From an optimization exercise on the open Yosys and OpenROAD flow, aimed at small area, a short achievable clock period and few clock cycles per item; shortcuts taken in it are not production practice. Where RTL was checked, it was by simulation tests only, not by an equivalence proof against the original. Some runs may be left out. An edit can pass the tests and still lose a function that they never use. Only the layout flow was run in runs 1 and 2; the RTL was not checked for function there.

Run 1, clock wires, drivers and flops:
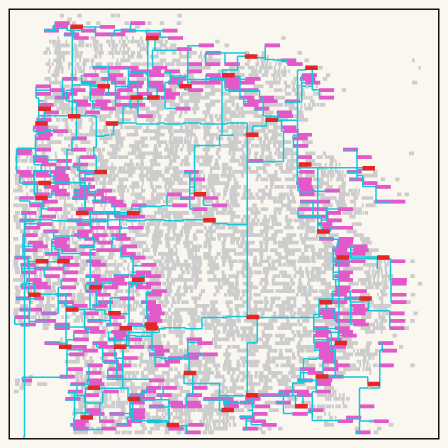
Run 1, top view of the die:
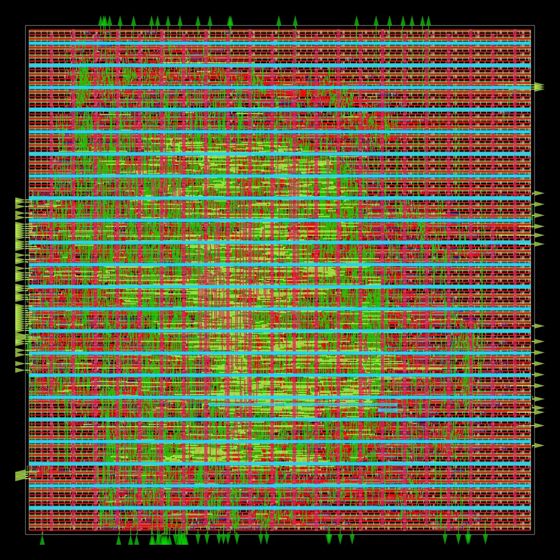
Run 1, the clock network:
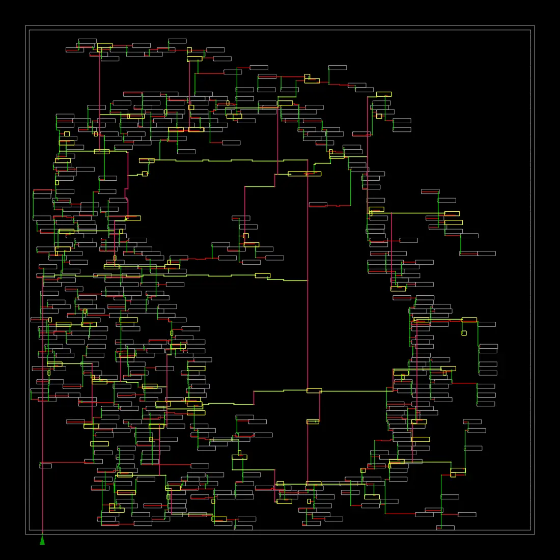
Run 1, port wiring:
Bar = 100 um.
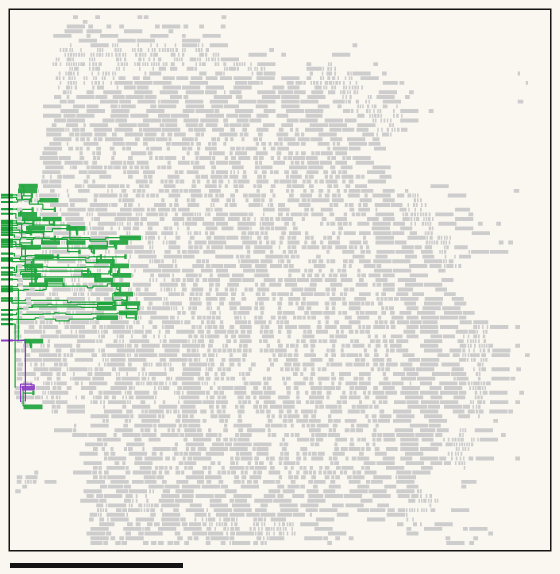
[design/flow/flow/run.sh]
#!/bin/bash
set -euo pipefail
MARGIN=7.4
bash standard.sh SETUP_SLACK_MARGIN=$MARGIN finish > standard_flow.log 2>&1
[design/flow/standard.sh]
#!/bin/bash
# synth_recipe.tcl (not shown) runs the flow's synth.tcl, then flattens the netlist and writes it again
# the make line also repeats each setting of config.mk as NAME=value (left out here)
make -C /OpenROAD-flow-scripts/flow DESIGN_CONFIG=/design/flow/config.mk WORK_HOME=/design/flow/orfs CLKGATE_MAP_FILE= SYNTH_SCRIPT=/design/flow/synth_recipe.tcl "${@:-finish}"
[design/flow/config.mk]
export PLATFORM = sky130hd
export DESIGN_NAME = mul
export DESIGN_NICKNAME = mul
export VERILOG_FILES = /design/flow/design.v
export SDC_FILE = /design/flow/constraint.sdc
export NUM_CORES = 4
export LEC_CHECK = 0
export ABC_AREA = 1
export CAP_MARGIN = 20
export CORE_MARGIN = 2
export CORE_UTILIZATION = 40
export SLEW_MARGIN = 20
export SYNTH_HIERARCHICAL = 1
[design/flow/constraint.sdc]
create_clock -name core_clock -period 11.0 [get_ports {clk}]
set_input_delay 2.2000 -clock core_clock [delete_from_list [all_inputs] [get_ports {clk}]]
set_output_delay 2.2000 -clock core_clock [all_outputs]
set_load 0.01 [all_outputs]
[design/flow/design.v]
module mul_fa (input wire a, input wire b, input wire c, output wire s, output wire co);
    assign s = a ^ b ^ c;
    assign co = (a & b) | (a & c) | (b & c);
endmodule
module mul_ha (input wire a, input wire b, output wire s, output wire co);
    assign s = a ^ b;
    assign co = a & b;
endmodule
module mul (
    input wire clk,
    input wire reset,
    input wire rd_en,
    input wire wr_en,
    input wire [31:0] wr_data_1,
    input wire [31:0] wr_data_2,
    output wire [63:0] rd_data,
    output reg wr_ready,
    output reg rd_ready,
    output reg rd_val
);
    reg sk_v, v1, v2;
    reg [31:0] sk_a, sk_b;
    reg [31:0] a1;
    reg [15:0] e1, e2, en;    
    reg d16;                  
    reg [242:0] cs2;       
    reg [63:0] p3;
    wire wfire = wr_en & wr_ready;
    wire en3 = ~rd_ready | rd_en;
    wire en2 = ~v2 | en3;
    wire en1 = ~v1 | en2;
    wire [31:0] b_in = sk_v ? sk_b : wr_data_2;
    wire [33:0] b_ext = {1'b0, b_in, 1'b0};
    reg [15:0] b_one, b_two, b_neg;
    integer k;
    always @(*)
        for (k = 0; k < 16; k = k + 1) begin
            b_one[k] = b_ext[2 * k + 1] ^ b_ext[2 * k];
            b_two[k] = (b_ext[2 * k + 2] & ~b_ext[2 * k + 1] & ~b_ext[2 * k])
                     | (~b_ext[2 * k + 2] & b_ext[2 * k + 1] & b_ext[2 * k]);
            b_neg[k] = b_ext[2 * k + 2];
        end
    wire [31:0] a = a1;
    wire t0 = ((e1[0] & a[0])) ^ en[0];
    wire t1 = ((e1[0] & a[1]) | (e2[0] & a[0])) ^ en[0];
    wire t2 = ((e1[0] & a[2]) | (e2[0] & a[1])) ^ en[0];
    wire t3 = ((e1[0] & a[3]) | (e2[0] & a[2])) ^ en[0];
    wire t4 = ((e1[0] & a[4]) | (e2[0] & a[3])) ^ en[0];
    wire t5 = ((e1[0] & a[5]) | (e2[0] & a[4])) ^ en[0];
    wire t6 = ((e1[0] & a[6]) | (e2[0] & a[5])) ^ en[0];
    wire t7 = ((e1[0] & a[7]) | (e2[0] & a[6])) ^ en[0];
    wire t8 = ((e1[0] & a[8]) | (e2[0] & a[7])) ^ en[0];
    wire t9 = ((e1[0] & a[9]) | (e2[0] & a[8])) ^ en[0];
    wire t10 = ((e1[0] & a[10]) | (e2[0] & a[9])) ^ en[0];
    wire t11 = ((e1[0] & a[11]) | (e2[0] & a[10])) ^ en[0];
    wire t12 = ((e1[0] & a[12]) | (e2[0] & a[11])) ^ en[0];
    wire t13 = ((e1[0] & a[13]) | (e2[0] & a[12])) ^ en[0];
    wire t14 = ((e1[0] & a[14]) | (e2[0] & a[13])) ^ en[0];
    wire t15 = ((e1[0] & a[15]) | (e2[0] & a[14])) ^ en[0];
    wire t16 = ((e1[0] & a[16]) | (e2[0] & a[15])) ^ en[0];
    wire t17 = ((e1[0] & a[17]) | (e2[0] & a[16])) ^ en[0];
    wire t18 = ((e1[0] & a[18]) | (e2[0] & a[17])) ^ en[0];
    wire t19 = ((e1[0] & a[19]) | (e2[0] & a[18])) ^ en[0];
    wire t20 = ((e1[0] & a[20]) | (e2[0] & a[19])) ^ en[0];
    wire t21 = ((e1[0] & a[21]) | (e2[0] & a[20])) ^ en[0];
    wire t22 = ((e1[0] & a[22]) | (e2[0] & a[21])) ^ en[0];
    wire t23 = ((e1[0] & a[23]) | (e2[0] & a[22])) ^ en[0];
    wire t24 = ((e1[0] & a[24]) | (e2[0] & a[23])) ^ en[0];
    wire t25 = ((e1[0] & a[25]) | (e2[0] & a[24])) ^ en[0];
    wire t26 = ((e1[0] & a[26]) | (e2[0] & a[25])) ^ en[0];
    wire t27 = ((e1[0] & a[27]) | (e2[0] & a[26])) ^ en[0];
    wire t28 = ((e1[0] & a[28]) | (e2[0] & a[27])) ^ en[0];
    wire t29 = ((e1[0] & a[29]) | (e2[0] & a[28])) ^ en[0];
    wire t30 = ((e1[0] & a[30]) | (e2[0] & a[29])) ^ en[0];
    wire t31 = ((e1[0] & a[31]) | (e2[0] & a[30])) ^ en[0];
    wire t32 = ((e2[0] & a[31])) ^ en[0];
    wire t33 = en[0];
    wire t34 = ~en[0];
    wire t35 = ((e1[1] & a[0])) ^ en[1];
    wire t36 = ((e1[1] & a[1]) | (e2[1] & a[0])) ^ en[1];
    wire t37 = ((e1[1] & a[2]) | (e2[1] & a[1])) ^ en[1];
    wire t38 = ((e1[1] & a[3]) | (e2[1] & a[2])) ^ en[1];
    wire t39 = ((e1[1] & a[4]) | (e2[1] & a[3])) ^ en[1];
    wire t40 = ((e1[1] & a[5]) | (e2[1] & a[4])) ^ en[1];
    wire t41 = ((e1[1] & a[6]) | (e2[1] & a[5])) ^ en[1];
    wire t42 = ((e1[1] & a[7]) | (e2[1] & a[6])) ^ en[1];
    wire t43 = ((e1[1] & a[8]) | (e2[1] & a[7])) ^ en[1];
    wire t44 = ((e1[1] & a[9]) | (e2[1] & a[8])) ^ en[1];
    wire t45 = ((e1[1] & a[10]) | (e2[1] & a[9])) ^ en[1];
    wire t46 = ((e1[1] & a[11]) | (e2[1] & a[10])) ^ en[1];
    wire t47 = ((e1[1] & a[12]) | (e2[1] & a[11])) ^ en[1];
    wire t48 = ((e1[1] & a[13]) | (e2[1] & a[12])) ^ en[1];
    wire t49 = ((e1[1] & a[14]) | (e2[1] & a[13])) ^ en[1];
    wire t50 = ((e1[1] & a[15]) | (e2[1] & a[14])) ^ en[1];
    wire t51 = ((e1[1] & a[16]) | (e2[1] & a[15])) ^ en[1];
    wire t52 = ((e1[1] & a[17]) | (e2[1] & a[16])) ^ en[1];
    wire t53 = ((e1[1] & a[18]) | (e2[1] & a[17])) ^ en[1];
    wire t54 = ((e1[1] & a[19]) | (e2[1] & a[18])) ^ en[1];
    wire t55 = ((e1[1] & a[20]) | (e2[1] & a[19])) ^ en[1];
    wire t56 = ((e1[1] & a[21]) | (e2[1] & a[20])) ^ en[1];
    wire t57 = ((e1[1] & a[22]) | (e2[1] & a[21])) ^ en[1];
    wire t58 = ((e1[1] & a[23]) | (e2[1] & a[22])) ^ en[1];
    wire t59 = ((e1[1] & a[24]) | (e2[1] & a[23])) ^ en[1];
    wire t60 = ((e1[1] & a[25]) | (e2[1] & a[24])) ^ en[1];
    wire t61 = ((e1[1] & a[26]) | (e2[1] & a[25])) ^ en[1];
    wire t62 = ((e1[1] & a[27]) | (e2[1] & a[26])) ^ en[1];
    wire t63 = ((e1[1] & a[28]) | (e2[1] & a[27])) ^ en[1];
    wire t64 = ((e1[1] & a[29]) | (e2[1] & a[28])) ^ en[1];
    wire t65 = ((e1[1] & a[30]) | (e2[1] & a[29])) ^ en[1];
    wire t66 = ((e1[1] & a[31]) | (e2[1] & a[30])) ^ en[1];
    wire t67 = ((e2[1] & a[31])) ^ en[1];
    wire t68 = en[1];
    wire t69 = ~en[1];
    wire t70 = ((e1[2] & a[0])) ^ en[2];
    wire t71 = ((e1[2] & a[1]) | (e2[2] & a[0])) ^ en[2];
    wire t72 = ((e1[2] & a[2]) | (e2[2] & a[1])) ^ en[2];
    wire t73 = ((e1[2] & a[3]) | (e2[2] & a[2])) ^ en[2];
    wire t74 = ((e1[2] & a[4]) | (e2[2] & a[3])) ^ en[2];
    wire t75 = ((e1[2] & a[5]) | (e2[2] & a[4])) ^ en[2];
    wire t76 = ((e1[2] & a[6]) | (e2[2] & a[5])) ^ en[2];
    wire t77 = ((e1[2] & a[7]) | (e2[2] & a[6])) ^ en[2];
    wire t78 = ((e1[2] & a[8]) | (e2[2] & a[7])) ^ en[2];
    wire t79 = ((e1[2] & a[9]) | (e2[2] & a[8])) ^ en[2];
    wire t80 = ((e1[2] & a[10]) | (e2[2] & a[9])) ^ en[2];
    wire t81 = ((e1[2] & a[11]) | (e2[2] & a[10])) ^ en[2];
    wire t82 = ((e1[2] & a[12]) | (e2[2] & a[11])) ^ en[2];
    wire t83 = ((e1[2] & a[13]) | (e2[2] & a[12])) ^ en[2];
    wire t84 = ((e1[2] & a[14]) | (e2[2] & a[13])) ^ en[2];
    wire t85 = ((e1[2] & a[15]) | (e2[2] & a[14])) ^ en[2];
    wire t86 = ((e1[2] & a[16]) | (e2[2] & a[15])) ^ en[2];
    wire t87 = ((e1[2] & a[17]) | (e2[2] & a[16])) ^ en[2];
    wire t88 = ((e1[2] & a[18]) | (e2[2] & a[17])) ^ en[2];
    wire t89 = ((e1[2] & a[19]) | (e2[2] & a[18])) ^ en[2];
    wire t90 = ((e1[2] & a[20]) | (e2[2] & a[19])) ^ en[2];
    wire t91 = ((e1[2] & a[21]) | (e2[2] & a[20])) ^ en[2];
    wire t92 = ((e1[2] & a[22]) | (e2[2] & a[21])) ^ en[2];
    wire t93 = ((e1[2] & a[23]) | (e2[2] & a[22])) ^ en[2];
    wire t94 = ((e1[2] & a[24]) | (e2[2] & a[23])) ^ en[2];
    wire t95 = ((e1[2] & a[25]) | (e2[2] & a[24])) ^ en[2];
    wire t96 = ((e1[2] & a[26]) | (e2[2] & a[25])) ^ en[2];
    wire t97 = ((e1[2] & a[27]) | (e2[2] & a[26])) ^ en[2];
    wire t98 = ((e1[2] & a[28]) | (e2[2] & a[27])) ^ en[2];
    wire t99 = ((e1[2] & a[29]) | (e2[2] & a[28])) ^ en[2];
    wire t100 = ((e1[2] & a[30]) | (e2[2] & a[29])) ^ en[2];
    wire t101 = ((e1[2] & a[31]) | (e2[2] & a[30])) ^ en[2];
    wire t102 = ((e2[2] & a[31])) ^ en[2];
    wire t103 = en[2];
    wire t104 = ~en[2];
    wire t105 = ((e1[3] & a[0])) ^ en[3];
    wire t106 = ((e1[3] & a[1]) | (e2[3] & a[0])) ^ en[3];
    wire t107 = ((e1[3] & a[2]) | (e2[3] & a[1])) ^ en[3];
    wire t108 = ((e1[3] & a[3]) | (e2[3] & a[2])) ^ en[3];
    wire t109 = ((e1[3] & a[4]) | (e2[3] & a[3])) ^ en[3];
    wire t110 = ((e1[3] & a[5]) | (e2[3] & a[4])) ^ en[3];
    wire t111 = ((e1[3] & a[6]) | (e2[3] & a[5])) ^ en[3];
    wire t112 = ((e1[3] & a[7]) | (e2[3] & a[6])) ^ en[3];
    wire t113 = ((e1[3] & a[8]) | (e2[3] & a[7])) ^ en[3];
    wire t114 = ((e1[3] & a[9]) | (e2[3] & a[8])) ^ en[3];
    wire t115 = ((e1[3] & a[10]) | (e2[3] & a[9])) ^ en[3];
    wire t116 = ((e1[3] & a[11]) | (e2[3] & a[10])) ^ en[3];
    wire t117 = ((e1[3] & a[12]) | (e2[3] & a[11])) ^ en[3];
    wire t118 = ((e1[3] & a[13]) | (e2[3] & a[12])) ^ en[3];
    wire t119 = ((e1[3] & a[14]) | (e2[3] & a[13])) ^ en[3];
    wire t120 = ((e1[3] & a[15]) | (e2[3] & a[14])) ^ en[3];
    wire t121 = ((e1[3] & a[16]) | (e2[3] & a[15])) ^ en[3];
    wire t122 = ((e1[3] & a[17]) | (e2[3] & a[16])) ^ en[3];
    wire t123 = ((e1[3] & a[18]) | (e2[3] & a[17])) ^ en[3];
    wire t124 = ((e1[3] & a[19]) | (e2[3] & a[18])) ^ en[3];
    wire t125 = ((e1[3] & a[20]) | (e2[3] & a[19])) ^ en[3];
    wire t126 = ((e1[3] & a[21]) | (e2[3] & a[20])) ^ en[3];
    wire t127 = ((e1[3] & a[22]) | (e2[3] & a[21])) ^ en[3];
    wire t128 = ((e1[3] & a[23]) | (e2[3] & a[22])) ^ en[3];
    wire t129 = ((e1[3] & a[24]) | (e2[3] & a[23])) ^ en[3];
    wire t130 = ((e1[3] & a[25]) | (e2[3] & a[24])) ^ en[3];
    wire t131 = ((e1[3] & a[26]) | (e2[3] & a[25])) ^ en[3];
    wire t132 = ((e1[3] & a[27]) | (e2[3] & a[26])) ^ en[3];
    wire t133 = ((e1[3] & a[28]) | (e2[3] & a[27])) ^ en[3];
    wire t134 = ((e1[3] & a[29]) | (e2[3] & a[28])) ^ en[3];
    wire t135 = ((e1[3] & a[30]) | (e2[3] & a[29])) ^ en[3];
    wire t136 = ((e1[3] & a[31]) | (e2[3] & a[30])) ^ en[3];
    wire t137 = ((e2[3] & a[31])) ^ en[3];
    wire t138 = en[3];
    wire t139 = ~en[3];
    wire t140 = ((e1[4] & a[0])) ^ en[4];
    wire t141 = ((e1[4] & a[1]) | (e2[4] & a[0])) ^ en[4];
    wire t142 = ((e1[4] & a[2]) | (e2[4] & a[1])) ^ en[4];
    wire t143 = ((e1[4] & a[3]) | (e2[4] & a[2])) ^ en[4];
    wire t144 = ((e1[4] & a[4]) | (e2[4] & a[3])) ^ en[4];
    wire t145 = ((e1[4] & a[5]) | (e2[4] & a[4])) ^ en[4];
    wire t146 = ((e1[4] & a[6]) | (e2[4] & a[5])) ^ en[4];
    wire t147 = ((e1[4] & a[7]) | (e2[4] & a[6])) ^ en[4];
    wire t148 = ((e1[4] & a[8]) | (e2[4] & a[7])) ^ en[4];
    wire t149 = ((e1[4] & a[9]) | (e2[4] & a[8])) ^ en[4];
    wire t150 = ((e1[4] & a[10]) | (e2[4] & a[9])) ^ en[4];
    wire t151 = ((e1[4] & a[11]) | (e2[4] & a[10])) ^ en[4];
    wire t152 = ((e1[4] & a[12]) | (e2[4] & a[11])) ^ en[4];
    wire t153 = ((e1[4] & a[13]) | (e2[4] & a[12])) ^ en[4];
    wire t154 = ((e1[4] & a[14]) | (e2[4] & a[13])) ^ en[4];
    wire t155 = ((e1[4] & a[15]) | (e2[4] & a[14])) ^ en[4];
    wire t156 = ((e1[4] & a[16]) | (e2[4] & a[15])) ^ en[4];
    wire t157 = ((e1[4] & a[17]) | (e2[4] & a[16])) ^ en[4];
    wire t158 = ((e1[4] & a[18]) | (e2[4] & a[17])) ^ en[4];
    wire t159 = ((e1[4] & a[19]) | (e2[4] & a[18])) ^ en[4];
    wire t160 = ((e1[4] & a[20]) | (e2[4] & a[19])) ^ en[4];
    wire t161 = ((e1[4] & a[21]) | (e2[4] & a[20])) ^ en[4];
    wire t162 = ((e1[4] & a[22]) | (e2[4] & a[21])) ^ en[4];
    wire t163 = ((e1[4] & a[23]) | (e2[4] & a[22])) ^ en[4];
    wire t164 = ((e1[4] & a[24]) | (e2[4] & a[23])) ^ en[4];
    wire t165 = ((e1[4] & a[25]) | (e2[4] & a[24])) ^ en[4];
    wire t166 = ((e1[4] & a[26]) | (e2[4] & a[25])) ^ en[4];
    wire t167 = ((e1[4] & a[27]) | (e2[4] & a[26])) ^ en[4];
    wire t168 = ((e1[4] & a[28]) | (e2[4] & a[27])) ^ en[4];
    wire t169 = ((e1[4] & a[29]) | (e2[4] & a[28])) ^ en[4];
    wire t170 = ((e1[4] & a[30]) | (e2[4] & a[29])) ^ en[4];
    wire t171 = ((e1[4] & a[31]) | (e2[4] & a[30])) ^ en[4];
    wire t172 = ((e2[4] & a[31])) ^ en[4];
    wire t173 = en[4];
    wire t174 = ~en[4];
    wire t175 = ((e1[5] & a[0])) ^ en[5];
    wire t176 = ((e1[5] & a[1]) | (e2[5] & a[0])) ^ en[5];
    wire t177 = ((e1[5] & a[2]) | (e2[5] & a[1])) ^ en[5];
    wire t178 = ((e1[5] & a[3]) | (e2[5] & a[2])) ^ en[5];
    wire t179 = ((e1[5] & a[4]) | (e2[5] & a[3])) ^ en[5];
    wire t180 = ((e1[5] & a[5]) | (e2[5] & a[4])) ^ en[5];
    wire t181 = ((e1[5] & a[6]) | (e2[5] & a[5])) ^ en[5];
    wire t182 = ((e1[5] & a[7]) | (e2[5] & a[6])) ^ en[5];
    wire t183 = ((e1[5] & a[8]) | (e2[5] & a[7])) ^ en[5];
    wire t184 = ((e1[5] & a[9]) | (e2[5] & a[8])) ^ en[5];
    wire t185 = ((e1[5] & a[10]) | (e2[5] & a[9])) ^ en[5];
    wire t186 = ((e1[5] & a[11]) | (e2[5] & a[10])) ^ en[5];
    wire t187 = ((e1[5] & a[12]) | (e2[5] & a[11])) ^ en[5];
    wire t188 = ((e1[5] & a[13]) | (e2[5] & a[12])) ^ en[5];
    wire t189 = ((e1[5] & a[14]) | (e2[5] & a[13])) ^ en[5];
    wire t190 = ((e1[5] & a[15]) | (e2[5] & a[14])) ^ en[5];
    wire t191 = ((e1[5] & a[16]) | (e2[5] & a[15])) ^ en[5];
    wire t192 = ((e1[5] & a[17]) | (e2[5] & a[16])) ^ en[5];
    wire t193 = ((e1[5] & a[18]) | (e2[5] & a[17])) ^ en[5];
    wire t194 = ((e1[5] & a[19]) | (e2[5] & a[18])) ^ en[5];
    wire t195 = ((e1[5] & a[20]) | (e2[5] & a[19])) ^ en[5];
    wire t196 = ((e1[5] & a[21]) | (e2[5] & a[20])) ^ en[5];
    wire t197 = ((e1[5] & a[22]) | (e2[5] & a[21])) ^ en[5];
    wire t198 = ((e1[5] & a[23]) | (e2[5] & a[22])) ^ en[5];
    wire t199 = ((e1[5] & a[24]) | (e2[5] & a[23])) ^ en[5];
    wire t200 = ((e1[5] & a[25]) | (e2[5] & a[24])) ^ en[5];
    wire t201 = ((e1[5] & a[26]) | (e2[5] & a[25])) ^ en[5];
    wire t202 = ((e1[5] & a[27]) | (e2[5] & a[26])) ^ en[5];
    wire t203 = ((e1[5] & a[28]) | (e2[5] & a[27])) ^ en[5];
    wire t204 = ((e1[5] & a[29]) | (e2[5] & a[28])) ^ en[5];
    wire t205 = ((e1[5] & a[30]) | (e2[5] & a[29])) ^ en[5];
    wire t206 = ((e1[5] & a[31]) | (e2[5] & a[30])) ^ en[5];
    wire t207 = ((e2[5] & a[31])) ^ en[5];
    wire t208 = en[5];
    wire t209 = ~en[5];
    wire t210 = ((e1[6] & a[0])) ^ en[6];
    wire t211 = ((e1[6] & a[1]) | (e2[6] & a[0])) ^ en[6];
    wire t212 = ((e1[6] & a[2]) | (e2[6] & a[1])) ^ en[6];
    wire t213 = ((e1[6] & a[3]) | (e2[6] & a[2])) ^ en[6];
    wire t214 = ((e1[6] & a[4]) | (e2[6] & a[3])) ^ en[6];
    wire t215 = ((e1[6] & a[5]) | (e2[6] & a[4])) ^ en[6];
    wire t216 = ((e1[6] & a[6]) | (e2[6] & a[5])) ^ en[6];
    wire t217 = ((e1[6] & a[7]) | (e2[6] & a[6])) ^ en[6];
    wire t218 = ((e1[6] & a[8]) | (e2[6] & a[7])) ^ en[6];
    wire t219 = ((e1[6] & a[9]) | (e2[6] & a[8])) ^ en[6];
    wire t220 = ((e1[6] & a[10]) | (e2[6] & a[9])) ^ en[6];
    wire t221 = ((e1[6] & a[11]) | (e2[6] & a[10])) ^ en[6];
    wire t222 = ((e1[6] & a[12]) | (e2[6] & a[11])) ^ en[6];
    wire t223 = ((e1[6] & a[13]) | (e2[6] & a[12])) ^ en[6];
    wire t224 = ((e1[6] & a[14]) | (e2[6] & a[13])) ^ en[6];
    wire t225 = ((e1[6] & a[15]) | (e2[6] & a[14])) ^ en[6];
    wire t226 = ((e1[6] & a[16]) | (e2[6] & a[15])) ^ en[6];
    wire t227 = ((e1[6] & a[17]) | (e2[6] & a[16])) ^ en[6];
    wire t228 = ((e1[6] & a[18]) | (e2[6] & a[17])) ^ en[6];
    wire t229 = ((e1[6] & a[19]) | (e2[6] & a[18])) ^ en[6];
    wire t230 = ((e1[6] & a[20]) | (e2[6] & a[19])) ^ en[6];
    wire t231 = ((e1[6] & a[21]) | (e2[6] & a[20])) ^ en[6];
    wire t232 = ((e1[6] & a[22]) | (e2[6] & a[21])) ^ en[6];
    wire t233 = ((e1[6] & a[23]) | (e2[6] & a[22])) ^ en[6];
    wire t234 = ((e1[6] & a[24]) | (e2[6] & a[23])) ^ en[6];
    wire t235 = ((e1[6] & a[25]) | (e2[6] & a[24])) ^ en[6];
    wire t236 = ((e1[6] & a[26]) | (e2[6] & a[25])) ^ en[6];
    wire t237 = ((e1[6] & a[27]) | (e2[6] & a[26])) ^ en[6];
    wire t238 = ((e1[6] & a[28]) | (e2[6] & a[27])) ^ en[6];
    wire t239 = ((e1[6] & a[29]) | (e2[6] & a[28])) ^ en[6];
    wire t240 = ((e1[6] & a[30]) | (e2[6] & a[29])) ^ en[6];
    wire t241 = ((e1[6] & a[31]) | (e2[6] & a[30])) ^ en[6];
    wire t242 = ((e2[6] & a[31])) ^ en[6];
    wire t243 = en[6];
    wire t244 = ~en[6];
    wire t245 = ((e1[7] & a[0])) ^ en[7];
    wire t246 = ((e1[7] & a[1]) | (e2[7] & a[0])) ^ en[7];
    wire t247 = ((e1[7] & a[2]) | (e2[7] & a[1])) ^ en[7];
    wire t248 = ((e1[7] & a[3]) | (e2[7] & a[2])) ^ en[7];
    wire t249 = ((e1[7] & a[4]) | (e2[7] & a[3])) ^ en[7];
    wire t250 = ((e1[7] & a[5]) | (e2[7] & a[4])) ^ en[7];
    wire t251 = ((e1[7] & a[6]) | (e2[7] & a[5])) ^ en[7];
    wire t252 = ((e1[7] & a[7]) | (e2[7] & a[6])) ^ en[7];
    wire t253 = ((e1[7] & a[8]) | (e2[7] & a[7])) ^ en[7];
    wire t254 = ((e1[7] & a[9]) | (e2[7] & a[8])) ^ en[7];
    wire t255 = ((e1[7] & a[10]) | (e2[7] & a[9])) ^ en[7];
    wire t256 = ((e1[7] & a[11]) | (e2[7] & a[10])) ^ en[7];
    wire t257 = ((e1[7] & a[12]) | (e2[7] & a[11])) ^ en[7];
    wire t258 = ((e1[7] & a[13]) | (e2[7] & a[12])) ^ en[7];
    wire t259 = ((e1[7] & a[14]) | (e2[7] & a[13])) ^ en[7];
    wire t260 = ((e1[7] & a[15]) | (e2[7] & a[14])) ^ en[7];
    wire t261 = ((e1[7] & a[16]) | (e2[7] & a[15])) ^ en[7];
    wire t262 = ((e1[7] & a[17]) | (e2[7] & a[16])) ^ en[7];
    wire t263 = ((e1[7] & a[18]) | (e2[7] & a[17])) ^ en[7];
    wire t264 = ((e1[7] & a[19]) | (e2[7] & a[18])) ^ en[7];
    wire t265 = ((e1[7] & a[20]) | (e2[7] & a[19])) ^ en[7];
    wire t266 = ((e1[7] & a[21]) | (e2[7] & a[20])) ^ en[7];
    wire t267 = ((e1[7] & a[22]) | (e2[7] & a[21])) ^ en[7];
    wire t268 = ((e1[7] & a[23]) | (e2[7] & a[22])) ^ en[7];
    wire t269 = ((e1[7] & a[24]) | (e2[7] & a[23])) ^ en[7];
    wire t270 = ((e1[7] & a[25]) | (e2[7] & a[24])) ^ en[7];
    wire t271 = ((e1[7] & a[26]) | (e2[7] & a[25])) ^ en[7];
    wire t272 = ((e1[7] & a[27]) | (e2[7] & a[26])) ^ en[7];
    wire t273 = ((e1[7] & a[28]) | (e2[7] & a[27])) ^ en[7];
    wire t274 = ((e1[7] & a[29]) | (e2[7] & a[28])) ^ en[7];
    wire t275 = ((e1[7] & a[30]) | (e2[7] & a[29])) ^ en[7];
    wire t276 = ((e1[7] & a[31]) | (e2[7] & a[30])) ^ en[7];
    wire t277 = ((e2[7] & a[31])) ^ en[7];
    wire t278 = en[7];
    wire t279 = ~en[7];
    wire t280 = ((e1[8] & a[0])) ^ en[8];
    wire t281 = ((e1[8] & a[1]) | (e2[8] & a[0])) ^ en[8];
    wire t282 = ((e1[8] & a[2]) | (e2[8] & a[1])) ^ en[8];
    wire t283 = ((e1[8] & a[3]) | (e2[8] & a[2])) ^ en[8];
    wire t284 = ((e1[8] & a[4]) | (e2[8] & a[3])) ^ en[8];
    wire t285 = ((e1[8] & a[5]) | (e2[8] & a[4])) ^ en[8];
    wire t286 = ((e1[8] & a[6]) | (e2[8] & a[5])) ^ en[8];
    wire t287 = ((e1[8] & a[7]) | (e2[8] & a[6])) ^ en[8];
    wire t288 = ((e1[8] & a[8]) | (e2[8] & a[7])) ^ en[8];
    wire t289 = ((e1[8] & a[9]) | (e2[8] & a[8])) ^ en[8];
    wire t290 = ((e1[8] & a[10]) | (e2[8] & a[9])) ^ en[8];
    wire t291 = ((e1[8] & a[11]) | (e2[8] & a[10])) ^ en[8];
    wire t292 = ((e1[8] & a[12]) | (e2[8] & a[11])) ^ en[8];
    wire t293 = ((e1[8] & a[13]) | (e2[8] & a[12])) ^ en[8];
    wire t294 = ((e1[8] & a[14]) | (e2[8] & a[13])) ^ en[8];
    wire t295 = ((e1[8] & a[15]) | (e2[8] & a[14])) ^ en[8];
    wire t296 = ((e1[8] & a[16]) | (e2[8] & a[15])) ^ en[8];
    wire t297 = ((e1[8] & a[17]) | (e2[8] & a[16])) ^ en[8];
    wire t298 = ((e1[8] & a[18]) | (e2[8] & a[17])) ^ en[8];
    wire t299 = ((e1[8] & a[19]) | (e2[8] & a[18])) ^ en[8];
    wire t300 = ((e1[8] & a[20]) | (e2[8] & a[19])) ^ en[8];
    wire t301 = ((e1[8] & a[21]) | (e2[8] & a[20])) ^ en[8];
    wire t302 = ((e1[8] & a[22]) | (e2[8] & a[21])) ^ en[8];
    wire t303 = ((e1[8] & a[23]) | (e2[8] & a[22])) ^ en[8];
    wire t304 = ((e1[8] & a[24]) | (e2[8] & a[23])) ^ en[8];
    wire t305 = ((e1[8] & a[25]) | (e2[8] & a[24])) ^ en[8];
    wire t306 = ((e1[8] & a[26]) | (e2[8] & a[25])) ^ en[8];
    wire t307 = ((e1[8] & a[27]) | (e2[8] & a[26])) ^ en[8];
    wire t308 = ((e1[8] & a[28]) | (e2[8] & a[27])) ^ en[8];
    wire t309 = ((e1[8] & a[29]) | (e2[8] & a[28])) ^ en[8];
    wire t310 = ((e1[8] & a[30]) | (e2[8] & a[29])) ^ en[8];
    wire t311 = ((e1[8] & a[31]) | (e2[8] & a[30])) ^ en[8];
    wire t312 = ((e2[8] & a[31])) ^ en[8];
    wire t313 = en[8];
    wire t314 = ~en[8];
    wire t315 = ((e1[9] & a[0])) ^ en[9];
    wire t316 = ((e1[9] & a[1]) | (e2[9] & a[0])) ^ en[9];
    wire t317 = ((e1[9] & a[2]) | (e2[9] & a[1])) ^ en[9];
    wire t318 = ((e1[9] & a[3]) | (e2[9] & a[2])) ^ en[9];
    wire t319 = ((e1[9] & a[4]) | (e2[9] & a[3])) ^ en[9];
    wire t320 = ((e1[9] & a[5]) | (e2[9] & a[4])) ^ en[9];
    wire t321 = ((e1[9] & a[6]) | (e2[9] & a[5])) ^ en[9];
    wire t322 = ((e1[9] & a[7]) | (e2[9] & a[6])) ^ en[9];
    wire t323 = ((e1[9] & a[8]) | (e2[9] & a[7])) ^ en[9];
    wire t324 = ((e1[9] & a[9]) | (e2[9] & a[8])) ^ en[9];
    wire t325 = ((e1[9] & a[10]) | (e2[9] & a[9])) ^ en[9];
    wire t326 = ((e1[9] & a[11]) | (e2[9] & a[10])) ^ en[9];
    wire t327 = ((e1[9] & a[12]) | (e2[9] & a[11])) ^ en[9];
    wire t328 = ((e1[9] & a[13]) | (e2[9] & a[12])) ^ en[9];
    wire t329 = ((e1[9] & a[14]) | (e2[9] & a[13])) ^ en[9];
    wire t330 = ((e1[9] & a[15]) | (e2[9] & a[14])) ^ en[9];
    wire t331 = ((e1[9] & a[16]) | (e2[9] & a[15])) ^ en[9];
    wire t332 = ((e1[9] & a[17]) | (e2[9] & a[16])) ^ en[9];
    wire t333 = ((e1[9] & a[18]) | (e2[9] & a[17])) ^ en[9];
    wire t334 = ((e1[9] & a[19]) | (e2[9] & a[18])) ^ en[9];
    wire t335 = ((e1[9] & a[20]) | (e2[9] & a[19])) ^ en[9];
    wire t336 = ((e1[9] & a[21]) | (e2[9] & a[20])) ^ en[9];
    wire t337 = ((e1[9] & a[22]) | (e2[9] & a[21])) ^ en[9];
    wire t338 = ((e1[9] & a[23]) | (e2[9] & a[22])) ^ en[9];
    wire t339 = ((e1[9] & a[24]) | (e2[9] & a[23])) ^ en[9];
    wire t340 = ((e1[9] & a[25]) | (e2[9] & a[24])) ^ en[9];
    wire t341 = ((e1[9] & a[26]) | (e2[9] & a[25])) ^ en[9];
    wire t342 = ((e1[9] & a[27]) | (e2[9] & a[26])) ^ en[9];
    wire t343 = ((e1[9] & a[28]) | (e2[9] & a[27])) ^ en[9];
    wire t344 = ((e1[9] & a[29]) | (e2[9] & a[28])) ^ en[9];
    wire t345 = ((e1[9] & a[30]) | (e2[9] & a[29])) ^ en[9];
    wire t346 = ((e1[9] & a[31]) | (e2[9] & a[30])) ^ en[9];
    wire t347 = ((e2[9] & a[31])) ^ en[9];
    wire t348 = en[9];
    wire t349 = ~en[9];
    wire t350 = ((e1[10] & a[0])) ^ en[10];
    wire t351 = ((e1[10] & a[1]) | (e2[10] & a[0])) ^ en[10];
    wire t352 = ((e1[10] & a[2]) | (e2[10] & a[1])) ^ en[10];
    wire t353 = ((e1[10] & a[3]) | (e2[10] & a[2])) ^ en[10];
    wire t354 = ((e1[10] & a[4]) | (e2[10] & a[3])) ^ en[10];
    wire t355 = ((e1[10] & a[5]) | (e2[10] & a[4])) ^ en[10];
    wire t356 = ((e1[10] & a[6]) | (e2[10] & a[5])) ^ en[10];
    wire t357 = ((e1[10] & a[7]) | (e2[10] & a[6])) ^ en[10];
    wire t358 = ((e1[10] & a[8]) | (e2[10] & a[7])) ^ en[10];
    wire t359 = ((e1[10] & a[9]) | (e2[10] & a[8])) ^ en[10];
    wire t360 = ((e1[10] & a[10]) | (e2[10] & a[9])) ^ en[10];
    wire t361 = ((e1[10] & a[11]) | (e2[10] & a[10])) ^ en[10];
    wire t362 = ((e1[10] & a[12]) | (e2[10] & a[11])) ^ en[10];
    wire t363 = ((e1[10] & a[13]) | (e2[10] & a[12])) ^ en[10];
    wire t364 = ((e1[10] & a[14]) | (e2[10] & a[13])) ^ en[10];
    wire t365 = ((e1[10] & a[15]) | (e2[10] & a[14])) ^ en[10];
    wire t366 = ((e1[10] & a[16]) | (e2[10] & a[15])) ^ en[10];
    wire t367 = ((e1[10] & a[17]) | (e2[10] & a[16])) ^ en[10];
    wire t368 = ((e1[10] & a[18]) | (e2[10] & a[17])) ^ en[10];
    wire t369 = ((e1[10] & a[19]) | (e2[10] & a[18])) ^ en[10];
    wire t370 = ((e1[10] & a[20]) | (e2[10] & a[19])) ^ en[10];
    wire t371 = ((e1[10] & a[21]) | (e2[10] & a[20])) ^ en[10];
    wire t372 = ((e1[10] & a[22]) | (e2[10] & a[21])) ^ en[10];
    wire t373 = ((e1[10] & a[23]) | (e2[10] & a[22])) ^ en[10];
    wire t374 = ((e1[10] & a[24]) | (e2[10] & a[23])) ^ en[10];
    wire t375 = ((e1[10] & a[25]) | (e2[10] & a[24])) ^ en[10];
    wire t376 = ((e1[10] & a[26]) | (e2[10] & a[25])) ^ en[10];
    wire t377 = ((e1[10] & a[27]) | (e2[10] & a[26])) ^ en[10];
    wire t378 = ((e1[10] & a[28]) | (e2[10] & a[27])) ^ en[10];
    wire t379 = ((e1[10] & a[29]) | (e2[10] & a[28])) ^ en[10];
    wire t380 = ((e1[10] & a[30]) | (e2[10] & a[29])) ^ en[10];
    wire t381 = ((e1[10] & a[31]) | (e2[10] & a[30])) ^ en[10];
    wire t382 = ((e2[10] & a[31])) ^ en[10];
    wire t383 = en[10];
    wire t384 = ~en[10];
    wire t385 = ((e1[11] & a[0])) ^ en[11];
    wire t386 = ((e1[11] & a[1]) | (e2[11] & a[0])) ^ en[11];
    wire t387 = ((e1[11] & a[2]) | (e2[11] & a[1])) ^ en[11];
    wire t388 = ((e1[11] & a[3]) | (e2[11] & a[2])) ^ en[11];
    wire t389 = ((e1[11] & a[4]) | (e2[11] & a[3])) ^ en[11];
    wire t390 = ((e1[11] & a[5]) | (e2[11] & a[4])) ^ en[11];
    wire t391 = ((e1[11] & a[6]) | (e2[11] & a[5])) ^ en[11];
    wire t392 = ((e1[11] & a[7]) | (e2[11] & a[6])) ^ en[11];
    wire t393 = ((e1[11] & a[8]) | (e2[11] & a[7])) ^ en[11];
    wire t394 = ((e1[11] & a[9]) | (e2[11] & a[8])) ^ en[11];
    wire t395 = ((e1[11] & a[10]) | (e2[11] & a[9])) ^ en[11];
    wire t396 = ((e1[11] & a[11]) | (e2[11] & a[10])) ^ en[11];
    wire t397 = ((e1[11] & a[12]) | (e2[11] & a[11])) ^ en[11];
    wire t398 = ((e1[11] & a[13]) | (e2[11] & a[12])) ^ en[11];
    wire t399 = ((e1[11] & a[14]) | (e2[11] & a[13])) ^ en[11];
    wire t400 = ((e1[11] & a[15]) | (e2[11] & a[14])) ^ en[11];
    wire t401 = ((e1[11] & a[16]) | (e2[11] & a[15])) ^ en[11];
    wire t402 = ((e1[11] & a[17]) | (e2[11] & a[16])) ^ en[11];
    wire t403 = ((e1[11] & a[18]) | (e2[11] & a[17])) ^ en[11];
    wire t404 = ((e1[11] & a[19]) | (e2[11] & a[18])) ^ en[11];
    wire t405 = ((e1[11] & a[20]) | (e2[11] & a[19])) ^ en[11];
    wire t406 = ((e1[11] & a[21]) | (e2[11] & a[20])) ^ en[11];
    wire t407 = ((e1[11] & a[22]) | (e2[11] & a[21])) ^ en[11];
    wire t408 = ((e1[11] & a[23]) | (e2[11] & a[22])) ^ en[11];
    wire t409 = ((e1[11] & a[24]) | (e2[11] & a[23])) ^ en[11];
    wire t410 = ((e1[11] & a[25]) | (e2[11] & a[24])) ^ en[11];
    wire t411 = ((e1[11] & a[26]) | (e2[11] & a[25])) ^ en[11];
    wire t412 = ((e1[11] & a[27]) | (e2[11] & a[26])) ^ en[11];
    wire t413 = ((e1[11] & a[28]) | (e2[11] & a[27])) ^ en[11];
    wire t414 = ((e1[11] & a[29]) | (e2[11] & a[28])) ^ en[11];
    wire t415 = ((e1[11] & a[30]) | (e2[11] & a[29])) ^ en[11];
    wire t416 = ((e1[11] & a[31]) | (e2[11] & a[30])) ^ en[11];
    wire t417 = ((e2[11] & a[31])) ^ en[11];
    wire t418 = en[11];
    wire t419 = ~en[11];
    wire t420 = ((e1[12] & a[0])) ^ en[12];
    wire t421 = ((e1[12] & a[1]) | (e2[12] & a[0])) ^ en[12];
    wire t422 = ((e1[12] & a[2]) | (e2[12] & a[1])) ^ en[12];
    wire t423 = ((e1[12] & a[3]) | (e2[12] & a[2])) ^ en[12];
    wire t424 = ((e1[12] & a[4]) | (e2[12] & a[3])) ^ en[12];
    wire t425 = ((e1[12] & a[5]) | (e2[12] & a[4])) ^ en[12];
    wire t426 = ((e1[12] & a[6]) | (e2[12] & a[5])) ^ en[12];
    wire t427 = ((e1[12] & a[7]) | (e2[12] & a[6])) ^ en[12];
    wire t428 = ((e1[12] & a[8]) | (e2[12] & a[7])) ^ en[12];
    wire t429 = ((e1[12] & a[9]) | (e2[12] & a[8])) ^ en[12];
    wire t430 = ((e1[12] & a[10]) | (e2[12] & a[9])) ^ en[12];
    wire t431 = ((e1[12] & a[11]) | (e2[12] & a[10])) ^ en[12];
    wire t432 = ((e1[12] & a[12]) | (e2[12] & a[11])) ^ en[12];
    wire t433 = ((e1[12] & a[13]) | (e2[12] & a[12])) ^ en[12];
    wire t434 = ((e1[12] & a[14]) | (e2[12] & a[13])) ^ en[12];
    wire t435 = ((e1[12] & a[15]) | (e2[12] & a[14])) ^ en[12];
    wire t436 = ((e1[12] & a[16]) | (e2[12] & a[15])) ^ en[12];
    wire t437 = ((e1[12] & a[17]) | (e2[12] & a[16])) ^ en[12];
    wire t438 = ((e1[12] & a[18]) | (e2[12] & a[17])) ^ en[12];
    wire t439 = ((e1[12] & a[19]) | (e2[12] & a[18])) ^ en[12];
    wire t440 = ((e1[12] & a[20]) | (e2[12] & a[19])) ^ en[12];
    wire t441 = ((e1[12] & a[21]) | (e2[12] & a[20])) ^ en[12];
    wire t442 = ((e1[12] & a[22]) | (e2[12] & a[21])) ^ en[12];
    wire t443 = ((e1[12] & a[23]) | (e2[12] & a[22])) ^ en[12];
    wire t444 = ((e1[12] & a[24]) | (e2[12] & a[23])) ^ en[12];
    wire t445 = ((e1[12] & a[25]) | (e2[12] & a[24])) ^ en[12];
    wire t446 = ((e1[12] & a[26]) | (e2[12] & a[25])) ^ en[12];
    wire t447 = ((e1[12] & a[27]) | (e2[12] & a[26])) ^ en[12];
    wire t448 = ((e1[12] & a[28]) | (e2[12] & a[27])) ^ en[12];
    wire t449 = ((e1[12] & a[29]) | (e2[12] & a[28])) ^ en[12];
    wire t450 = ((e1[12] & a[30]) | (e2[12] & a[29])) ^ en[12];
    wire t451 = ((e1[12] & a[31]) | (e2[12] & a[30])) ^ en[12];
    wire t452 = ((e2[12] & a[31])) ^ en[12];
    wire t453 = en[12];
    wire t454 = ~en[12];
    wire t455 = ((e1[13] & a[0])) ^ en[13];
    wire t456 = ((e1[13] & a[1]) | (e2[13] & a[0])) ^ en[13];
    wire t457 = ((e1[13] & a[2]) | (e2[13] & a[1])) ^ en[13];
    wire t458 = ((e1[13] & a[3]) | (e2[13] & a[2])) ^ en[13];
    wire t459 = ((e1[13] & a[4]) | (e2[13] & a[3])) ^ en[13];
    wire t460 = ((e1[13] & a[5]) | (e2[13] & a[4])) ^ en[13];
    wire t461 = ((e1[13] & a[6]) | (e2[13] & a[5])) ^ en[13];
    wire t462 = ((e1[13] & a[7]) | (e2[13] & a[6])) ^ en[13];
    wire t463 = ((e1[13] & a[8]) | (e2[13] & a[7])) ^ en[13];
    wire t464 = ((e1[13] & a[9]) | (e2[13] & a[8])) ^ en[13];
    wire t465 = ((e1[13] & a[10]) | (e2[13] & a[9])) ^ en[13];
    wire t466 = ((e1[13] & a[11]) | (e2[13] & a[10])) ^ en[13];
    wire t467 = ((e1[13] & a[12]) | (e2[13] & a[11])) ^ en[13];
    wire t468 = ((e1[13] & a[13]) | (e2[13] & a[12])) ^ en[13];
    wire t469 = ((e1[13] & a[14]) | (e2[13] & a[13])) ^ en[13];
    wire t470 = ((e1[13] & a[15]) | (e2[13] & a[14])) ^ en[13];
    wire t471 = ((e1[13] & a[16]) | (e2[13] & a[15])) ^ en[13];
    wire t472 = ((e1[13] & a[17]) | (e2[13] & a[16])) ^ en[13];
    wire t473 = ((e1[13] & a[18]) | (e2[13] & a[17])) ^ en[13];
    wire t474 = ((e1[13] & a[19]) | (e2[13] & a[18])) ^ en[13];
    wire t475 = ((e1[13] & a[20]) | (e2[13] & a[19])) ^ en[13];
    wire t476 = ((e1[13] & a[21]) | (e2[13] & a[20])) ^ en[13];
    wire t477 = ((e1[13] & a[22]) | (e2[13] & a[21])) ^ en[13];
    wire t478 = ((e1[13] & a[23]) | (e2[13] & a[22])) ^ en[13];
    wire t479 = ((e1[13] & a[24]) | (e2[13] & a[23])) ^ en[13];
    wire t480 = ((e1[13] & a[25]) | (e2[13] & a[24])) ^ en[13];
    wire t481 = ((e1[13] & a[26]) | (e2[13] & a[25])) ^ en[13];
    wire t482 = ((e1[13] & a[27]) | (e2[13] & a[26])) ^ en[13];
    wire t483 = ((e1[13] & a[28]) | (e2[13] & a[27])) ^ en[13];
    wire t484 = ((e1[13] & a[29]) | (e2[13] & a[28])) ^ en[13];
    wire t485 = ((e1[13] & a[30]) | (e2[13] & a[29])) ^ en[13];
    wire t486 = ((e1[13] & a[31]) | (e2[13] & a[30])) ^ en[13];
    wire t487 = ((e2[13] & a[31])) ^ en[13];
    wire t488 = en[13];
    wire t489 = ~en[13];
    wire t490 = ((e1[14] & a[0])) ^ en[14];
    wire t491 = ((e1[14] & a[1]) | (e2[14] & a[0])) ^ en[14];
    wire t492 = ((e1[14] & a[2]) | (e2[14] & a[1])) ^ en[14];
    wire t493 = ((e1[14] & a[3]) | (e2[14] & a[2])) ^ en[14];
    wire t494 = ((e1[14] & a[4]) | (e2[14] & a[3])) ^ en[14];
    wire t495 = ((e1[14] & a[5]) | (e2[14] & a[4])) ^ en[14];
    wire t496 = ((e1[14] & a[6]) | (e2[14] & a[5])) ^ en[14];
    wire t497 = ((e1[14] & a[7]) | (e2[14] & a[6])) ^ en[14];
    wire t498 = ((e1[14] & a[8]) | (e2[14] & a[7])) ^ en[14];
    wire t499 = ((e1[14] & a[9]) | (e2[14] & a[8])) ^ en[14];
    wire t500 = ((e1[14] & a[10]) | (e2[14] & a[9])) ^ en[14];
    wire t501 = ((e1[14] & a[11]) | (e2[14] & a[10])) ^ en[14];
    wire t502 = ((e1[14] & a[12]) | (e2[14] & a[11])) ^ en[14];
    wire t503 = ((e1[14] & a[13]) | (e2[14] & a[12])) ^ en[14];
    wire t504 = ((e1[14] & a[14]) | (e2[14] & a[13])) ^ en[14];
    wire t505 = ((e1[14] & a[15]) | (e2[14] & a[14])) ^ en[14];
    wire t506 = ((e1[14] & a[16]) | (e2[14] & a[15])) ^ en[14];
    wire t507 = ((e1[14] & a[17]) | (e2[14] & a[16])) ^ en[14];
    wire t508 = ((e1[14] & a[18]) | (e2[14] & a[17])) ^ en[14];
    wire t509 = ((e1[14] & a[19]) | (e2[14] & a[18])) ^ en[14];
    wire t510 = ((e1[14] & a[20]) | (e2[14] & a[19])) ^ en[14];
    wire t511 = ((e1[14] & a[21]) | (e2[14] & a[20])) ^ en[14];
    wire t512 = ((e1[14] & a[22]) | (e2[14] & a[21])) ^ en[14];
    wire t513 = ((e1[14] & a[23]) | (e2[14] & a[22])) ^ en[14];
    wire t514 = ((e1[14] & a[24]) | (e2[14] & a[23])) ^ en[14];
    wire t515 = ((e1[14] & a[25]) | (e2[14] & a[24])) ^ en[14];
    wire t516 = ((e1[14] & a[26]) | (e2[14] & a[25])) ^ en[14];
    wire t517 = ((e1[14] & a[27]) | (e2[14] & a[26])) ^ en[14];
    wire t518 = ((e1[14] & a[28]) | (e2[14] & a[27])) ^ en[14];
    wire t519 = ((e1[14] & a[29]) | (e2[14] & a[28])) ^ en[14];
    wire t520 = ((e1[14] & a[30]) | (e2[14] & a[29])) ^ en[14];
    wire t521 = ((e1[14] & a[31]) | (e2[14] & a[30])) ^ en[14];
    wire t522 = ((e2[14] & a[31])) ^ en[14];
    wire t523 = en[14];
    wire t524 = ~en[14];
    wire t525 = ((e1[15] & a[0])) ^ en[15];
    wire t526 = ((e1[15] & a[1]) | (e2[15] & a[0])) ^ en[15];
    wire t527 = ((e1[15] & a[2]) | (e2[15] & a[1])) ^ en[15];
    wire t528 = ((e1[15] & a[3]) | (e2[15] & a[2])) ^ en[15];
    wire t529 = ((e1[15] & a[4]) | (e2[15] & a[3])) ^ en[15];
    wire t530 = ((e1[15] & a[5]) | (e2[15] & a[4])) ^ en[15];
    wire t531 = ((e1[15] & a[6]) | (e2[15] & a[5])) ^ en[15];
    wire t532 = ((e1[15] & a[7]) | (e2[15] & a[6])) ^ en[15];
    wire t533 = ((e1[15] & a[8]) | (e2[15] & a[7])) ^ en[15];
    wire t534 = ((e1[15] & a[9]) | (e2[15] & a[8])) ^ en[15];
    wire t535 = ((e1[15] & a[10]) | (e2[15] & a[9])) ^ en[15];
    wire t536 = ((e1[15] & a[11]) | (e2[15] & a[10])) ^ en[15];
    wire t537 = ((e1[15] & a[12]) | (e2[15] & a[11])) ^ en[15];
    wire t538 = ((e1[15] & a[13]) | (e2[15] & a[12])) ^ en[15];
    wire t539 = ((e1[15] & a[14]) | (e2[15] & a[13])) ^ en[15];
    wire t540 = ((e1[15] & a[15]) | (e2[15] & a[14])) ^ en[15];
    wire t541 = ((e1[15] & a[16]) | (e2[15] & a[15])) ^ en[15];
    wire t542 = ((e1[15] & a[17]) | (e2[15] & a[16])) ^ en[15];
    wire t543 = ((e1[15] & a[18]) | (e2[15] & a[17])) ^ en[15];
    wire t544 = ((e1[15] & a[19]) | (e2[15] & a[18])) ^ en[15];
    wire t545 = ((e1[15] & a[20]) | (e2[15] & a[19])) ^ en[15];
    wire t546 = ((e1[15] & a[21]) | (e2[15] & a[20])) ^ en[15];
    wire t547 = ((e1[15] & a[22]) | (e2[15] & a[21])) ^ en[15];
    wire t548 = ((e1[15] & a[23]) | (e2[15] & a[22])) ^ en[15];
    wire t549 = ((e1[15] & a[24]) | (e2[15] & a[23])) ^ en[15];
    wire t550 = ((e1[15] & a[25]) | (e2[15] & a[24])) ^ en[15];
    wire t551 = ((e1[15] & a[26]) | (e2[15] & a[25])) ^ en[15];
    wire t552 = ((e1[15] & a[27]) | (e2[15] & a[26])) ^ en[15];
    wire t553 = ((e1[15] & a[28]) | (e2[15] & a[27])) ^ en[15];
    wire t554 = ((e1[15] & a[29]) | (e2[15] & a[28])) ^ en[15];
    wire t555 = ((e1[15] & a[30]) | (e2[15] & a[29])) ^ en[15];
    wire t556 = ((e1[15] & a[31]) | (e2[15] & a[30])) ^ en[15];
    wire t557 = ((e2[15] & a[31])) ^ en[15];
    wire t558 = en[15];
    wire t559 = ~en[15];
    wire t560 = a[0] & d16;
    wire t561 = a[1] & d16;
    wire t562 = a[2] & d16;
    wire t563 = a[3] & d16;
    wire t564 = a[4] & d16;
    wire t565 = a[5] & d16;
    wire t566 = a[6] & d16;
    wire t567 = a[7] & d16;
    wire t568 = a[8] & d16;
    wire t569 = a[9] & d16;
    wire t570 = a[10] & d16;
    wire t571 = a[11] & d16;
    wire t572 = a[12] & d16;
    wire t573 = a[13] & d16;
    wire t574 = a[14] & d16;
    wire t575 = a[15] & d16;
    wire t576 = a[16] & d16;
    wire t577 = a[17] & d16;
    wire t578 = a[18] & d16;
    wire t579 = a[19] & d16;
    wire t580 = a[20] & d16;
    wire t581 = a[21] & d16;
    wire t582 = a[22] & d16;
    wire t583 = a[23] & d16;
    wire t584 = a[24] & d16;
    wire t585 = a[25] & d16;
    wire t586 = a[26] & d16;
    wire t587 = a[27] & d16;
    wire t588 = a[28] & d16;
    wire t589 = a[29] & d16;
    wire t590 = a[30] & d16;
    wire t591 = a[31] & d16;
    wire t592, t593;
    mul_ha u594 (t453, t24, t592, t593);
    wire t594, t595;
    mul_ha u596 (t25, t58, t594, t595);
    wire t596, t597;
    mul_fa u598 (t488, t26, t59, t596, t597);
    wire t598, t599;
    mul_ha u600 (t92, t125, t598, t599);
    wire t600, t601;
    mul_fa u602 (t27, t60, t93, t600, t601);
    wire t602, t603;
    mul_ha u604 (t126, t159, t602, t603);
    wire t604, t605;
    mul_fa u606 (t523, t28, t61, t604, t605);
    wire t606, t607;
    mul_fa u608 (t94, t127, t160, t606, t607);
    wire t608, t609;
    mul_ha u610 (t193, t226, t608, t609);
    wire t610, t611;
    mul_fa u612 (t29, t62, t95, t610, t611);
    wire t612, t613;
    mul_fa u614 (t128, t161, t194, t612, t613);
    wire t614, t615;
    mul_ha u616 (t227, t260, t614, t615);
    wire t616, t617;
    mul_fa u618 (t558, t30, t63, t616, t617);
    wire t618, t619;
    mul_fa u620 (t96, t129, t162, t618, t619);
    wire t620, t621;
    mul_fa u622 (t195, t228, t261, t620, t621);
    wire t622, t623;
    mul_ha u624 (t294, t327, t622, t623);
    wire t624, t625;
    mul_fa u626 (t31, t64, t97, t624, t625);
    wire t626, t627;
    mul_fa u628 (t130, t163, t196, t626, t627);
    wire t628, t629;
    mul_fa u630 (t229, t262, t295, t628, t629);
    wire t630, t631;
    mul_ha u632 (t328, t361, t630, t631);
    wire t632, t633;
    mul_fa u634 (t560, t32, t65, t632, t633);
    wire t634, t635;
    mul_fa u636 (t98, t131, t164, t634, t635);
    wire t636, t637;
    mul_fa u638 (t197, t230, t263, t636, t637);
    wire t638, t639;
    mul_fa u640 (t296, t329, t362, t638, t639);
    wire t640, t641;
    mul_fa u642 (t34, 1'b1, t561, t640, t641);
    wire t642, t643;
    mul_fa u644 (t66, t99, t132, t642, t643);
    wire t644, t645;
    mul_fa u646 (t165, t198, t231, t644, t645);
    wire t646, t647;
    mul_fa u648 (t264, t297, t330, t646, t647);
    wire t648, t649;
    mul_ha u650 (t363, t396, t648, t649);
    wire t650, t651;
    mul_fa u652 (1'b1, t562, t67, t650, t651);
    wire t652, t653;
    mul_fa u654 (t100, t133, t166, t652, t653);
    wire t654, t655;
    mul_fa u656 (t199, t232, t265, t654, t655);
    wire t656, t657;
    mul_fa u658 (t298, t331, t364, t656, t657);
    wire t658, t659;
    mul_ha u660 (t397, t430, t658, t659);
    wire t660, t661;
    mul_fa u662 (t69, t563, t101, t660, t661);
    wire t662, t663;
    mul_fa u664 (t134, t167, t200, t662, t663);
    wire t664, t665;
    mul_fa u666 (t233, t266, t299, t664, t665);
    wire t666, t667;
    mul_fa u668 (t332, t365, t398, t666, t667);
    wire t668, t669;
    mul_fa u670 (1'b1, t564, t102, t668, t669);
    wire t670, t671;
    mul_fa u672 (t135, t168, t201, t670, t671);
    wire t672, t673;
    mul_fa u674 (t234, t267, t300, t672, t673);
    wire t674, t675;
    mul_ha u676 (t333, t366, t674, t675);
    wire t676, t677;
    mul_fa u678 (t104, t565, t136, t676, t677);
    wire t678, t679;
    mul_fa u680 (t169, t202, t235, t678, t679);
    wire t680, t681;
    mul_fa u682 (t268, t301, t334, t680, t681);
    wire t682, t683;
    mul_fa u684 (1'b1, t566, t137, t682, t683);
    wire t684, t685;
    mul_fa u686 (t170, t203, t236, t684, t685);
    wire t686, t687;
    mul_ha u688 (t269, t302, t686, t687);
    wire t688, t689;
    mul_fa u690 (t139, t567, t171, t688, t689);
    wire t690, t691;
    mul_fa u692 (t204, t237, t270, t690, t691);
    wire t692, t693;
    mul_fa u694 (1'b1, t568, t172, t692, t693);
    wire t694, t695;
    mul_ha u696 (t205, t238, t694, t695);
    wire t696, t697;
    mul_fa u698 (t174, t569, t206, t696, t697);
    wire t698, t699;
    mul_ha u700 (1'b1, t570, t698, t699);
    wire t700, t701;
    mul_ha u702 (t313, t16, t700, t701);
    wire t702, t703;
    mul_ha u704 (t17, t50, t702, t703);
    wire t704, t705;
    mul_fa u706 (t348, t18, t51, t704, t705);
    wire t706, t707;
    mul_ha u708 (t84, t117, t706, t707);
    wire t708, t709;
    mul_fa u710 (t19, t52, t85, t708, t709);
    wire t710, t711;
    mul_ha u712 (t118, t151, t710, t711);
    wire t712, t713;
    mul_fa u714 (t383, t20, t53, t712, t713);
    wire t714, t715;
    mul_fa u716 (t86, t119, t152, t714, t715);
    wire t716, t717;
    mul_ha u718 (t185, t218, t716, t717);
    wire t718, t719;
    mul_fa u720 (t21, t54, t87, t718, t719);
    wire t720, t721;
    mul_fa u722 (t120, t153, t186, t720, t721);
    wire t722, t723;
    mul_ha u724 (t219, t252, t722, t723);
    wire t724, t725;
    mul_fa u726 (t418, t22, t55, t724, t725);
    wire t726, t727;
    mul_fa u728 (t88, t121, t154, t726, t727);
    wire t728, t729;
    mul_fa u730 (t187, t220, t253, t728, t729);
    wire t730, t731;
    mul_ha u732 (t286, t319, t730, t731);
    wire t732, t733;
    mul_fa u734 (t23, t56, t89, t732, t733);
    wire t734, t735;
    mul_fa u736 (t122, t155, t188, t734, t735);
    wire t736, t737;
    mul_fa u738 (t221, t254, t287, t736, t737);
    wire t738, t739;
    mul_ha u740 (t320, t353, t738, t739);
    wire t740, t741;
    mul_fa u742 (t57, t90, t123, t740, t741);
    wire t742, t743;
    mul_fa u744 (t156, t189, t222, t742, t743);
    wire t744, t745;
    mul_fa u746 (t255, t288, t321, t744, t745);
    wire t746, t747;
    mul_fa u748 (t354, t387, t420, t746, t747);
    wire t748, t749;
    mul_fa u750 (t91, t124, t157, t748, t749);
    wire t750, t751;
    mul_fa u752 (t190, t223, t256, t750, t751);
    wire t752, t753;
    mul_fa u754 (t289, t322, t355, t752, t753);
    wire t754, t755;
    mul_fa u756 (t388, t421, t593, t754, t755);
    wire t756, t757;
    mul_fa u758 (t158, t191, t224, t756, t757);
    wire t758, t759;
    mul_fa u760 (t257, t290, t323, t758, t759);
    wire t760, t761;
    mul_fa u762 (t356, t389, t422, t760, t761);
    wire t762, t763;
    mul_fa u764 (t455, t595, t598, t762, t763);
    wire t764, t765;
    mul_fa u766 (t192, t225, t258, t764, t765);
    wire t766, t767;
    mul_fa u768 (t291, t324, t357, t766, t767);
    wire t768, t769;
    mul_fa u770 (t390, t423, t456, t768, t769);
    wire t770, t771;
    mul_fa u772 (t599, t602, t597, t770, t771);
    wire t772, t773;
    mul_fa u774 (t259, t292, t325, t772, t773);
    wire t774, t775;
    mul_fa u776 (t358, t391, t424, t774, t775);
    wire t776, t777;
    mul_fa u778 (t457, t490, t603, t776, t777);
    wire t778, t779;
    mul_fa u780 (t608, t601, t604, t778, t779);
    wire t780, t781;
    mul_fa u782 (t293, t326, t359, t780, t781);
    wire t782, t783;
    mul_fa u784 (t392, t425, t458, t782, t783);
    wire t784, t785;
    mul_fa u786 (t491, t609, t614, t784, t785);
    wire t786, t787;
    mul_fa u788 (t605, t607, t610, t786, t787);
    wire t788, t789;
    mul_fa u790 (t360, t393, t426, t788, t789);
    wire t790, t791;
    mul_fa u792 (t459, t492, t525, t790, t791);
    wire t792, t793;
    mul_fa u794 (t615, t622, t611, t792, t793);
    wire t794, t795;
    mul_fa u796 (t613, t616, t618, t794, t795);
    wire t796, t797;
    mul_fa u798 (t394, t427, t460, t796, t797);
    wire t798, t799;
    mul_fa u800 (t493, t526, t623, t798, t799);
    wire t800, t801;
    mul_fa u802 (t630, t617, t619, t800, t801);
    wire t802, t803;
    mul_fa u804 (t621, t624, t626, t802, t803);
    wire t804, t805;
    mul_fa u806 (t395, t428, t461, t804, t805);
    wire t806, t807;
    mul_fa u808 (t494, t527, t631, t806, t807);
    wire t808, t809;
    mul_fa u810 (t625, t627, t629, t808, t809);
    wire t810, t811;
    mul_fa u812 (t632, t634, t636, t810, t811);
    wire t812, t813;
    mul_fa u814 (t429, t462, t495, t812, t813);
    wire t814, t815;
    mul_fa u816 (t528, t640, t648, t814, t815);
    wire t816, t817;
    mul_fa u818 (t633, t635, t637, t816, t817);
    wire t818, t819;
    mul_fa u820 (t639, t642, t644, t818, t819);
    wire t820, t821;
    mul_fa u822 (t463, t496, t529, t820, t821);
    wire t822, t823;
    mul_fa u824 (t641, t649, t658, t822, t823);
    wire t824, t825;
    mul_fa u826 (t643, t645, t647, t824, t825);
    wire t826, t827;
    mul_fa u828 (t650, t652, t654, t826, t827);
    wire t828, t829;
    mul_fa u830 (t431, t464, t497, t828, t829);
    wire t830, t831;
    mul_fa u832 (t530, t659, t651, t830, t831);
    wire t832, t833;
    mul_fa u834 (t653, t655, t657, t832, t833);
    wire t834, t835;
    mul_fa u836 (t660, t662, t664, t834, t835);
    wire t836, t837;
    mul_fa u838 (t399, t432, t465, t836, t837);
    wire t838, t839;
    mul_fa u840 (t498, t531, t674, t838, t839);
    wire t840, t841;
    mul_fa u842 (t661, t663, t665, t840, t841);
    wire t842, t843;
    mul_fa u844 (t667, t668, t670, t842, t843);
    wire t844, t845;
    mul_fa u846 (t367, t400, t433, t844, t845);
    wire t846, t847;
    mul_fa u848 (t466, t499, t532, t846, t847);
    wire t848, t849;
    mul_fa u850 (t675, t669, t671, t848, t849);
    wire t850, t851;
    mul_fa u852 (t673, t676, t678, t850, t851);
    wire t852, t853;
    mul_fa u854 (t335, t368, t401, t852, t853);
    wire t854, t855;
    mul_fa u856 (t434, t467, t500, t854, t855);
    wire t856, t857;
    mul_fa u858 (t533, t686, t677, t856, t857);
    wire t858, t859;
    mul_fa u860 (t679, t681, t682, t858, t859);
    wire t860, t861;
    mul_fa u862 (t303, t336, t369, t860, t861);
    wire t862, t863;
    mul_fa u864 (t402, t435, t468, t862, t863);
    wire t864, t865;
    mul_fa u866 (t501, t534, t687, t864, t865);
    wire t866, t867;
    mul_fa u868 (t683, t685, t688, t866, t867);
    wire t868, t869;
    mul_fa u870 (t271, t304, t337, t868, t869);
    wire t870, t871;
    mul_fa u872 (t370, t403, t436, t870, t871);
    wire t872, t873;
    mul_fa u874 (t469, t502, t535, t872, t873);
    wire t874, t875;
    mul_fa u876 (t694, t689, t691, t874, t875);
    wire t876, t877;
    mul_fa u878 (t239, t272, t305, t876, t877);
    wire t878, t879;
    mul_fa u880 (t338, t371, t404, t878, t879);
    wire t880, t881;
    mul_fa u882 (t437, t470, t503, t880, t881);
    wire t882, t883;
    mul_fa u884 (t536, t695, t693, t882, t883);
    wire t884, t885;
    mul_fa u886 (t698, t207, t240, t884, t885);
    wire t886, t887;
    mul_fa u888 (t273, t306, t339, t886, t887);
    wire t888, t889;
    mul_fa u890 (t372, t405, t438, t888, t889);
    wire t890, t891;
    mul_fa u892 (t471, t504, t537, t890, t891);
    wire t892, t893;
    mul_fa u894 (t209, t571, t699, t892, t893);
    wire t894, t895;
    mul_fa u896 (t241, t274, t307, t894, t895);
    wire t896, t897;
    mul_fa u898 (t340, t373, t406, t896, t897);
    wire t898, t899;
    mul_fa u900 (t439, t472, t505, t898, t899);
    wire t900, t901;
    mul_fa u902 (1'b1, t572, t242, t900, t901);
    wire t902, t903;
    mul_fa u904 (t275, t308, t341, t902, t903);
    wire t904, t905;
    mul_fa u906 (t374, t407, t440, t904, t905);
    wire t906, t907;
    mul_ha u908 (t473, t506, t906, t907);
    wire t908, t909;
    mul_fa u910 (t244, t573, t276, t908, t909);
    wire t910, t911;
    mul_fa u912 (t309, t342, t375, t910, t911);
    wire t912, t913;
    mul_fa u914 (t408, t441, t474, t912, t913);
    wire t914, t915;
    mul_fa u916 (1'b1, t574, t277, t914, t915);
    wire t916, t917;
    mul_fa u918 (t310, t343, t376, t916, t917);
    wire t918, t919;
    mul_ha u920 (t409, t442, t918, t919);
    wire t920, t921;
    mul_fa u922 (t279, t575, t311, t920, t921);
    wire t922, t923;
    mul_fa u924 (t344, t377, t410, t922, t923);
    wire t924, t925;
    mul_fa u926 (1'b1, t576, t312, t924, t925);
    wire t926, t927;
    mul_ha u928 (t345, t378, t926, t927);
    wire t928, t929;
    mul_fa u930 (t314, t577, t346, t928, t929);
    wire t930, t931;
    mul_ha u932 (1'b1, t578, t930, t931);
    wire t932, t933;
    mul_ha u934 (t208, t10, t932, t933);
    wire t934, t935;
    mul_ha u936 (t11, t44, t934, t935);
    wire t936, t937;
    mul_fa u938 (t243, t12, t45, t936, t937);
    wire t938, t939;
    mul_ha u940 (t78, t111, t938, t939);
    wire t940, t941;
    mul_fa u942 (t13, t46, t79, t940, t941);
    wire t942, t943;
    mul_ha u944 (t112, t145, t942, t943);
    wire t944, t945;
    mul_fa u946 (t278, t14, t47, t944, t945);
    wire t946, t947;
    mul_fa u948 (t80, t113, t146, t946, t947);
    wire t948, t949;
    mul_ha u950 (t179, t212, t948, t949);
    wire t950, t951;
    mul_fa u952 (t15, t48, t81, t950, t951);
    wire t952, t953;
    mul_fa u954 (t114, t147, t180, t952, t953);
    wire t954, t955;
    mul_ha u956 (t213, t246, t954, t955);
    wire t956, t957;
    mul_fa u958 (t49, t82, t115, t956, t957);
    wire t958, t959;
    mul_fa u960 (t148, t181, t214, t958, t959);
    wire t960, t961;
    mul_fa u962 (t247, t280, t700, t960, t961);
    wire t962, t963;
    mul_fa u964 (t83, t116, t149, t962, t963);
    wire t964, t965;
    mul_fa u966 (t182, t215, t248, t964, t965);
    wire t966, t967;
    mul_fa u968 (t281, t701, t702, t966, t967);
    wire t968, t969;
    mul_fa u970 (t150, t183, t216, t968, t969);
    wire t970, t971;
    mul_fa u972 (t249, t282, t315, t970, t971);
    wire t972, t973;
    mul_fa u974 (t703, t706, t704, t972, t973);
    wire t974, t975;
    mul_fa u976 (t184, t217, t250, t974, t975);
    wire t976, t977;
    mul_fa u978 (t283, t316, t707, t976, t977);
    wire t978, t979;
    mul_fa u980 (t710, t705, t708, t978, t979);
    wire t980, t981;
    mul_fa u982 (t251, t284, t317, t980, t981);
    wire t982, t983;
    mul_fa u984 (t350, t711, t716, t982, t983);
    wire t984, t985;
    mul_fa u986 (t709, t712, t714, t984, t985);
    wire t986, t987;
    mul_fa u988 (t285, t318, t351, t986, t987);
    wire t988, t989;
    mul_fa u990 (t717, t722, t713, t988, t989);
    wire t990, t991;
    mul_fa u992 (t715, t718, t720, t990, t991);
    wire t992, t993;
    mul_fa u994 (t352, t385, t723, t992, t993);
    wire t994, t995;
    mul_fa u996 (t730, t719, t721, t994, t995);
    wire t996, t997;
    mul_fa u998 (t724, t726, t728, t996, t997);
    wire t998, t999;
    mul_fa u1000 (t386, t731, t738, t998, t999);
    wire t1000, t1001;
    mul_fa u1002 (t725, t727, t729, t1000, t1001);
    wire t1002, t1003;
    mul_fa u1004 (t732, t734, t736, t1002, t1003);
    wire t1004, t1005;
    mul_fa u1006 (t739, t592, t733, t1004, t1005);
    wire t1006, t1007;
    mul_fa u1008 (t735, t737, t740, t1006, t1007);
    wire t1008, t1009;
    mul_fa u1010 (t742, t744, t746, t1008, t1009);
    wire t1010, t1011;
    mul_fa u1012 (t594, t741, t743, t1010, t1011);
    wire t1012, t1013;
    mul_fa u1014 (t745, t747, t748, t1012, t1013);
    wire t1014, t1015;
    mul_fa u1016 (t750, t752, t754, t1014, t1015);
    wire t1016, t1017;
    mul_fa u1018 (t749, t751, t753, t1016, t1017);
    wire t1018, t1019;
    mul_fa u1020 (t756, t758, t760, t1018, t1019);
    wire t1020, t1021;
    mul_fa u1022 (t596, t755, t762, t1020, t1021);
    wire t1022, t1023;
    mul_fa u1024 (t757, t759, t761, t1022, t1023);
    wire t1024, t1025;
    mul_fa u1026 (t764, t766, t768, t1024, t1025);
    wire t1026, t1027;
    mul_fa u1028 (t600, t763, t770, t1026, t1027);
    wire t1028, t1029;
    mul_fa u1030 (t765, t767, t769, t1028, t1029);
    wire t1030, t1031;
    mul_fa u1032 (t772, t774, t606, t1030, t1031);
    wire t1032, t1033;
    mul_fa u1034 (t776, t771, t778, t1032, t1033);
    wire t1034, t1035;
    mul_fa u1036 (t773, t775, t780, t1034, t1035);
    wire t1036, t1037;
    mul_fa u1038 (t782, t612, t777, t1036, t1037);
    wire t1038, t1039;
    mul_fa u1040 (t784, t779, t786, t1038, t1039);
    wire t1040, t1041;
    mul_fa u1042 (t781, t783, t788, t1040, t1041);
    wire t1042, t1043;
    mul_fa u1044 (t790, t620, t785, t1042, t1043);
    wire t1044, t1045;
    mul_fa u1046 (t787, t792, t794, t1044, t1045);
    wire t1046, t1047;
    mul_fa u1048 (t789, t791, t796, t1046, t1047);
    wire t1048, t1049;
    mul_fa u1050 (t628, t798, t793, t1048, t1049);
    wire t1050, t1051;
    mul_fa u1052 (t795, t800, t802, t1050, t1051);
    wire t1052, t1053;
    mul_fa u1054 (t797, t804, t638, t1052, t1053);
    wire t1054, t1055;
    mul_fa u1056 (t799, t806, t801, t1054, t1055);
    wire t1056, t1057;
    mul_fa u1058 (t803, t808, t810, t1056, t1057);
    wire t1058, t1059;
    mul_fa u1060 (t805, t812, t646, t1058, t1059);
    wire t1060, t1061;
    mul_fa u1062 (t807, t814, t809, t1060, t1061);
    wire t1062, t1063;
    mul_fa u1064 (t811, t816, t818, t1062, t1063);
    wire t1064, t1065;
    mul_fa u1066 (t813, t820, t656, t1064, t1065);
    wire t1066, t1067;
    mul_fa u1068 (t815, t822, t817, t1066, t1067);
    wire t1068, t1069;
    mul_fa u1070 (t819, t824, t826, t1068, t1069);
    wire t1070, t1071;
    mul_fa u1072 (t821, t828, t666, t1070, t1071);
    wire t1072, t1073;
    mul_fa u1074 (t823, t825, t827, t1072, t1073);
    wire t1074, t1075;
    mul_fa u1076 (t830, t832, t834, t1074, t1075);
    wire t1076, t1077;
    mul_fa u1078 (t829, t836, t672, t1076, t1077);
    wire t1078, t1079;
    mul_fa u1080 (t838, t831, t833, t1078, t1079);
    wire t1080, t1081;
    mul_fa u1082 (t835, t840, t842, t1080, t1081);
    wire t1082, t1083;
    mul_fa u1084 (t837, t844, t846, t1082, t1083);
    wire t1084, t1085;
    mul_fa u1086 (t680, t839, t841, t1084, t1085);
    wire t1086, t1087;
    mul_fa u1088 (t843, t848, t850, t1086, t1087);
    wire t1088, t1089;
    mul_fa u1090 (t845, t847, t852, t1088, t1089);
    wire t1090, t1091;
    mul_fa u1092 (t854, t684, t849, t1090, t1091);
    wire t1092, t1093;
    mul_fa u1094 (t851, t856, t858, t1092, t1093);
    wire t1094, t1095;
    mul_fa u1096 (t853, t855, t860, t1094, t1095);
    wire t1096, t1097;
    mul_fa u1098 (t862, t690, t864, t1096, t1097);
    wire t1098, t1099;
    mul_fa u1100 (t857, t859, t866, t1098, t1099);
    wire t1100, t1101;
    mul_fa u1102 (t861, t863, t868, t1100, t1101);
    wire t1102, t1103;
    mul_fa u1104 (t870, t872, t692, t1102, t1103);
    wire t1104, t1105;
    mul_fa u1106 (t865, t867, t874, t1104, t1105);
    wire t1106, t1107;
    mul_fa u1108 (t869, t871, t873, t1106, t1107);
    wire t1108, t1109;
    mul_fa u1110 (t876, t878, t880, t1108, t1109);
    wire t1110, t1111;
    mul_fa u1112 (t696, t875, t882, t1110, t1111);
    wire t1112, t1113;
    mul_fa u1114 (t877, t879, t881, t1112, t1113);
    wire t1114, t1115;
    mul_fa u1116 (t697, t884, t886, t1114, t1115);
    wire t1116, t1117;
    mul_fa u1118 (t888, t890, t883, t1116, t1117);
    wire t1118, t1119;
    mul_fa u1120 (t538, t892, t885, t1118, t1119);
    wire t1120, t1121;
    mul_fa u1122 (t887, t889, t891, t1120, t1121);
    wire t1122, t1123;
    mul_fa u1124 (t894, t896, t898, t1122, t1123);
    wire t1124, t1125;
    mul_fa u1126 (t539, t906, t893, t1124, t1125);
    wire t1126, t1127;
    mul_fa u1128 (t895, t897, t899, t1126, t1127);
    wire t1128, t1129;
    mul_fa u1130 (t900, t902, t904, t1128, t1129);
    wire t1130, t1131;
    mul_fa u1132 (t507, t540, t907, t1130, t1131);
    wire t1132, t1133;
    mul_fa u1134 (t901, t903, t905, t1132, t1133);
    wire t1134, t1135;
    mul_fa u1136 (t908, t910, t912, t1134, t1135);
    wire t1136, t1137;
    mul_fa u1138 (t475, t508, t541, t1136, t1137);
    wire t1138, t1139;
    mul_fa u1140 (t918, t909, t911, t1138, t1139);
    wire t1140, t1141;
    mul_fa u1142 (t913, t914, t916, t1140, t1141);
    wire t1142, t1143;
    mul_fa u1144 (t443, t476, t509, t1142, t1143);
    wire t1144, t1145;
    mul_fa u1146 (t542, t919, t915, t1144, t1145);
    wire t1146, t1147;
    mul_fa u1148 (t917, t920, t922, t1146, t1147);
    wire t1148, t1149;
    mul_fa u1150 (t411, t444, t477, t1148, t1149);
    wire t1150, t1151;
    mul_fa u1152 (t510, t543, t926, t1150, t1151);
    wire t1152, t1153;
    mul_fa u1154 (t921, t923, t924, t1152, t1153);
    wire t1154, t1155;
    mul_fa u1156 (t379, t412, t445, t1154, t1155);
    wire t1156, t1157;
    mul_fa u1158 (t478, t511, t544, t1156, t1157);
    wire t1158, t1159;
    mul_fa u1160 (t927, t925, t928, t1158, t1159);
    wire t1160, t1161;
    mul_fa u1162 (t930, t347, t380, t1160, t1161);
    wire t1162, t1163;
    mul_fa u1164 (t413, t446, t479, t1162, t1163);
    wire t1164, t1165;
    mul_fa u1166 (t512, t545, t929, t1164, t1165);
    wire t1166, t1167;
    mul_fa u1168 (t349, t579, t931, t1166, t1167);
    wire t1168, t1169;
    mul_fa u1170 (t381, t414, t447, t1168, t1169);
    wire t1170, t1171;
    mul_fa u1172 (t480, t513, t546, t1170, t1171);
    wire t1172, t1173;
    mul_fa u1174 (1'b1, t580, t382, t1172, t1173);
    wire t1174, t1175;
    mul_fa u1176 (t415, t448, t481, t1174, t1175);
    wire t1176, t1177;
    mul_ha u1178 (t514, t547, t1176, t1177);
    wire t1178, t1179;
    mul_fa u1180 (t384, t581, t416, t1178, t1179);
    wire t1180, t1181;
    mul_fa u1182 (t449, t482, t515, t1180, t1181);
    wire t1182, t1183;
    mul_fa u1184 (1'b1, t582, t417, t1182, t1183);
    wire t1184, t1185;
    mul_ha u1186 (t450, t483, t1184, t1185);
    wire t1186, t1187;
    mul_fa u1188 (t419, t583, t451, t1186, t1187);
    wire t1188, t1189;
    mul_ha u1190 (1'b1, t584, t1188, t1189);
    wire t1190, t1191;
    mul_ha u1192 (t138, t6, t1190, t1191);
    wire t1192, t1193;
    mul_ha u1194 (t7, t40, t1192, t1193);
    wire t1194, t1195;
    mul_fa u1196 (t173, t8, t41, t1194, t1195);
    wire t1196, t1197;
    mul_ha u1198 (t74, t107, t1196, t1197);
    wire t1198, t1199;
    mul_fa u1200 (t9, t42, t75, t1198, t1199);
    wire t1200, t1201;
    mul_ha u1202 (t108, t141, t1200, t1201);
    wire t1202, t1203;
    mul_fa u1204 (t43, t76, t109, t1202, t1203);
    wire t1204, t1205;
    mul_fa u1206 (t142, t175, t932, t1204, t1205);
    wire t1206, t1207;
    mul_fa u1208 (t77, t110, t143, t1206, t1207);
    wire t1208, t1209;
    mul_fa u1210 (t176, t933, t934, t1208, t1209);
    wire t1210, t1211;
    mul_fa u1212 (t144, t177, t210, t1210, t1211);
    wire t1212, t1213;
    mul_fa u1214 (t935, t938, t936, t1212, t1213);
    wire t1214, t1215;
    mul_fa u1216 (t178, t211, t939, t1214, t1215);
    wire t1216, t1217;
    mul_fa u1218 (t942, t937, t940, t1216, t1217);
    wire t1218, t1219;
    mul_fa u1220 (t245, t943, t948, t1218, t1219);
    wire t1220, t1221;
    mul_fa u1222 (t941, t944, t946, t1220, t1221);
    wire t1222, t1223;
    mul_fa u1224 (t949, t954, t945, t1222, t1223);
    wire t1224, t1225;
    mul_fa u1226 (t947, t950, t952, t1224, t1225);
    wire t1226, t1227;
    mul_fa u1228 (t955, t951, t953, t1226, t1227);
    wire t1228, t1229;
    mul_fa u1230 (t956, t958, t960, t1228, t1229);
    wire t1230, t1231;
    mul_fa u1232 (t957, t959, t962, t1230, t1231);
    wire t1232, t1233;
    mul_fa u1234 (t964, t961, t966, t1232, t1233);
    wire t1234, t1235;
    mul_fa u1236 (t963, t965, t968, t1234, t1235);
    wire t1236, t1237;
    mul_fa u1238 (t970, t967, t972, t1236, t1237);
    wire t1238, t1239;
    mul_fa u1240 (t969, t971, t974, t1238, t1239);
    wire t1240, t1241;
    mul_fa u1242 (t976, t973, t978, t1240, t1241);
    wire t1242, t1243;
    mul_fa u1244 (t975, t980, t977, t1242, t1243);
    wire t1244, t1245;
    mul_fa u1246 (t982, t979, t984, t1244, t1245);
    wire t1246, t1247;
    mul_fa u1248 (t981, t986, t983, t1246, t1247);
    wire t1248, t1249;
    mul_fa u1250 (t985, t988, t990, t1248, t1249);
    wire t1250, t1251;
    mul_fa u1252 (t987, t992, t989, t1250, t1251);
    wire t1252, t1253;
    mul_fa u1254 (t991, t994, t996, t1252, t1253);
    wire t1254, t1255;
    mul_fa u1256 (t993, t998, t995, t1254, t1255);
    wire t1256, t1257;
    mul_fa u1258 (t997, t1000, t1002, t1256, t1257);
    wire t1258, t1259;
    mul_fa u1260 (t999, t1001, t1003, t1258, t1259);
    wire t1260, t1261;
    mul_fa u1262 (t1004, t1006, t1008, t1260, t1261);
    wire t1262, t1263;
    mul_fa u1264 (t1005, t1007, t1009, t1262, t1263);
    wire t1264, t1265;
    mul_fa u1266 (t1010, t1012, t1014, t1264, t1265);
    wire t1266, t1267;
    mul_fa u1268 (t1011, t1013, t1016, t1266, t1267);
    wire t1268, t1269;
    mul_fa u1270 (t1018, t1015, t1020, t1268, t1269);
    wire t1270, t1271;
    mul_fa u1272 (t1017, t1019, t1022, t1270, t1271);
    wire t1272, t1273;
    mul_fa u1274 (t1024, t1021, t1026, t1272, t1273);
    wire t1274, t1275;
    mul_fa u1276 (t1023, t1025, t1028, t1274, t1275);
    wire t1276, t1277;
    mul_fa u1278 (t1030, t1027, t1032, t1276, t1277);
    wire t1278, t1279;
    mul_fa u1280 (t1029, t1031, t1034, t1278, t1279);
    wire t1280, t1281;
    mul_fa u1282 (t1036, t1033, t1038, t1280, t1281);
    wire t1282, t1283;
    mul_fa u1284 (t1035, t1040, t1037, t1282, t1283);
    wire t1284, t1285;
    mul_fa u1286 (t1042, t1039, t1044, t1284, t1285);
    wire t1286, t1287;
    mul_fa u1288 (t1041, t1046, t1043, t1286, t1287);
    wire t1288, t1289;
    mul_fa u1290 (t1048, t1045, t1050, t1288, t1289);
    wire t1290, t1291;
    mul_fa u1292 (t1047, t1052, t1049, t1290, t1291);
    wire t1292, t1293;
    mul_fa u1294 (t1054, t1051, t1056, t1292, t1293);
    wire t1294, t1295;
    mul_fa u1296 (t1053, t1058, t1055, t1294, t1295);
    wire t1296, t1297;
    mul_fa u1298 (t1060, t1057, t1062, t1296, t1297);
    wire t1298, t1299;
    mul_fa u1300 (t1059, t1064, t1061, t1298, t1299);
    wire t1300, t1301;
    mul_fa u1302 (t1066, t1063, t1068, t1300, t1301);
    wire t1302, t1303;
    mul_fa u1304 (t1065, t1070, t1067, t1302, t1303);
    wire t1304, t1305;
    mul_fa u1306 (t1069, t1072, t1074, t1304, t1305);
    wire t1306, t1307;
    mul_fa u1308 (t1071, t1076, t1073, t1306, t1307);
    wire t1308, t1309;
    mul_fa u1310 (t1078, t1075, t1080, t1308, t1309);
    wire t1310, t1311;
    mul_fa u1312 (t1077, t1082, t1079, t1310, t1311);
    wire t1312, t1313;
    mul_fa u1314 (t1084, t1081, t1086, t1312, t1313);
    wire t1314, t1315;
    mul_fa u1316 (t1083, t1088, t1085, t1314, t1315);
    wire t1316, t1317;
    mul_fa u1318 (t1090, t1087, t1092, t1316, t1317);
    wire t1318, t1319;
    mul_fa u1320 (t1089, t1094, t1096, t1318, t1319);
    wire t1320, t1321;
    mul_fa u1322 (t1091, t1093, t1098, t1320, t1321);
    wire t1322, t1323;
    mul_fa u1324 (t1095, t1100, t1102, t1322, t1323);
    wire t1324, t1325;
    mul_fa u1326 (t1097, t1099, t1104, t1324, t1325);
    wire t1326, t1327;
    mul_fa u1328 (t1101, t1103, t1106, t1326, t1327);
    wire t1328, t1329;
    mul_fa u1330 (t1108, t1105, t1110, t1328, t1329);
    wire t1330, t1331;
    mul_fa u1332 (t1107, t1109, t1112, t1330, t1331);
    wire t1332, t1333;
    mul_fa u1334 (t1114, t1111, t1116, t1332, t1333);
    wire t1334, t1335;
    mul_fa u1336 (t1113, t1115, t1118, t1334, t1335);
    wire t1336, t1337;
    mul_fa u1338 (t1120, t1122, t1117, t1336, t1337);
    wire t1338, t1339;
    mul_fa u1340 (t1124, t1119, t1121, t1338, t1339);
    wire t1340, t1341;
    mul_fa u1342 (t1123, t1126, t1128, t1340, t1341);
    wire t1342, t1343;
    mul_fa u1344 (t1130, t1125, t1127, t1342, t1343);
    wire t1344, t1345;
    mul_fa u1346 (t1129, t1132, t1134, t1344, t1345);
    wire t1346, t1347;
    mul_fa u1348 (t1136, t1131, t1133, t1346, t1347);
    wire t1348, t1349;
    mul_fa u1350 (t1135, t1138, t1140, t1348, t1349);
    wire t1350, t1351;
    mul_fa u1352 (t1137, t1142, t1139, t1350, t1351);
    wire t1352, t1353;
    mul_fa u1354 (t1141, t1144, t1146, t1352, t1353);
    wire t1354, t1355;
    mul_fa u1356 (t1143, t1148, t1150, t1354, t1355);
    wire t1356, t1357;
    mul_fa u1358 (t1145, t1147, t1152, t1356, t1357);
    wire t1358, t1359;
    mul_fa u1360 (t1149, t1154, t1156, t1358, t1359);
    wire t1360, t1361;
    mul_fa u1362 (t1151, t1153, t1158, t1360, t1361);
    wire t1362, t1363;
    mul_fa u1364 (t1155, t1157, t1160, t1362, t1363);
    wire t1364, t1365;
    mul_fa u1366 (t1162, t1159, t1164, t1364, t1365);
    wire t1366, t1367;
    mul_fa u1368 (t1166, t1161, t1163, t1366, t1367);
    wire t1368, t1369;
    mul_fa u1370 (t1168, t1170, t1165, t1368, t1369);
    wire t1370, t1371;
    mul_fa u1372 (t1176, t1167, t1169, t1370, t1371);
    wire t1372, t1373;
    mul_fa u1374 (t1171, t1172, t1174, t1372, t1373);
    wire t1374, t1375;
    mul_fa u1376 (t548, t1177, t1173, t1374, t1375);
    wire t1376, t1377;
    mul_fa u1378 (t1175, t1178, t1180, t1376, t1377);
    wire t1378, t1379;
    mul_fa u1380 (t516, t549, t1184, t1378, t1379);
    wire t1380, t1381;
    mul_fa u1382 (t1179, t1181, t1182, t1380, t1381);
    wire t1382, t1383;
    mul_fa u1384 (t484, t517, t550, t1382, t1383);
    wire t1384, t1385;
    mul_fa u1386 (t1185, t1183, t1186, t1384, t1385);
    wire t1386, t1387;
    mul_fa u1388 (t1188, t452, t485, t1386, t1387);
    wire t1388, t1389;
    mul_fa u1390 (t518, t551, t1187, t1388, t1389);
    wire t1390, t1391;
    mul_fa u1392 (t454, t585, t1189, t1390, t1391);
    wire t1392, t1393;
    mul_fa u1394 (t486, t519, t552, t1392, t1393);
    wire t1394, t1395;
    mul_fa u1396 (1'b1, t586, t487, t1394, t1395);
    wire t1396, t1397;
    mul_ha u1398 (t520, t553, t1396, t1397);
    wire t1398, t1399;
    mul_fa u1400 (t489, t587, t521, t1398, t1399);
    wire t1400, t1401;
    mul_ha u1402 (1'b1, t588, t1400, t1401);
    wire [242:0] cs = {t591, t559, t557, t590, t556, t589, t524, t1401, t555, t522, t1400, t1399, t554, t1398, t1397, t1395, t1396, t1394, t1393, t1391, t1392, t1390, t1389, t1387, t1388, t1386, t1385, t1383, t1384, t1382, t1381, t1379, t1380, t1378, t1377, t1375, t1376, t1374, t1373, t1371, t1372, t1370, t1369, t1367, t1368, t1366, t1365, t1363, t1364, t1362, t1361, t1359, t1360, t1358, t1357, t1355, t1356, t1354, t1353, t1351, t1352, t1350, t1349, t1347, t1348, t1346, t1345, t1343, t1344, t1342, t1341, t1339, t1340, t1338, t1337, t1335, t1336, t1334, t1333, t1331, t1332, t1330, t1329, t1327, t1328, t1326, t1325, t1323, t1324, t1322, t1321, t1319, t1320, t1318, t1317, t1315, t1316, t1314, t1313, t1311, t1312, t1310, t1309, t1307, t1308, t1306, t1305, t1303, t1304, t1302, t1301, t1299, t1300, t1298, t1297, t1295, t1296, t1294, t1293, t1291, t1292, t1290, t1289, t1287, t1288, t1286, t1285, t1283, t1284, t1282, t1281, t1279, t1280, t1278, t1277, t1275, t1276, t1274, t1273, t1271, t1272, t1270, t1269, t1267, t1268, t1266, t1265, t1263, t1264, t1262, t1261, t1259, t1260, t1258, t1257, t1255, t1256, t1254, t1253, t1251, t1252, t1250, t1249, t1247, t1248, t1246, t1245, t1243, t1244, t1242, t1241, t1239, t1240, t1238, t1237, t1235, t1236, t1234, t1233, t1231, t1232, t1230, t1229, t1227, t1228, t1226, t1225, t1223, t1224, t1222, t1221, t1219, t1220, t1218, t1217, t1215, t1216, t1214, t1213, t1211, t1212, t1210, t1209, t1207, t1208, t1206, t1205, t1203, t1204, t1202, t1201, t1199, t1200, t1198, t1197, t1195, t140, t1196, t1194, t1193, t106, t73, t1192, t1191, t105, t72, t39, t1190, t71, t38, t5, t70, t37, t4, t103, t36, t3, t35, t2, t68, t1, t0, t33};
    wire sk_v_n = en1 ? (sk_v & wfire) : (sk_v | wfire);
    wire v1_n = en1 ? (sk_v | wfire) : v1;
    wire v2_n = en2 ? v1 : v2;
    wire v3_n = en3 ? v2 : rd_ready;
    always @(posedge clk) begin
        if (reset) begin
            sk_v <= 1'b0;
            v1 <= 1'b0;
            v2 <= 1'b0;
            rd_ready <= 1'b0;
            wr_ready <= 1'b1;
            rd_val <= 1'b0;
        end else begin
            sk_v <= sk_v_n;
            v1 <= v1_n;
            v2 <= v2_n;
            rd_ready <= v3_n;
            wr_ready <= ~(sk_v_n & v1_n & v2_n & v3_n);
            if (rd_en)
                rd_val <= rd_ready;
        end
    end
    always @(posedge clk) begin
        if (wfire) begin
            sk_a <= wr_data_1;
            sk_b <= wr_data_2;
        end
        if (en1) begin
            a1 <= sk_v ? sk_a : wr_data_1;
            e1 <= b_one;
            e2 <= b_two;
            en <= b_neg;
            d16 <= b_in[31];
        end
        if (en2) begin
            cs2 <= cs;
        end
        if (en3)
            p3 <= ps;
    end
    wire t1402, t1403;
    mul_ha u1404 (cs2[8], cs2[9], t1402, t1403);
    wire t1404, t1405;
    mul_ha u1406 (cs2[12], cs2[13], t1404, t1405);
    wire t1406, t1407;
    mul_fa u1408 (cs2[15], cs2[16], cs2[17], t1406, t1407);
    wire t1408, t1409;
    mul_fa u1410 (cs2[19], cs2[20], cs2[21], t1408, t1409);
    wire t1410, t1411;
    mul_fa u1412 (cs2[23], cs2[24], cs2[25], t1410, t1411);
    wire t1412, t1413;
    mul_fa u1414 (cs2[27], cs2[28], cs2[29], t1412, t1413);
    wire t1414, t1415;
    mul_fa u1416 (cs2[31], cs2[32], cs2[33], t1414, t1415);
    wire t1416, t1417;
    mul_fa u1418 (cs2[35], cs2[36], cs2[37], t1416, t1417);
    wire t1418, t1419;
    mul_fa u1420 (cs2[39], cs2[40], cs2[41], t1418, t1419);
    wire t1420, t1421;
    mul_fa u1422 (cs2[43], cs2[44], cs2[45], t1420, t1421);
    wire t1422, t1423;
    mul_fa u1424 (cs2[47], cs2[48], cs2[49], t1422, t1423);
    wire t1424, t1425;
    mul_fa u1426 (cs2[51], cs2[52], cs2[53], t1424, t1425);
    wire t1426, t1427;
    mul_fa u1428 (cs2[55], cs2[56], cs2[57], t1426, t1427);
    wire t1428, t1429;
    mul_fa u1430 (cs2[59], cs2[60], cs2[61], t1428, t1429);
    wire t1430, t1431;
    mul_fa u1432 (cs2[63], cs2[64], cs2[65], t1430, t1431);
    wire t1432, t1433;
    mul_fa u1434 (cs2[67], cs2[68], cs2[69], t1432, t1433);
    wire t1434, t1435;
    mul_fa u1436 (cs2[71], cs2[72], cs2[73], t1434, t1435);
    wire t1436, t1437;
    mul_fa u1438 (cs2[75], cs2[76], cs2[77], t1436, t1437);
    wire t1438, t1439;
    mul_fa u1440 (cs2[79], cs2[80], cs2[81], t1438, t1439);
    wire t1440, t1441;
    mul_fa u1442 (cs2[83], cs2[84], cs2[85], t1440, t1441);
    wire t1442, t1443;
    mul_fa u1444 (cs2[87], cs2[88], cs2[89], t1442, t1443);
    wire t1444, t1445;
    mul_fa u1446 (cs2[91], cs2[92], cs2[93], t1444, t1445);
    wire t1446, t1447;
    mul_fa u1448 (cs2[95], cs2[96], cs2[97], t1446, t1447);
    wire t1448, t1449;
    mul_fa u1450 (cs2[99], cs2[100], cs2[101], t1448, t1449);
    wire t1450, t1451;
    mul_fa u1452 (cs2[103], cs2[104], cs2[105], t1450, t1451);
    wire t1452, t1453;
    mul_fa u1454 (cs2[107], cs2[108], cs2[109], t1452, t1453);
    wire t1454, t1455;
    mul_fa u1456 (cs2[111], cs2[112], cs2[113], t1454, t1455);
    wire t1456, t1457;
    mul_fa u1458 (cs2[115], cs2[116], cs2[117], t1456, t1457);
    wire t1458, t1459;
    mul_fa u1460 (cs2[119], cs2[120], cs2[121], t1458, t1459);
    wire t1460, t1461;
    mul_fa u1462 (cs2[123], cs2[124], cs2[125], t1460, t1461);
    wire t1462, t1463;
    mul_fa u1464 (cs2[127], cs2[128], cs2[129], t1462, t1463);
    wire t1464, t1465;
    mul_fa u1466 (cs2[131], cs2[132], cs2[133], t1464, t1465);
    wire t1466, t1467;
    mul_fa u1468 (cs2[135], cs2[136], cs2[137], t1466, t1467);
    wire t1468, t1469;
    mul_fa u1470 (cs2[139], cs2[140], cs2[141], t1468, t1469);
    wire t1470, t1471;
    mul_fa u1472 (cs2[143], cs2[144], cs2[145], t1470, t1471);
    wire t1472, t1473;
    mul_fa u1474 (cs2[147], cs2[148], cs2[149], t1472, t1473);
    wire t1474, t1475;
    mul_fa u1476 (cs2[151], cs2[152], cs2[153], t1474, t1475);
    wire t1476, t1477;
    mul_fa u1478 (cs2[155], cs2[156], cs2[157], t1476, t1477);
    wire t1478, t1479;
    mul_fa u1480 (cs2[159], cs2[160], cs2[161], t1478, t1479);
    wire t1480, t1481;
    mul_fa u1482 (cs2[163], cs2[164], cs2[165], t1480, t1481);
    wire t1482, t1483;
    mul_fa u1484 (cs2[167], cs2[168], cs2[169], t1482, t1483);
    wire t1484, t1485;
    mul_fa u1486 (cs2[171], cs2[172], cs2[173], t1484, t1485);
    wire t1486, t1487;
    mul_fa u1488 (cs2[175], cs2[176], cs2[177], t1486, t1487);
    wire t1488, t1489;
    mul_fa u1490 (cs2[179], cs2[180], cs2[181], t1488, t1489);
    wire t1490, t1491;
    mul_fa u1492 (cs2[183], cs2[184], cs2[185], t1490, t1491);
    wire t1492, t1493;
    mul_fa u1494 (cs2[187], cs2[188], cs2[189], t1492, t1493);
    wire t1494, t1495;
    mul_fa u1496 (cs2[191], cs2[192], cs2[193], t1494, t1495);
    wire t1496, t1497;
    mul_fa u1498 (cs2[195], cs2[196], cs2[197], t1496, t1497);
    wire t1498, t1499;
    mul_fa u1500 (cs2[199], cs2[200], cs2[201], t1498, t1499);
    wire t1500, t1501;
    mul_fa u1502 (cs2[203], cs2[204], cs2[205], t1500, t1501);
    wire t1502, t1503;
    mul_fa u1504 (cs2[207], cs2[208], cs2[209], t1502, t1503);
    wire t1504, t1505;
    mul_fa u1506 (cs2[211], cs2[212], cs2[213], t1504, t1505);
    wire t1506, t1507;
    mul_fa u1508 (cs2[215], cs2[216], cs2[217], t1506, t1507);
    wire t1508, t1509;
    mul_fa u1510 (cs2[219], cs2[220], cs2[221], t1508, t1509);
    wire t1510, t1511;
    mul_fa u1512 (cs2[223], cs2[224], cs2[225], t1510, t1511);
    wire t1512, t1513;
    mul_fa u1514 (cs2[227], cs2[228], cs2[229], t1512, t1513);
    wire t1514, t1515;
    mul_fa u1516 (cs2[231], cs2[232], cs2[233], t1514, t1515);
    wire t1516, t1517;
    mul_fa u1518 (cs2[235], cs2[236], cs2[237], t1516, t1517);
    wire t1518, t1519;
    mul_ha u1520 (1'b1, cs2[239], t1518, t1519);
    wire t1520, t1521;
    mul_ha u1522 (cs2[3], cs2[4], t1520, t1521);
    wire t1522, t1523;
    mul_ha u1524 (cs2[6], cs2[7], t1522, t1523);
    wire t1524, t1525;
    mul_fa u1526 (cs2[10], cs2[11], t1402, t1524, t1525);
    wire t1526, t1527;
    mul_fa u1528 (cs2[14], t1403, t1404, t1526, t1527);
    wire t1528, t1529;
    mul_fa u1530 (cs2[18], t1405, t1406, t1528, t1529);
    wire t1530, t1531;
    mul_fa u1532 (cs2[22], t1407, t1408, t1530, t1531);
    wire t1532, t1533;
    mul_fa u1534 (cs2[26], t1409, t1410, t1532, t1533);
    wire t1534, t1535;
    mul_fa u1536 (cs2[30], t1411, t1412, t1534, t1535);
    wire t1536, t1537;
    mul_fa u1538 (cs2[34], t1413, t1414, t1536, t1537);
    wire t1538, t1539;
    mul_fa u1540 (cs2[38], t1415, t1416, t1538, t1539);
    wire t1540, t1541;
    mul_fa u1542 (cs2[42], t1417, t1418, t1540, t1541);
    wire t1542, t1543;
    mul_fa u1544 (cs2[46], t1419, t1420, t1542, t1543);
    wire t1544, t1545;
    mul_fa u1546 (cs2[50], t1421, t1422, t1544, t1545);
    wire t1546, t1547;
    mul_fa u1548 (cs2[54], t1423, t1424, t1546, t1547);
    wire t1548, t1549;
    mul_fa u1550 (cs2[58], t1425, t1426, t1548, t1549);
    wire t1550, t1551;
    mul_fa u1552 (cs2[62], t1427, t1428, t1550, t1551);
    wire t1552, t1553;
    mul_fa u1554 (cs2[66], t1429, t1430, t1552, t1553);
    wire t1554, t1555;
    mul_fa u1556 (cs2[70], t1431, t1432, t1554, t1555);
    wire t1556, t1557;
    mul_fa u1558 (cs2[74], t1433, t1434, t1556, t1557);
    wire t1558, t1559;
    mul_fa u1560 (cs2[78], t1435, t1436, t1558, t1559);
    wire t1560, t1561;
    mul_fa u1562 (cs2[82], t1437, t1438, t1560, t1561);
    wire t1562, t1563;
    mul_fa u1564 (cs2[86], t1439, t1440, t1562, t1563);
    wire t1564, t1565;
    mul_fa u1566 (cs2[90], t1441, t1442, t1564, t1565);
    wire t1566, t1567;
    mul_fa u1568 (cs2[94], t1443, t1444, t1566, t1567);
    wire t1568, t1569;
    mul_fa u1570 (cs2[98], t1445, t1446, t1568, t1569);
    wire t1570, t1571;
    mul_fa u1572 (cs2[102], t1447, t1448, t1570, t1571);
    wire t1572, t1573;
    mul_fa u1574 (cs2[106], t1449, t1450, t1572, t1573);
    wire t1574, t1575;
    mul_fa u1576 (cs2[110], t1451, t1452, t1574, t1575);
    wire t1576, t1577;
    mul_fa u1578 (cs2[114], t1453, t1454, t1576, t1577);
    wire t1578, t1579;
    mul_fa u1580 (cs2[118], t1455, t1456, t1578, t1579);
    wire t1580, t1581;
    mul_fa u1582 (cs2[122], t1457, t1458, t1580, t1581);
    wire t1582, t1583;
    mul_fa u1584 (cs2[126], t1459, t1460, t1582, t1583);
    wire t1584, t1585;
    mul_fa u1586 (cs2[130], t1461, t1462, t1584, t1585);
    wire t1586, t1587;
    mul_fa u1588 (cs2[134], t1463, t1464, t1586, t1587);
    wire t1588, t1589;
    mul_fa u1590 (cs2[138], t1465, t1466, t1588, t1589);
    wire t1590, t1591;
    mul_fa u1592 (cs2[142], t1467, t1468, t1590, t1591);
    wire t1592, t1593;
    mul_fa u1594 (cs2[146], t1469, t1470, t1592, t1593);
    wire t1594, t1595;
    mul_fa u1596 (cs2[150], t1471, t1472, t1594, t1595);
    wire t1596, t1597;
    mul_fa u1598 (cs2[154], t1473, t1474, t1596, t1597);
    wire t1598, t1599;
    mul_fa u1600 (cs2[158], t1475, t1476, t1598, t1599);
    wire t1600, t1601;
    mul_fa u1602 (cs2[162], t1477, t1478, t1600, t1601);
    wire t1602, t1603;
    mul_fa u1604 (cs2[166], t1479, t1480, t1602, t1603);
    wire t1604, t1605;
    mul_fa u1606 (cs2[170], t1481, t1482, t1604, t1605);
    wire t1606, t1607;
    mul_fa u1608 (cs2[174], t1483, t1484, t1606, t1607);
    wire t1608, t1609;
    mul_fa u1610 (cs2[178], t1485, t1486, t1608, t1609);
    wire t1610, t1611;
    mul_fa u1612 (cs2[182], t1487, t1488, t1610, t1611);
    wire t1612, t1613;
    mul_fa u1614 (cs2[186], t1489, t1490, t1612, t1613);
    wire t1614, t1615;
    mul_fa u1616 (cs2[190], t1491, t1492, t1614, t1615);
    wire t1616, t1617;
    mul_fa u1618 (cs2[194], t1493, t1494, t1616, t1617);
    wire t1618, t1619;
    mul_fa u1620 (cs2[198], t1495, t1496, t1618, t1619);
    wire t1620, t1621;
    mul_fa u1622 (cs2[202], t1497, t1498, t1620, t1621);
    wire t1622, t1623;
    mul_fa u1624 (cs2[206], t1499, t1500, t1622, t1623);
    wire t1624, t1625;
    mul_fa u1626 (cs2[210], t1501, t1502, t1624, t1625);
    wire t1626, t1627;
    mul_fa u1628 (cs2[214], t1503, t1504, t1626, t1627);
    wire t1628, t1629;
    mul_fa u1630 (cs2[218], t1505, t1506, t1628, t1629);
    wire t1630, t1631;
    mul_fa u1632 (cs2[222], t1507, t1508, t1630, t1631);
    wire t1632, t1633;
    mul_fa u1634 (cs2[226], t1509, t1510, t1632, t1633);
    wire t1634, t1635;
    mul_fa u1636 (cs2[230], t1511, t1512, t1634, t1635);
    wire t1636, t1637;
    mul_fa u1638 (cs2[234], t1513, t1514, t1636, t1637);
    wire t1638, t1639;
    mul_fa u1640 (cs2[238], t1515, t1516, t1638, t1639);
    wire t1640, t1641;
    mul_fa u1642 (cs2[240], t1518, t1517, t1640, t1641);
    wire t1642, t1643;
    mul_fa u1644 (cs2[241], cs2[242], t1519, t1642, t1643);
    wire [63:0] x3 = {t1641, t1639, t1637, t1635, t1633, t1631, t1629, t1627, t1625, t1623, t1621, t1619, t1617, t1615, t1613, t1611, t1609, t1607, t1605, t1603, t1601, t1599, t1597, t1595, t1593, t1591, t1589, t1587, t1585, t1583, t1581, t1579, t1577, t1575, t1573, t1571, t1569, t1567, t1565, t1563, t1561, t1559, t1557, t1555, t1553, t1551, t1549, t1547, t1545, t1543, t1541, t1539, t1537, t1535, t1533, t1531, t1529, t1527, t1525, t1523, t1521, t1520, cs2[2], cs2[0]};
    wire [63:0] y3 = {t1642, t1640, t1638, t1636, t1634, t1632, t1630, t1628, t1626, t1624, t1622, t1620, t1618, t1616, t1614, t1612, t1610, t1608, t1606, t1604, t1602, t1600, t1598, t1596, t1594, t1592, t1590, t1588, t1586, t1584, t1582, t1580, t1578, t1576, t1574, t1572, t1570, t1568, t1566, t1564, t1562, t1560, t1558, t1556, t1554, t1552, t1550, t1548, t1546, t1544, t1542, t1540, t1538, t1536, t1534, t1532, t1530, t1528, t1526, t1524, t1522, cs2[5], 1'b0, cs2[1]};
    wire cg0_0 = x3[0] & y3[0];
    wire cp0_0 = x3[0] ^ y3[0];
    wire cg1_1 = x3[1] & y3[1];
    wire cp1_1 = x3[1] ^ y3[1];
    wire cg2_2 = x3[2] & y3[2];
    wire cp2_2 = x3[2] ^ y3[2];
    wire cg3_3 = x3[3] & y3[3];
    wire cp3_3 = x3[3] ^ y3[3];
    wire cg4_4 = x3[4] & y3[4];
    wire cp4_4 = x3[4] ^ y3[4];
    wire cg5_5 = x3[5] & y3[5];
    wire cp5_5 = x3[5] ^ y3[5];
    wire cg6_6 = x3[6] & y3[6];
    wire cp6_6 = x3[6] ^ y3[6];
    wire cg7_7 = x3[7] & y3[7];
    wire cp7_7 = x3[7] ^ y3[7];
    wire cg8_8 = x3[8] & y3[8];
    wire cp8_8 = x3[8] ^ y3[8];
    wire cg9_9 = x3[9] & y3[9];
    wire cp9_9 = x3[9] ^ y3[9];
    wire cg10_10 = x3[10] & y3[10];
    wire cp10_10 = x3[10] ^ y3[10];
    wire cg11_11 = x3[11] & y3[11];
    wire cp11_11 = x3[11] ^ y3[11];
    wire cg12_12 = x3[12] & y3[12];
    wire cp12_12 = x3[12] ^ y3[12];
    wire cg13_13 = x3[13] & y3[13];
    wire cp13_13 = x3[13] ^ y3[13];
    wire cg14_14 = x3[14] & y3[14];
    wire cp14_14 = x3[14] ^ y3[14];
    wire cg15_15 = x3[15] & y3[15];
    wire cp15_15 = x3[15] ^ y3[15];
    wire cg16_16 = x3[16] & y3[16];
    wire cp16_16 = x3[16] ^ y3[16];
    wire cg17_17 = x3[17] & y3[17];
    wire cp17_17 = x3[17] ^ y3[17];
    wire cg18_18 = x3[18] & y3[18];
    wire cp18_18 = x3[18] ^ y3[18];
    wire cg19_19 = x3[19] & y3[19];
    wire cp19_19 = x3[19] ^ y3[19];
    wire cg20_20 = x3[20] & y3[20];
    wire cp20_20 = x3[20] ^ y3[20];
    wire cg21_21 = x3[21] & y3[21];
    wire cp21_21 = x3[21] ^ y3[21];
    wire cg22_22 = x3[22] & y3[22];
    wire cp22_22 = x3[22] ^ y3[22];
    wire cg23_23 = x3[23] & y3[23];
    wire cp23_23 = x3[23] ^ y3[23];
    wire cg24_24 = x3[24] & y3[24];
    wire cp24_24 = x3[24] ^ y3[24];
    wire cg25_25 = x3[25] & y3[25];
    wire cp25_25 = x3[25] ^ y3[25];
    wire cg26_26 = x3[26] & y3[26];
    wire cp26_26 = x3[26] ^ y3[26];
    wire cg27_27 = x3[27] & y3[27];
    wire cp27_27 = x3[27] ^ y3[27];
    wire cg28_28 = x3[28] & y3[28];
    wire cp28_28 = x3[28] ^ y3[28];
    wire cg29_29 = x3[29] & y3[29];
    wire cp29_29 = x3[29] ^ y3[29];
    wire cg30_30 = x3[30] & y3[30];
    wire cp30_30 = x3[30] ^ y3[30];
    wire cg31_31 = x3[31] & y3[31];
    wire cp31_31 = x3[31] ^ y3[31];
    wire cg32_32 = x3[32] & y3[32];
    wire cp32_32 = x3[32] ^ y3[32];
    wire cg33_33 = x3[33] & y3[33];
    wire cp33_33 = x3[33] ^ y3[33];
    wire cg34_34 = x3[34] & y3[34];
    wire cp34_34 = x3[34] ^ y3[34];
    wire cg35_35 = x3[35] & y3[35];
    wire cp35_35 = x3[35] ^ y3[35];
    wire cg36_36 = x3[36] & y3[36];
    wire cp36_36 = x3[36] ^ y3[36];
    wire cg37_37 = x3[37] & y3[37];
    wire cp37_37 = x3[37] ^ y3[37];
    wire cg38_38 = x3[38] & y3[38];
    wire cp38_38 = x3[38] ^ y3[38];
    wire cg39_39 = x3[39] & y3[39];
    wire cp39_39 = x3[39] ^ y3[39];
    wire cg40_40 = x3[40] & y3[40];
    wire cp40_40 = x3[40] ^ y3[40];
    wire cg41_41 = x3[41] & y3[41];
    wire cp41_41 = x3[41] ^ y3[41];
    wire cg42_42 = x3[42] & y3[42];
    wire cp42_42 = x3[42] ^ y3[42];
    wire cg43_43 = x3[43] & y3[43];
    wire cp43_43 = x3[43] ^ y3[43];
    wire cg44_44 = x3[44] & y3[44];
    wire cp44_44 = x3[44] ^ y3[44];
    wire cg45_45 = x3[45] & y3[45];
    wire cp45_45 = x3[45] ^ y3[45];
    wire cg46_46 = x3[46] & y3[46];
    wire cp46_46 = x3[46] ^ y3[46];
    wire cg47_47 = x3[47] & y3[47];
    wire cp47_47 = x3[47] ^ y3[47];
    wire cg48_48 = x3[48] & y3[48];
    wire cp48_48 = x3[48] ^ y3[48];
    wire cg49_49 = x3[49] & y3[49];
    wire cp49_49 = x3[49] ^ y3[49];
    wire cg50_50 = x3[50] & y3[50];
    wire cp50_50 = x3[50] ^ y3[50];
    wire cg51_51 = x3[51] & y3[51];
    wire cp51_51 = x3[51] ^ y3[51];
    wire cg52_52 = x3[52] & y3[52];
    wire cp52_52 = x3[52] ^ y3[52];
    wire cg53_53 = x3[53] & y3[53];
    wire cp53_53 = x3[53] ^ y3[53];
    wire cg54_54 = x3[54] & y3[54];
    wire cp54_54 = x3[54] ^ y3[54];
    wire cg55_55 = x3[55] & y3[55];
    wire cp55_55 = x3[55] ^ y3[55];
    wire cg56_56 = x3[56] & y3[56];
    wire cp56_56 = x3[56] ^ y3[56];
    wire cg57_57 = x3[57] & y3[57];
    wire cp57_57 = x3[57] ^ y3[57];
    wire cg58_58 = x3[58] & y3[58];
    wire cp58_58 = x3[58] ^ y3[58];
    wire cg59_59 = x3[59] & y3[59];
    wire cp59_59 = x3[59] ^ y3[59];
    wire cg60_60 = x3[60] & y3[60];
    wire cp60_60 = x3[60] ^ y3[60];
    wire cg61_61 = x3[61] & y3[61];
    wire cp61_61 = x3[61] ^ y3[61];
    wire cg62_62 = x3[62] & y3[62];
    wire cp62_62 = x3[62] ^ y3[62];
    wire cg63_63 = x3[63] & y3[63];
    wire cp63_63 = x3[63] ^ y3[63];
    wire cg1_0 = cg1_1 | (cp1_1 & cg0_0);
    wire cg3_2 = cg3_3 | (cp3_3 & cg2_2);
    wire cp3_2 = cp3_3 & cp2_2;
    wire cg5_4 = cg5_5 | (cp5_5 & cg4_4);
    wire cp5_4 = cp5_5 & cp4_4;
    wire cg7_6 = cg7_7 | (cp7_7 & cg6_6);
    wire cp7_6 = cp7_7 & cp6_6;
    wire cg9_8 = cg9_9 | (cp9_9 & cg8_8);
    wire cp9_8 = cp9_9 & cp8_8;
    wire cg11_10 = cg11_11 | (cp11_11 & cg10_10);
    wire cp11_10 = cp11_11 & cp10_10;
    wire cg13_12 = cg13_13 | (cp13_13 & cg12_12);
    wire cp13_12 = cp13_13 & cp12_12;
    wire cg15_14 = cg15_15 | (cp15_15 & cg14_14);
    wire cp15_14 = cp15_15 & cp14_14;
    wire cg17_16 = cg17_17 | (cp17_17 & cg16_16);
    wire cp17_16 = cp17_17 & cp16_16;
    wire cg19_18 = cg19_19 | (cp19_19 & cg18_18);
    wire cp19_18 = cp19_19 & cp18_18;
    wire cg21_20 = cg21_21 | (cp21_21 & cg20_20);
    wire cp21_20 = cp21_21 & cp20_20;
    wire cg23_22 = cg23_23 | (cp23_23 & cg22_22);
    wire cp23_22 = cp23_23 & cp22_22;
    wire cg25_24 = cg25_25 | (cp25_25 & cg24_24);
    wire cp25_24 = cp25_25 & cp24_24;
    wire cg27_26 = cg27_27 | (cp27_27 & cg26_26);
    wire cp27_26 = cp27_27 & cp26_26;
    wire cg29_28 = cg29_29 | (cp29_29 & cg28_28);
    wire cp29_28 = cp29_29 & cp28_28;
    wire cg31_30 = cg31_31 | (cp31_31 & cg30_30);
    wire cp31_30 = cp31_31 & cp30_30;
    wire cg33_32 = cg33_33 | (cp33_33 & cg32_32);
    wire cp33_32 = cp33_33 & cp32_32;
    wire cg35_34 = cg35_35 | (cp35_35 & cg34_34);
    wire cp35_34 = cp35_35 & cp34_34;
    wire cg37_36 = cg37_37 | (cp37_37 & cg36_36);
    wire cp37_36 = cp37_37 & cp36_36;
    wire cg39_38 = cg39_39 | (cp39_39 & cg38_38);
    wire cp39_38 = cp39_39 & cp38_38;
    wire cg41_40 = cg41_41 | (cp41_41 & cg40_40);
    wire cp41_40 = cp41_41 & cp40_40;
    wire cg43_42 = cg43_43 | (cp43_43 & cg42_42);
    wire cp43_42 = cp43_43 & cp42_42;
    wire cg45_44 = cg45_45 | (cp45_45 & cg44_44);
    wire cp45_44 = cp45_45 & cp44_44;
    wire cg47_46 = cg47_47 | (cp47_47 & cg46_46);
    wire cp47_46 = cp47_47 & cp46_46;
    wire cg49_48 = cg49_49 | (cp49_49 & cg48_48);
    wire cp49_48 = cp49_49 & cp48_48;
    wire cg51_50 = cg51_51 | (cp51_51 & cg50_50);
    wire cp51_50 = cp51_51 & cp50_50;
    wire cg53_52 = cg53_53 | (cp53_53 & cg52_52);
    wire cp53_52 = cp53_53 & cp52_52;
    wire cg55_54 = cg55_55 | (cp55_55 & cg54_54);
    wire cp55_54 = cp55_55 & cp54_54;
    wire cg57_56 = cg57_57 | (cp57_57 & cg56_56);
    wire cp57_56 = cp57_57 & cp56_56;
    wire cg59_58 = cg59_59 | (cp59_59 & cg58_58);
    wire cp59_58 = cp59_59 & cp58_58;
    wire cg61_60 = cg61_61 | (cp61_61 & cg60_60);
    wire cp61_60 = cp61_61 & cp60_60;
    wire cg63_62 = cg63_63 | (cp63_63 & cg62_62);
    wire cp63_62 = cp63_63 & cp62_62;
    wire cg2_0 = cg2_2 | (cp2_2 & cg1_0);
    wire cg3_0 = cg3_2 | (cp3_2 & cg1_0);
    wire cg6_4 = cg6_6 | (cp6_6 & cg5_4);
    wire cp6_4 = cp6_6 & cp5_4;
    wire cg7_4 = cg7_6 | (cp7_6 & cg5_4);
    wire cp7_4 = cp7_6 & cp5_4;
    wire cg10_8 = cg10_10 | (cp10_10 & cg9_8);
    wire cp10_8 = cp10_10 & cp9_8;
    wire cg11_8 = cg11_10 | (cp11_10 & cg9_8);
    wire cp11_8 = cp11_10 & cp9_8;
    wire cg14_12 = cg14_14 | (cp14_14 & cg13_12);
    wire cp14_12 = cp14_14 & cp13_12;
    wire cg15_12 = cg15_14 | (cp15_14 & cg13_12);
    wire cp15_12 = cp15_14 & cp13_12;
    wire cg18_16 = cg18_18 | (cp18_18 & cg17_16);
    wire cp18_16 = cp18_18 & cp17_16;
    wire cg19_16 = cg19_18 | (cp19_18 & cg17_16);
    wire cp19_16 = cp19_18 & cp17_16;
    wire cg22_20 = cg22_22 | (cp22_22 & cg21_20);
    wire cp22_20 = cp22_22 & cp21_20;
    wire cg23_20 = cg23_22 | (cp23_22 & cg21_20);
    wire cp23_20 = cp23_22 & cp21_20;
    wire cg26_24 = cg26_26 | (cp26_26 & cg25_24);
    wire cp26_24 = cp26_26 & cp25_24;
    wire cg27_24 = cg27_26 | (cp27_26 & cg25_24);
    wire cp27_24 = cp27_26 & cp25_24;
    wire cg30_28 = cg30_30 | (cp30_30 & cg29_28);
    wire cp30_28 = cp30_30 & cp29_28;
    wire cg31_28 = cg31_30 | (cp31_30 & cg29_28);
    wire cp31_28 = cp31_30 & cp29_28;
    wire cg34_32 = cg34_34 | (cp34_34 & cg33_32);
    wire cp34_32 = cp34_34 & cp33_32;
    wire cg35_32 = cg35_34 | (cp35_34 & cg33_32);
    wire cp35_32 = cp35_34 & cp33_32;
    wire cg38_36 = cg38_38 | (cp38_38 & cg37_36);
    wire cp38_36 = cp38_38 & cp37_36;
    wire cg39_36 = cg39_38 | (cp39_38 & cg37_36);
    wire cp39_36 = cp39_38 & cp37_36;
    wire cg42_40 = cg42_42 | (cp42_42 & cg41_40);
    wire cp42_40 = cp42_42 & cp41_40;
    wire cg43_40 = cg43_42 | (cp43_42 & cg41_40);
    wire cp43_40 = cp43_42 & cp41_40;
    wire cg46_44 = cg46_46 | (cp46_46 & cg45_44);
    wire cp46_44 = cp46_46 & cp45_44;
    wire cg47_44 = cg47_46 | (cp47_46 & cg45_44);
    wire cp47_44 = cp47_46 & cp45_44;
    wire cg50_48 = cg50_50 | (cp50_50 & cg49_48);
    wire cp50_48 = cp50_50 & cp49_48;
    wire cg51_48 = cg51_50 | (cp51_50 & cg49_48);
    wire cp51_48 = cp51_50 & cp49_48;
    wire cg54_52 = cg54_54 | (cp54_54 & cg53_52);
    wire cp54_52 = cp54_54 & cp53_52;
    wire cg55_52 = cg55_54 | (cp55_54 & cg53_52);
    wire cp55_52 = cp55_54 & cp53_52;
    wire cg58_56 = cg58_58 | (cp58_58 & cg57_56);
    wire cp58_56 = cp58_58 & cp57_56;
    wire cg59_56 = cg59_58 | (cp59_58 & cg57_56);
    wire cp59_56 = cp59_58 & cp57_56;
    wire cg62_60 = cg62_62 | (cp62_62 & cg61_60);
    wire cp62_60 = cp62_62 & cp61_60;
    wire cg63_60 = cg63_62 | (cp63_62 & cg61_60);
    wire cp63_60 = cp63_62 & cp61_60;
    wire cg4_0 = cg4_4 | (cp4_4 & cg3_0);
    wire cg5_0 = cg5_4 | (cp5_4 & cg3_0);
    wire cg6_0 = cg6_4 | (cp6_4 & cg3_0);
    wire cg7_0 = cg7_4 | (cp7_4 & cg3_0);
    wire cg12_8 = cg12_12 | (cp12_12 & cg11_8);
    wire cp12_8 = cp12_12 & cp11_8;
    wire cg13_8 = cg13_12 | (cp13_12 & cg11_8);
    wire cp13_8 = cp13_12 & cp11_8;
    wire cg14_8 = cg14_12 | (cp14_12 & cg11_8);
    wire cp14_8 = cp14_12 & cp11_8;
    wire cg15_8 = cg15_12 | (cp15_12 & cg11_8);
    wire cp15_8 = cp15_12 & cp11_8;
    wire cg20_16 = cg20_20 | (cp20_20 & cg19_16);
    wire cp20_16 = cp20_20 & cp19_16;
    wire cg21_16 = cg21_20 | (cp21_20 & cg19_16);
    wire cp21_16 = cp21_20 & cp19_16;
    wire cg22_16 = cg22_20 | (cp22_20 & cg19_16);
    wire cp22_16 = cp22_20 & cp19_16;
    wire cg23_16 = cg23_20 | (cp23_20 & cg19_16);
    wire cp23_16 = cp23_20 & cp19_16;
    wire cg28_24 = cg28_28 | (cp28_28 & cg27_24);
    wire cp28_24 = cp28_28 & cp27_24;
    wire cg29_24 = cg29_28 | (cp29_28 & cg27_24);
    wire cp29_24 = cp29_28 & cp27_24;
    wire cg30_24 = cg30_28 | (cp30_28 & cg27_24);
    wire cp30_24 = cp30_28 & cp27_24;
    wire cg31_24 = cg31_28 | (cp31_28 & cg27_24);
    wire cp31_24 = cp31_28 & cp27_24;
    wire cg36_32 = cg36_36 | (cp36_36 & cg35_32);
    wire cp36_32 = cp36_36 & cp35_32;
    wire cg37_32 = cg37_36 | (cp37_36 & cg35_32);
    wire cp37_32 = cp37_36 & cp35_32;
    wire cg38_32 = cg38_36 | (cp38_36 & cg35_32);
    wire cp38_32 = cp38_36 & cp35_32;
    wire cg39_32 = cg39_36 | (cp39_36 & cg35_32);
    wire cp39_32 = cp39_36 & cp35_32;
    wire cg44_40 = cg44_44 | (cp44_44 & cg43_40);
    wire cp44_40 = cp44_44 & cp43_40;
    wire cg45_40 = cg45_44 | (cp45_44 & cg43_40);
    wire cp45_40 = cp45_44 & cp43_40;
    wire cg46_40 = cg46_44 | (cp46_44 & cg43_40);
    wire cp46_40 = cp46_44 & cp43_40;
    wire cg47_40 = cg47_44 | (cp47_44 & cg43_40);
    wire cp47_40 = cp47_44 & cp43_40;
    wire cg52_48 = cg52_52 | (cp52_52 & cg51_48);
    wire cp52_48 = cp52_52 & cp51_48;
    wire cg53_48 = cg53_52 | (cp53_52 & cg51_48);
    wire cp53_48 = cp53_52 & cp51_48;
    wire cg54_48 = cg54_52 | (cp54_52 & cg51_48);
    wire cp54_48 = cp54_52 & cp51_48;
    wire cg55_48 = cg55_52 | (cp55_52 & cg51_48);
    wire cp55_48 = cp55_52 & cp51_48;
    wire cg60_56 = cg60_60 | (cp60_60 & cg59_56);
    wire cp60_56 = cp60_60 & cp59_56;
    wire cg61_56 = cg61_60 | (cp61_60 & cg59_56);
    wire cp61_56 = cp61_60 & cp59_56;
    wire cg62_56 = cg62_60 | (cp62_60 & cg59_56);
    wire cp62_56 = cp62_60 & cp59_56;
    wire cg63_56 = cg63_60 | (cp63_60 & cg59_56);
    wire cp63_56 = cp63_60 & cp59_56;
    wire cg8_0 = cg8_8 | (cp8_8 & cg7_0);
    wire cg9_0 = cg9_8 | (cp9_8 & cg7_0);
    wire cg10_0 = cg10_8 | (cp10_8 & cg7_0);
    wire cg11_0 = cg11_8 | (cp11_8 & cg7_0);
    wire cg12_0 = cg12_8 | (cp12_8 & cg7_0);
    wire cg13_0 = cg13_8 | (cp13_8 & cg7_0);
    wire cg14_0 = cg14_8 | (cp14_8 & cg7_0);
    wire cg15_0 = cg15_8 | (cp15_8 & cg7_0);
    wire cg24_16 = cg24_24 | (cp24_24 & cg23_16);
    wire cp24_16 = cp24_24 & cp23_16;
    wire cg25_16 = cg25_24 | (cp25_24 & cg23_16);
    wire cp25_16 = cp25_24 & cp23_16;
    wire cg26_16 = cg26_24 | (cp26_24 & cg23_16);
    wire cp26_16 = cp26_24 & cp23_16;
    wire cg27_16 = cg27_24 | (cp27_24 & cg23_16);
    wire cp27_16 = cp27_24 & cp23_16;
    wire cg28_16 = cg28_24 | (cp28_24 & cg23_16);
    wire cp28_16 = cp28_24 & cp23_16;
    wire cg29_16 = cg29_24 | (cp29_24 & cg23_16);
    wire cp29_16 = cp29_24 & cp23_16;
    wire cg30_16 = cg30_24 | (cp30_24 & cg23_16);
    wire cp30_16 = cp30_24 & cp23_16;
    wire cg31_16 = cg31_24 | (cp31_24 & cg23_16);
    wire cp31_16 = cp31_24 & cp23_16;
    wire cg40_32 = cg40_40 | (cp40_40 & cg39_32);
    wire cp40_32 = cp40_40 & cp39_32;
    wire cg41_32 = cg41_40 | (cp41_40 & cg39_32);
    wire cp41_32 = cp41_40 & cp39_32;
    wire cg42_32 = cg42_40 | (cp42_40 & cg39_32);
    wire cp42_32 = cp42_40 & cp39_32;
    wire cg43_32 = cg43_40 | (cp43_40 & cg39_32);
    wire cp43_32 = cp43_40 & cp39_32;
    wire cg44_32 = cg44_40 | (cp44_40 & cg39_32);
    wire cp44_32 = cp44_40 & cp39_32;
    wire cg45_32 = cg45_40 | (cp45_40 & cg39_32);
    wire cp45_32 = cp45_40 & cp39_32;
    wire cg46_32 = cg46_40 | (cp46_40 & cg39_32);
    wire cp46_32 = cp46_40 & cp39_32;
    wire cg47_32 = cg47_40 | (cp47_40 & cg39_32);
    wire cp47_32 = cp47_40 & cp39_32;
    wire cg56_48 = cg56_56 | (cp56_56 & cg55_48);
    wire cp56_48 = cp56_56 & cp55_48;
    wire cg57_48 = cg57_56 | (cp57_56 & cg55_48);
    wire cp57_48 = cp57_56 & cp55_48;
    wire cg58_48 = cg58_56 | (cp58_56 & cg55_48);
    wire cp58_48 = cp58_56 & cp55_48;
    wire cg59_48 = cg59_56 | (cp59_56 & cg55_48);
    wire cp59_48 = cp59_56 & cp55_48;
    wire cg60_48 = cg60_56 | (cp60_56 & cg55_48);
    wire cp60_48 = cp60_56 & cp55_48;
    wire cg61_48 = cg61_56 | (cp61_56 & cg55_48);
    wire cp61_48 = cp61_56 & cp55_48;
    wire cg62_48 = cg62_56 | (cp62_56 & cg55_48);
    wire cp62_48 = cp62_56 & cp55_48;
    wire cg63_48 = cg63_56 | (cp63_56 & cg55_48);
    wire cp63_48 = cp63_56 & cp55_48;
    wire cg16_0 = cg16_16 | (cp16_16 & cg15_0);
    wire cg17_0 = cg17_16 | (cp17_16 & cg15_0);
    wire cg18_0 = cg18_16 | (cp18_16 & cg15_0);
    wire cg19_0 = cg19_16 | (cp19_16 & cg15_0);
    wire cg20_0 = cg20_16 | (cp20_16 & cg15_0);
    wire cg21_0 = cg21_16 | (cp21_16 & cg15_0);
    wire cg22_0 = cg22_16 | (cp22_16 & cg15_0);
    wire cg23_0 = cg23_16 | (cp23_16 & cg15_0);
    wire cg24_0 = cg24_16 | (cp24_16 & cg15_0);
    wire cg25_0 = cg25_16 | (cp25_16 & cg15_0);
    wire cg26_0 = cg26_16 | (cp26_16 & cg15_0);
    wire cg27_0 = cg27_16 | (cp27_16 & cg15_0);
    wire cg28_0 = cg28_16 | (cp28_16 & cg15_0);
    wire cg29_0 = cg29_16 | (cp29_16 & cg15_0);
    wire cg30_0 = cg30_16 | (cp30_16 & cg15_0);
    wire cg31_0 = cg31_16 | (cp31_16 & cg15_0);
    wire cg48_32 = cg48_48 | (cp48_48 & cg47_32);
    wire cp48_32 = cp48_48 & cp47_32;
    wire cg49_32 = cg49_48 | (cp49_48 & cg47_32);
    wire cp49_32 = cp49_48 & cp47_32;
    wire cg50_32 = cg50_48 | (cp50_48 & cg47_32);
    wire cp50_32 = cp50_48 & cp47_32;
    wire cg51_32 = cg51_48 | (cp51_48 & cg47_32);
    wire cp51_32 = cp51_48 & cp47_32;
    wire cg52_32 = cg52_48 | (cp52_48 & cg47_32);
    wire cp52_32 = cp52_48 & cp47_32;
    wire cg53_32 = cg53_48 | (cp53_48 & cg47_32);
    wire cp53_32 = cp53_48 & cp47_32;
    wire cg54_32 = cg54_48 | (cp54_48 & cg47_32);
    wire cp54_32 = cp54_48 & cp47_32;
    wire cg55_32 = cg55_48 | (cp55_48 & cg47_32);
    wire cp55_32 = cp55_48 & cp47_32;
    wire cg56_32 = cg56_48 | (cp56_48 & cg47_32);
    wire cp56_32 = cp56_48 & cp47_32;
    wire cg57_32 = cg57_48 | (cp57_48 & cg47_32);
    wire cp57_32 = cp57_48 & cp47_32;
    wire cg58_32 = cg58_48 | (cp58_48 & cg47_32);
    wire cp58_32 = cp58_48 & cp47_32;
    wire cg59_32 = cg59_48 | (cp59_48 & cg47_32);
    wire cp59_32 = cp59_48 & cp47_32;
    wire cg60_32 = cg60_48 | (cp60_48 & cg47_32);
    wire cp60_32 = cp60_48 & cp47_32;
    wire cg61_32 = cg61_48 | (cp61_48 & cg47_32);
    wire cp61_32 = cp61_48 & cp47_32;
    wire cg62_32 = cg62_48 | (cp62_48 & cg47_32);
    wire cp62_32 = cp62_48 & cp47_32;
    wire cg63_32 = cg63_48 | (cp63_48 & cg47_32);
    wire cp63_32 = cp63_48 & cp47_32;
    wire cg32_0 = cg32_32 | (cp32_32 & cg31_0);
    wire cg33_0 = cg33_32 | (cp33_32 & cg31_0);
    wire cg34_0 = cg34_32 | (cp34_32 & cg31_0);
    wire cg35_0 = cg35_32 | (cp35_32 & cg31_0);
    wire cg36_0 = cg36_32 | (cp36_32 & cg31_0);
    wire cg37_0 = cg37_32 | (cp37_32 & cg31_0);
    wire cg38_0 = cg38_32 | (cp38_32 & cg31_0);
    wire cg39_0 = cg39_32 | (cp39_32 & cg31_0);
    wire cg40_0 = cg40_32 | (cp40_32 & cg31_0);
    wire cg41_0 = cg41_32 | (cp41_32 & cg31_0);
    wire cg42_0 = cg42_32 | (cp42_32 & cg31_0);
    wire cg43_0 = cg43_32 | (cp43_32 & cg31_0);
    wire cg44_0 = cg44_32 | (cp44_32 & cg31_0);
    wire cg45_0 = cg45_32 | (cp45_32 & cg31_0);
    wire cg46_0 = cg46_32 | (cp46_32 & cg31_0);
    wire cg47_0 = cg47_32 | (cp47_32 & cg31_0);
    wire cg48_0 = cg48_32 | (cp48_32 & cg31_0);
    wire cg49_0 = cg49_32 | (cp49_32 & cg31_0);
    wire cg50_0 = cg50_32 | (cp50_32 & cg31_0);
    wire cg51_0 = cg51_32 | (cp51_32 & cg31_0);
    wire cg52_0 = cg52_32 | (cp52_32 & cg31_0);
    wire cg53_0 = cg53_32 | (cp53_32 & cg31_0);
    wire cg54_0 = cg54_32 | (cp54_32 & cg31_0);
    wire cg55_0 = cg55_32 | (cp55_32 & cg31_0);
    wire cg56_0 = cg56_32 | (cp56_32 & cg31_0);
    wire cg57_0 = cg57_32 | (cp57_32 & cg31_0);
    wire cg58_0 = cg58_32 | (cp58_32 & cg31_0);
    wire cg59_0 = cg59_32 | (cp59_32 & cg31_0);
    wire cg60_0 = cg60_32 | (cp60_32 & cg31_0);
    wire cg61_0 = cg61_32 | (cp61_32 & cg31_0);
    wire cg62_0 = cg62_32 | (cp62_32 & cg31_0);
    wire cg63_0 = cg63_32 | (cp63_32 & cg31_0);
    wire [63:0] ps;
    assign ps[0] = cp0_0;
    assign ps[1] = cp1_1 ^ cg0_0;
    assign ps[2] = cp2_2 ^ cg1_0;
    assign ps[3] = cp3_3 ^ cg2_0;
    assign ps[4] = cp4_4 ^ cg3_0;
    assign ps[5] = cp5_5 ^ cg4_0;
    assign ps[6] = cp6_6 ^ cg5_0;
    assign ps[7] = cp7_7 ^ cg6_0;
    assign ps[8] = cp8_8 ^ cg7_0;
    assign ps[9] = cp9_9 ^ cg8_0;
    assign ps[10] = cp10_10 ^ cg9_0;
    assign ps[11] = cp11_11 ^ cg10_0;
    assign ps[12] = cp12_12 ^ cg11_0;
    assign ps[13] = cp13_13 ^ cg12_0;
    assign ps[14] = cp14_14 ^ cg13_0;
    assign ps[15] = cp15_15 ^ cg14_0;
    assign ps[16] = cp16_16 ^ cg15_0;
    assign ps[17] = cp17_17 ^ cg16_0;
    assign ps[18] = cp18_18 ^ cg17_0;
    assign ps[19] = cp19_19 ^ cg18_0;
    assign ps[20] = cp20_20 ^ cg19_0;
    assign ps[21] = cp21_21 ^ cg20_0;
    assign ps[22] = cp22_22 ^ cg21_0;
    assign ps[23] = cp23_23 ^ cg22_0;
    assign ps[24] = cp24_24 ^ cg23_0;
    assign ps[25] = cp25_25 ^ cg24_0;
    assign ps[26] = cp26_26 ^ cg25_0;
    assign ps[27] = cp27_27 ^ cg26_0;
    assign ps[28] = cp28_28 ^ cg27_0;
    assign ps[29] = cp29_29 ^ cg28_0;
    assign ps[30] = cp30_30 ^ cg29_0;
    assign ps[31] = cp31_31 ^ cg30_0;
    assign ps[32] = cp32_32 ^ cg31_0;
    assign ps[33] = cp33_33 ^ cg32_0;
    assign ps[34] = cp34_34 ^ cg33_0;
    assign ps[35] = cp35_35 ^ cg34_0;
    assign ps[36] = cp36_36 ^ cg35_0;
    assign ps[37] = cp37_37 ^ cg36_0;
    assign ps[38] = cp38_38 ^ cg37_0;
    assign ps[39] = cp39_39 ^ cg38_0;
    assign ps[40] = cp40_40 ^ cg39_0;
    assign ps[41] = cp41_41 ^ cg40_0;
    assign ps[42] = cp42_42 ^ cg41_0;
    assign ps[43] = cp43_43 ^ cg42_0;
    assign ps[44] = cp44_44 ^ cg43_0;
    assign ps[45] = cp45_45 ^ cg44_0;
    assign ps[46] = cp46_46 ^ cg45_0;
    assign ps[47] = cp47_47 ^ cg46_0;
    assign ps[48] = cp48_48 ^ cg47_0;
    assign ps[49] = cp49_49 ^ cg48_0;
    assign ps[50] = cp50_50 ^ cg49_0;
    assign ps[51] = cp51_51 ^ cg50_0;
    assign ps[52] = cp52_52 ^ cg51_0;
    assign ps[53] = cp53_53 ^ cg52_0;
    assign ps[54] = cp54_54 ^ cg53_0;
    assign ps[55] = cp55_55 ^ cg54_0;
    assign ps[56] = cp56_56 ^ cg55_0;
    assign ps[57] = cp57_57 ^ cg56_0;
    assign ps[58] = cp58_58 ^ cg57_0;
    assign ps[59] = cp59_59 ^ cg58_0;
    assign ps[60] = cp60_60 ^ cg59_0;
    assign ps[61] = cp61_61 ^ cg60_0;
    assign ps[62] = cp62_62 ^ cg61_0;
    assign ps[63] = cp63_63 ^ cg62_0;
    assign rd_data = p3;
endmodule
==> report_table.html, run 1 <==
<table>
<tr><th>Metric</th><th>Value</th></tr>
<tr><th colspan="2">Final layout</th></tr>
<tr><td>Multi-input gate count</td><td>about 2,400</td></tr>
<tr><td>Non-clock buffering overhead</td><td>about 6%</td></tr>
<tr><td>Number of inserted filler cells in the final layout</td><td>around 8,800</td></tr>
<tr><td>Largest class</td><td>multi-input gates</td></tr>
<tr><td>Final instance count without filler cells</td><td>roughly 4,800</td></tr>
<tr><td>Non-clk invs</td><td>265</td></tr>
<tr><td>Final antenna diode count</td><td>0</td></tr>
<tr><td>FFs &amp; Latches</td><td>roughly 460</td></tr>
<tr><td>Non-clock buffer count in the final layout</td><td>roughly 260</td></tr>
<tr><td>Area fraction of clock buffers and clock inverters</td><td>around 4.1%</td></tr>
<tr><th colspan="2">Placed design</th></tr>
<tr><td>Pre-CTS setup slack</td><td>about 5.4 ns</td></tr>
<tr><td>DP HPWL</td><td>about 74 mm</td></tr>
<tr><td>Placed Area</td><td>a little over 0.04 mm^2</td></tr>
<tr><td>Number of cells in the design after placement</td><td>~4,600</td></tr>
<tr><th colspan="2">Synthesis</th></tr>
<tr><td>#FFs+latches synth</td><td>about 460</td></tr>
<tr><td>Number of distinct library cells after synthesis</td><td>36</td></tr>
<tr><td>Cell area after synthesis</td><td>0.0382 mm^2</td></tr>
<tr><td>Post-synth EDFFs</td><td>between 400 and 500</td></tr>
<tr><td>Area share of the largest cell type after synthesis</td><td>35.5%</td></tr>
<tr><td>Ys flop type</td><td>edfxtp_1</td></tr>
<tr><td>Cell accounting for the most synthesized area</td><td>edfxtp_1</td></tr>
<tr><td>Number of warnings reported in the yosys synthesis log</td><td>7</td></tr>
<tr><td>Part of the Yosys area used for sequential elements</td><td>35.8%</td></tr>
<tr><th colspan="2">Routing</th></tr>
<tr><td>Vias</td><td>between 20,000 and 30,000</td></tr>
<tr><td>Routed via count divided by cell count</td><td>~5.7</td></tr>
<tr><td>Routed wire length per instance</td><td>24.9 um</td></tr>
<tr><td>Count of routing violations after the opening detailed-route iteration</td><td>3,158</td></tr>
<tr><td>Pre-Repair DR Iteration Count</td><td>6</td></tr>
<tr><td>Post-detailed-route count of antenna-violating nets</td><td>0</td></tr>
<tr><th colspan="2">Run status</th></tr>
<tr><td>Status</td><td>no timing/DRC/antenna violations</td></tr>
<tr><th colspan="2">Global route</th></tr>
<tr><td>Overall global routing resource usage</td><td>24.1%</td></tr>
<tr><td>Overflow left after global routing</td><td>0</td></tr>
<tr><td>Via count of the first global-routing pass</td><td>28,100</td></tr>
<tr><td>Most used routing layer</td><td>met2</td></tr>
<tr><td>Met2 Resource Use GR</td><td>~38%</td></tr>
<tr><td>Number of antenna violations at the first check in global routing</td><td>1</td></tr>
<tr><th colspan="2">Floorplan</th></tr>
<tr><td>DIE WIDTH</td><td>313 um</td></tr>
<tr><td>Placeable Area</td><td>approximately 0.095 mm^2</td></tr>
<tr><td>Starting utilization of the core area</td><td>between 40% and 50%</td></tr>
<tr><td>Die Y-Extent</td><td>between 300 and 400 um</td></tr>
<tr><td>Num rows</td><td>around 110</td></tr>
<tr><th colspan="2">Min path</th></tr>
<tr><td>Hold path startpoint</td><td>rd_val</td></tr>
<tr><td>Endpoint with the worst hold slack</td><td>rd_val</td></tr>
<tr><td>Cell depth of the worst hold path</td><td>2</td></tr>
<tr><th colspan="2">Run</th></tr>
<tr><td>Number of violations of the max-capacitance limit</td><td>0</td></tr>
<tr><th colspan="2">Timing</th></tr>
<tr><td>Final hold violation count</td><td>0</td></tr>
<tr><td>RSZ-0062 raised after global routing</td><td>true</td></tr>
<tr><td># setup viols final</td><td>0</td></tr>
<tr><td>Hold Slack</td><td>~0.47 ns</td></tr>
<tr><th colspan="2">Setup path</th></tr>
<tr><td>Max FO, Critical Path</td><td>31</td></tr>
<tr><td>Peak per-stage delay on the critical path</td><td>approximately 0.55 ns</td></tr>
<tr><td>Required time worst endpoint</td><td>11.34 ns</td></tr>
<tr><td>Dominant cell type by count on the critical path</td><td>fa_1</td></tr>
<tr><th colspan="2">Clock tree</th></tr>
<tr><td>Reg clk slew, reported paths</td><td>approximately 0.06 ns</td></tr>
<tr><td>CTS tree</td><td>done</td></tr>
<tr><td>CTS Root Buffer Type</td><td>clkbuf_16</td></tr>
<tr><td>Number of buffers inserted by post-CTS setup repair</td><td>27</td></tr>
</table>
-- 'clock wires, drivers and flops' (at the start) --
[cyan] clock wires | length: 6,700 um
[magenta] flip-flops | count: 457
[red] cells driving clock nets | count: 53
routed clock nets: 54
flops lie: widely spread

-- 'top view of the die' (at the start) --
Final Instance Area: 0.0436 mm^2
total wire length after detailed routing: 119 mm

-- 'the clock network' (at the start) --
clock buf count: 57
clock insertion delay at the later pin of the skew report: 0.65 ns
clock sink count: 457

-- 'port wiring' (at the start) --
| colour | port | bits | direction | end cells | wire |
|---|---|---|---|---|---|
| green | wr_data_1 | 32 | input | 64 | 1,460 um |
| purple | wr_ready | 1 | output | 1 | 65.1 um |
total of buffers placed on input and output ports: 134
IO Pins: 135

run 1: per-module statistics from Yosys (local to each module, per instance):
module / copies in the design / flops+latches
mul: 1 / 457
mul_fa: 480 / 0
mul_ha: 46 / 0
run 1: cell families (layout without fill, tap and decap cells):
kind of cell             Yosys count  count (layout)  share of synthesized area (%)
AO/OA/AOI/OAI                    607             607                           9.80
XOR/XNOR                         562             562                           12.9
adder cells (fa/ha/maj)          594             594                           29.0
buffers and inverters            543             628                           5.43
flip-flops                       457             457                           35.8
multiplexers                      15              15                          0.393
other                              1              16                        0.00983
AND/OR/NAND/NOR                  632             638                           6.64
run 1: routing by layer:
metal  routed length, um  part of all wire [%]
met1               47800                    40
met2               53500                    45
met3               12800                    11
met4                4890                   4.1
met5                 124                  0.10
run 1: registers in the layout, indices dropped and copies added (netlist names), 15 cells and up:
name  flops
e2       16
en       15
e1       16
p3       64
cs2     243
sk_a     32
a1       32
sk_b     32
run 1: layout by cell type (no fill, tap or decap), types with 16 or more instances in the layout:
| cell type | count |
|---|---|
| fa_1 | 483 |
| buf_6 | 28 |
| dlygate4sd2_1 | 63 |
| nor2_1 | 89 |
| o22ai_1 | 496 |
| nand2_2 | 17 |
| nand2_1 | 428 |
| a21oi_1 | 50 |
| edfxtp_1 | 451 |
| buf_4 | 80 |
| or2_2 | 16 |
| ha_1 | 102 |
| inv_1 | 237 |
| o21ai_0 | 17 |
| conb_1 | 16 |
| nand3_1 | 50 |
| clkbuf_16 | 53 |
| clkinvlp_4 | 18 |
| xor2_1 | 550 |
| clkdlybuf4s50_1 | 67 |
run 1: how the worst max path moves through the flow:
stage	cells after the start	to	slack (ns)	from
after floorplan	4	cs2[0]	6.71	rd_en
after global placement	6	cs2[130]	5.44	rd_en
after detailed placement	6	cs2[130]	5.38	rd_en
after CTS	1	rd_data[37]	7.40	p3[37]
after global routing	17	p3[41]	7.33	cs2[35]
final	8	cs2[148]	7.40	e2[9]
run 1: critical path, delay by kind of cell (launching register included):
family	cells	cell delay (ns)
XOR/XNOR	1	0.18
AO/OA/AOI/OAI	1	0.17
flip-flops	1	0.39
adder cells (fa/ha/maj)	4	2.05
buffers and inverters	2	0.45
==> run 1 -> run 2 <==
--- a/design/flow/config.mk
+++ b/design/flow/config.mk
@@ -8,6 +8,6 @@
 export ABC_AREA = 1
 export CAP_MARGIN = 20
 export CORE_MARGIN = 2
-export CORE_UTILIZATION = 40
+export CORE_UTILIZATION = 65
 export SLEW_MARGIN = 20
 export SYNTH_HIERARCHICAL = 1
Run 2, top view of the die:
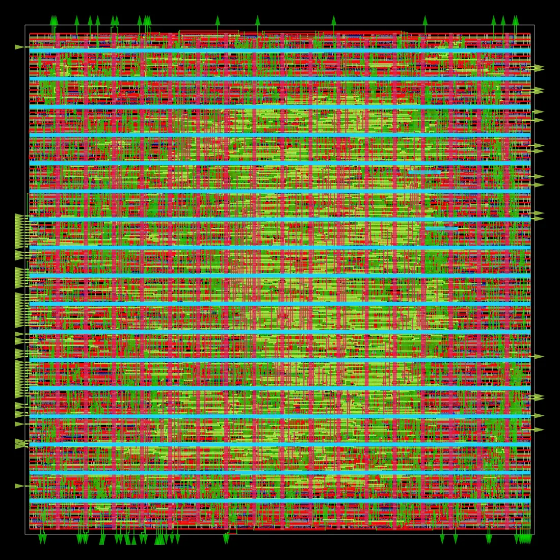
final cell utilization of the core: 74.5%
total wire length after detailed routing: 116 mm

Run 2, port wiring:
Bar = 50 um.
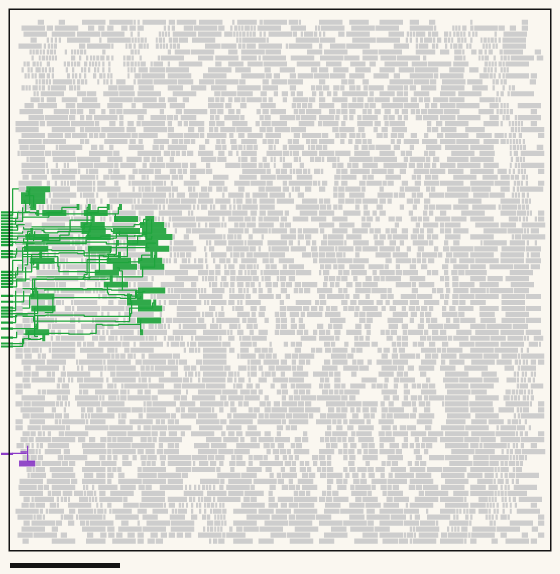
| colour | port | bits | direction | end cells | wire |
|---|---|---|---|---|---|
| green | wr_data_1 | 32 | input | 64 | 1,720 um |
| purple | wr_ready | 1 | output | 1 | 20.9 um |

Run 2, met1 routing:
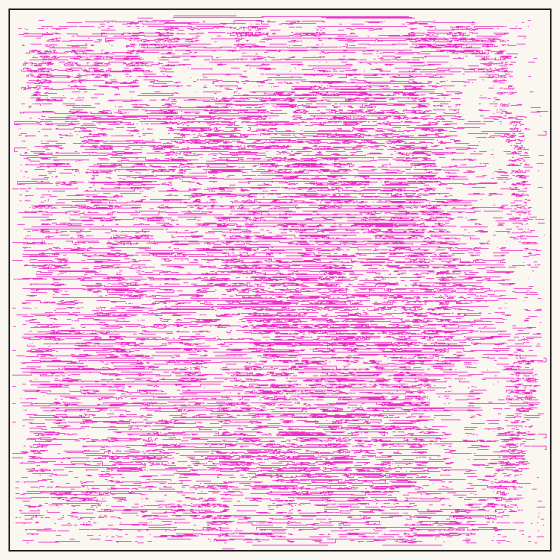
main direction: horizontal
wire length on this layer: 42.4 mm

Run 2, clock wires, drivers and flops:
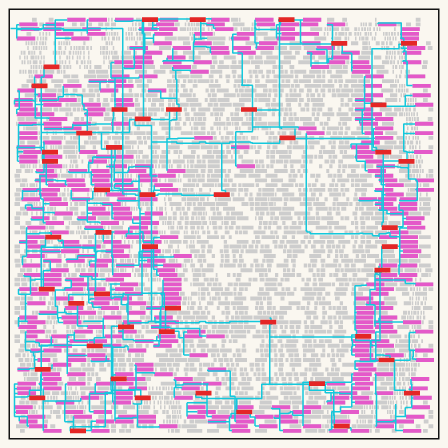
[magenta] flip-flops | count: 457
[red] cells driving clock nets | count: 48
[cyan] clock wires | length: 6,040 um
routed clock nets: 49
final clock skew: 0.0370 ns
clock insertion delay at the later pin of the skew report: 0.63 ns

==> run 2 against run 1 <==
Against the previous run: core utilization is 28 points higher; die area decreased by 38%; largest cell class unchanged; still clean; highest routed layer unchanged; critical path type unchanged; critical endpoint is now cs2[130]; critical path depth is 1 lower.
==> report_table.html, run 2 <==
<table>
<tr><th>Metric</th><th>Value</th></tr>
<tr><th colspan="2">Routing</th></tr>
<tr><td>Top routing layer in use</td><td>met5</td></tr>
<tr><td>Routed wire length per instance</td><td>about 27 um</td></tr>
<tr><td>Wire length on met3</td><td>16.5 mm</td></tr>
<tr><td>Routed via count divided by cell count</td><td>about 6.7</td></tr>
<tr><td>Post-detailed-route count of antenna-violating nets</td><td>0</td></tr>
<tr><td>Vias</td><td>approximately 29,000</td></tr>
<tr><td>Count of routing violations after the opening detailed-route iteration</td><td>approximately 4,200</td></tr>
<tr><td>Pre-Repair DR Iteration Count</td><td>8</td></tr>
<tr><td>Wire length on met1</td><td>around 42 mm</td></tr>
<tr><th colspan="2">Final layout</th></tr>
<tr><td>Commonest non-fill, non-tap cell in the layout</td><td>xor2_1</td></tr>
<tr><td>Most frequent cells in the layout</td><td>xor2_1, o22ai_1, fa_1</td></tr>
<tr><td>Registers with the most flip-flops</td><td>cs2: 243 flops, p3: 64 flops</td></tr>
<tr><td>Number of flip-flops in the largest register</td><td>243</td></tr>
<tr><td>Fraction of layout instances using a drive strength above 1</td><td>around 8.4%</td></tr>
<tr><td>Register name with the most flops</td><td>cs2</td></tr>
<tr><td>Number of inserted filler cells in the final layout</td><td>3,856</td></tr>
<tr><td>Final instance count without filler cells</td><td>4,265</td></tr>
<tr><th colspan="2">Synthesis</th></tr>
<tr><td>Post-synth EDFFs</td><td>around 450</td></tr>
<tr><td>Compound-Gate Fraction of Synth Area</td><td>between 9 and 10%</td></tr>
<tr><td>Cell area after synthesis</td><td>approximately 0.038 mm^2</td></tr>
<tr><td>Number of warnings reported in the yosys synthesis log</td><td>7</td></tr>
<tr><td>Adder-cell share of the synthesized area</td><td>a little under 30%</td></tr>
<tr><td>#FFs+latches synth</td><td>between 400 and 500</td></tr>
<tr><td>Area share of and/or/nand/nor cells after synthesis</td><td>~6.6%</td></tr>
<tr><td>Area share of the largest cell type after synthesis</td><td>between 30% and 40%</td></tr>
<tr><td>XOR/XNOR share of the synthesized area</td><td>between 10% and 20%</td></tr>
<tr><td>Cell accounting for the most synthesized area</td><td>edfxtp_1</td></tr>
<tr><td>Ys flop type</td><td>edfxtp_1</td></tr>
<tr><td>Part of the Yosys area used for sequential elements</td><td>a little over a third</td></tr>
<tr><td>Dominant combinational cell family by area after synthesis</td><td>adder cells</td></tr>
<tr><th colspan="2">Clock tree</th></tr>
<tr><td>Post-cts hold buffer count</td><td>0</td></tr>
<tr><td>CTS Root Buffer Type</td><td>clkbuf_16</td></tr>
<tr><td>Clock sink count</td><td>around 460</td></tr>
<tr><td>Reg clk slew, reported paths</td><td>~0.060 ns</td></tr>
<tr><td>CTS tree</td><td>done</td></tr>
<tr><th colspan="2">Timing</th></tr>
<tr><td>Final hold violation count</td><td>0</td></tr>
<tr><td># setup viols final</td><td>0</td></tr>
<tr><th colspan="2">Global route</th></tr>
<tr><td>Number of antenna violations at the first check in global routing</td><td>3</td></tr>
<tr><td>Overflow left after global routing</td><td>0</td></tr>
<tr><td>Overall global routing resource usage</td><td>about two fifths</td></tr>
<tr><th colspan="2">Placed design</th></tr>
<tr><td>DP HPWL</td><td>just over 70 mm</td></tr>
<tr><td>Pre-CTS setup slack</td><td>slightly above 5 ns</td></tr>
<tr><td>Total of buffers placed on input and output ports</td><td>approximately 130</td></tr>
<tr><td>Number of cells in the design after placement</td><td>around 4,100</td></tr>
<tr><th colspan="2">Floorplan</th></tr>
<tr><td>Die Y-Extent</td><td>about 250 um</td></tr>
<tr><td>Placeable Area</td><td>approximately 0.058 mm^2</td></tr>
<tr><td>DIE WIDTH</td><td>246 um</td></tr>
<tr><td>IO Pins</td><td>approximately 140</td></tr>
<tr><td>Starting utilization of the core area</td><td>between 60% and 70%</td></tr>
<tr><th colspan="2">Run</th></tr>
<tr><td>Number of violations of the max-capacitance limit</td><td>0</td></tr>
<tr><th colspan="2">Run status</th></tr>
<tr><td>Status</td><td>no timing/DRC/antenna violations</td></tr>
<tr><th colspan="2">Setup path</th></tr>
<tr><td>Startpoint Class</td><td>flip-flop</td></tr>
<tr><td>Max FO, Critical Path</td><td>33</td></tr>
</table>
run 2: cell counts after synthesis:
No cell type changed its count.
run 2: cells by family (layout without fill, tap and decap cells):
family	Yosys count	count (layout)
mux	15	15
simple gates	632	638
buf+inv	543	608
xor+xnor	562	562
compound gates	607	607
other cells	1	19
fa+ha+maj	594	594
flops	457	457
run 2: per-layer routing:
layer | GRT usage [%] | vias to the layer above
li1 | - | 11700
met1 | 51.2 | 14100
met2 | 58.2 | 2295
met3 | 14.8 | 519
met4 | 16.7 | 4
met5 | 0 | -
run 2: path summary, 6_finish.rpt:
check,startpoint,end,cells past startpoint
hold / removal,rd_val,rd_val,2
hold reg to reg,rd_val,rd_val,2
setup reg to reg,en[1],cs2[130],7
setup / recovery,en[1],cs2[130],7
run 2: critical path, cell delays in order, from the launching register on:
cell,delay [ns]
edfxtp_1,0.38
buf_12,0.28
inv_1,0.26
xor2_1,0.34
fa_1,0.52
fa_1,0.53
fa_2,0.55
fa_1,0.46
run 2: Yosys stat by module (local to each module, per instance):
module / cells / flops+latches / copies in the design
mul: 2885 / 457 / 1
mul_fa: 1 / 0 / 480
mul_ha: 1 / 0 / 46
run 2: stage by stage:
step                      cell area, um^2  hold slack (ns)
after floorplan                     38300            0.424
after global placement              40100            0.471
after detailed placement            40100            0.470
after CTS                           42500            0.478
after global routing                43100            0.511
final                               43100            0.476
run 2: repair_timing:
action,CTS,global route
pin swaps,4,11
gates cloned,9,3
setup buffers,20,8
endpoints found under the setup margin,480,57
gates resized for setup,138,128
run 2: layout make-up:
cell class,count,area (um^2),share of cell area (%)
multi-input cells,2432,23000,53.2
flip-flops and latches,457,13700,31.7
repair buffers,254,2760,6.39
clock buffers,55,1230,2.85
inverters,265,1020,2.37
well taps,765,957,2.22
clock inverters,34,529,1.23
diodes,3,7.51,0.0174
--- run 3: outline of the changes from run 2 ---
design/flow/design.v: 2246 -> 2248 lines; modules unchanged: 2
  mul: edited, 2238 -> 2240 lines
==> design/flow/flow/run.sh (replaced) <==
#!/bin/bash
set -euo pipefail
MARGIN=7.5
bash standard.sh SETUP_SLACK_MARGIN=$MARGIN \
  "BUFFER_PORTS_ARGS=-buffer_cell sky130_fd_sc_hd__buf_2" \
  finish > standard_flow.log 2>&1
--- a/design/flow/config.mk
+++ b/design/flow/config.mk
@@ -9,5 +9,7 @@
 export CAP_MARGIN = 20
 export CORE_MARGIN = 2
-export CORE_UTILIZATION = 65
+export CORE_UTILIZATION = 40
+export CTS_BUF_LIST = sky130_fd_sc_hd__clkbuf_8
+export CTS_CLUSTER_SIZE = 24
 export SLEW_MARGIN = 20
 export SYNTH_HIERARCHICAL = 1
Run 3, cells coloured by class:
Fill, decap, tap and diode cells in grey.
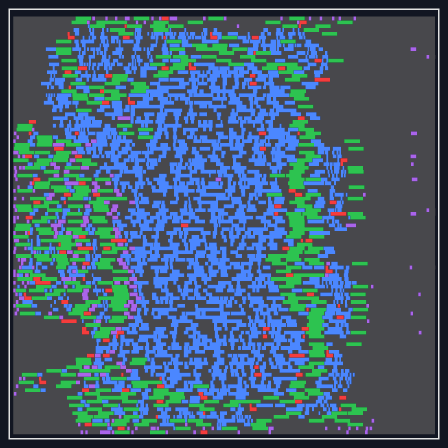
| colour | class | cells | share of their area |
|---|---|---|---|
| blue | all other logic | 2,533 | 61% |
| purple | other buffers and delay cells | 231 | 4.7% |
| red | clock drivers and dummy loads | 121 | 3.7% |
| green | flip-flops | 392 | 31% |
sequential cell area share: 29.5%
Final Instance Area: 0.0397 mm^2
Placeable Area: 0.0888 mm^2

Run 3, port wiring:
Bar = 100 um.
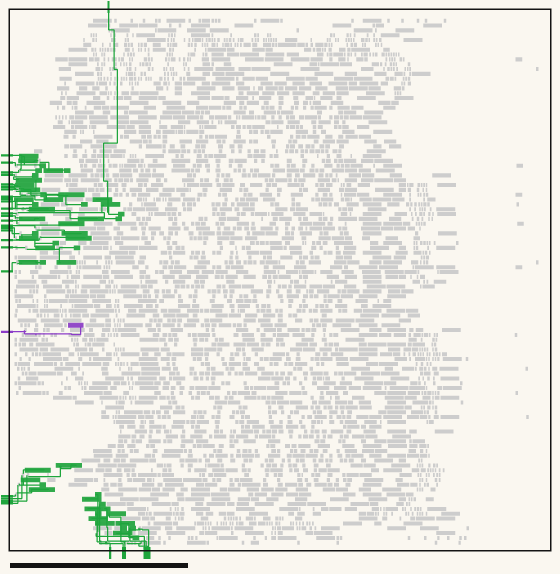
| colour | port | bits | direction | end cells | wire |
|---|---|---|---|---|---|
| green | wr_data_1 | 32 | input | 64 | 1,260 um |
| purple | wr_ready | 1 | output | 1 | 47.6 um |

Run 3, met1 routing:
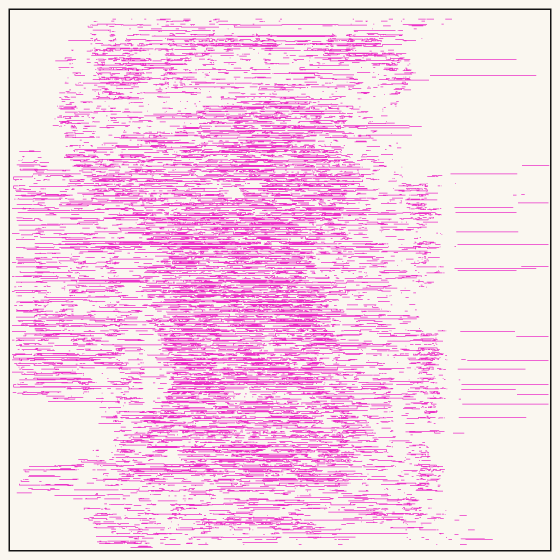
nets with wire on the layer: 3,583
wire length on this layer: 43.5 mm
share of all routed wire: 39%

Run 3, clock wires, drivers and flops:
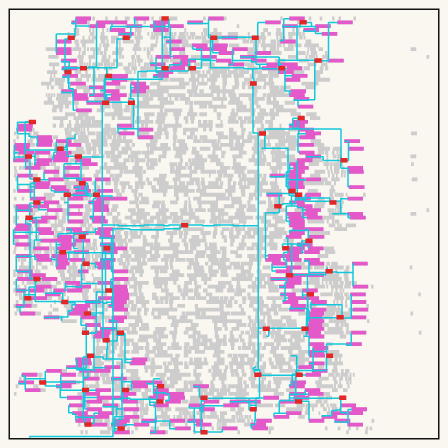
[magenta] flip-flops | count: 392
[cyan] clock wires | length: 6,170 um
[red] cells driving clock nets | count: 70
flops lie: widely spread
routed clock nets: 71
clock insertion delay at the later pin of the skew report: 0.69 ns
final clock skew: 0.0365 ns

==> run 3 against run 2 <==
Against the previous run: via count decreased by 8.0%; clock skew shrank 0.00050 ns; area after synthesis down 5.7%; die area increased by 52%; highest routed layer unchanged; global-route usage fell by 15 points; register-to-register slack improved by 0.11 ns; worst hold slack got worse by 0.0054 ns; largest cell class unchanged; core utilization decreased by 30 points; critical path depth did not move; first-iteration DRC count fell by 21%; still clean.
==> report_table.html, run 3 <==
<table>
<tr><th>Metric</th><th>Value</th></tr>
<tr><th colspan="2">Synthesis</th></tr>
<tr><td>#FFs+latches synth</td><td>392</td></tr>
<tr><td>Area share of and/or/nand/nor cells after synthesis</td><td>6.52%</td></tr>
<tr><td>Area share of the largest cell type after synthesis</td><td>roughly a third</td></tr>
<tr><td>Biggest area contributors in the synthesized netlist</td><td>edfxtp_1, fa_1, xor2_1</td></tr>
<tr><td>Ys flop type</td><td>edfxtp_1</td></tr>
<tr><td>XOR/XNOR share of the synthesized area</td><td>a little over an eighth</td></tr>
<tr><td>Gate count after technology mapping</td><td>3,209</td></tr>
<tr><td>Number of warnings reported in the yosys synthesis log</td><td>7</td></tr>
<tr><td>Compound-Gate Fraction of Synth Area</td><td>approximately a tenth</td></tr>
<tr><td>Number of distinct library cells after synthesis</td><td>39</td></tr>
<tr><td>Average cell area after synthesis</td><td>between 10 and 15 um^2</td></tr>
<tr><td>Dominant combinational cell family by area after synthesis</td><td>adder cells</td></tr>
<tr><td>Post-synth EDFFs</td><td>roughly 390</td></tr>
<tr><td>Cell accounting for the most synthesized area</td><td>edfxtp_1</td></tr>
<tr><td>Cell types with the highest counts after synthesis</td><td>xor2_1, o22ai_1, fa_1</td></tr>
<tr><td>Adder-cell share of the synthesized area</td><td>between 30 and 40%</td></tr>
<tr><td>Portion of netlist area occupied by mux cells</td><td>1.36%</td></tr>
<tr><td>Cell area after synthesis</td><td>about 0.036 mm^2</td></tr>
<tr><td>Async set-reset flop share out of synthesis</td><td>0%</td></tr>
<tr><td>Part of the Yosys area used for sequential elements</td><td>32.6%</td></tr>
<tr><th colspan="2">Setup path</th></tr>
<tr><td>WP buf/inv</td><td>1</td></tr>
<tr><td>Peak per-stage delay on the critical path</td><td>just over 0.6 ns</td></tr>
<tr><td>Dominant cell type by count on the critical path</td><td>fa_1</td></tr>
<tr><td>Kind of cell with the highest combined delay on the critical path</td><td>adder cells</td></tr>
<tr><td>Critical path cell sequence</td><td>buf_6 -&gt; o22ai_1 -&gt; xor2_1 -&gt; fa_1 -&gt; fa_1 -&gt; fa_1 -&gt; fa_1</td></tr>
<tr><td>Max FO, Critical Path</td><td>33</td></tr>
<tr><td>Startpoint Class</td><td>flip-flop</td></tr>
<tr><td>Crit-path slowest cell</td><td>fa_1</td></tr>
<tr><td>Required time worst endpoint</td><td>around 11 ns</td></tr>
<tr><th colspan="2">Clock tree</th></tr>
<tr><td>Worst-case clock buffer depth</td><td>3</td></tr>
<tr><td>Post-cts hold buffer count</td><td>0</td></tr>
<tr><td>Reg clk slew, reported paths</td><td>approximately 0.060 ns</td></tr>
<tr><td>CTS Root Buffer Type</td><td>clkbuf_8</td></tr>
<tr><td>H-tree Lvls</td><td>3</td></tr>
<tr><td>CTS tree</td><td>done</td></tr>
<tr><td>TritonCTS Buffers</td><td>70</td></tr>
<tr><td>Clock sink count</td><td>392</td></tr>
<tr><th colspan="2">Final layout</th></tr>
<tr><td>Fraction of layout instances using a drive strength above 1</td><td>~13%</td></tr>
<tr><td>Number of inserted filler cells in the final layout</td><td>~8,000</td></tr>
<tr><td>P&amp;R area growth vs syn</td><td>10.3%</td></tr>
<tr><td>Register name with the most flops</td><td>cs2</td></tr>
<tr><td>Final cell utilization of the core</td><td>about 45%</td></tr>
<tr><td>Number of nets in the finished design</td><td>just under 4,000</td></tr>
<tr><td>Commonest non-fill, non-tap cell in the layout</td><td>xor2_1</td></tr>
<tr><td>Area occupied by multi-input gates</td><td>0.0226 mm^2</td></tr>
<tr><td>Flip-flop and latch area</td><td>0.0117 mm^2</td></tr>
<tr><td>Registers with the most flip-flops</td><td>cs2: 178 flops, p3: 64 flops</td></tr>
<tr><td>Most frequent cells in the layout</td><td>xor2_1, o22ai_1, fa_1</td></tr>
<tr><td>Number of flip-flops in the largest register</td><td>between 150 and 200</td></tr>
<tr><th colspan="2">Timing</th></tr>
<tr><td>TNS Setup</td><td>0 ns</td></tr>
<tr><td>RSZ-0062 raised after global routing</td><td>true</td></tr>
<tr><td>Max Transition Viols Final</td><td>0</td></tr>
<tr><td>Headroom to the max-slew limit</td><td>31.3%</td></tr>
<tr><td>Highest Clock Rate</td><td>approximately 280 MHz</td></tr>
<tr><td># setup viols final</td><td>0</td></tr>
<tr><td>Fin crit share</td><td>about a third</td></tr>
<tr><td>Final hold violation count</td><td>0</td></tr>
<tr><td>Crit path time final</td><td>~3.5 ns</td></tr>
<tr><th colspan="2">Global route</th></tr>
<tr><td>Via count of the first global-routing pass</td><td>roughly 27,000</td></tr>
<tr><td>Overall global routing resource usage</td><td>a little under a quarter</td></tr>
<tr><td>Number of antenna violations at the first check in global routing</td><td>5</td></tr>
<tr><td>Overflow left after global routing</td><td>0</td></tr>
<tr><td>Global-route wire length before repair</td><td>around 170 mm</td></tr>
<tr><td>Maximum number of pins on one net before global-route repair</td><td>74</td></tr>
<tr><th colspan="2">Min path</th></tr>
<tr><td>Type of the most critical hold path</td><td>reg -&gt; reg</td></tr>
<tr><th colspan="2">Routing</th></tr>
<tr><td>Vias</td><td>roughly 26,000</td></tr>
<tr><td>Routed wire length per instance</td><td>25.3 um</td></tr>
<tr><td>Count of routing violations after the opening detailed-route iteration</td><td>~3,300</td></tr>
<tr><td>Pre-Repair DR Iteration Count</td><td>6</td></tr>
<tr><td>Routed via count divided by cell count</td><td>approximately 5.9</td></tr>
<tr><td>Number of remaining DRC errors</td><td>0</td></tr>
<tr><td>Post-detailed-route count of antenna-violating nets</td><td>0</td></tr>
<tr><td>Total wire length after detailed routing</td><td>around 110 mm</td></tr>
<tr><th colspan="2">Floorplan</th></tr>
<tr><td>Die area</td><td>between 0.09 and 0.1 mm^2</td></tr>
<tr><td>Starting utilization of the core area</td><td>about two fifths</td></tr>
<tr><td>DIE WIDTH</td><td>approximately 300 um</td></tr>
<tr><td>Num rows</td><td>around 110</td></tr>
<tr><td>Die Y-Extent</td><td>304 um</td></tr>
<tr><td>IO Pins</td><td>around 140</td></tr>
<tr><th colspan="2">Placed design</th></tr>
<tr><td>Placed Area</td><td>0.0376 mm^2</td></tr>
<tr><td>Total of buffers placed on input and output ports</td><td>134</td></tr>
<tr><td>DP HPWL</td><td>between 60 and 70 mm</td></tr>
<tr><td>GP Congestion</td><td>between 0.8 and 0.9</td></tr>
<tr><th colspan="2">Run</th></tr>
<tr><td>Number of violations of the max-capacitance limit</td><td>0</td></tr>
<tr><th colspan="2">Run status</th></tr>
<tr><td>Status</td><td>no timing/DRC/antenna violations</td></tr>
</table>
Testbench counts for the RTL of run 3, summed over its fixed seeds: cycles 536, items 512.
[run 3: cell types whose count changed after synthesis, sizes merged, moves of 15 or more]
cell    delta
a211oi    -15
buf       +46
clkbuf    -20
edfxtp    -65
inv      -100
mux2i     +34
nand2    -118
nor2      +55
[run 3: worst min-delay path, cell delays in order, from the launching register on]
cell	delay, ns
dfxtp_1	0.31
nand2_1	0.06
a21oi_1	0.05
[run 3: layout make-up]
class	instances	area share, %
flip-flops and latches	392	29.5
well taps	1165	3.67
diodes	4	0.0252
multi-input cells	2367	57.1
clock buffers	71	2.46
inverters	166	1.60
clock inverters	50	1.08
repair buffers	231	4.56
[run 3: final timing paths]
kind | startpoint | end | slack, ns | cells past startpoint
setup / recovery | a1_n[12] | cs2[81] | 7.47 | 7
hold / removal | rd_val | rd_val | 0.47 | 2
setup reg to reg | a1_n[12] | cs2[81] | 7.47 | 7
hold reg to reg | rd_val | rd_val | 0.47 | 2
[run 3: cell families after synthesis]
| group | after synthesis |
|---|---|
| buffers and inverters | 470 |
| XOR/XNOR | 549 |
| multiplexers | 49 |
| flip-flops | 392 |
| adder cells (fa/ha/maj) | 589 |
| AO/OA/AOI/OAI | 601 |
| other | 1 |
| AND/OR/NAND/NOR | 558 |
[run 3: metrics by stage]
stage          std cells  hold WS [ns]  setup WS, ns
3_5_place_dp        4304         0.462          5.76
5_1_grt             4445         0.511          7.44
3_3_place_gp        4304         0.472          5.80
2_1_floorplan       3224         0.424          6.96
6_report            4446         0.471          7.47
4_1_cts             4434         0.472          7.40
[run 3: per-layer routing]
metal	vias to the layer above	track usage, %	wire length (um)
li1	11000	-	-
met1	12900	31.1	43500
met2	1896	35.3	48500
met3	431	9.54	15300
met4	4	10.4	5030
met5	-	0.775	131
[run 3: repair_timing]
action	in CTS	in global routing
pin swaps	2	1
resized for setup	37	86
cloned	3	3
endpoints found under the setup margin	346	185
buffers inserted	6	5
==> run 3 -> run 4 <==
==> design/flow/flow/run.sh (replaced) <==
#!/bin/bash
set -euo pipefail
MARGIN=7.4
bash standard.sh SETUP_SLACK_MARGIN=$MARGIN \
  "BUFFER_PORTS_ARGS=-buffer_cell sky130_fd_sc_hd__buf_2" \
  finish > standard_flow.log 2>&1
--- a/design/flow/config.mk
+++ b/design/flow/config.mk
@@ -9,7 +9,5 @@
 export CAP_MARGIN = 20
 export CORE_MARGIN = 2
 export CORE_UTILIZATION = 40
-export CTS_BUF_LIST = sky130_fd_sc_hd__clkbuf_8
-export CTS_CLUSTER_SIZE = 24
 export SLEW_MARGIN = 20
 export SYNTH_HIERARCHICAL = 1
Run 4, clock wires, drivers and flops:
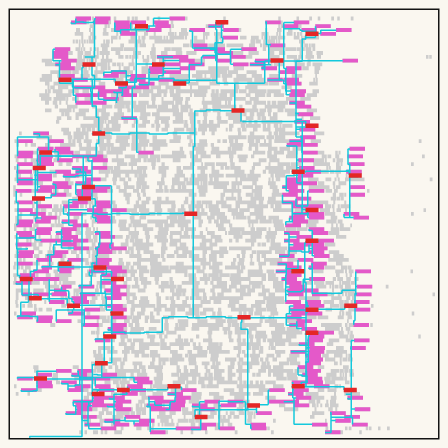
[red] cells driving clock nets | count: 44
[cyan] clock wires | length: 5,460 um
[magenta] flip-flops | count: 392
routed clock nets: 45

Run 4, met1 routing:
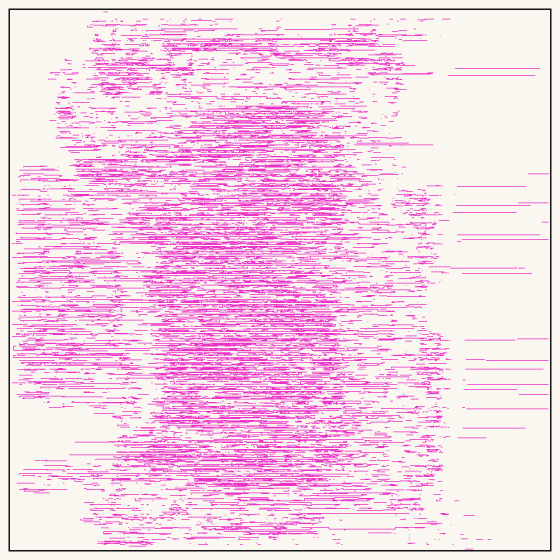
longest straight run: 68.5 um
share of all routed wire: 38%
wire length on this layer: 43.1 mm
main direction: horizontal
vias: 26,400
total wire length after detailed routing: 112 mm
met1 Resource Use GR: 30.9%

==> run 4 against run 3 <==
Against the previous run: still clean; core utilization decreased by 0.15 points; wire length fell by 0.38%; register-to-register slack worse by 0.09 ns.
==> report_table.html, run 4 <==
<table>
<tr><th>Metric</th><th>Value</th></tr>
<tr><th colspan="2">Global route</th></tr>
<tr><td>Maximum number of pins on one net before global-route repair</td><td>81</td></tr>
<tr><td>Via count of the first global-routing pass</td><td>27,000</td></tr>
<tr><td>Overflow left after global routing</td><td>0</td></tr>
<tr><td>Number of antenna violations at the first check in global routing</td><td>4</td></tr>
<tr><th colspan="2">Clock tree</th></tr>
<tr><td>Clock insertion delay at the later pin of the skew report</td><td>slightly above 0.6 ns</td></tr>
<tr><td>CTS tree</td><td>done</td></tr>
<tr><th colspan="2">Synthesis</th></tr>
<tr><td>Number of distinct library cells after synthesis</td><td>39</td></tr>
<tr><td>Post-synth EDFFs</td><td>roughly 390</td></tr>
<tr><td>Cell accounting for the most synthesized area</td><td>edfxtp_1</td></tr>
<tr><td>Ys flop type</td><td>edfxtp_1</td></tr>
<tr><td>Number of warnings reported in the yosys synthesis log</td><td>7</td></tr>
<tr><td>Biggest area contributors in the synthesized netlist</td><td>edfxtp_1, fa_1, xor2_1</td></tr>
<tr><th colspan="2">Timing</th></tr>
<tr><td>Final clock skew</td><td>between 0.02 and 0.03 ns</td></tr>
<tr><td># setup viols final</td><td>0</td></tr>
<tr><td>Headroom to the max-slew limit</td><td>32.9%</td></tr>
<tr><td>Final Worst Setup Slack</td><td>between 7 and 8 ns</td></tr>
<tr><td>Crit path time final</td><td>3.62 ns</td></tr>
<tr><td>Fin crit share</td><td>between 30% and 40%</td></tr>
<tr><th colspan="2">Routing</th></tr>
<tr><td>Count of routing violations after the opening detailed-route iteration</td><td>between 3,000 and 4,000</td></tr>
<tr><td>Routed wire length per instance</td><td>between 20 and 30 um</td></tr>
<tr><td>Routed via count divided by cell count</td><td>between 6 and 7</td></tr>
<tr><td>Number of remaining DRC errors</td><td>0</td></tr>
<tr><td>Post-detailed-route count of antenna-violating nets</td><td>0</td></tr>
<tr><th colspan="2">Setup path</th></tr>
<tr><td>Number of cells on the worst reg-to-reg path</td><td>7</td></tr>
<tr><td>FF-to-FF Start</td><td>a1_n[11]</td></tr>
<tr><td>Required time worst endpoint</td><td>11.31 ns</td></tr>
<tr><td>Peak per-stage delay on the critical path</td><td>between 0.5 and 0.6 ns</td></tr>
<tr><th colspan="2">Placed design</th></tr>
<tr><td>Pre-CTS setup slack</td><td>5.71 ns</td></tr>
<tr><td>GP Congestion</td><td>slightly below 0.9</td></tr>
<tr><td>DP HPWL</td><td>around 64 mm</td></tr>
<tr><th colspan="2">Run</th></tr>
<tr><td>Number of violations of the max-capacitance limit</td><td>0</td></tr>
<tr><th colspan="2">Final layout</th></tr>
<tr><td>Number of nets in the finished design</td><td>about 3,900</td></tr>
<tr><td>Commonest non-fill, non-tap cell in the layout</td><td>xor2_1</td></tr>
<tr><td>Final cell utilization of the core</td><td>44.6%</td></tr>
<tr><td>P&amp;R area growth vs syn</td><td>9.97%</td></tr>
<tr><th colspan="2">Run status</th></tr>
<tr><td>Status</td><td>no timing/DRC/antenna violations</td></tr>
<tr><th colspan="2">Floorplan</th></tr>
<tr><td>Starting utilization of the core area</td><td>40.5%</td></tr>
<tr><td>Num rows</td><td>roughly 110</td></tr>
<tr><td>Placeable Area</td><td>just under 0.09 mm^2</td></tr>
<tr><td>DIE WIDTH</td><td>~300 um</td></tr>
</table>
Run 4, the clock network:
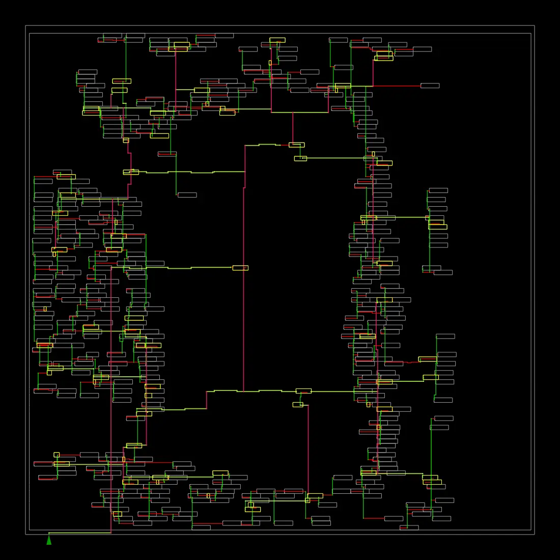
clock buf count: 53
clock sink count: 392

Run 4, port wiring:
Bar = 100 um.
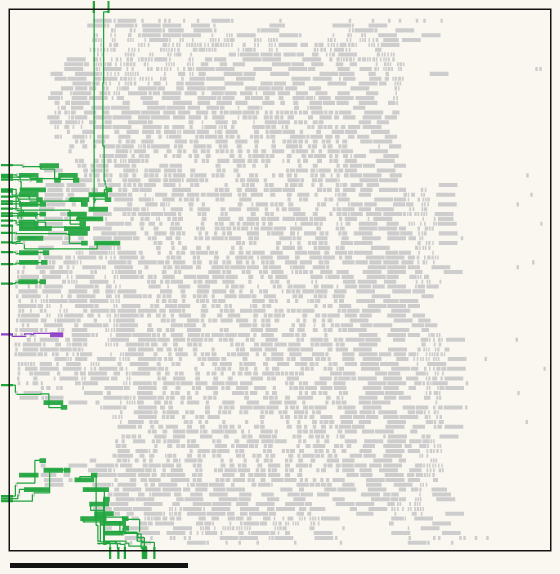
| colour | port | bits | direction | end cells | wire |
|---|---|---|---|---|---|
| purple | wr_ready | 1 | output | 1 | 32.7 um |
| green | wr_data_1 | 32 | input | 64 | 1,360 um |

run 4: cell counts after synthesis:
Identical to the previous run, type by type.
run 4: metal layers:
metal / track usage [%] / routed length [um]
met1: 30.9 / 43100
met2: 35.2 / 47400
met3: 9.04 / 15900
met4: 10.1 / 5710
met5: 0.724 / 13
run 4: path summary, 6_finish.rpt:
kind         endpoint  slack (ns)
min            rd_val        0.47
max           cs2[77]        7.38
max reg2reg   cs2[77]        7.38
min reg2reg    rd_val        0.47
run 4: final cells by class:
class                           instances  area, um^2  share of cell area (%)
Sequential cell                       392       11700                    29.6
Multi-Input combinational cell       2367       22600                    57.1
Timing Repair Buffer                  228        1570                    3.98
Clock inverter                         26         427                    1.08
Tap cell                             1165        1460                    3.69
Inverter                              166         636                    1.61
Antenna cell                            2        5.00                  0.0127
Clock buffer                           53        1150                    2.92
run 4: repair_timing:
| action | 4_1_cts | 5_1_grt |
|---|---|---|
| hold endpoints to repair | 0 | 0 |
| cloned | 3 | 2 |
| pin swaps | 2 | 2 |
| setup endpoints to repair | 282 | 272 |
| resized for setup | 11 | 43 |
| setup buffers | 2 | 8 |
run 4: metrics by stage:
| step | cells | cell area (um^2) | hold WS (ns) |
|---|---|---|---|
| after floorplan | 3224 | 36100 | 0.424 |
| after global placement | 4303 | 37600 | 0.466 |
| after detailed placement | 4303 | 37600 | 0.458 |
| after CTS | 4387 | 39300 | 0.469 |
| after global routing | 4398 | 39600 | 0.504 |
| final | 4399 | 39600 | 0.469 |
run 4: worst min-delay path: cells and delay by family (launching register included):
| kind | cells | cell delay (ns) |
|---|---|---|
| AND/OR/NAND/NOR | 1 | 0.06 |
| flip-flops | 1 | 0.31 |
| AO/OA/AOI/OAI | 1 | 0.05 |
run 4: cell families (layout without fill, tap and decap cells):
family,after synthesis,in the layout,synth area share (%)
AOI/OAI and AO/OA,601,601,10.3
xor gates and xnor gates,549,549,13.4
other,1,18,0.0104
buffers and inverters,470,473,5.20
DFF,392,392,32.6
muxes,49,49,1.36
and+or+nand+nor,558,563,6.52
adders and majority gates,589,589,30.7
run 4: modules after synthesis, one instance, submodules excluded:
module,cells,cell area (um^2)
mul,2683,25700
mul_fa,1,20.0
mul_ha,1,12.5
Run 4, top view of the die:
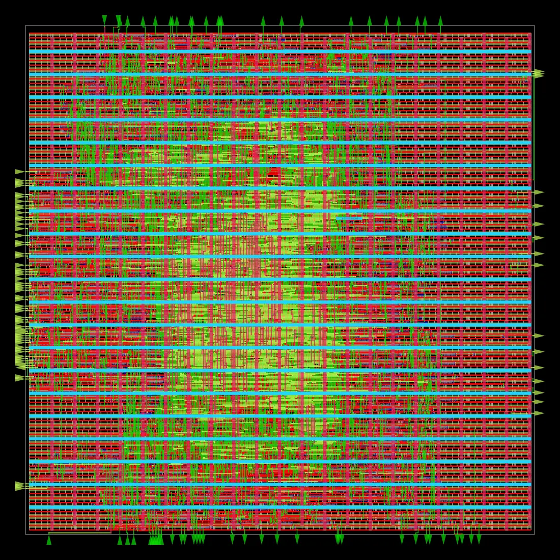

==> run 4 -> run 5 <==
==> design/flow/flow/run.sh (replaced) <==
#!/bin/bash
set -euo pipefail
MARGIN=7.5
bash standard.sh SETUP_SLACK_MARGIN=$MARGIN \
  "BUFFER_PORTS_ARGS=-buffer_cell sky130_fd_sc_hd__buf_2" \
  finish > standard_flow.log 2>&1
--- a/design/flow/config.mk
+++ b/design/flow/config.mk
@@ -8,6 +8,6 @@
 export ABC_AREA = 1
 export CAP_MARGIN = 20
 export CORE_MARGIN = 2
-export CORE_UTILIZATION = 40
+export CORE_UTILIZATION = 50
 export SLEW_MARGIN = 20
 export SYNTH_HIERARCHICAL = 1
Run 5, top view of the die:
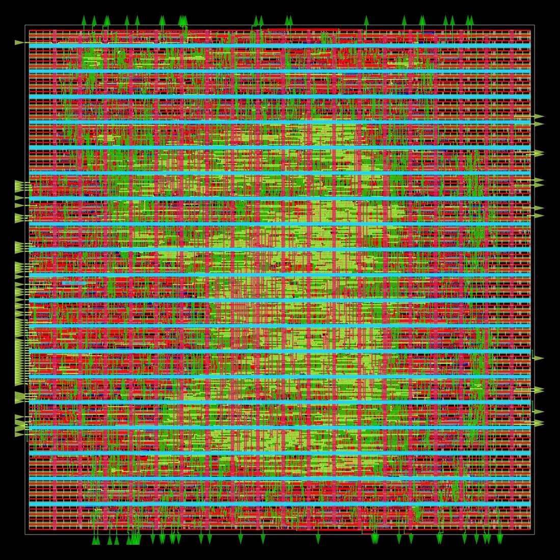
Die Y-Extent: 272 um
Final Instance Area: 0.0396 mm^2
DIE WIDTH: 272 um
total wire length after detailed routing: 113 mm
num rows: 98

Run 5, port wiring:
Bar = 100 um.
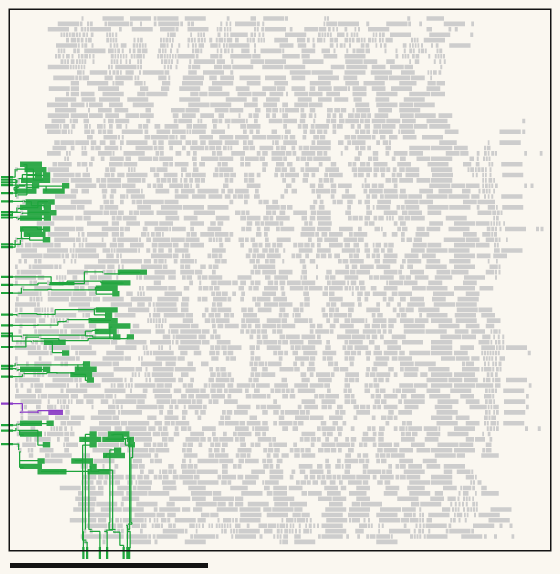
| colour | port | bits | direction | end cells | wire |
|---|---|---|---|---|---|
| green | wr_data_1 | 32 | input | 64 | 1,360 um |
| purple | wr_ready | 1 | output | 1 | 31.8 um |

Run 5, cells coloured by class:
Fill, decap, tap and diode cells in grey.
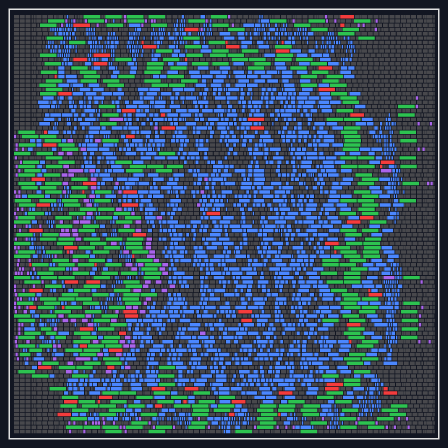
| colour | class | cells | share of their area |
|---|---|---|---|
| blue | all other logic | 2,534 | 61% |
| purple | other buffers and delay cells | 233 | 4.7% |
| red | clock drivers and dummy loads | 82 | 4.1% |
| green | flip-flops | 392 | 31% |
Placeable Area: 0.0714 mm^2
final cell utilization of the core: 55.5%
sequential cell area share: 29.6%

Run 5, met1 routing:
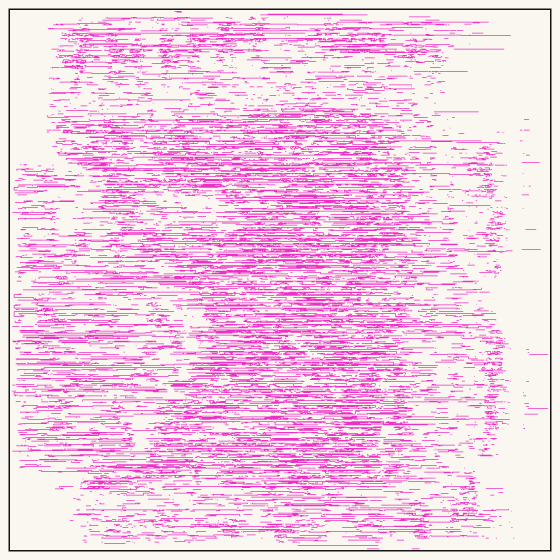
longest straight run: 66.2 um
wire length on this layer: 43.2 mm

==> run 5 against run 4 <==
Against the previous run: still clean; design area rose by 0.11%; non-clock buffer count rose by 5; die area fell by 20%; largest cell class unchanged.
==> report_table.html, run 5 <==
<table>
<tr><th>Metric</th><th>Value</th></tr>
<tr><th colspan="2">Run status</th></tr>
<tr><td>Status</td><td>no timing/DRC/antenna violations</td></tr>
<tr><th colspan="2">Synthesis</th></tr>
<tr><td>Dominant combinational cell family by area after synthesis</td><td>adder cells</td></tr>
<tr><td>Area share of and/or/nand/nor cells after synthesis</td><td>about 6.5%</td></tr>
<tr><td>Gate count after technology mapping</td><td>approximately 3,200</td></tr>
<tr><td>Compound-Gate Fraction of Synth Area</td><td>10.3%</td></tr>
<tr><td>Number of distinct library cells after synthesis</td><td>39</td></tr>
<tr><td>Cell area after synthesis</td><td>0.0360 mm^2</td></tr>
<tr><td>Part of the Yosys area used for sequential elements</td><td>32.6%</td></tr>
<tr><td>Portion of netlist area occupied by mux cells</td><td>~1.4%</td></tr>
<tr><td>Biggest area contributors in the synthesized netlist</td><td>edfxtp_1, fa_1, xor2_1</td></tr>
<tr><td>Post-synth EDFFs</td><td>around 390</td></tr>
<tr><td>Ys flop type</td><td>edfxtp_1</td></tr>
<tr><td>Cell types with the highest counts after synthesis</td><td>xor2_1, o22ai_1, fa_1</td></tr>
<tr><td>Area share of the largest cell type after synthesis</td><td>about a third</td></tr>
<tr><td>Adder-cell share of the synthesized area</td><td>between 30 and 40%</td></tr>
<tr><td>Async set-reset flop share out of synthesis</td><td>0%</td></tr>
<tr><td>Cell accounting for the most synthesized area</td><td>edfxtp_1</td></tr>
<tr><td>XOR/XNOR share of the synthesized area</td><td>between 10% and 20%</td></tr>
<tr><th colspan="2">Setup path</th></tr>
<tr><td>Startpoint Class</td><td>flip-flop</td></tr>
<tr><td>Dominant cell type by count on the critical path</td><td>fa_1</td></tr>
<tr><td>CP Depth</td><td>7</td></tr>
<tr><td>Peak per-stage delay on the critical path</td><td>about 0.6 ns</td></tr>
<tr><td>WP buf/inv</td><td>1</td></tr>
<tr><td>Max FO, Critical Path</td><td>32</td></tr>
<tr><td>Kind of cell with the highest combined delay on the critical path</td><td>adder cells</td></tr>
<tr><td>Crit-path slowest cell</td><td>fa_1</td></tr>
<tr><td>Required time worst endpoint</td><td>approximately 11 ns</td></tr>
<tr><th colspan="2">Timing</th></tr>
<tr><td># setup viols final</td><td>0</td></tr>
<tr><td>RSZ-0062 raised after global routing</td><td>true</td></tr>
<tr><td>Max Transition Viols Final</td><td>0</td></tr>
<tr><td>TNS Setup</td><td>0 ns</td></tr>
<tr><td>Highest Clock Rate</td><td>about 280 MHz</td></tr>
<tr><td>Final hold violation count</td><td>0</td></tr>
<tr><td>Headroom to the max-slew limit</td><td>slightly below 30%</td></tr>
<tr><td>Final clock skew</td><td>approximately 0.018 ns</td></tr>
<tr><td>Final Worst Setup Slack</td><td>between 7 and 8 ns</td></tr>
<tr><th colspan="2">Routing</th></tr>
<tr><td>Routed via count divided by cell count</td><td>6.41</td></tr>
<tr><td>Number of remaining DRC errors</td><td>0</td></tr>
<tr><td>Routed wire length per instance</td><td>~27 um</td></tr>
<tr><td>Post-detailed-route count of antenna-violating nets</td><td>0</td></tr>
<tr><td>Count of routing violations after the opening detailed-route iteration</td><td>around 3,700</td></tr>
<tr><td>Pre-Repair DR Iteration Count</td><td>8</td></tr>
<tr><th colspan="2">Clock tree</th></tr>
<tr><td>Number of buffers inserted by post-CTS setup repair</td><td>10</td></tr>
<tr><td>CTS Root Buffer Type</td><td>clkbuf_16</td></tr>
<tr><td>Reg clk slew, reported paths</td><td>0.06 ns</td></tr>
<tr><td>CTS tree</td><td>done</td></tr>
<tr><td>Post-cts hold buffer count</td><td>0</td></tr>
<tr><td>TritonCTS Buffers</td><td>45</td></tr>
<tr><td>H-tree Lvls</td><td>2</td></tr>
<tr><td># resized after CTS</td><td>24</td></tr>
<tr><td>Worst-case clock buffer depth</td><td>3</td></tr>
<tr><td>Clock insertion delay at the later pin of the skew report</td><td>approximately 0.61 ns</td></tr>
<tr><th colspan="2">Final layout</th></tr>
<tr><td>Registers with the most flip-flops</td><td>cs2: 178 flops, p3: 64 flops</td></tr>
<tr><td>Register name with the most flops</td><td>cs2</td></tr>
<tr><td>Final instance count without filler cells</td><td>4,193</td></tr>
<tr><td>Commonest non-fill, non-tap cell in the layout</td><td>xor2_1</td></tr>
<tr><td>Number of flip-flops in the largest register</td><td>178</td></tr>
<tr><td>Most frequent cells in the layout</td><td>xor2_1, o22ai_1, fa_1</td></tr>
<tr><th colspan="2">Floorplan</th></tr>
<tr><td>IO Pins</td><td>roughly 140</td></tr>
<tr><th colspan="2">Min path</th></tr>
<tr><td>Type of the most critical hold path</td><td>reg -&gt; reg</td></tr>
<tr><td>Cell depth of the worst hold path</td><td>2</td></tr>
<tr><th colspan="2">Global route</th></tr>
<tr><td>Global-route wire length before repair</td><td>about 170 mm</td></tr>
<tr><td>Overall global routing resource usage</td><td>between 30% and 40%</td></tr>
<tr><td>Global Route met3 Usage</td><td>between 10% and 20%</td></tr>
<tr><td>Number of antenna violations at the first check in global routing</td><td>1</td></tr>
<tr><td>Maximum number of pins on one net before global-route repair</td><td>76</td></tr>
<tr><th colspan="2">Placed design</th></tr>
<tr><td>DP HPWL</td><td>between 60 and 70 mm</td></tr>
<tr><td>Placed Area</td><td>~0.037 mm^2</td></tr>
<tr><td>Pre-CTS setup slack</td><td>5.74 ns</td></tr>
<tr><td>Number of cells in the design after placement</td><td>4,088</td></tr>
<tr><th colspan="2">Run</th></tr>
<tr><td>Number of violations of the max-capacitance limit</td><td>0</td></tr>
</table>
[run 5: cell count changes in the layout (fill, tap and decap cells not counted), moves of 3 or more]
cell       before  now
ha_4            0    3
clkinv_2        4    9
bufinv_16      10    5
ha_1          101   97
clkbuf_16      44   47
buf_6          30   67
clkbuf_8        3    6
buf_4          57   22
[run 5: cell type report]
| class | count | area (um^2) |
|---|---|---|
| fillers | 6031 | 31800 |
| clock inverters | 24 | 317 |
| well taps | 950 | 1190 |
| inverters | 166 | 636 |
| multi-input cells | 2368 | 22700 |
| flip-flops and latches | 392 | 11700 |
| clock buffers | 58 | 1250 |
| repair buffers | 233 | 1790 |
| diodes | 2 | 5.00 |
[run 5: per-module statistics from Yosys, one instance, submodules excluded]
module / times used / cells
mul: 1 / 2683
mul_fa: 485 / 1
mul_ha: 41 / 1
[run 5: worst min-delay path: stages (launching register included)]
cell and delay (ns):
dfxtp_1 0.31, nand2_1 0.06, a21oi_1 0.05
[run 5: per-stage QoR]
| stage | hold WS (ns) |
|---|---|
| after floorplan | 0.424 |
| after global placement | 0.456 |
| after detailed placement | 0.462 |
| after CTS | 0.473 |
| after global routing | 0.493 |
| final | 0.467 |
[run 5: kinds of logic (layout without fill, tap and decap cells)]
logic type | count (synthesis) | count (layout)
AO/OA/AOI/OAI | 601 | 601
adder cells (fa/ha/maj) | 589 | 589
AND/OR/NAND/NOR | 558 | 564
XOR/XNOR | 549 | 549
buffers and inverters | 470 | 481
flip-flops | 392 | 392
multiplexers | 49 | 49
other | 1 | 18
[run 5: path summary, 6_finish.rpt]
path           start      end  slack (ns)
max          e1_n[4]  cs2[97]        7.47
min           rd_val   rd_val        0.47
max reg2reg  e1_n[4]  cs2[97]        7.47
min reg2reg   rd_val   rd_val        0.47
[run 5: per-layer routing]
metal | routed length (um) | vias up | share of wire [%]
met5 | 11 | - | 0.0098
met4 | 5740 | 2 | 5.1
li1 | - | 10900 | -
met2 | 48300 | 2129 | 43
met1 | 43200 | 13300 | 38
met3 | 15600 | 508 | 14
==> run 5 -> run 6 <==
--- a/design/flow/config.mk
+++ b/design/flow/config.mk
@@ -8,6 +8,6 @@
 export ABC_AREA = 1
 export CAP_MARGIN = 20
 export CORE_MARGIN = 2
-export CORE_UTILIZATION = 50
+export CORE_UTILIZATION = 40
 export SLEW_MARGIN = 20
 export SYNTH_HIERARCHICAL = 1
Run 6, clock wires, drivers and flops:
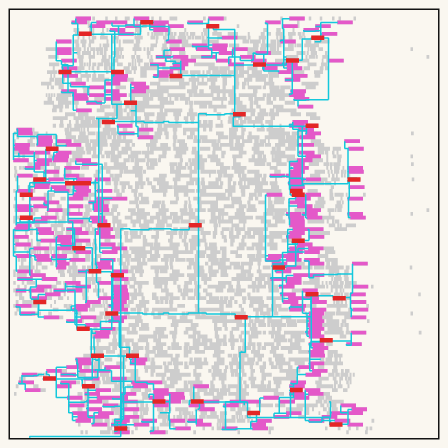
[red] cells driving clock nets | count: 46
[cyan] clock wires | length: 5,680 um
[magenta] flip-flops | count: 392
flops lie: widely spread

Run 6, the clock network:
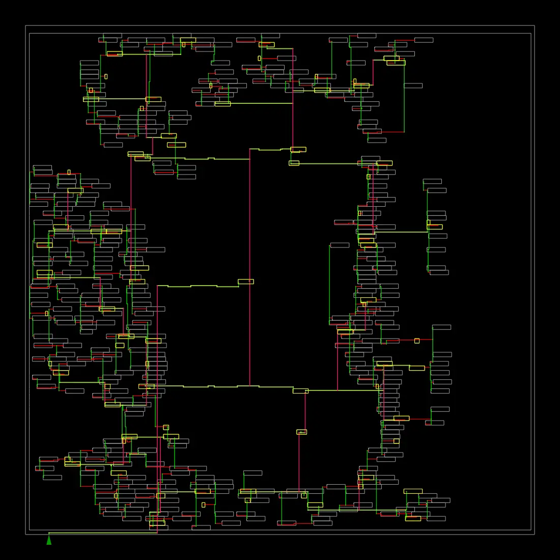
clock insertion delay at the later pin of the skew report: 0.61 ns
FFs & Latches: 392

==> run 6 against run 5 <==
Against the previous run: still clean on timing, DRC and antenna; cell count is 5.1% higher; critical path depth stayed put; count of clock-buffer cells in the layout decreased by 4; sequential share of layout area decreased by 0.11 points; area after synthesis unchanged; critical path type unchanged.
==> report_table.html, run 6 <==
<table>
<tr><th>Metric</th><th>Value</th></tr>
<tr><th colspan="2">Run status</th></tr>
<tr><td>Status</td><td>no timing/DRC/antenna violations</td></tr>
<tr><th colspan="2">Setup path</th></tr>
<tr><td>Peak per-stage delay on the critical path</td><td>0.59 ns</td></tr>
<tr><td>CP Depth</td><td>7</td></tr>
<tr><td>Slack of the worst reg-to-reg path</td><td>7.50 ns</td></tr>
<tr><td>Startpoint Class</td><td>flip-flop</td></tr>
<tr><td>Number of cells on the worst reg-to-reg path</td><td>7</td></tr>
<tr><th colspan="2">Clock tree</th></tr>
<tr><td>Worst-case clock buffer depth</td><td>3</td></tr>
<tr><td>Clock sink count</td><td>between 300 and 400</td></tr>
<tr><td>CTS tree</td><td>done</td></tr>
<tr><th colspan="2">Timing</th></tr>
<tr><td>TNS Setup</td><td>0 ns</td></tr>
<tr><td>Fin crit share</td><td>31.8%</td></tr>
<tr><td># setup viols final</td><td>0</td></tr>
<tr><td>Final Worst Setup Slack</td><td>about 7.5 ns</td></tr>
<tr><td>Crit path time final</td><td>3.50 ns</td></tr>
<tr><th colspan="2">Final layout</th></tr>
<tr><td>Flip-flop and latch area</td><td>0.0117 mm^2</td></tr>
<tr><td>P&amp;R area growth vs syn</td><td>10.5%</td></tr>
<tr><td>Most frequent cells in the layout</td><td>xor2_1, o22ai_1, fa_1</td></tr>
<tr><td>Number of flip-flops in the largest register</td><td>178</td></tr>
<tr><td>Number of inserted filler cells in the final layout</td><td>8,073</td></tr>
<tr><td>Register name with the most flops</td><td>cs2</td></tr>
<tr><th colspan="2">Routing</th></tr>
<tr><td>Vias</td><td>around 26,000</td></tr>
<tr><td>Count of routing violations after the opening detailed-route iteration</td><td>3,075</td></tr>
<tr><th colspan="2">Global route</th></tr>
<tr><td>Overall global routing resource usage</td><td>approximately a quarter</td></tr>
<tr><td>Global-route wire length before repair</td><td>167 mm</td></tr>
<tr><th colspan="2">Synthesis</th></tr>
<tr><td>#FFs+latches synth</td><td>approximately 390</td></tr>
<tr><td>Average cell area after synthesis</td><td>roughly 11 um^2</td></tr>
<tr><td>Number of warnings reported in the yosys synthesis log</td><td>7</td></tr>
<tr><td>Cell accounting for the most synthesized area</td><td>edfxtp_1</td></tr>
<tr><td>Ys flop type</td><td>edfxtp_1</td></tr>
<tr><td>Post-synth EDFFs</td><td>a little under 400</td></tr>
<tr><td>Cell area after synthesis</td><td>~0.036 mm^2</td></tr>
<tr><th colspan="2">Run</th></tr>
<tr><td>Number of violations of the max-capacitance limit</td><td>0</td></tr>
<tr><th colspan="2">Min path</th></tr>
<tr><td>Hold path startpoint</td><td>rd_val</td></tr>
<tr><td>Type of the most critical hold path</td><td>reg -&gt; reg</td></tr>
<tr><th colspan="2">Floorplan</th></tr>
<tr><td>Die Y-Extent</td><td>just over 300 um</td></tr>
<tr><td>DIE WIDTH</td><td>just over 300 um</td></tr>
<tr><td>Starting utilization of the core area</td><td>40.5%</td></tr>
<tr><th colspan="2">Placed design</th></tr>
<tr><td>Total of buffers placed on input and output ports</td><td>approximately 130</td></tr>
</table>
Run 6, port wiring:
Bar = 100 um.
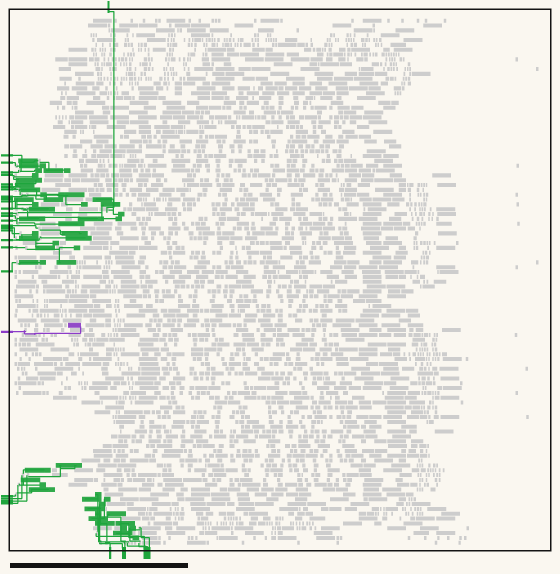
| colour | port | bits | direction | end cells | wire |
|---|---|---|---|---|---|
| green | wr_data_1 | 32 | input | 64 | 1,250 um |
| purple | wr_ready | 1 | output | 1 | 47.1 um |

Run 6, top view of the die:
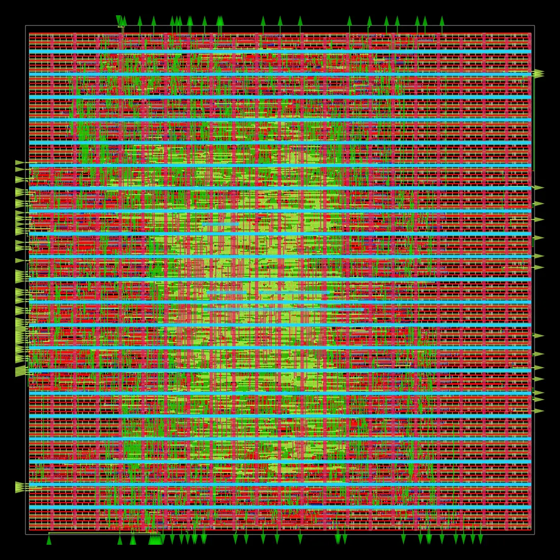
final cell utilization of the core: 44.8%
die area: 0.0923 mm^2
total wire length after detailed routing: 112 mm
num rows: 109

-- run 6: kinds of logic (layout without fill, tap and decap cells) --
group,after synthesis,after routing,share of synthesized area (%)
AOI/OAI and AO/OA,601,601,10.3
xor gates and xnor gates,549,549,13.4
adders and majority gates,589,589,30.7
buffers and inverters,470,481,5.20
DFF,392,392,32.6
muxes,49,49,1.36
other,1,17,0.0104
and+or+nand+nor,558,562,6.52
-- run 6: worst max-delay path by stage --
stage	endpoint	startpoint	slack [ns]
after floorplan	wr_ready	rd_en	6.96
after global placement	cs2[105]	rd_en	5.80
after detailed placement	cs2[105]	rd_en	5.76
after CTS	p3[33]	cs2[58]	7.50
after global routing	p3[52]	cs2[86]	7.47
final	cs2[81]	a1_n[13]	7.50
-- run 6: repair_timing --
action                     4_1_cts  5_1_grt
pin swaps                        2        4
gates resized for setup         32       85
hold buffers                     0        0
setup endpoints to repair      341       57
gates cloned                     3        2
setup buffers                    7        5
-- run 6: worst register-to-register path, delay by kind of cell (launching register included) --
kind	cells	cell delay, ns
compound gates	1	0.19
xor+xnor	1	0.19
fa+ha+maj	4	2.06
buf+inv	1	0.41
flops	1	0.34
-- run 6: layout make-up --
cell class              count  share of cell area [%]
well taps                1165                    3.67
flip-flops and latches    392                    29.5
clock buffers              54                    3.08
inverters                 166                    1.60
diodes                      1                 0.00630
multi-input cells        2366                    57.0
repair buffers            232                    4.49
clock inverters            29                   0.721
-- run 6: layer usage --
| layer | up-vias | track usage, % | share of wire [%] |
|---|---|---|---|
| met2 | 1919 | 35.2 | 43 |
| met5 | - | 0.775 | 0.16 |
| met4 | 8 | 9.38 | 4.7 |
| li1 | 11000 | - | - |
| met1 | 12900 | 31.2 | 39 |
| met3 | 433 | 8.90 | 14 |
-- run 6: stage by stage --
step	cell area [um^2]	std cells
CTS	39300	4397
floorplan	36100	3224
global route	39700	4405
detailed placement	37600	4304
finish	39700	4405
global placement	37600	4304
-- run 6: modules after synthesis (local to each module, per instance) --
module | cells | times used | area [um^2] | flip-flops and latches
mul | 2683 | 1 | 25700 | 392
mul_fa | 1 | 485 | 20.0 | 0
mul_ha | 1 | 41 | 12.5 | 0
==> run 6 -> run 7 <==
--- a/design/flow/config.mk
+++ b/design/flow/config.mk
@@ -9,5 +9,7 @@
 export CAP_MARGIN = 20
 export CORE_MARGIN = 2
 export CORE_UTILIZATION = 40
+export CTS_CLUSTER_DIAMETER = 150
+export CTS_CLUSTER_SIZE = 30
 export SLEW_MARGIN = 20
 export SYNTH_HIERARCHICAL = 1
Run 7, clock wires, drivers and flops:
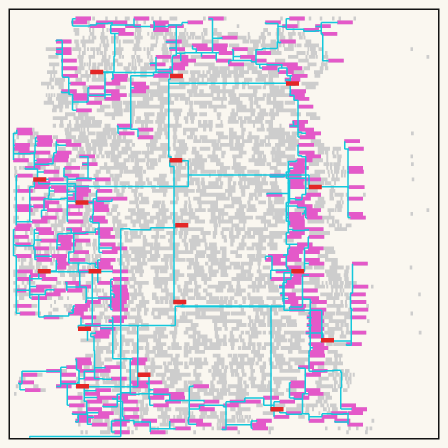
[magenta] flip-flops | count: 392
[red] cells driving clock nets | count: 17
[cyan] clock wires | length: 4,840 um
flops lie: widely spread
routed clock nets: 18
final clock skew: 0.0454 ns
clock insertion delay at the later pin of the skew report: 0.58 ns

Run 7, the clock network:
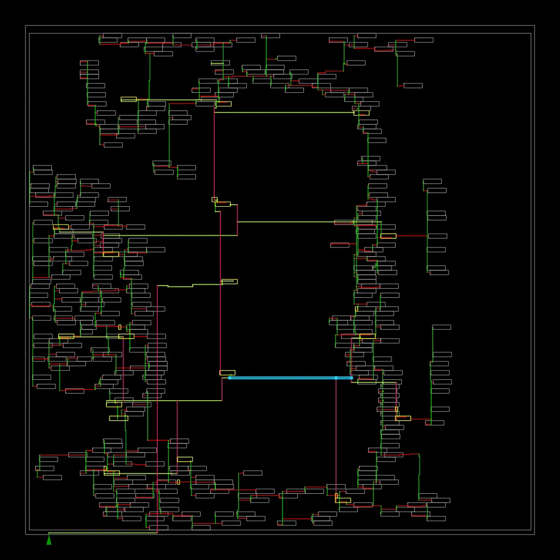
TritonCTS Buffers: 17
clock buf count: 23

Run 7, top view of the die:
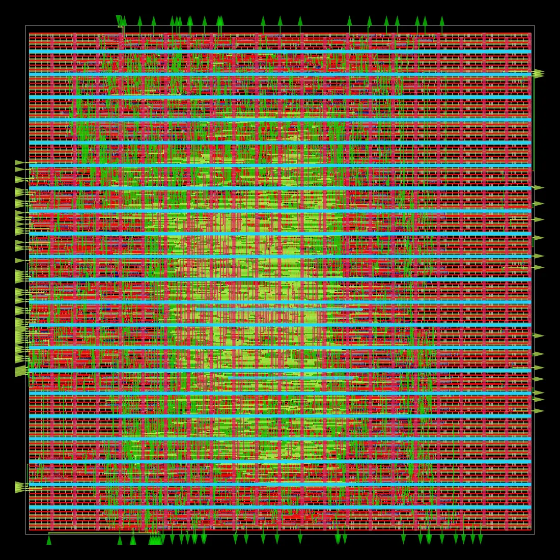
total wire length after detailed routing: 111 mm
DIE WIDTH: 304 um

Run 7, met1 routing:
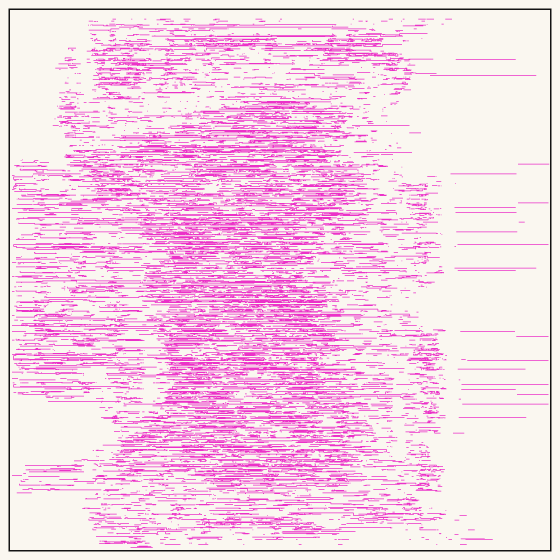
main direction: horizontal
longest straight run: 84.2 um
wire length on this layer: 43.0 mm
nets with wire on the layer: 3,516
share of all routed wire: 39%
vias: 26,000
met1 Resource Use GR: 31.1%

==> run 7 against run 6 <==
Against the previous run: global-route usage decreased by 0.30 points; cell count decreased by 1.4%; flip-flop and latch count unchanged; critical path depth unchanged; setup slack got worse by 0.020 ns; design area decreased by 2.5%; first-iteration DRC count decreased by 1.3%; non-clock buffer count decreased by 2; critical endpoint unchanged.
==> report_table.html, run 7 <==
<table>
<tr><th>Metric</th><th>Value</th></tr>
<tr><th colspan="2">Global route</th></tr>
<tr><td>Global-route wire length before repair</td><td>165 mm</td></tr>
<tr><td>Number of antenna violations at the first check in global routing</td><td>2</td></tr>
<tr><td>Overflow left after global routing</td><td>0</td></tr>
<tr><td>Overall global routing resource usage</td><td>between 20% and 30%</td></tr>
<tr><td>Via count of the first global-routing pass</td><td>26,400</td></tr>
<tr><td>Maximum number of pins on one net before global-route repair</td><td>74</td></tr>
<tr><th colspan="2">Timing</th></tr>
<tr><td>Max Transition Viols Final</td><td>0</td></tr>
<tr><td># setup viols final</td><td>0</td></tr>
<tr><td>Highest Clock Rate</td><td>284 MHz</td></tr>
<tr><td>Fin crit share</td><td>approximately a third</td></tr>
<tr><td>Slew at the pin closest to its max-slew limit</td><td>slightly below 0.8 ns</td></tr>
<tr><td>Final Worst Setup Slack</td><td>7.48 ns</td></tr>
<tr><td>TNS Setup</td><td>0 ns</td></tr>
<tr><td>Headroom to the max-slew limit</td><td>around 47%</td></tr>
<tr><td>Final hold violation count</td><td>0</td></tr>
<tr><td>Crit path time final</td><td>around 3.5 ns</td></tr>
<tr><td>RSZ-0062 raised after global routing</td><td>true</td></tr>
<tr><th colspan="2">Synthesis</th></tr>
<tr><td>Async set-reset flop share out of synthesis</td><td>0%</td></tr>
<tr><td>Number of warnings reported in the yosys synthesis log</td><td>7</td></tr>
<tr><td>Compound-Gate Fraction of Synth Area</td><td>about 10%</td></tr>
<tr><td>Portion of netlist area occupied by mux cells</td><td>under 10%</td></tr>
<tr><td>Average cell area after synthesis</td><td>~11 um^2</td></tr>
<tr><td>#FFs+latches synth</td><td>~400</td></tr>
<tr><td>XOR/XNOR share of the synthesized area</td><td>between 10% and 20%</td></tr>
<tr><td>Area share of the largest cell type after synthesis</td><td>between 30% and 40%</td></tr>
<tr><td>Cell area after synthesis</td><td>approximately 0.036 mm^2</td></tr>
<tr><td>Cell accounting for the most synthesized area</td><td>edfxtp_1</td></tr>
<tr><td>Gate count after technology mapping</td><td>around 3,200</td></tr>
<tr><td>Adder-cell share of the synthesized area</td><td>a little under a third</td></tr>
<tr><td>Number of distinct library cells after synthesis</td><td>39</td></tr>
<tr><td>Ys flop type</td><td>edfxtp_1</td></tr>
<tr><td>Biggest area contributors in the synthesized netlist</td><td>edfxtp_1, fa_1, xor2_1</td></tr>
<tr><td>Cell types with the highest counts after synthesis</td><td>xor2_1, o22ai_1, fa_1</td></tr>
<tr><td>Most common cell in the synthesized netlist</td><td>xor2_1</td></tr>
<tr><td>Dominant combinational cell family by area after synthesis</td><td>adder cells</td></tr>
<tr><td>Post-synth EDFFs</td><td>about 390</td></tr>
<tr><td>Area share of and/or/nand/nor cells after synthesis</td><td>6.52%</td></tr>
<tr><td>Part of the Yosys area used for sequential elements</td><td>about a third</td></tr>
<tr><th colspan="2">Clock tree</th></tr>
<tr><td>Worst-case clock buffer depth</td><td>3</td></tr>
<tr><td>Clock sink count</td><td>a little under 400</td></tr>
<tr><td>Post-cts hold buffer count</td><td>0</td></tr>
<tr><td>CTS tree</td><td>done</td></tr>
<tr><td>Reg clk slew, reported paths</td><td>between 0.1 and 0.15 ns</td></tr>
<tr><td>CTS Root Buffer Type</td><td>clkbuf_16</td></tr>
<tr><td>H-tree Lvls</td><td>1</td></tr>
<tr><th colspan="2">Final layout</th></tr>
<tr><td>Fraction of layout instances using a drive strength above 1</td><td>between 10% and 20%</td></tr>
<tr><td>Number of inserted filler cells in the final layout</td><td>~8,000</td></tr>
<tr><td>P&amp;R area growth vs syn</td><td>7.73%</td></tr>
<tr><td>Commonest non-fill, non-tap cell in the layout</td><td>xor2_1</td></tr>
<tr><td>Final Instance Area</td><td>about 0.039 mm^2</td></tr>
<tr><td>Register name with the most flops</td><td>cs2</td></tr>
<tr><td>Number of flip-flops in the largest register</td><td>about 180</td></tr>
<tr><td>Number of nets in the finished design</td><td>3,830</td></tr>
<tr><td>Most frequent cells in the layout</td><td>xor2_1, o22ai_1, fa_1</td></tr>
<tr><td>Registers with the most flip-flops</td><td>cs2: 178 flops, p3: 64 flops</td></tr>
<tr><th colspan="2">Placed design</th></tr>
<tr><td>DP HPWL</td><td>about 64 mm</td></tr>
<tr><td>Pre-CTS setup slack</td><td>~5.8 ns</td></tr>
<tr><td>Placed Area</td><td>0.0376 mm^2</td></tr>
<tr><td>Total of buffers placed on input and output ports</td><td>134</td></tr>
<tr><td>GP Congestion</td><td>about 0.87</td></tr>
<tr><th colspan="2">Setup path</th></tr>
<tr><td>Required time worst endpoint</td><td>about 11 ns</td></tr>
<tr><td>Endpoint arrival time on the critical path</td><td>3.80 ns</td></tr>
<tr><td>Critical path class</td><td>reg -&gt; reg</td></tr>
<tr><td>Crit. End Element</td><td>flip-flop</td></tr>
<tr><td>Max FO, Critical Path</td><td>33</td></tr>
<tr><td>Startpoint Class</td><td>flip-flop</td></tr>
<tr><th colspan="2">Routing</th></tr>
<tr><td>Routed wire length per instance</td><td>between 20 and 30 um</td></tr>
<tr><td>Routed via count divided by cell count</td><td>5.97</td></tr>
<tr><td>Post-detailed-route count of antenna-violating nets</td><td>0</td></tr>
<tr><td>Pre-Repair DR Iteration Count</td><td>6</td></tr>
<tr><td>Number of remaining DRC errors</td><td>0</td></tr>
<tr><td>Count of routing violations after the opening detailed-route iteration</td><td>3,036</td></tr>
<tr><th colspan="2">Floorplan</th></tr>
<tr><td>Placeable Area</td><td>between 0.08 and 0.09 mm^2</td></tr>
<tr><td>Die area</td><td>between 0.09 and 0.1 mm^2</td></tr>
<tr><td>Starting utilization of the core area</td><td>between 40 and 50%</td></tr>
<tr><td>Num rows</td><td>109</td></tr>
<tr><td>IO Pins</td><td>between 100 and 150</td></tr>
<tr><th colspan="2">Min path</th></tr>
<tr><td>Type of the most critical hold path</td><td>reg -&gt; reg</td></tr>
<tr><th colspan="2">Run status</th></tr>
<tr><td>Status</td><td>no timing/DRC/antenna violations</td></tr>
<tr><th colspan="2">Run</th></tr>
<tr><td>Number of violations of the max-capacitance limit</td><td>0</td></tr>
</table>
-- run 7: cell count changes in the layout (fill, tap and decap cells not counted), sizes merged --
| cell | change |
|---|---|
| clkbuf | -33 |
| bufinv | -4 |
| clkinvlp | -2 |
| clkinv | -21 |
-- run 7: stage by stage --
| step | instances | hold slack [ns] | util [%] |
|---|---|---|---|
| after global placement | 4304 | 0.472 | 42.4 |
| after global routing | 4345 | 0.519 | 43.6 |
| after floorplan | 3224 | 0.424 | - |
| after detailed placement | 4304 | 0.462 | 42.4 |
| after CTS | 4338 | 0.479 | 43.2 |
| final | 4345 | 0.477 | 43.6 |
-- run 7: final timing paths --
| kind | start | end | slack [ns] | cells past startpoint |
|---|---|---|---|---|
| min | rd_val | rd_val | 0.48 | 2 |
| max reg2reg | a1_n[13] | cs2[81] | 7.48 | 7 |
| max | a1_n[13] | cs2[81] | 7.48 | 7 |
| min reg2reg | rd_val | rd_val | 0.48 | 2 |
-- run 7: layout make-up --
class	count	area [um^2]	area share, %
antenna	1	2.50	0.00646
clock buffer	23	448	1.16
tap	1165	1460	3.76
multi-input combinational	2366	22700	58.5
timing repair buffer	230	1780	4.60
sequential	392	11700	30.2
clock inverter	2	38.8	0.100
inverter	166	636	1.64
-- run 7: what timing repair did --
item	in CTS	in global routing
gates resized for setup	31	89
setup endpoints to repair	338	48
buffers inserted	6	4
gates cloned	3	2
pin swaps	2	1
-- run 7: logic make-up (layout without fill, tap and decap cells) --
group	after synthesis	count (layout)
fa+ha+maj	589	589
compound gates	601	601
other cells	1	17
xor+xnor	549	549
mux	49	49
simple gates	558	562
buf+inv	470	421
flops	392	392
-- run 7: layer usage --
layer  up-vias  wire length, um  track usage, %
li1      10900                -               -
met1     12800            43000            31.1
met2      1912            47600            35.2
met3       424            14900            8.06
met4         5             5130            8.68
met5         -              170            1.40
-- run 7: critical path, cell delays in order, from the launching register on --
cell and delay, ns:
edfxtp_1 0.36, buf_6 0.41, o22ai_1 0.18, xor2_1 0.19, fa_1 0.50, fa_1 0.53
fa_1 0.42, fa_1 0.63
==> run 7 -> run 8 <==
--- a/design/flow/config.mk
+++ b/design/flow/config.mk
@@ -9,7 +9,7 @@
 export CAP_MARGIN = 20
 export CORE_MARGIN = 2
 export CORE_UTILIZATION = 40
-export CTS_CLUSTER_DIAMETER = 150
-export CTS_CLUSTER_SIZE = 30
+export CTS_CLUSTER_DIAMETER = 110
+export CTS_CLUSTER_SIZE = 22
 export SLEW_MARGIN = 20
 export SYNTH_HIERARCHICAL = 1
Run 8, clock wires, drivers and flops:
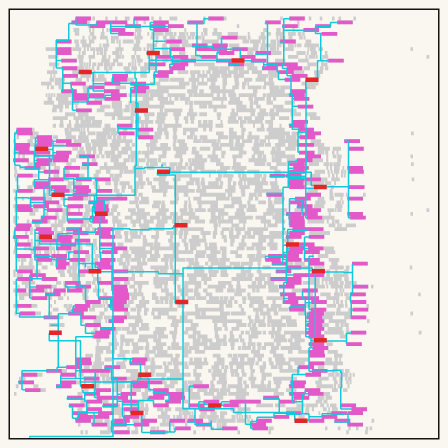
[cyan] clock wires | length: 5,240 um
[red] cells driving clock nets | count: 23
[magenta] flip-flops | count: 392
flops lie: widely spread

Run 8, the clock network:
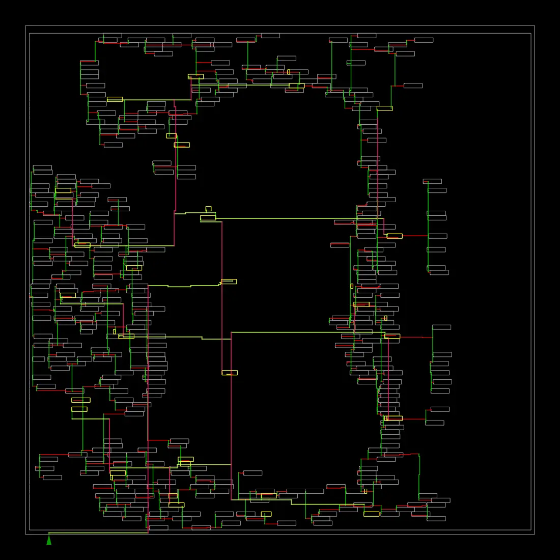
TritonCTS Buffers: 23
final clock skew: 0.0447 ns
clock insertion delay at the later pin of the skew report: 0.61 ns

==> run 8 against run 7 <==
Against the previous run: first-iteration DRC count up 3.6%; setup slack better by 0.025 ns; core utilization up 0.25 points; register-to-register slack better by 0.03 ns; wire length up 0.18%; worst hold slack worse by 0.0028 ns; sequential share of layout area down 0.17 points; clock skew down 0.00069 ns; via count down 0.24%; largest cell class unchanged.
==> report_table.html, run 8 <==
<table>
<tr><th>Metric</th><th>Value</th></tr>
<tr><th colspan="2">Run status</th></tr>
<tr><td>Status</td><td>no timing/DRC/antenna violations</td></tr>
<tr><th colspan="2">Timing</th></tr>
<tr><td>Crit path time final</td><td>3.49 ns</td></tr>
<tr><td>Final Worst Setup Slack</td><td>7.51 ns</td></tr>
<tr><td>Hold Slack</td><td>around 0.47 ns</td></tr>
<tr><td>Headroom to the max-slew limit</td><td>between 20% and 30%</td></tr>
<tr><td>Slew at the pin closest to its max-slew limit</td><td>1.07 ns</td></tr>
<tr><td>Final hold violation count</td><td>0</td></tr>
<tr><td>Max Transition Viols Final</td><td>0</td></tr>
<tr><td>RSZ-0062 raised after global routing</td><td>true</td></tr>
<tr><td>TNS Setup</td><td>0 ns</td></tr>
<tr><th colspan="2">Floorplan</th></tr>
<tr><td>Starting utilization of the core area</td><td>about two fifths</td></tr>
<tr><td>IO Pins</td><td>around 140</td></tr>
<tr><td>Placeable Area</td><td>approximately 0.089 mm^2</td></tr>
<tr><td>Die area</td><td>between 0.09 and 0.1 mm^2</td></tr>
<tr><th colspan="2">Final layout</th></tr>
<tr><td>P&amp;R area growth vs syn</td><td>8.33%</td></tr>
<tr><td>Number of inserted filler cells in the final layout</td><td>between 8,000 and 9,000</td></tr>
<tr><td>Final instance count without filler cells</td><td>around 4,400</td></tr>
<tr><td>Area occupied by multi-input gates</td><td>approximately 0.023 mm^2</td></tr>
<tr><td>Most frequent cells in the layout</td><td>xor2_1, o22ai_1, fa_1</td></tr>
<tr><td>Flip-flop and latch area</td><td>between 0.01 and 0.015 mm^2</td></tr>
<tr><td>Fraction of layout instances using a drive strength above 1</td><td>a little over a tenth</td></tr>
<tr><td>Registers with the most flip-flops</td><td>cs2: 178 flops, p3: 64 flops</td></tr>
<tr><td>Commonest non-fill, non-tap cell in the layout</td><td>xor2_1</td></tr>
<tr><th colspan="2">Synthesis</th></tr>
<tr><td>Number of warnings reported in the yosys synthesis log</td><td>7</td></tr>
<tr><td>Cell accounting for the most synthesized area</td><td>edfxtp_1</td></tr>
<tr><td>Cell area after synthesis</td><td>between 0.03 and 0.04 mm^2</td></tr>
<tr><td>Most common cell in the synthesized netlist</td><td>xor2_1</td></tr>
<tr><td>Biggest area contributors in the synthesized netlist</td><td>edfxtp_1, fa_1, xor2_1</td></tr>
<tr><td>Post-synth EDFFs</td><td>~390</td></tr>
<tr><td>Average cell area after synthesis</td><td>about 11 um^2</td></tr>
<tr><td>Gate count after technology mapping</td><td>3,209</td></tr>
<tr><td>Number of distinct library cells after synthesis</td><td>39</td></tr>
<tr><td>Cell types with the highest counts after synthesis</td><td>xor2_1, o22ai_1, fa_1</td></tr>
<tr><th colspan="2">Global route</th></tr>
<tr><td>Overall global routing resource usage</td><td>between 20% and 30%</td></tr>
<tr><td>Via count of the first global-routing pass</td><td>about 27,000</td></tr>
<tr><td>Maximum number of pins on one net before global-route repair</td><td>74</td></tr>
<tr><td>Number of antenna violations at the first check in global routing</td><td>3</td></tr>
<tr><td>Global-route wire length before repair</td><td>roughly 170 mm</td></tr>
<tr><th colspan="2">Placed design</th></tr>
<tr><td>GP Congestion</td><td>just under 0.9</td></tr>
<tr><td>Number of cells in the design after placement</td><td>roughly 4,300</td></tr>
<tr><td>Placed Area</td><td>0.0376 mm^2</td></tr>
<tr><td>DP HPWL</td><td>between 60 and 70 mm</td></tr>
<tr><td>Pre-CTS setup slack</td><td>about 5.8 ns</td></tr>
<tr><th colspan="2">Setup path</th></tr>
<tr><td>Peak per-stage delay on the critical path</td><td>0.63 ns</td></tr>
<tr><td>Number of cells on the worst reg-to-reg path</td><td>7</td></tr>
<tr><td>Max FO, Critical Path</td><td>33</td></tr>
<tr><td>Crit. End Element</td><td>flip-flop</td></tr>
<tr><td>CP Depth</td><td>7</td></tr>
<tr><td>Kind of cell with the highest combined delay on the critical path</td><td>adder cells</td></tr>
<tr><td>Crit-path slowest cell</td><td>fa_1</td></tr>
<tr><td>Startpoint Class</td><td>flip-flop</td></tr>
<tr><td>Endpoint arrival time on the critical path</td><td>roughly 3.8 ns</td></tr>
<tr><td>WP buf/inv</td><td>1</td></tr>
<tr><th colspan="2">Clock tree</th></tr>
<tr><td>CTS Root Buffer Type</td><td>clkbuf_16</td></tr>
<tr><td>CTS tree</td><td>done</td></tr>
<tr><td>H-tree Lvls</td><td>1</td></tr>
<tr><td>Worst-case clock buffer depth</td><td>3</td></tr>
<tr><td>Reg clk slew, reported paths</td><td>roughly 0.09 ns</td></tr>
<tr><td>Post-cts hold buffer count</td><td>0</td></tr>
<tr><th colspan="2">Min path</th></tr>
<tr><td>Type of the most critical hold path</td><td>reg -&gt; reg</td></tr>
<tr><th colspan="2">Routing</th></tr>
<tr><td>Vias</td><td>between 20,000 and 30,000</td></tr>
<tr><td>Number of remaining DRC errors</td><td>0</td></tr>
<tr><td>Pre-Repair DR Iteration Count</td><td>10</td></tr>
<tr><th colspan="2">Run</th></tr>
<tr><td>Number of violations of the max-capacitance limit</td><td>0</td></tr>
</table>
Run 8, top view of the die:
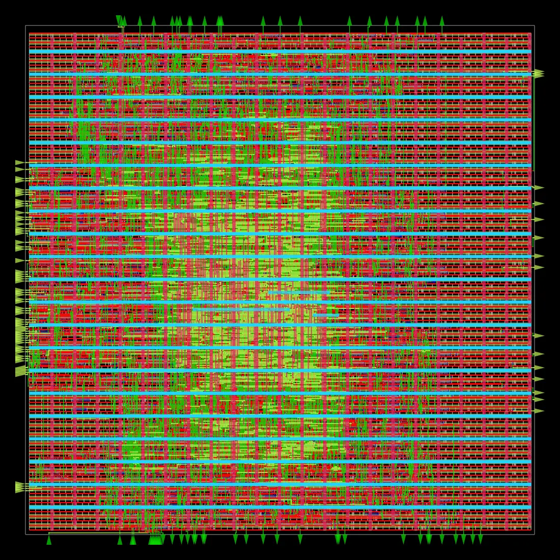
Final Instance Area: 0.0390 mm^2
final cell utilization of the core: 43.9%
Die Y-Extent: 304 um
total wire length after detailed routing: 111 mm

Run 8, cells coloured by class:
Fill, decap, tap and diode cells in grey.
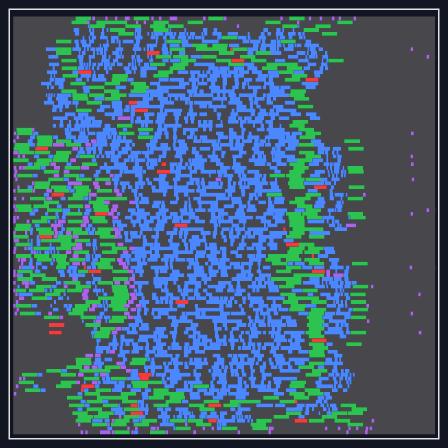
| colour | class | cells | share of their area |
|---|---|---|---|
| green | flip-flops | 392 | 31% |
| red | clock drivers and dummy loads | 36 | 1.9% |
| purple | other buffers and delay cells | 232 | 4.8% |
| blue | all other logic | 2,533 | 62% |

[run 8: cell types whose count changed in the layout (fill, tap and decap cells not counted), sizes merged]
cell    previous run  this run
nand2            337       338
clkinv             3         5
buf              227       230
bufinv             0         1
diode              1         2
inv              162       163
clkbuf            26        32
[run 8: cell type report]
| class | instances | area share [%] |
|---|---|---|
| Antenna cell | 2 | 0.0128 |
| Clock buffer | 30 | 1.57 |
| Clock inverter | 6 | 0.234 |
| Inverter | 166 | 1.63 |
| Multi-Input combinational cell | 2367 | 58.1 |
| Sequential cell | 392 | 30.1 |
| Tap cell | 1165 | 3.74 |
| Timing Repair Buffer | 232 | 4.60 |
[run 8: worst register-to-register path: stages (launching register included)]
cell,delay (ns)
edfxtp_1,0.37
buf_6,0.35
o22ai_1,0.19
xor2_1,0.19
fa_1,0.63
fa_1,0.53
fa_1,0.52
fa_1,0.48
[run 8: logic make-up after synthesis]
kind of cell	synth area share, %
AND/OR/NAND/NOR	6.52
other	0.0104
buffers and inverters	5.20
adder cells (fa/ha/maj)	30.7
XOR/XNOR	13.4
multiplexers	1.36
flip-flops	32.6
AO/OA/AOI/OAI	10.3
[run 8: final timing paths]
| check | start | end | slack (ns) |
|---|---|---|---|
| setup / recovery | a1_n[23] | cs2[101] | 7.51 |
| hold / removal | rd_val | rd_val | 0.47 |
| setup reg to reg | a1_n[23] | cs2[101] | 7.51 |
| hold reg to reg | rd_val | rd_val | 0.47 |
[run 8: routing by layer]
metal  GRT usage [%]  share of wire [%]
met5           0.465              0.094
met4            9.16                4.7
met3            8.64                 13
met2            35.1                 43
met1            31.1                 39
[run 8: Yosys stat by module, one instance, submodules excluded]
| module | cells inside | flip-flops and latches |
|---|---|---|
| mul_fa | 1 | 0 |
| mul_ha | 1 | 0 |
| mul | 2683 | 392 |
[run 8: repair_timing]
item,in CTS,in global routing
setup endpoints to repair,338,232
gates resized for setup,27,83
pin swaps,2,1
gates cloned,4,2
setup buffers,6,6
## Run 9: large edit since run 8, in outline
design/flow/design.v: 2248 -> 2247 lines; modules unchanged: 2
  mul: edited, 2240 -> 2239 lines
--- a/design/flow/config.mk
+++ b/design/flow/config.mk
@@ -10,6 +10,6 @@
 export CORE_MARGIN = 2
 export CORE_UTILIZATION = 40
-export CTS_CLUSTER_DIAMETER = 110
-export CTS_CLUSTER_SIZE = 22
+export CTS_CLUSTER_DIAMETER = 120
+export CTS_CLUSTER_SIZE = 26
 export SLEW_MARGIN = 20
 export SYNTH_HIERARCHICAL = 1
Run 9, clock wires, drivers and flops:
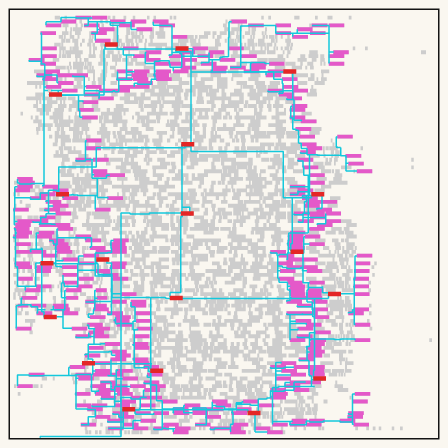
[cyan] clock wires | length: 5,230 um
[red] cells driving clock nets | count: 19
[magenta] flip-flops | count: 392
flops lie: widely spread
routed clock nets: 20

Run 9, top view of the die:
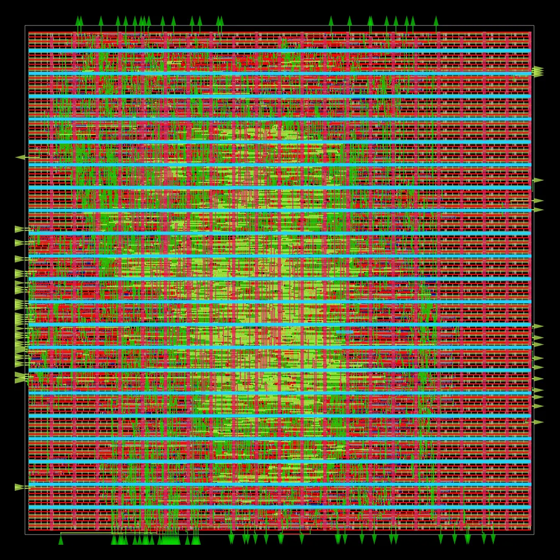
die area: 0.0920 mm^2
DIE WIDTH: 303 um

==> run 9 against run 8 <==
Against the previous run: area after synthesis down 0.38%; design area down 0.69%; flip-flop and latch count unchanged; wire length down 0.47%; via count up 0.49%; clock skew down 0.014 ns; first-iteration DRC count down 7.2%; non-clock buffer count up 4; largest cell class unchanged; die area down 0.37%; global-route usage up 0.40 points.
==> report_table.html, run 9 <==
<table>
<tr><th>Metric</th><th>Value</th></tr>
<tr><th colspan="2">Placed design</th></tr>
<tr><td>GP Congestion</td><td>0.874</td></tr>
<tr><td>Number of cells in the design after placement</td><td>approximately 4,300</td></tr>
<tr><td>Total of buffers placed on input and output ports</td><td>between 100 and 150</td></tr>
<tr><td>Placed Area</td><td>about 0.037 mm^2</td></tr>
<tr><th colspan="2">Min path</th></tr>
<tr><td>Hold path startpoint</td><td>rd_val</td></tr>
<tr><td>Type of the most critical hold path</td><td>reg -&gt; reg</td></tr>
<tr><td>Endpoint with the worst hold slack</td><td>rd_val</td></tr>
<tr><th colspan="2">Routing</th></tr>
<tr><td>Post-detailed-route count of antenna-violating nets</td><td>0</td></tr>
<tr><td>Pre-Repair DR Iteration Count</td><td>8</td></tr>
<tr><td>Wire length on met1</td><td>42.4 mm</td></tr>
<tr><td>Top routing layer in use</td><td>met5</td></tr>
<tr><td>Number of remaining DRC errors</td><td>0</td></tr>
<tr><td>Routed via count divided by cell count</td><td>5.96</td></tr>
<tr><td>Wire length on met3</td><td>13.3 mm</td></tr>
<tr><td>Count of routing violations after the opening detailed-route iteration</td><td>~2,900</td></tr>
<tr><td>Routed wl met2</td><td>~49 mm</td></tr>
<tr><td>Routed wire length per instance</td><td>about 25 um</td></tr>
<tr><td>Vias</td><td>26,000</td></tr>
<tr><td>Total wire length after detailed routing</td><td>110 mm</td></tr>
<tr><th colspan="2">Setup path</th></tr>
<tr><td>CP Launch Point</td><td>e2_n[9]</td></tr>
<tr><td>Crit. End Element</td><td>flip-flop</td></tr>
<tr><td>Number of cells on the worst reg-to-reg path</td><td>7</td></tr>
<tr><td>Critical path class</td><td>reg -&gt; reg</td></tr>
<tr><td>Endpoint arrival time on the critical path</td><td>about 3.8 ns</td></tr>
<tr><td>Max FO, Critical Path</td><td>32</td></tr>
<tr><td>Required time worst endpoint</td><td>around 11 ns</td></tr>
<tr><td>Reg2reg end</td><td>cs2[65]</td></tr>
<tr><td>Startpoint Class</td><td>flip-flop</td></tr>
<tr><td>Capture point of the critical path</td><td>cs2[65]</td></tr>
<tr><td>Slack of the worst reg-to-reg path</td><td>7.50 ns</td></tr>
<tr><th colspan="2">Final layout</th></tr>
<tr><td>Most frequent cells in the layout</td><td>xor2_1, o22ai_1, fa_1</td></tr>
<tr><td>Commonest non-fill, non-tap cell in the layout</td><td>xor2_1</td></tr>
<tr><td>Registers with the most flip-flops</td><td>cs2: 178 flops, p3: 64 flops</td></tr>
<tr><td>P&amp;R area growth vs syn</td><td>7.99%</td></tr>
<tr><td>Final Instance Area</td><td>between 0.03 and 0.04 mm^2</td></tr>
<tr><td>Number of nets in the finished design</td><td>around 3,900</td></tr>
<tr><td>Number of flip-flops in the largest register</td><td>between 150 and 200</td></tr>
<tr><td>Final instance count without filler cells</td><td>between 4,000 and 5,000</td></tr>
<tr><td>Number of inserted filler cells in the final layout</td><td>a little over 8,000</td></tr>
<tr><td>Fraction of layout instances using a drive strength above 1</td><td>about 11%</td></tr>
<tr><th colspan="2">Clock tree</th></tr>
<tr><td>CTS tree</td><td>done</td></tr>
<tr><td>Reg clk slew, reported paths</td><td>0.10 ns</td></tr>
<tr><td>Clock insertion delay at the later pin of the skew report</td><td>about 0.6 ns</td></tr>
<tr><td>H-tree Lvls</td><td>1</td></tr>
<tr><td>Clock sink count</td><td>around 390</td></tr>
<tr><td>CTS Root Buffer Type</td><td>clkbuf_16</td></tr>
<tr><td>Worst-case clock buffer depth</td><td>3</td></tr>
<tr><th colspan="2">Synthesis</th></tr>
<tr><td>Area share of the largest cell type after synthesis</td><td>roughly 32%</td></tr>
<tr><td>Part of the Yosys area used for sequential elements</td><td>between 30% and 40%</td></tr>
<tr><td>Async set-reset flop share out of synthesis</td><td>0%</td></tr>
<tr><td>Post-synth EDFFs</td><td>386</td></tr>
<tr><td>Biggest area contributors in the synthesized netlist</td><td>edfxtp_1, fa_1, xor2_1</td></tr>
<tr><td>Ys flop type</td><td>edfxtp_1</td></tr>
<tr><td>Most common cell in the synthesized netlist</td><td>xor2_1</td></tr>
<tr><td>Gate count after technology mapping</td><td>3,235</td></tr>
<tr><td>Average cell area after synthesis</td><td>11.1 um^2</td></tr>
<tr><td>#FFs+latches synth</td><td>around 390</td></tr>
<tr><td>Number of distinct library cells after synthesis</td><td>34</td></tr>
<tr><td>Cell types with the highest counts after synthesis</td><td>xor2_1, o22ai_1, fa_1</td></tr>
<tr><td>Cell accounting for the most synthesized area</td><td>edfxtp_1</td></tr>
<tr><td>Cell area after synthesis</td><td>0.0358 mm^2</td></tr>
<tr><th colspan="2">Global route</th></tr>
<tr><td>Via count of the first global-routing pass</td><td>between 20,000 and 30,000</td></tr>
<tr><td>Overall global routing resource usage</td><td>a little under a quarter</td></tr>
<tr><td>Overflow left after global routing</td><td>0</td></tr>
<tr><td>Global Route met3 Usage</td><td>between 6 and 7%</td></tr>
<tr><td>Number of antenna violations at the first check in global routing</td><td>2</td></tr>
<tr><td>Met1 Resource Use GR</td><td>31.1%</td></tr>
<tr><td>Maximum number of pins on one net before global-route repair</td><td>81</td></tr>
<tr><td>Most used routing layer</td><td>met2</td></tr>
<tr><td>Global-route wire length before repair</td><td>around 170 mm</td></tr>
<tr><td>Met2 Resource Use GR</td><td>between 30% and 40%</td></tr>
<tr><th colspan="2">Timing</th></tr>
<tr><td>Fin crit share</td><td>about a third</td></tr>
<tr><td>Max Transition Viols Final</td><td>0</td></tr>
<tr><td>Highest Clock Rate</td><td>~290 MHz</td></tr>
<tr><td>Hold Slack</td><td>around 0.47 ns</td></tr>
<tr><td>TNS Setup</td><td>0 ns</td></tr>
<tr><td>RSZ-0062 raised after global routing</td><td>false</td></tr>
<tr><td>Final clock skew</td><td>0.0309 ns</td></tr>
<tr><td># setup viols final</td><td>0</td></tr>
<tr><td>Final hold violation count</td><td>0</td></tr>
<tr><th colspan="2">Floorplan</th></tr>
<tr><td>Placeable Area</td><td>~0.09 mm^2</td></tr>
<tr><td>Starting utilization of the core area</td><td>about two fifths</td></tr>
<tr><th colspan="2">Run</th></tr>
<tr><td>Number of violations of the max-capacitance limit</td><td>0</td></tr>
<tr><th colspan="2">Run status</th></tr>
<tr><td>Status</td><td>no timing/DRC/antenna violations</td></tr>
</table>
Testbench counts for the RTL of run 9, summed over its fixed seeds: cycles 536, items 512.
Run 9, port wiring:
Bar = 100 um.
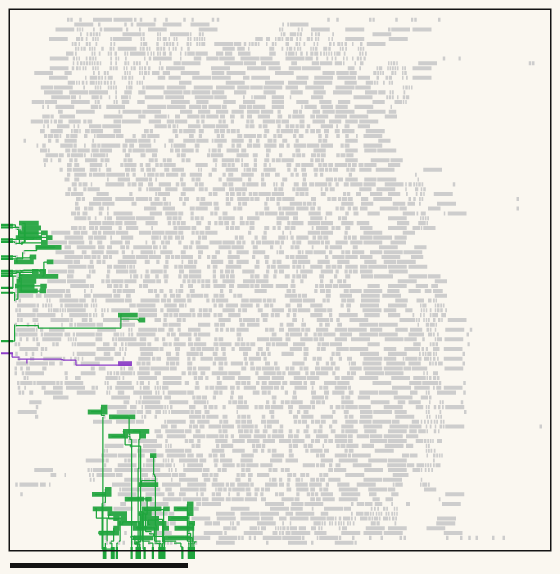
| colour | port | bits | direction | end cells | wire |
|---|---|---|---|---|---|
| purple | wr_ready | 1 | output | 1 | 76.3 um |
| green | wr_data_1 | 32 | input | 64 | 1,250 um |

Run 9, cells coloured by class:
Fill, decap, tap and diode cells in grey.
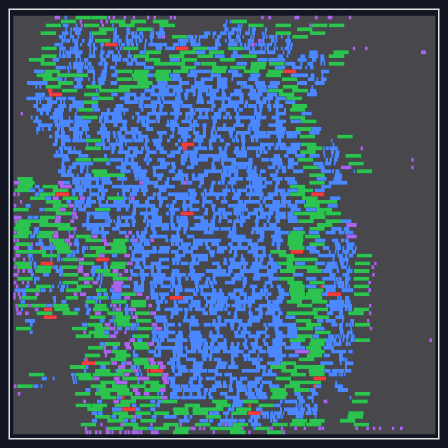
| colour | class | cells | share of their area |
|---|---|---|---|
| blue | all other logic | 2,545 | 62% |
| red | clock drivers and dummy loads | 29 | 1.4% |
| purple | other buffers and delay cells | 236 | 4.8% |
| green | flip-flops | 392 | 31% |

-- run 9: changes by cell type after synthesis, sizes merged --
cell / previous run / this run
inv: 165 / 196
nor2: 155 / 137
fa: 488 / 473
or2: 14 / 29
ha: 101 / 115
clkbuf: 244 / 255
buf: 60 / 50
a21o: 2 / 1
clkinv: 1 / 0
conb: 1 / 0
nand2: 333 / 332
nand3: 41 / 42
nor3: 12 / 13
-- run 9: modules after synthesis, one instance, submodules excluded --
module | times used | cell area (um^2) | flip-flops and latches | cells
mul | 1 | 25900 | 392 | 2725
mul_fa | 470 | 20.0 | 0 | 1
mul_ha | 40 | 12.5 | 0 | 1
-- run 9: critical path: stages, from the launching register on --
cell      delay [ns]
edfxtp_1        0.33
buf_4           0.46
o22ai_1         0.19
xor2_1          0.19
fa_1            0.48
fa_1            0.47
fa_1            0.63
fa_1            0.48
-- run 9: kinds of logic after synthesis --
group / count (synthesis) / synth area share (%)
AOI/OAI and AO/OA: 600 / 10.2
muxes: 49 / 1.37
buffers and inverters: 501 / 5.47
DFF: 392 / 32.7
adders and majority gates: 588 / 30.4
and+or+nand+nor: 556 / 6.42
xor gates and xnor gates: 549 / 13.4
-- run 9: stage by stage --
stage	setup WS, ns	utilization [%]
6_report	7.50	43.7
5_1_grt	7.49	43.6
4_1_cts	7.26	43.1
3_5_place_dp	5.70	42.3
3_3_place_gp	5.76	42.2
2_1_floorplan	6.96	-
-- run 9: cell type report --
type | count | area, um^2 | area share (%)
clock inverters | 3 | 33.8 | 0.0873
clock buffers | 26 | 502 | 1.30
flip-flops and latches | 392 | 11700 | 30.3
well taps | 1165 | 1460 | 3.77
multi-input cells | 2349 | 22400 | 58.0
repair buffers | 236 | 1780 | 4.61
diodes | 2 | 5.00 | 0.0129
inverters | 196 | 747 | 1.93
-- run 9: timing repair --
action / 4_1_cts / 5_1_grt
buffers inserted: 8 / 9
endpoints found under the hold margin: 0 / 0
setup endpoints to repair: 321 / 306
resized for setup: 23 / 85
hold buffers: 0 / 0
cloned: 5 / 2
pin swaps: 3 / 7
Run 9, the clock network:
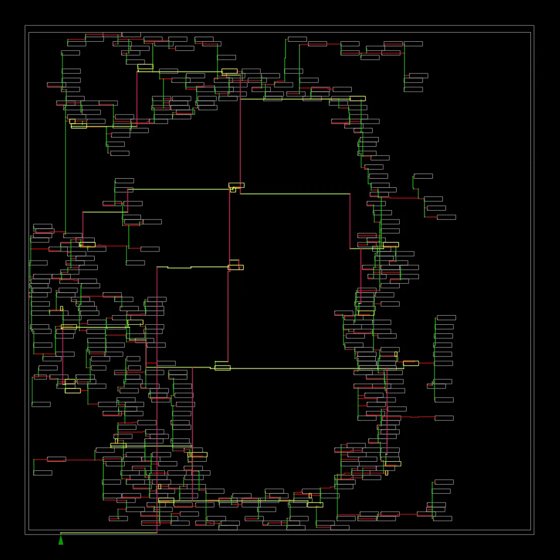

==> run 9 -> run 10 <==
==> design/flow/flow/run.sh (replaced) <==
#!/bin/bash
set -euo pipefail
MARGIN=7.56
bash standard.sh SETUP_SLACK_MARGIN=$MARGIN \
  "BUFFER_PORTS_ARGS=-buffer_cell sky130_fd_sc_hd__buf_2" \
  finish > standard_flow.log 2>&1
--- a/design/flow/config.mk
+++ b/design/flow/config.mk
@@ -9,7 +9,7 @@
 export CAP_MARGIN = 20
 export CORE_MARGIN = 2
 export CORE_UTILIZATION = 40
-export CTS_CLUSTER_DIAMETER = 120
-export CTS_CLUSTER_SIZE = 26
+export CTS_CLUSTER_DIAMETER = 110
+export CTS_CLUSTER_SIZE = 22
 export SLEW_MARGIN = 20
 export SYNTH_HIERARCHICAL = 1
Run 10, the clock network:
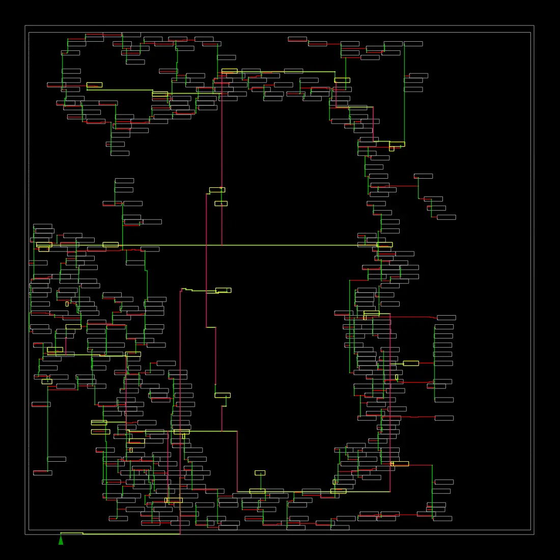
final clock skew: 0.0323 ns
clock buf count: 31

Run 10, clock wires, drivers and flops:
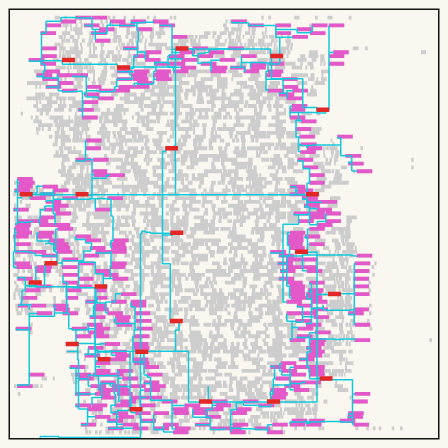
[magenta] flip-flops | count: 392
[red] cells driving clock nets | count: 23
[cyan] clock wires | length: 5,190 um
flops lie: widely spread
routed clock nets: 24

==> run 10 against run 9 <==
Against the previous run: synthesized cell count is the same; cell count is 0.11% higher; global-route usage up 0.063 points; area after synthesis unchanged; sequential share of layout area down 0.29 points; non-clock buffer count unchanged; flip-flop and latch count did not move; setup slack improved by 0.053 ns; worst hold slack got worse by 0.0017 ns; design area increased by 0.98%; highest routed layer is now met4.
==> report_table.html, run 10 <==
<table>
<tr><th>Metric</th><th>Value</th></tr>
<tr><th colspan="2">Setup path</th></tr>
<tr><td>Number of cells on the worst reg-to-reg path</td><td>7</td></tr>
<tr><td>Dominant cell type by count on the critical path</td><td>fa_1</td></tr>
<tr><td>Critical path class</td><td>reg -&gt; reg</td></tr>
<tr><td>Slack of the worst reg-to-reg path</td><td>approximately 7.5 ns</td></tr>
<tr><td>Kind of cell with the highest combined delay on the critical path</td><td>adder cells</td></tr>
<tr><td>Max FO, Critical Path</td><td>33</td></tr>
<tr><td>Crit-path slowest cell</td><td>fa_2</td></tr>
<tr><td>FF-to-FF Start</td><td>a1_n[23]</td></tr>
<tr><td>Required time worst endpoint</td><td>around 11 ns</td></tr>
<tr><td>WP buf/inv</td><td>1</td></tr>
<tr><td>Endpoint arrival time on the critical path</td><td>about 3.8 ns</td></tr>
<tr><td>Startpoint Class</td><td>flip-flop</td></tr>
<tr><td>Crit. End Element</td><td>flip-flop</td></tr>
<tr><td>Critical path cell sequence</td><td>buf_6 -&gt; o22ai_1 -&gt; xor2_1 -&gt; fa_1 -&gt; fa_1 -&gt; fa_2 -&gt; fa_1</td></tr>
<tr><th colspan="2">Synthesis</th></tr>
<tr><td>Gate count after technology mapping</td><td>between 3,000 and 4,000</td></tr>
<tr><td>Biggest area contributors in the synthesized netlist</td><td>edfxtp_1, fa_1, xor2_1</td></tr>
<tr><td>Ys flop type</td><td>edfxtp_1</td></tr>
<tr><td>Cell types with the highest counts after synthesis</td><td>xor2_1, o22ai_1, fa_1</td></tr>
<tr><td>Cell area after synthesis</td><td>roughly 0.036 mm^2</td></tr>
<tr><td>Async set-reset flop share out of synthesis</td><td>0%</td></tr>
<tr><td>Number of distinct library cells after synthesis</td><td>34</td></tr>
<tr><td>Post-synth EDFFs</td><td>around 390</td></tr>
<tr><td>Number of warnings reported in the yosys synthesis log</td><td>7</td></tr>
<tr><td>Area share of the largest cell type after synthesis</td><td>around a third</td></tr>
<tr><td>Most common cell in the synthesized netlist</td><td>xor2_1</td></tr>
<tr><td>Part of the Yosys area used for sequential elements</td><td>between 30% and 40%</td></tr>
<tr><th colspan="2">Timing</th></tr>
<tr><td>Fin crit share</td><td>a little under a third</td></tr>
<tr><td>Slew at the pin closest to its max-slew limit</td><td>1.02 ns</td></tr>
<tr><td># setup viols final</td><td>0</td></tr>
<tr><td>Final hold violation count</td><td>0</td></tr>
<tr><td>Max Transition Viols Final</td><td>0</td></tr>
<tr><td>TNS Setup</td><td>0 ns</td></tr>
<tr><td>Headroom to the max-slew limit</td><td>31.8%</td></tr>
<tr><td>Crit path time final</td><td>3.45 ns</td></tr>
<tr><td>RSZ-0062 raised after global routing</td><td>true</td></tr>
<tr><th colspan="2">Routing</th></tr>
<tr><td>Routed wl met2</td><td>49.5 mm</td></tr>
<tr><td>Wire length on met1</td><td>42.8 mm</td></tr>
<tr><td>Wire length on met3</td><td>roughly 13 mm</td></tr>
<tr><td>Pre-Repair DR Iteration Count</td><td>7</td></tr>
<tr><td>Vias</td><td>approximately 26,000</td></tr>
<tr><td>Count of routing violations after the opening detailed-route iteration</td><td>approximately 3,100</td></tr>
<tr><th colspan="2">Global route</th></tr>
<tr><td>Global-route wire length before repair</td><td>166 mm</td></tr>
<tr><td>Most used routing layer</td><td>met2</td></tr>
<tr><td>Overflow left after global routing</td><td>0</td></tr>
<tr><td>Global Route met3 Usage</td><td>6.46%</td></tr>
<tr><td>Met1 Resource Use GR</td><td>~31%</td></tr>
<tr><td>Overall global routing resource usage</td><td>between 20% and 30%</td></tr>
<tr><td>Via count of the first global-routing pass</td><td>around 27,000</td></tr>
<tr><td>Maximum number of pins on one net before global-route repair</td><td>between 60 and 70</td></tr>
<tr><td>Met2 Resource Use GR</td><td>a little under two fifths</td></tr>
<tr><td>Number of antenna violations at the first check in global routing</td><td>1</td></tr>
<tr><th colspan="2">Clock tree</th></tr>
<tr><td>TritonCTS Buffers</td><td>23</td></tr>
<tr><td>Worst-case clock buffer depth</td><td>3</td></tr>
<tr><td>CTS tree</td><td>done</td></tr>
<tr><td>H-tree Lvls</td><td>1</td></tr>
<tr><td>Reg clk slew, reported paths</td><td>roughly 0.10 ns</td></tr>
<tr><td>Clock sink count</td><td>just under 400</td></tr>
<tr><th colspan="2">Run</th></tr>
<tr><td>Number of violations of the max-capacitance limit</td><td>0</td></tr>
<tr><th colspan="2">Floorplan</th></tr>
<tr><td>Num rows</td><td>109</td></tr>
<tr><td>Placeable Area</td><td>about 0.089 mm^2</td></tr>
<tr><th colspan="2">Placed design</th></tr>
<tr><td>DP HPWL</td><td>around 64 mm</td></tr>
<tr><td>Number of cells in the design after placement</td><td>4,314</td></tr>
<tr><td>GP Congestion</td><td>0.874</td></tr>
<tr><th colspan="2">Final layout</th></tr>
<tr><td>Register name with the most flops</td><td>cs2</td></tr>
<tr><td>Fraction of layout instances using a drive strength above 1</td><td>11.9%</td></tr>
<tr><td>Number of flip-flops in the largest register</td><td>roughly 180</td></tr>
<tr><td>Number of nets in the finished design</td><td>between 3,000 and 4,000</td></tr>
<tr><td>Flip-flop and latch area</td><td>0.0117 mm^2</td></tr>
<tr><td>Most frequent cells in the layout</td><td>xor2_1, o22ai_1, fa_1</td></tr>
<tr><td>Registers with the most flip-flops</td><td>cs2: 178 flops, p3: 64 flops</td></tr>
<tr><td>Commonest non-fill, non-tap cell in the layout</td><td>xor2_1</td></tr>
<tr><td>Final antenna diode count</td><td>0</td></tr>
<tr><th colspan="2">Min path</th></tr>
<tr><td>Cell depth of the worst hold path</td><td>2</td></tr>
<tr><td>Type of the most critical hold path</td><td>reg -&gt; reg</td></tr>
<tr><th colspan="2">Run status</th></tr>
<tr><td>Status</td><td>no timing/DRC/antenna violations</td></tr>
</table>
Run 10, cells coloured by class:
Fill, decap, tap and diode cells in grey.
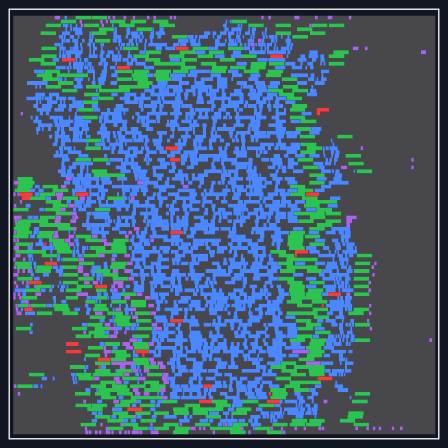
| colour | class | cells | share of their area |
|---|---|---|---|
| red | clock drivers and dummy loads | 37 | 1.9% |
| purple | other buffers and delay cells | 236 | 5.0% |
| blue | all other logic | 2,544 | 62% |
| green | flip-flops | 392 | 31% |
Final Instance Area: 0.0391 mm^2
final cell utilization of the core: 44.1%

Run 10, top view of the die:
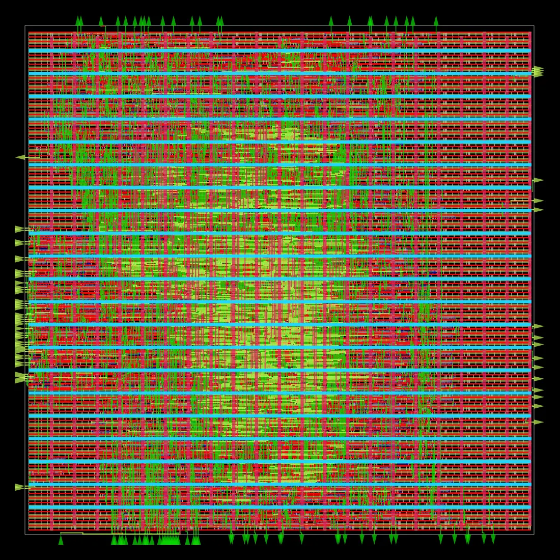
total wire length after detailed routing: 111 mm
final instance count without filler cells: 4,374
Die Y-Extent: 303 um

==> run 10: cell count changes in the layout (fill, tap and decap cells not counted), moves of 3 or more <==
cell,previous run,this run
buf_4,28,17
buf_8,2,11
fa_1,473,464
fa_2,0,9
o22ai_1,496,491
o22ai_2,0,5
a21oi_1,56,52
a21oi_2,3,7
buf_6,65,69
clkbuf_16,19,23
buf_12,5,2
nand2_1,308,305
==> run 10: layout make-up <==
cell class	count	area share, %
inverter	196	1.92
sequential	392	30.0
clock inverter	6	0.272
multi-input combinational	2348	57.8
timing repair buffer	236	4.77
clock buffer	31	1.55
tap	1165	3.73
==> run 10: metrics by stage <==
stage / cell area (um^2) / worst slack (ns) / util [%] / hold slack (ns)
3_5_place_dp: 37500 / 5.70 / 42.3 / 0.455
2_1_floorplan: 35900 / 6.96 / - / 0.455
3_3_place_gp: 37400 / 5.76 / 42.2 / 0.466
5_1_grt: 39100 / 7.53 / 44.1 / 0.497
6_report: 39100 / 7.55 / 44.1 / 0.469
4_1_cts: 38600 / 7.54 / 43.6 / 0.466
==> run 10: logic make-up after synthesis <==
logic type,share of synthesized area [%]
compound gates,10.2
xor+xnor,13.4
fa+ha+maj,30.4
buf+inv,5.47
flops,32.7
mux,1.37
simple gates,6.42
==> run 10: per-module statistics from Yosys, one instance, submodules excluded <==
module / cell area, um^2 / cells inside / copies in the design
mul_ha: 12.5 / 1 / 40
mul_fa: 20.0 / 1 / 470
mul: 25900 / 2725 / 1
==> run 10: how the worst max path moves through the flow <==
stage                              to  startpoint  slack, ns
final                         cs2[81]    a1_n[23]       7.55
after global routing          cs2[97]    e1_n[13]       7.53
after CTS                 rd_data[34]      p3[34]       7.54
after detailed placement      cs2[91]       rd_en       5.70
after global placement        cs2[97]       rd_en       5.76
after floorplan              wr_ready       rd_en       6.96
==> run 10: what timing repair did <==
item,4_1_cts,5_1_grt
gates resized for setup,59,112
endpoints found under the setup margin,339,80
pin swaps,4,16
gates cloned,7,0
buffers inserted,10,6
Run 10, met1 routing:
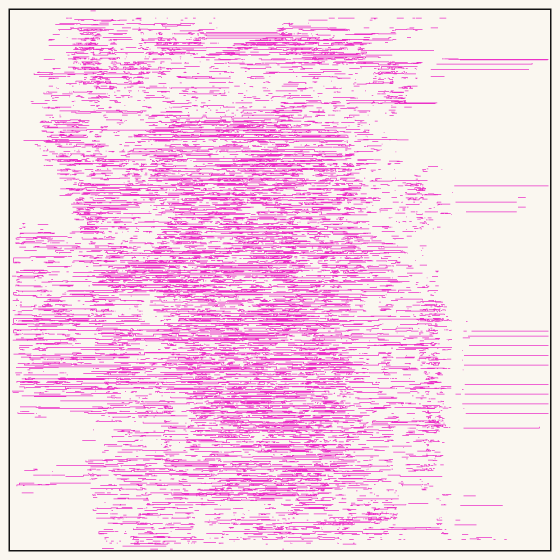

==> run 10 -> run 11 <==
==> design/flow/flow/run.sh (replaced) <==
#!/bin/bash
set -euo pipefail
MARGIN=7.44
bash standard.sh SETUP_SLACK_MARGIN=$MARGIN \
  "BUFFER_PORTS_ARGS=-buffer_cell sky130_fd_sc_hd__buf_2" \
  finish > standard_flow.log 2>&1
Run 11, met1 routing:
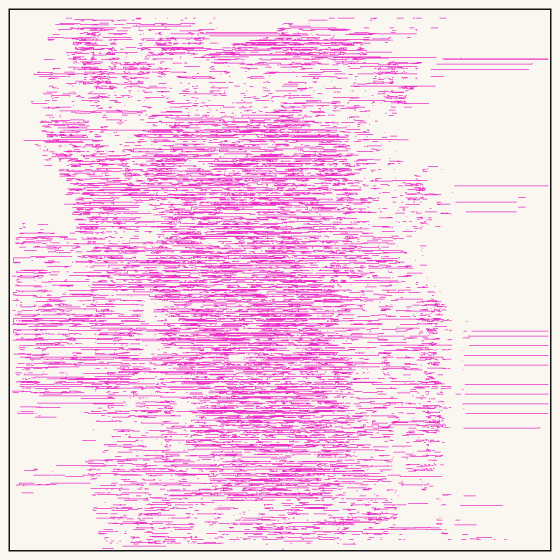
wire length on this layer: 42.4 mm
longest straight run: 72.7 um
main direction: horizontal
met1 Resource Use GR: 31.1%
total wire length after detailed routing: 110 mm

Run 11, cells coloured by class:
Fill, decap, tap and diode cells in grey.
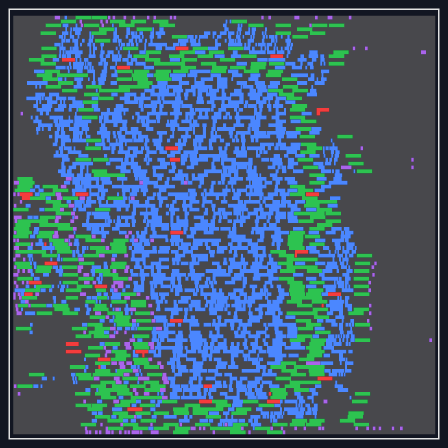
| colour | class | cells | share of their area |
|---|---|---|---|
| purple | other buffers and delay cells | 228 | 4.3% |
| green | flip-flops | 392 | 32% |
| blue | all other logic | 2,544 | 62% |
| red | clock drivers and dummy loads | 37 | 1.9% |
sequential cell area share: 30.3%
Placeable Area: 0.0886 mm^2
Final Instance Area: 0.0386 mm^2

Run 11, top view of the die:
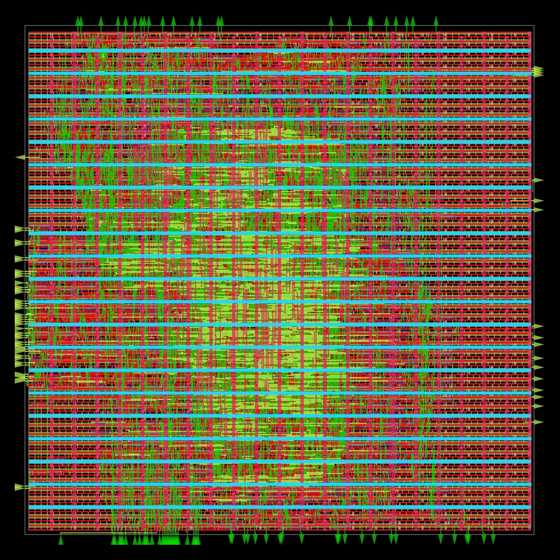
final cell utilization of the core: 43.6%
final instance count without filler cells: 4,366

Run 11, port wiring:
Bar = 100 um.
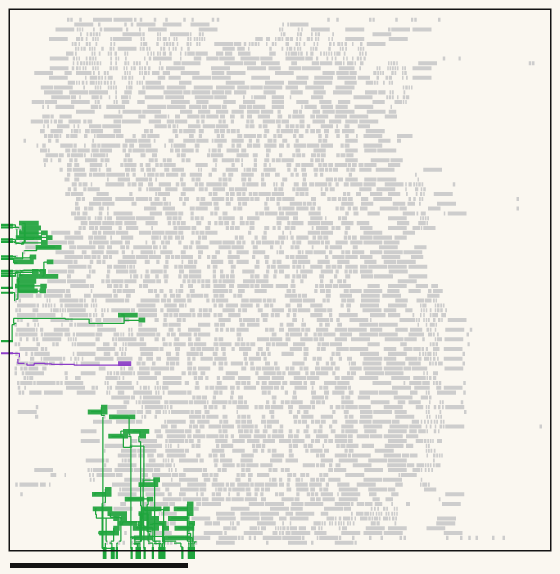
| colour | port | bits | direction | end cells | wire |
|---|---|---|---|---|---|
| purple | wr_ready | 1 | output | 1 | 74.6 um |
| green | wr_data_1 | 32 | input | 64 | 1,230 um |

==> run 11 against run 10 <==
Against the previous run: still clean on timing, DRC and antenna; count of clock-buffer cells in the layout is the same; register-to-register slack lost 0.11 ns; area after synthesis is the same; die area is the same; synthesized cell count is the same; critical path type unchanged; critical endpoint unchanged.
==> report_table.html, run 11 <==
<table>
<tr><th>Metric</th><th>Value</th></tr>
<tr><th colspan="2">Clock tree</th></tr>
<tr><td>Clock sink count</td><td>about 390</td></tr>
<tr><td>Clock insertion delay at the later pin of the skew report</td><td>between 0.6 and 0.7 ns</td></tr>
<tr><td>H-tree Lvls</td><td>1</td></tr>
<tr><td>CTS tree</td><td>done</td></tr>
<tr><th colspan="2">Synthesis</th></tr>
<tr><td>Cell accounting for the most synthesized area</td><td>edfxtp_1</td></tr>
<tr><td>Compound-Gate Fraction of Synth Area</td><td>about a tenth</td></tr>
<tr><td>Gate count after technology mapping</td><td>3,235</td></tr>
<tr><td>Average cell area after synthesis</td><td>approximately 11 um^2</td></tr>
<tr><td>Area share of and/or/nand/nor cells after synthesis</td><td>under 10%</td></tr>
<tr><td>Part of the Yosys area used for sequential elements</td><td>32.7%</td></tr>
<tr><td>Cell types with the highest counts after synthesis</td><td>xor2_1, o22ai_1, fa_1</td></tr>
<tr><td>Most common cell in the synthesized netlist</td><td>xor2_1</td></tr>
<tr><td>Number of warnings reported in the yosys synthesis log</td><td>7</td></tr>
<tr><th colspan="2">Min path</th></tr>
<tr><td>Hold path startpoint</td><td>rd_val</td></tr>
<tr><td>Type of the most critical hold path</td><td>reg -&gt; reg</td></tr>
<tr><th colspan="2">Timing</th></tr>
<tr><td>Headroom to the max-slew limit</td><td>a little under a third</td></tr>
<tr><td>Final clock skew</td><td>between 0.03 and 0.04 ns</td></tr>
<tr><td>RSZ-0062 raised after global routing</td><td>false</td></tr>
<tr><td>Crit path time final</td><td>about 3.6 ns</td></tr>
<tr><td>Final hold violation count</td><td>0</td></tr>
<tr><td># setup viols final</td><td>0</td></tr>
<tr><th colspan="2">Routing</th></tr>
<tr><td>Routed wire length per instance</td><td>approximately 25 um</td></tr>
<tr><td>Wire length on met1</td><td>42.4 mm</td></tr>
<tr><td>Routed wl met2</td><td>approximately 50 mm</td></tr>
<tr><td>Top routing layer in use</td><td>met4</td></tr>
<tr><td>Count of routing violations after the opening detailed-route iteration</td><td>2,978</td></tr>
<tr><td>Post-detailed-route count of antenna-violating nets</td><td>0</td></tr>
<tr><td>Routed via count divided by cell count</td><td>just under 6</td></tr>
<tr><td>Number of remaining DRC errors</td><td>0</td></tr>
<tr><th colspan="2">Setup path</th></tr>
<tr><td>Kind of cell with the highest combined delay on the critical path</td><td>adder cells</td></tr>
<tr><td>Max FO, Critical Path</td><td>32</td></tr>
<tr><td>Crit-path slowest cell</td><td>fa_1</td></tr>
<tr><td>Peak per-stage delay on the critical path</td><td>about 0.69 ns</td></tr>
<tr><td>Required time worst endpoint</td><td>11.34 ns</td></tr>
<tr><td>Critical path cell sequence</td><td>buf_4 -&gt; o22ai_1 -&gt; xor2_1 -&gt; fa_1 -&gt; fa_1 -&gt; fa_1 -&gt; fa_1</td></tr>
<tr><th colspan="2">Global route</th></tr>
<tr><td>Number of antenna violations at the first check in global routing</td><td>2</td></tr>
<tr><th colspan="2">Final layout</th></tr>
<tr><td>Number of inserted filler cells in the final layout</td><td>approximately 8,300</td></tr>
<tr><td>Most frequent cells in the layout</td><td>xor2_1, o22ai_1, fa_1</td></tr>
<tr><td>Number of nets in the finished design</td><td>3,845</td></tr>
<tr><td>Commonest non-fill, non-tap cell in the layout</td><td>xor2_1</td></tr>
<tr><td>Area occupied by multi-input gates</td><td>0.0224 mm^2</td></tr>
<tr><td>Registers with the most flip-flops</td><td>cs2: 178 flops, p3: 64 flops</td></tr>
<tr><td>Fraction of layout instances using a drive strength above 1</td><td>a little over a tenth</td></tr>
<tr><th colspan="2">Run status</th></tr>
<tr><td>Status</td><td>no timing/DRC/antenna violations</td></tr>
<tr><th colspan="2">Placed design</th></tr>
<tr><td>Number of cells in the design after placement</td><td>approximately 4,300</td></tr>
<tr><td>Pre-CTS setup slack</td><td>about 5.7 ns</td></tr>
<tr><th colspan="2">Floorplan</th></tr>
<tr><td>IO Pins</td><td>135</td></tr>
<tr><th colspan="2">Run</th></tr>
<tr><td>Number of violations of the max-capacitance limit</td><td>0</td></tr>
</table>
[run 11: cell counts after synthesis]
No cell type changed its count.
[run 11: logic make-up (layout without fill, tap and decap cells)]
| group | after synthesis | in the layout |
|---|---|---|
| adder cells (fa/ha/maj) | 588 | 588 |
| multiplexers | 49 | 49 |
| XOR/XNOR | 549 | 549 |
| flip-flops | 392 | 392 |
| AND/OR/NAND/NOR | 556 | 562 |
| buffers and inverters | 501 | 461 |
| AO/OA/AOI/OAI | 600 | 600 |
[run 11: modules after synthesis, one instance, submodules excluded]
| module | cell area [um^2] | flip-flops and latches |
|---|---|---|
| mul | 25900 | 392 |
| mul_fa | 20.0 | 0 |
| mul_ha | 12.5 | 0 |
[run 11: path summary, 6_finish.rpt]
kind                   to  cells after the start  slack (ns)
setup reg to reg  cs2[81]                      7        7.44
setup / recovery  cs2[81]                      7        7.44
hold reg to reg    rd_val                      2        0.47
hold / removal     rd_val                      2        0.47
[run 11: worst reg2reg max path: cells and delay by family, from the launching register on]
kind	cells	cell delay, ns
compound gates	1	0.18
buf+inv	1	0.46
fa+ha+maj	4	2.14
flops	1	0.34
xor+xnor	1	0.19
[run 11: metrics by stage]
step	hold slack [ns]	cell area, um^2
6_report	0.469	38600
5_1_grt	0.497	38600
4_1_cts	0.466	38400
3_5_place_dp	0.455	37500
3_3_place_gp	0.466	37400
2_1_floorplan	0.455	35900
[run 11: area by class of cell]
| class | count | share of cell area (%) |
|---|---|---|
| multi-input combinational | 2348 | 58.0 |
| sequential | 392 | 30.3 |
| timing repair buffer | 228 | 4.11 |
| tap | 1165 | 3.77 |
| inverter | 196 | 1.93 |
| clock buffer | 31 | 1.57 |
| clock inverter | 6 | 0.275 |
[run 11: timing repair]
item,4_1_cts,5_1_grt
endpoints found under the setup margin,297,153
cloned,6,0
hold buffers,0,0
pin swaps,3,1
setup buffers,8,1
resized for setup,13,58

re-timing with driven ports:
No port has a modelled driver above. Below, the same layouts with a new extraction and two added sets of constraints.
Step 1, drivers: a clkbuf_16 drives clk and a buf_2 each remaining input, both assumed.
Step 2 also shifts input and output timing later by t, the mid clock arrival at the registers, as if the neighbouring blocks saw the same clock.
Slacks: no drivers / after step 1 / after step 2; pairs: no drivers / after step 1.
run | t, ns | setup slack, ns | hold slack, ns
run 1 | 0.708 | 7.396 / 7.396 / 6.859 | 0.465 / 0.465 / 0.465
run 2 | 0.673 | 7.358 / 7.358 / 6.834 | 0.476 / 0.476 / 0.476
run 3 | 0.732 | 7.470 / 7.470 / 7.005 | 0.471 / 0.471 / 0.471
run 4 | 0.663 | 7.380 / 7.380 / 6.899 | 0.469 / 0.469 / 0.469
run 5 | 0.667 | 7.470 / 7.470 / 7.186 | 0.467 / 0.467 / 0.467
run 6 | 0.664 | 7.504 / 7.488 / 7.048 | 0.470 / 0.470 / 0.470
run 7 | 0.625 | 7.485 / 7.439 / 7.103 | 0.477 / 0.477 / 0.477
run 8 | 0.659 | 7.510 / 7.468 / 7.114 | 0.474 / 0.474 / 0.474
run 9 | 0.651 | 7.496 / 7.496 / 7.051 | 0.471 / 0.471 / 0.471
run 10 | 0.653 | 7.549 / 7.539 / 7.168 | 0.469 / 0.469 / 0.469
run 11 | 0.656 | 7.441 / 7.418 / 7.026 | 0.469 / 0.469 / 0.469
After both steps setup and hold are still met in every run listed. For run 1, which loses most, drivers alone change the setup slack by 0.000 ns; drivers and shift together by -0.537 ns.
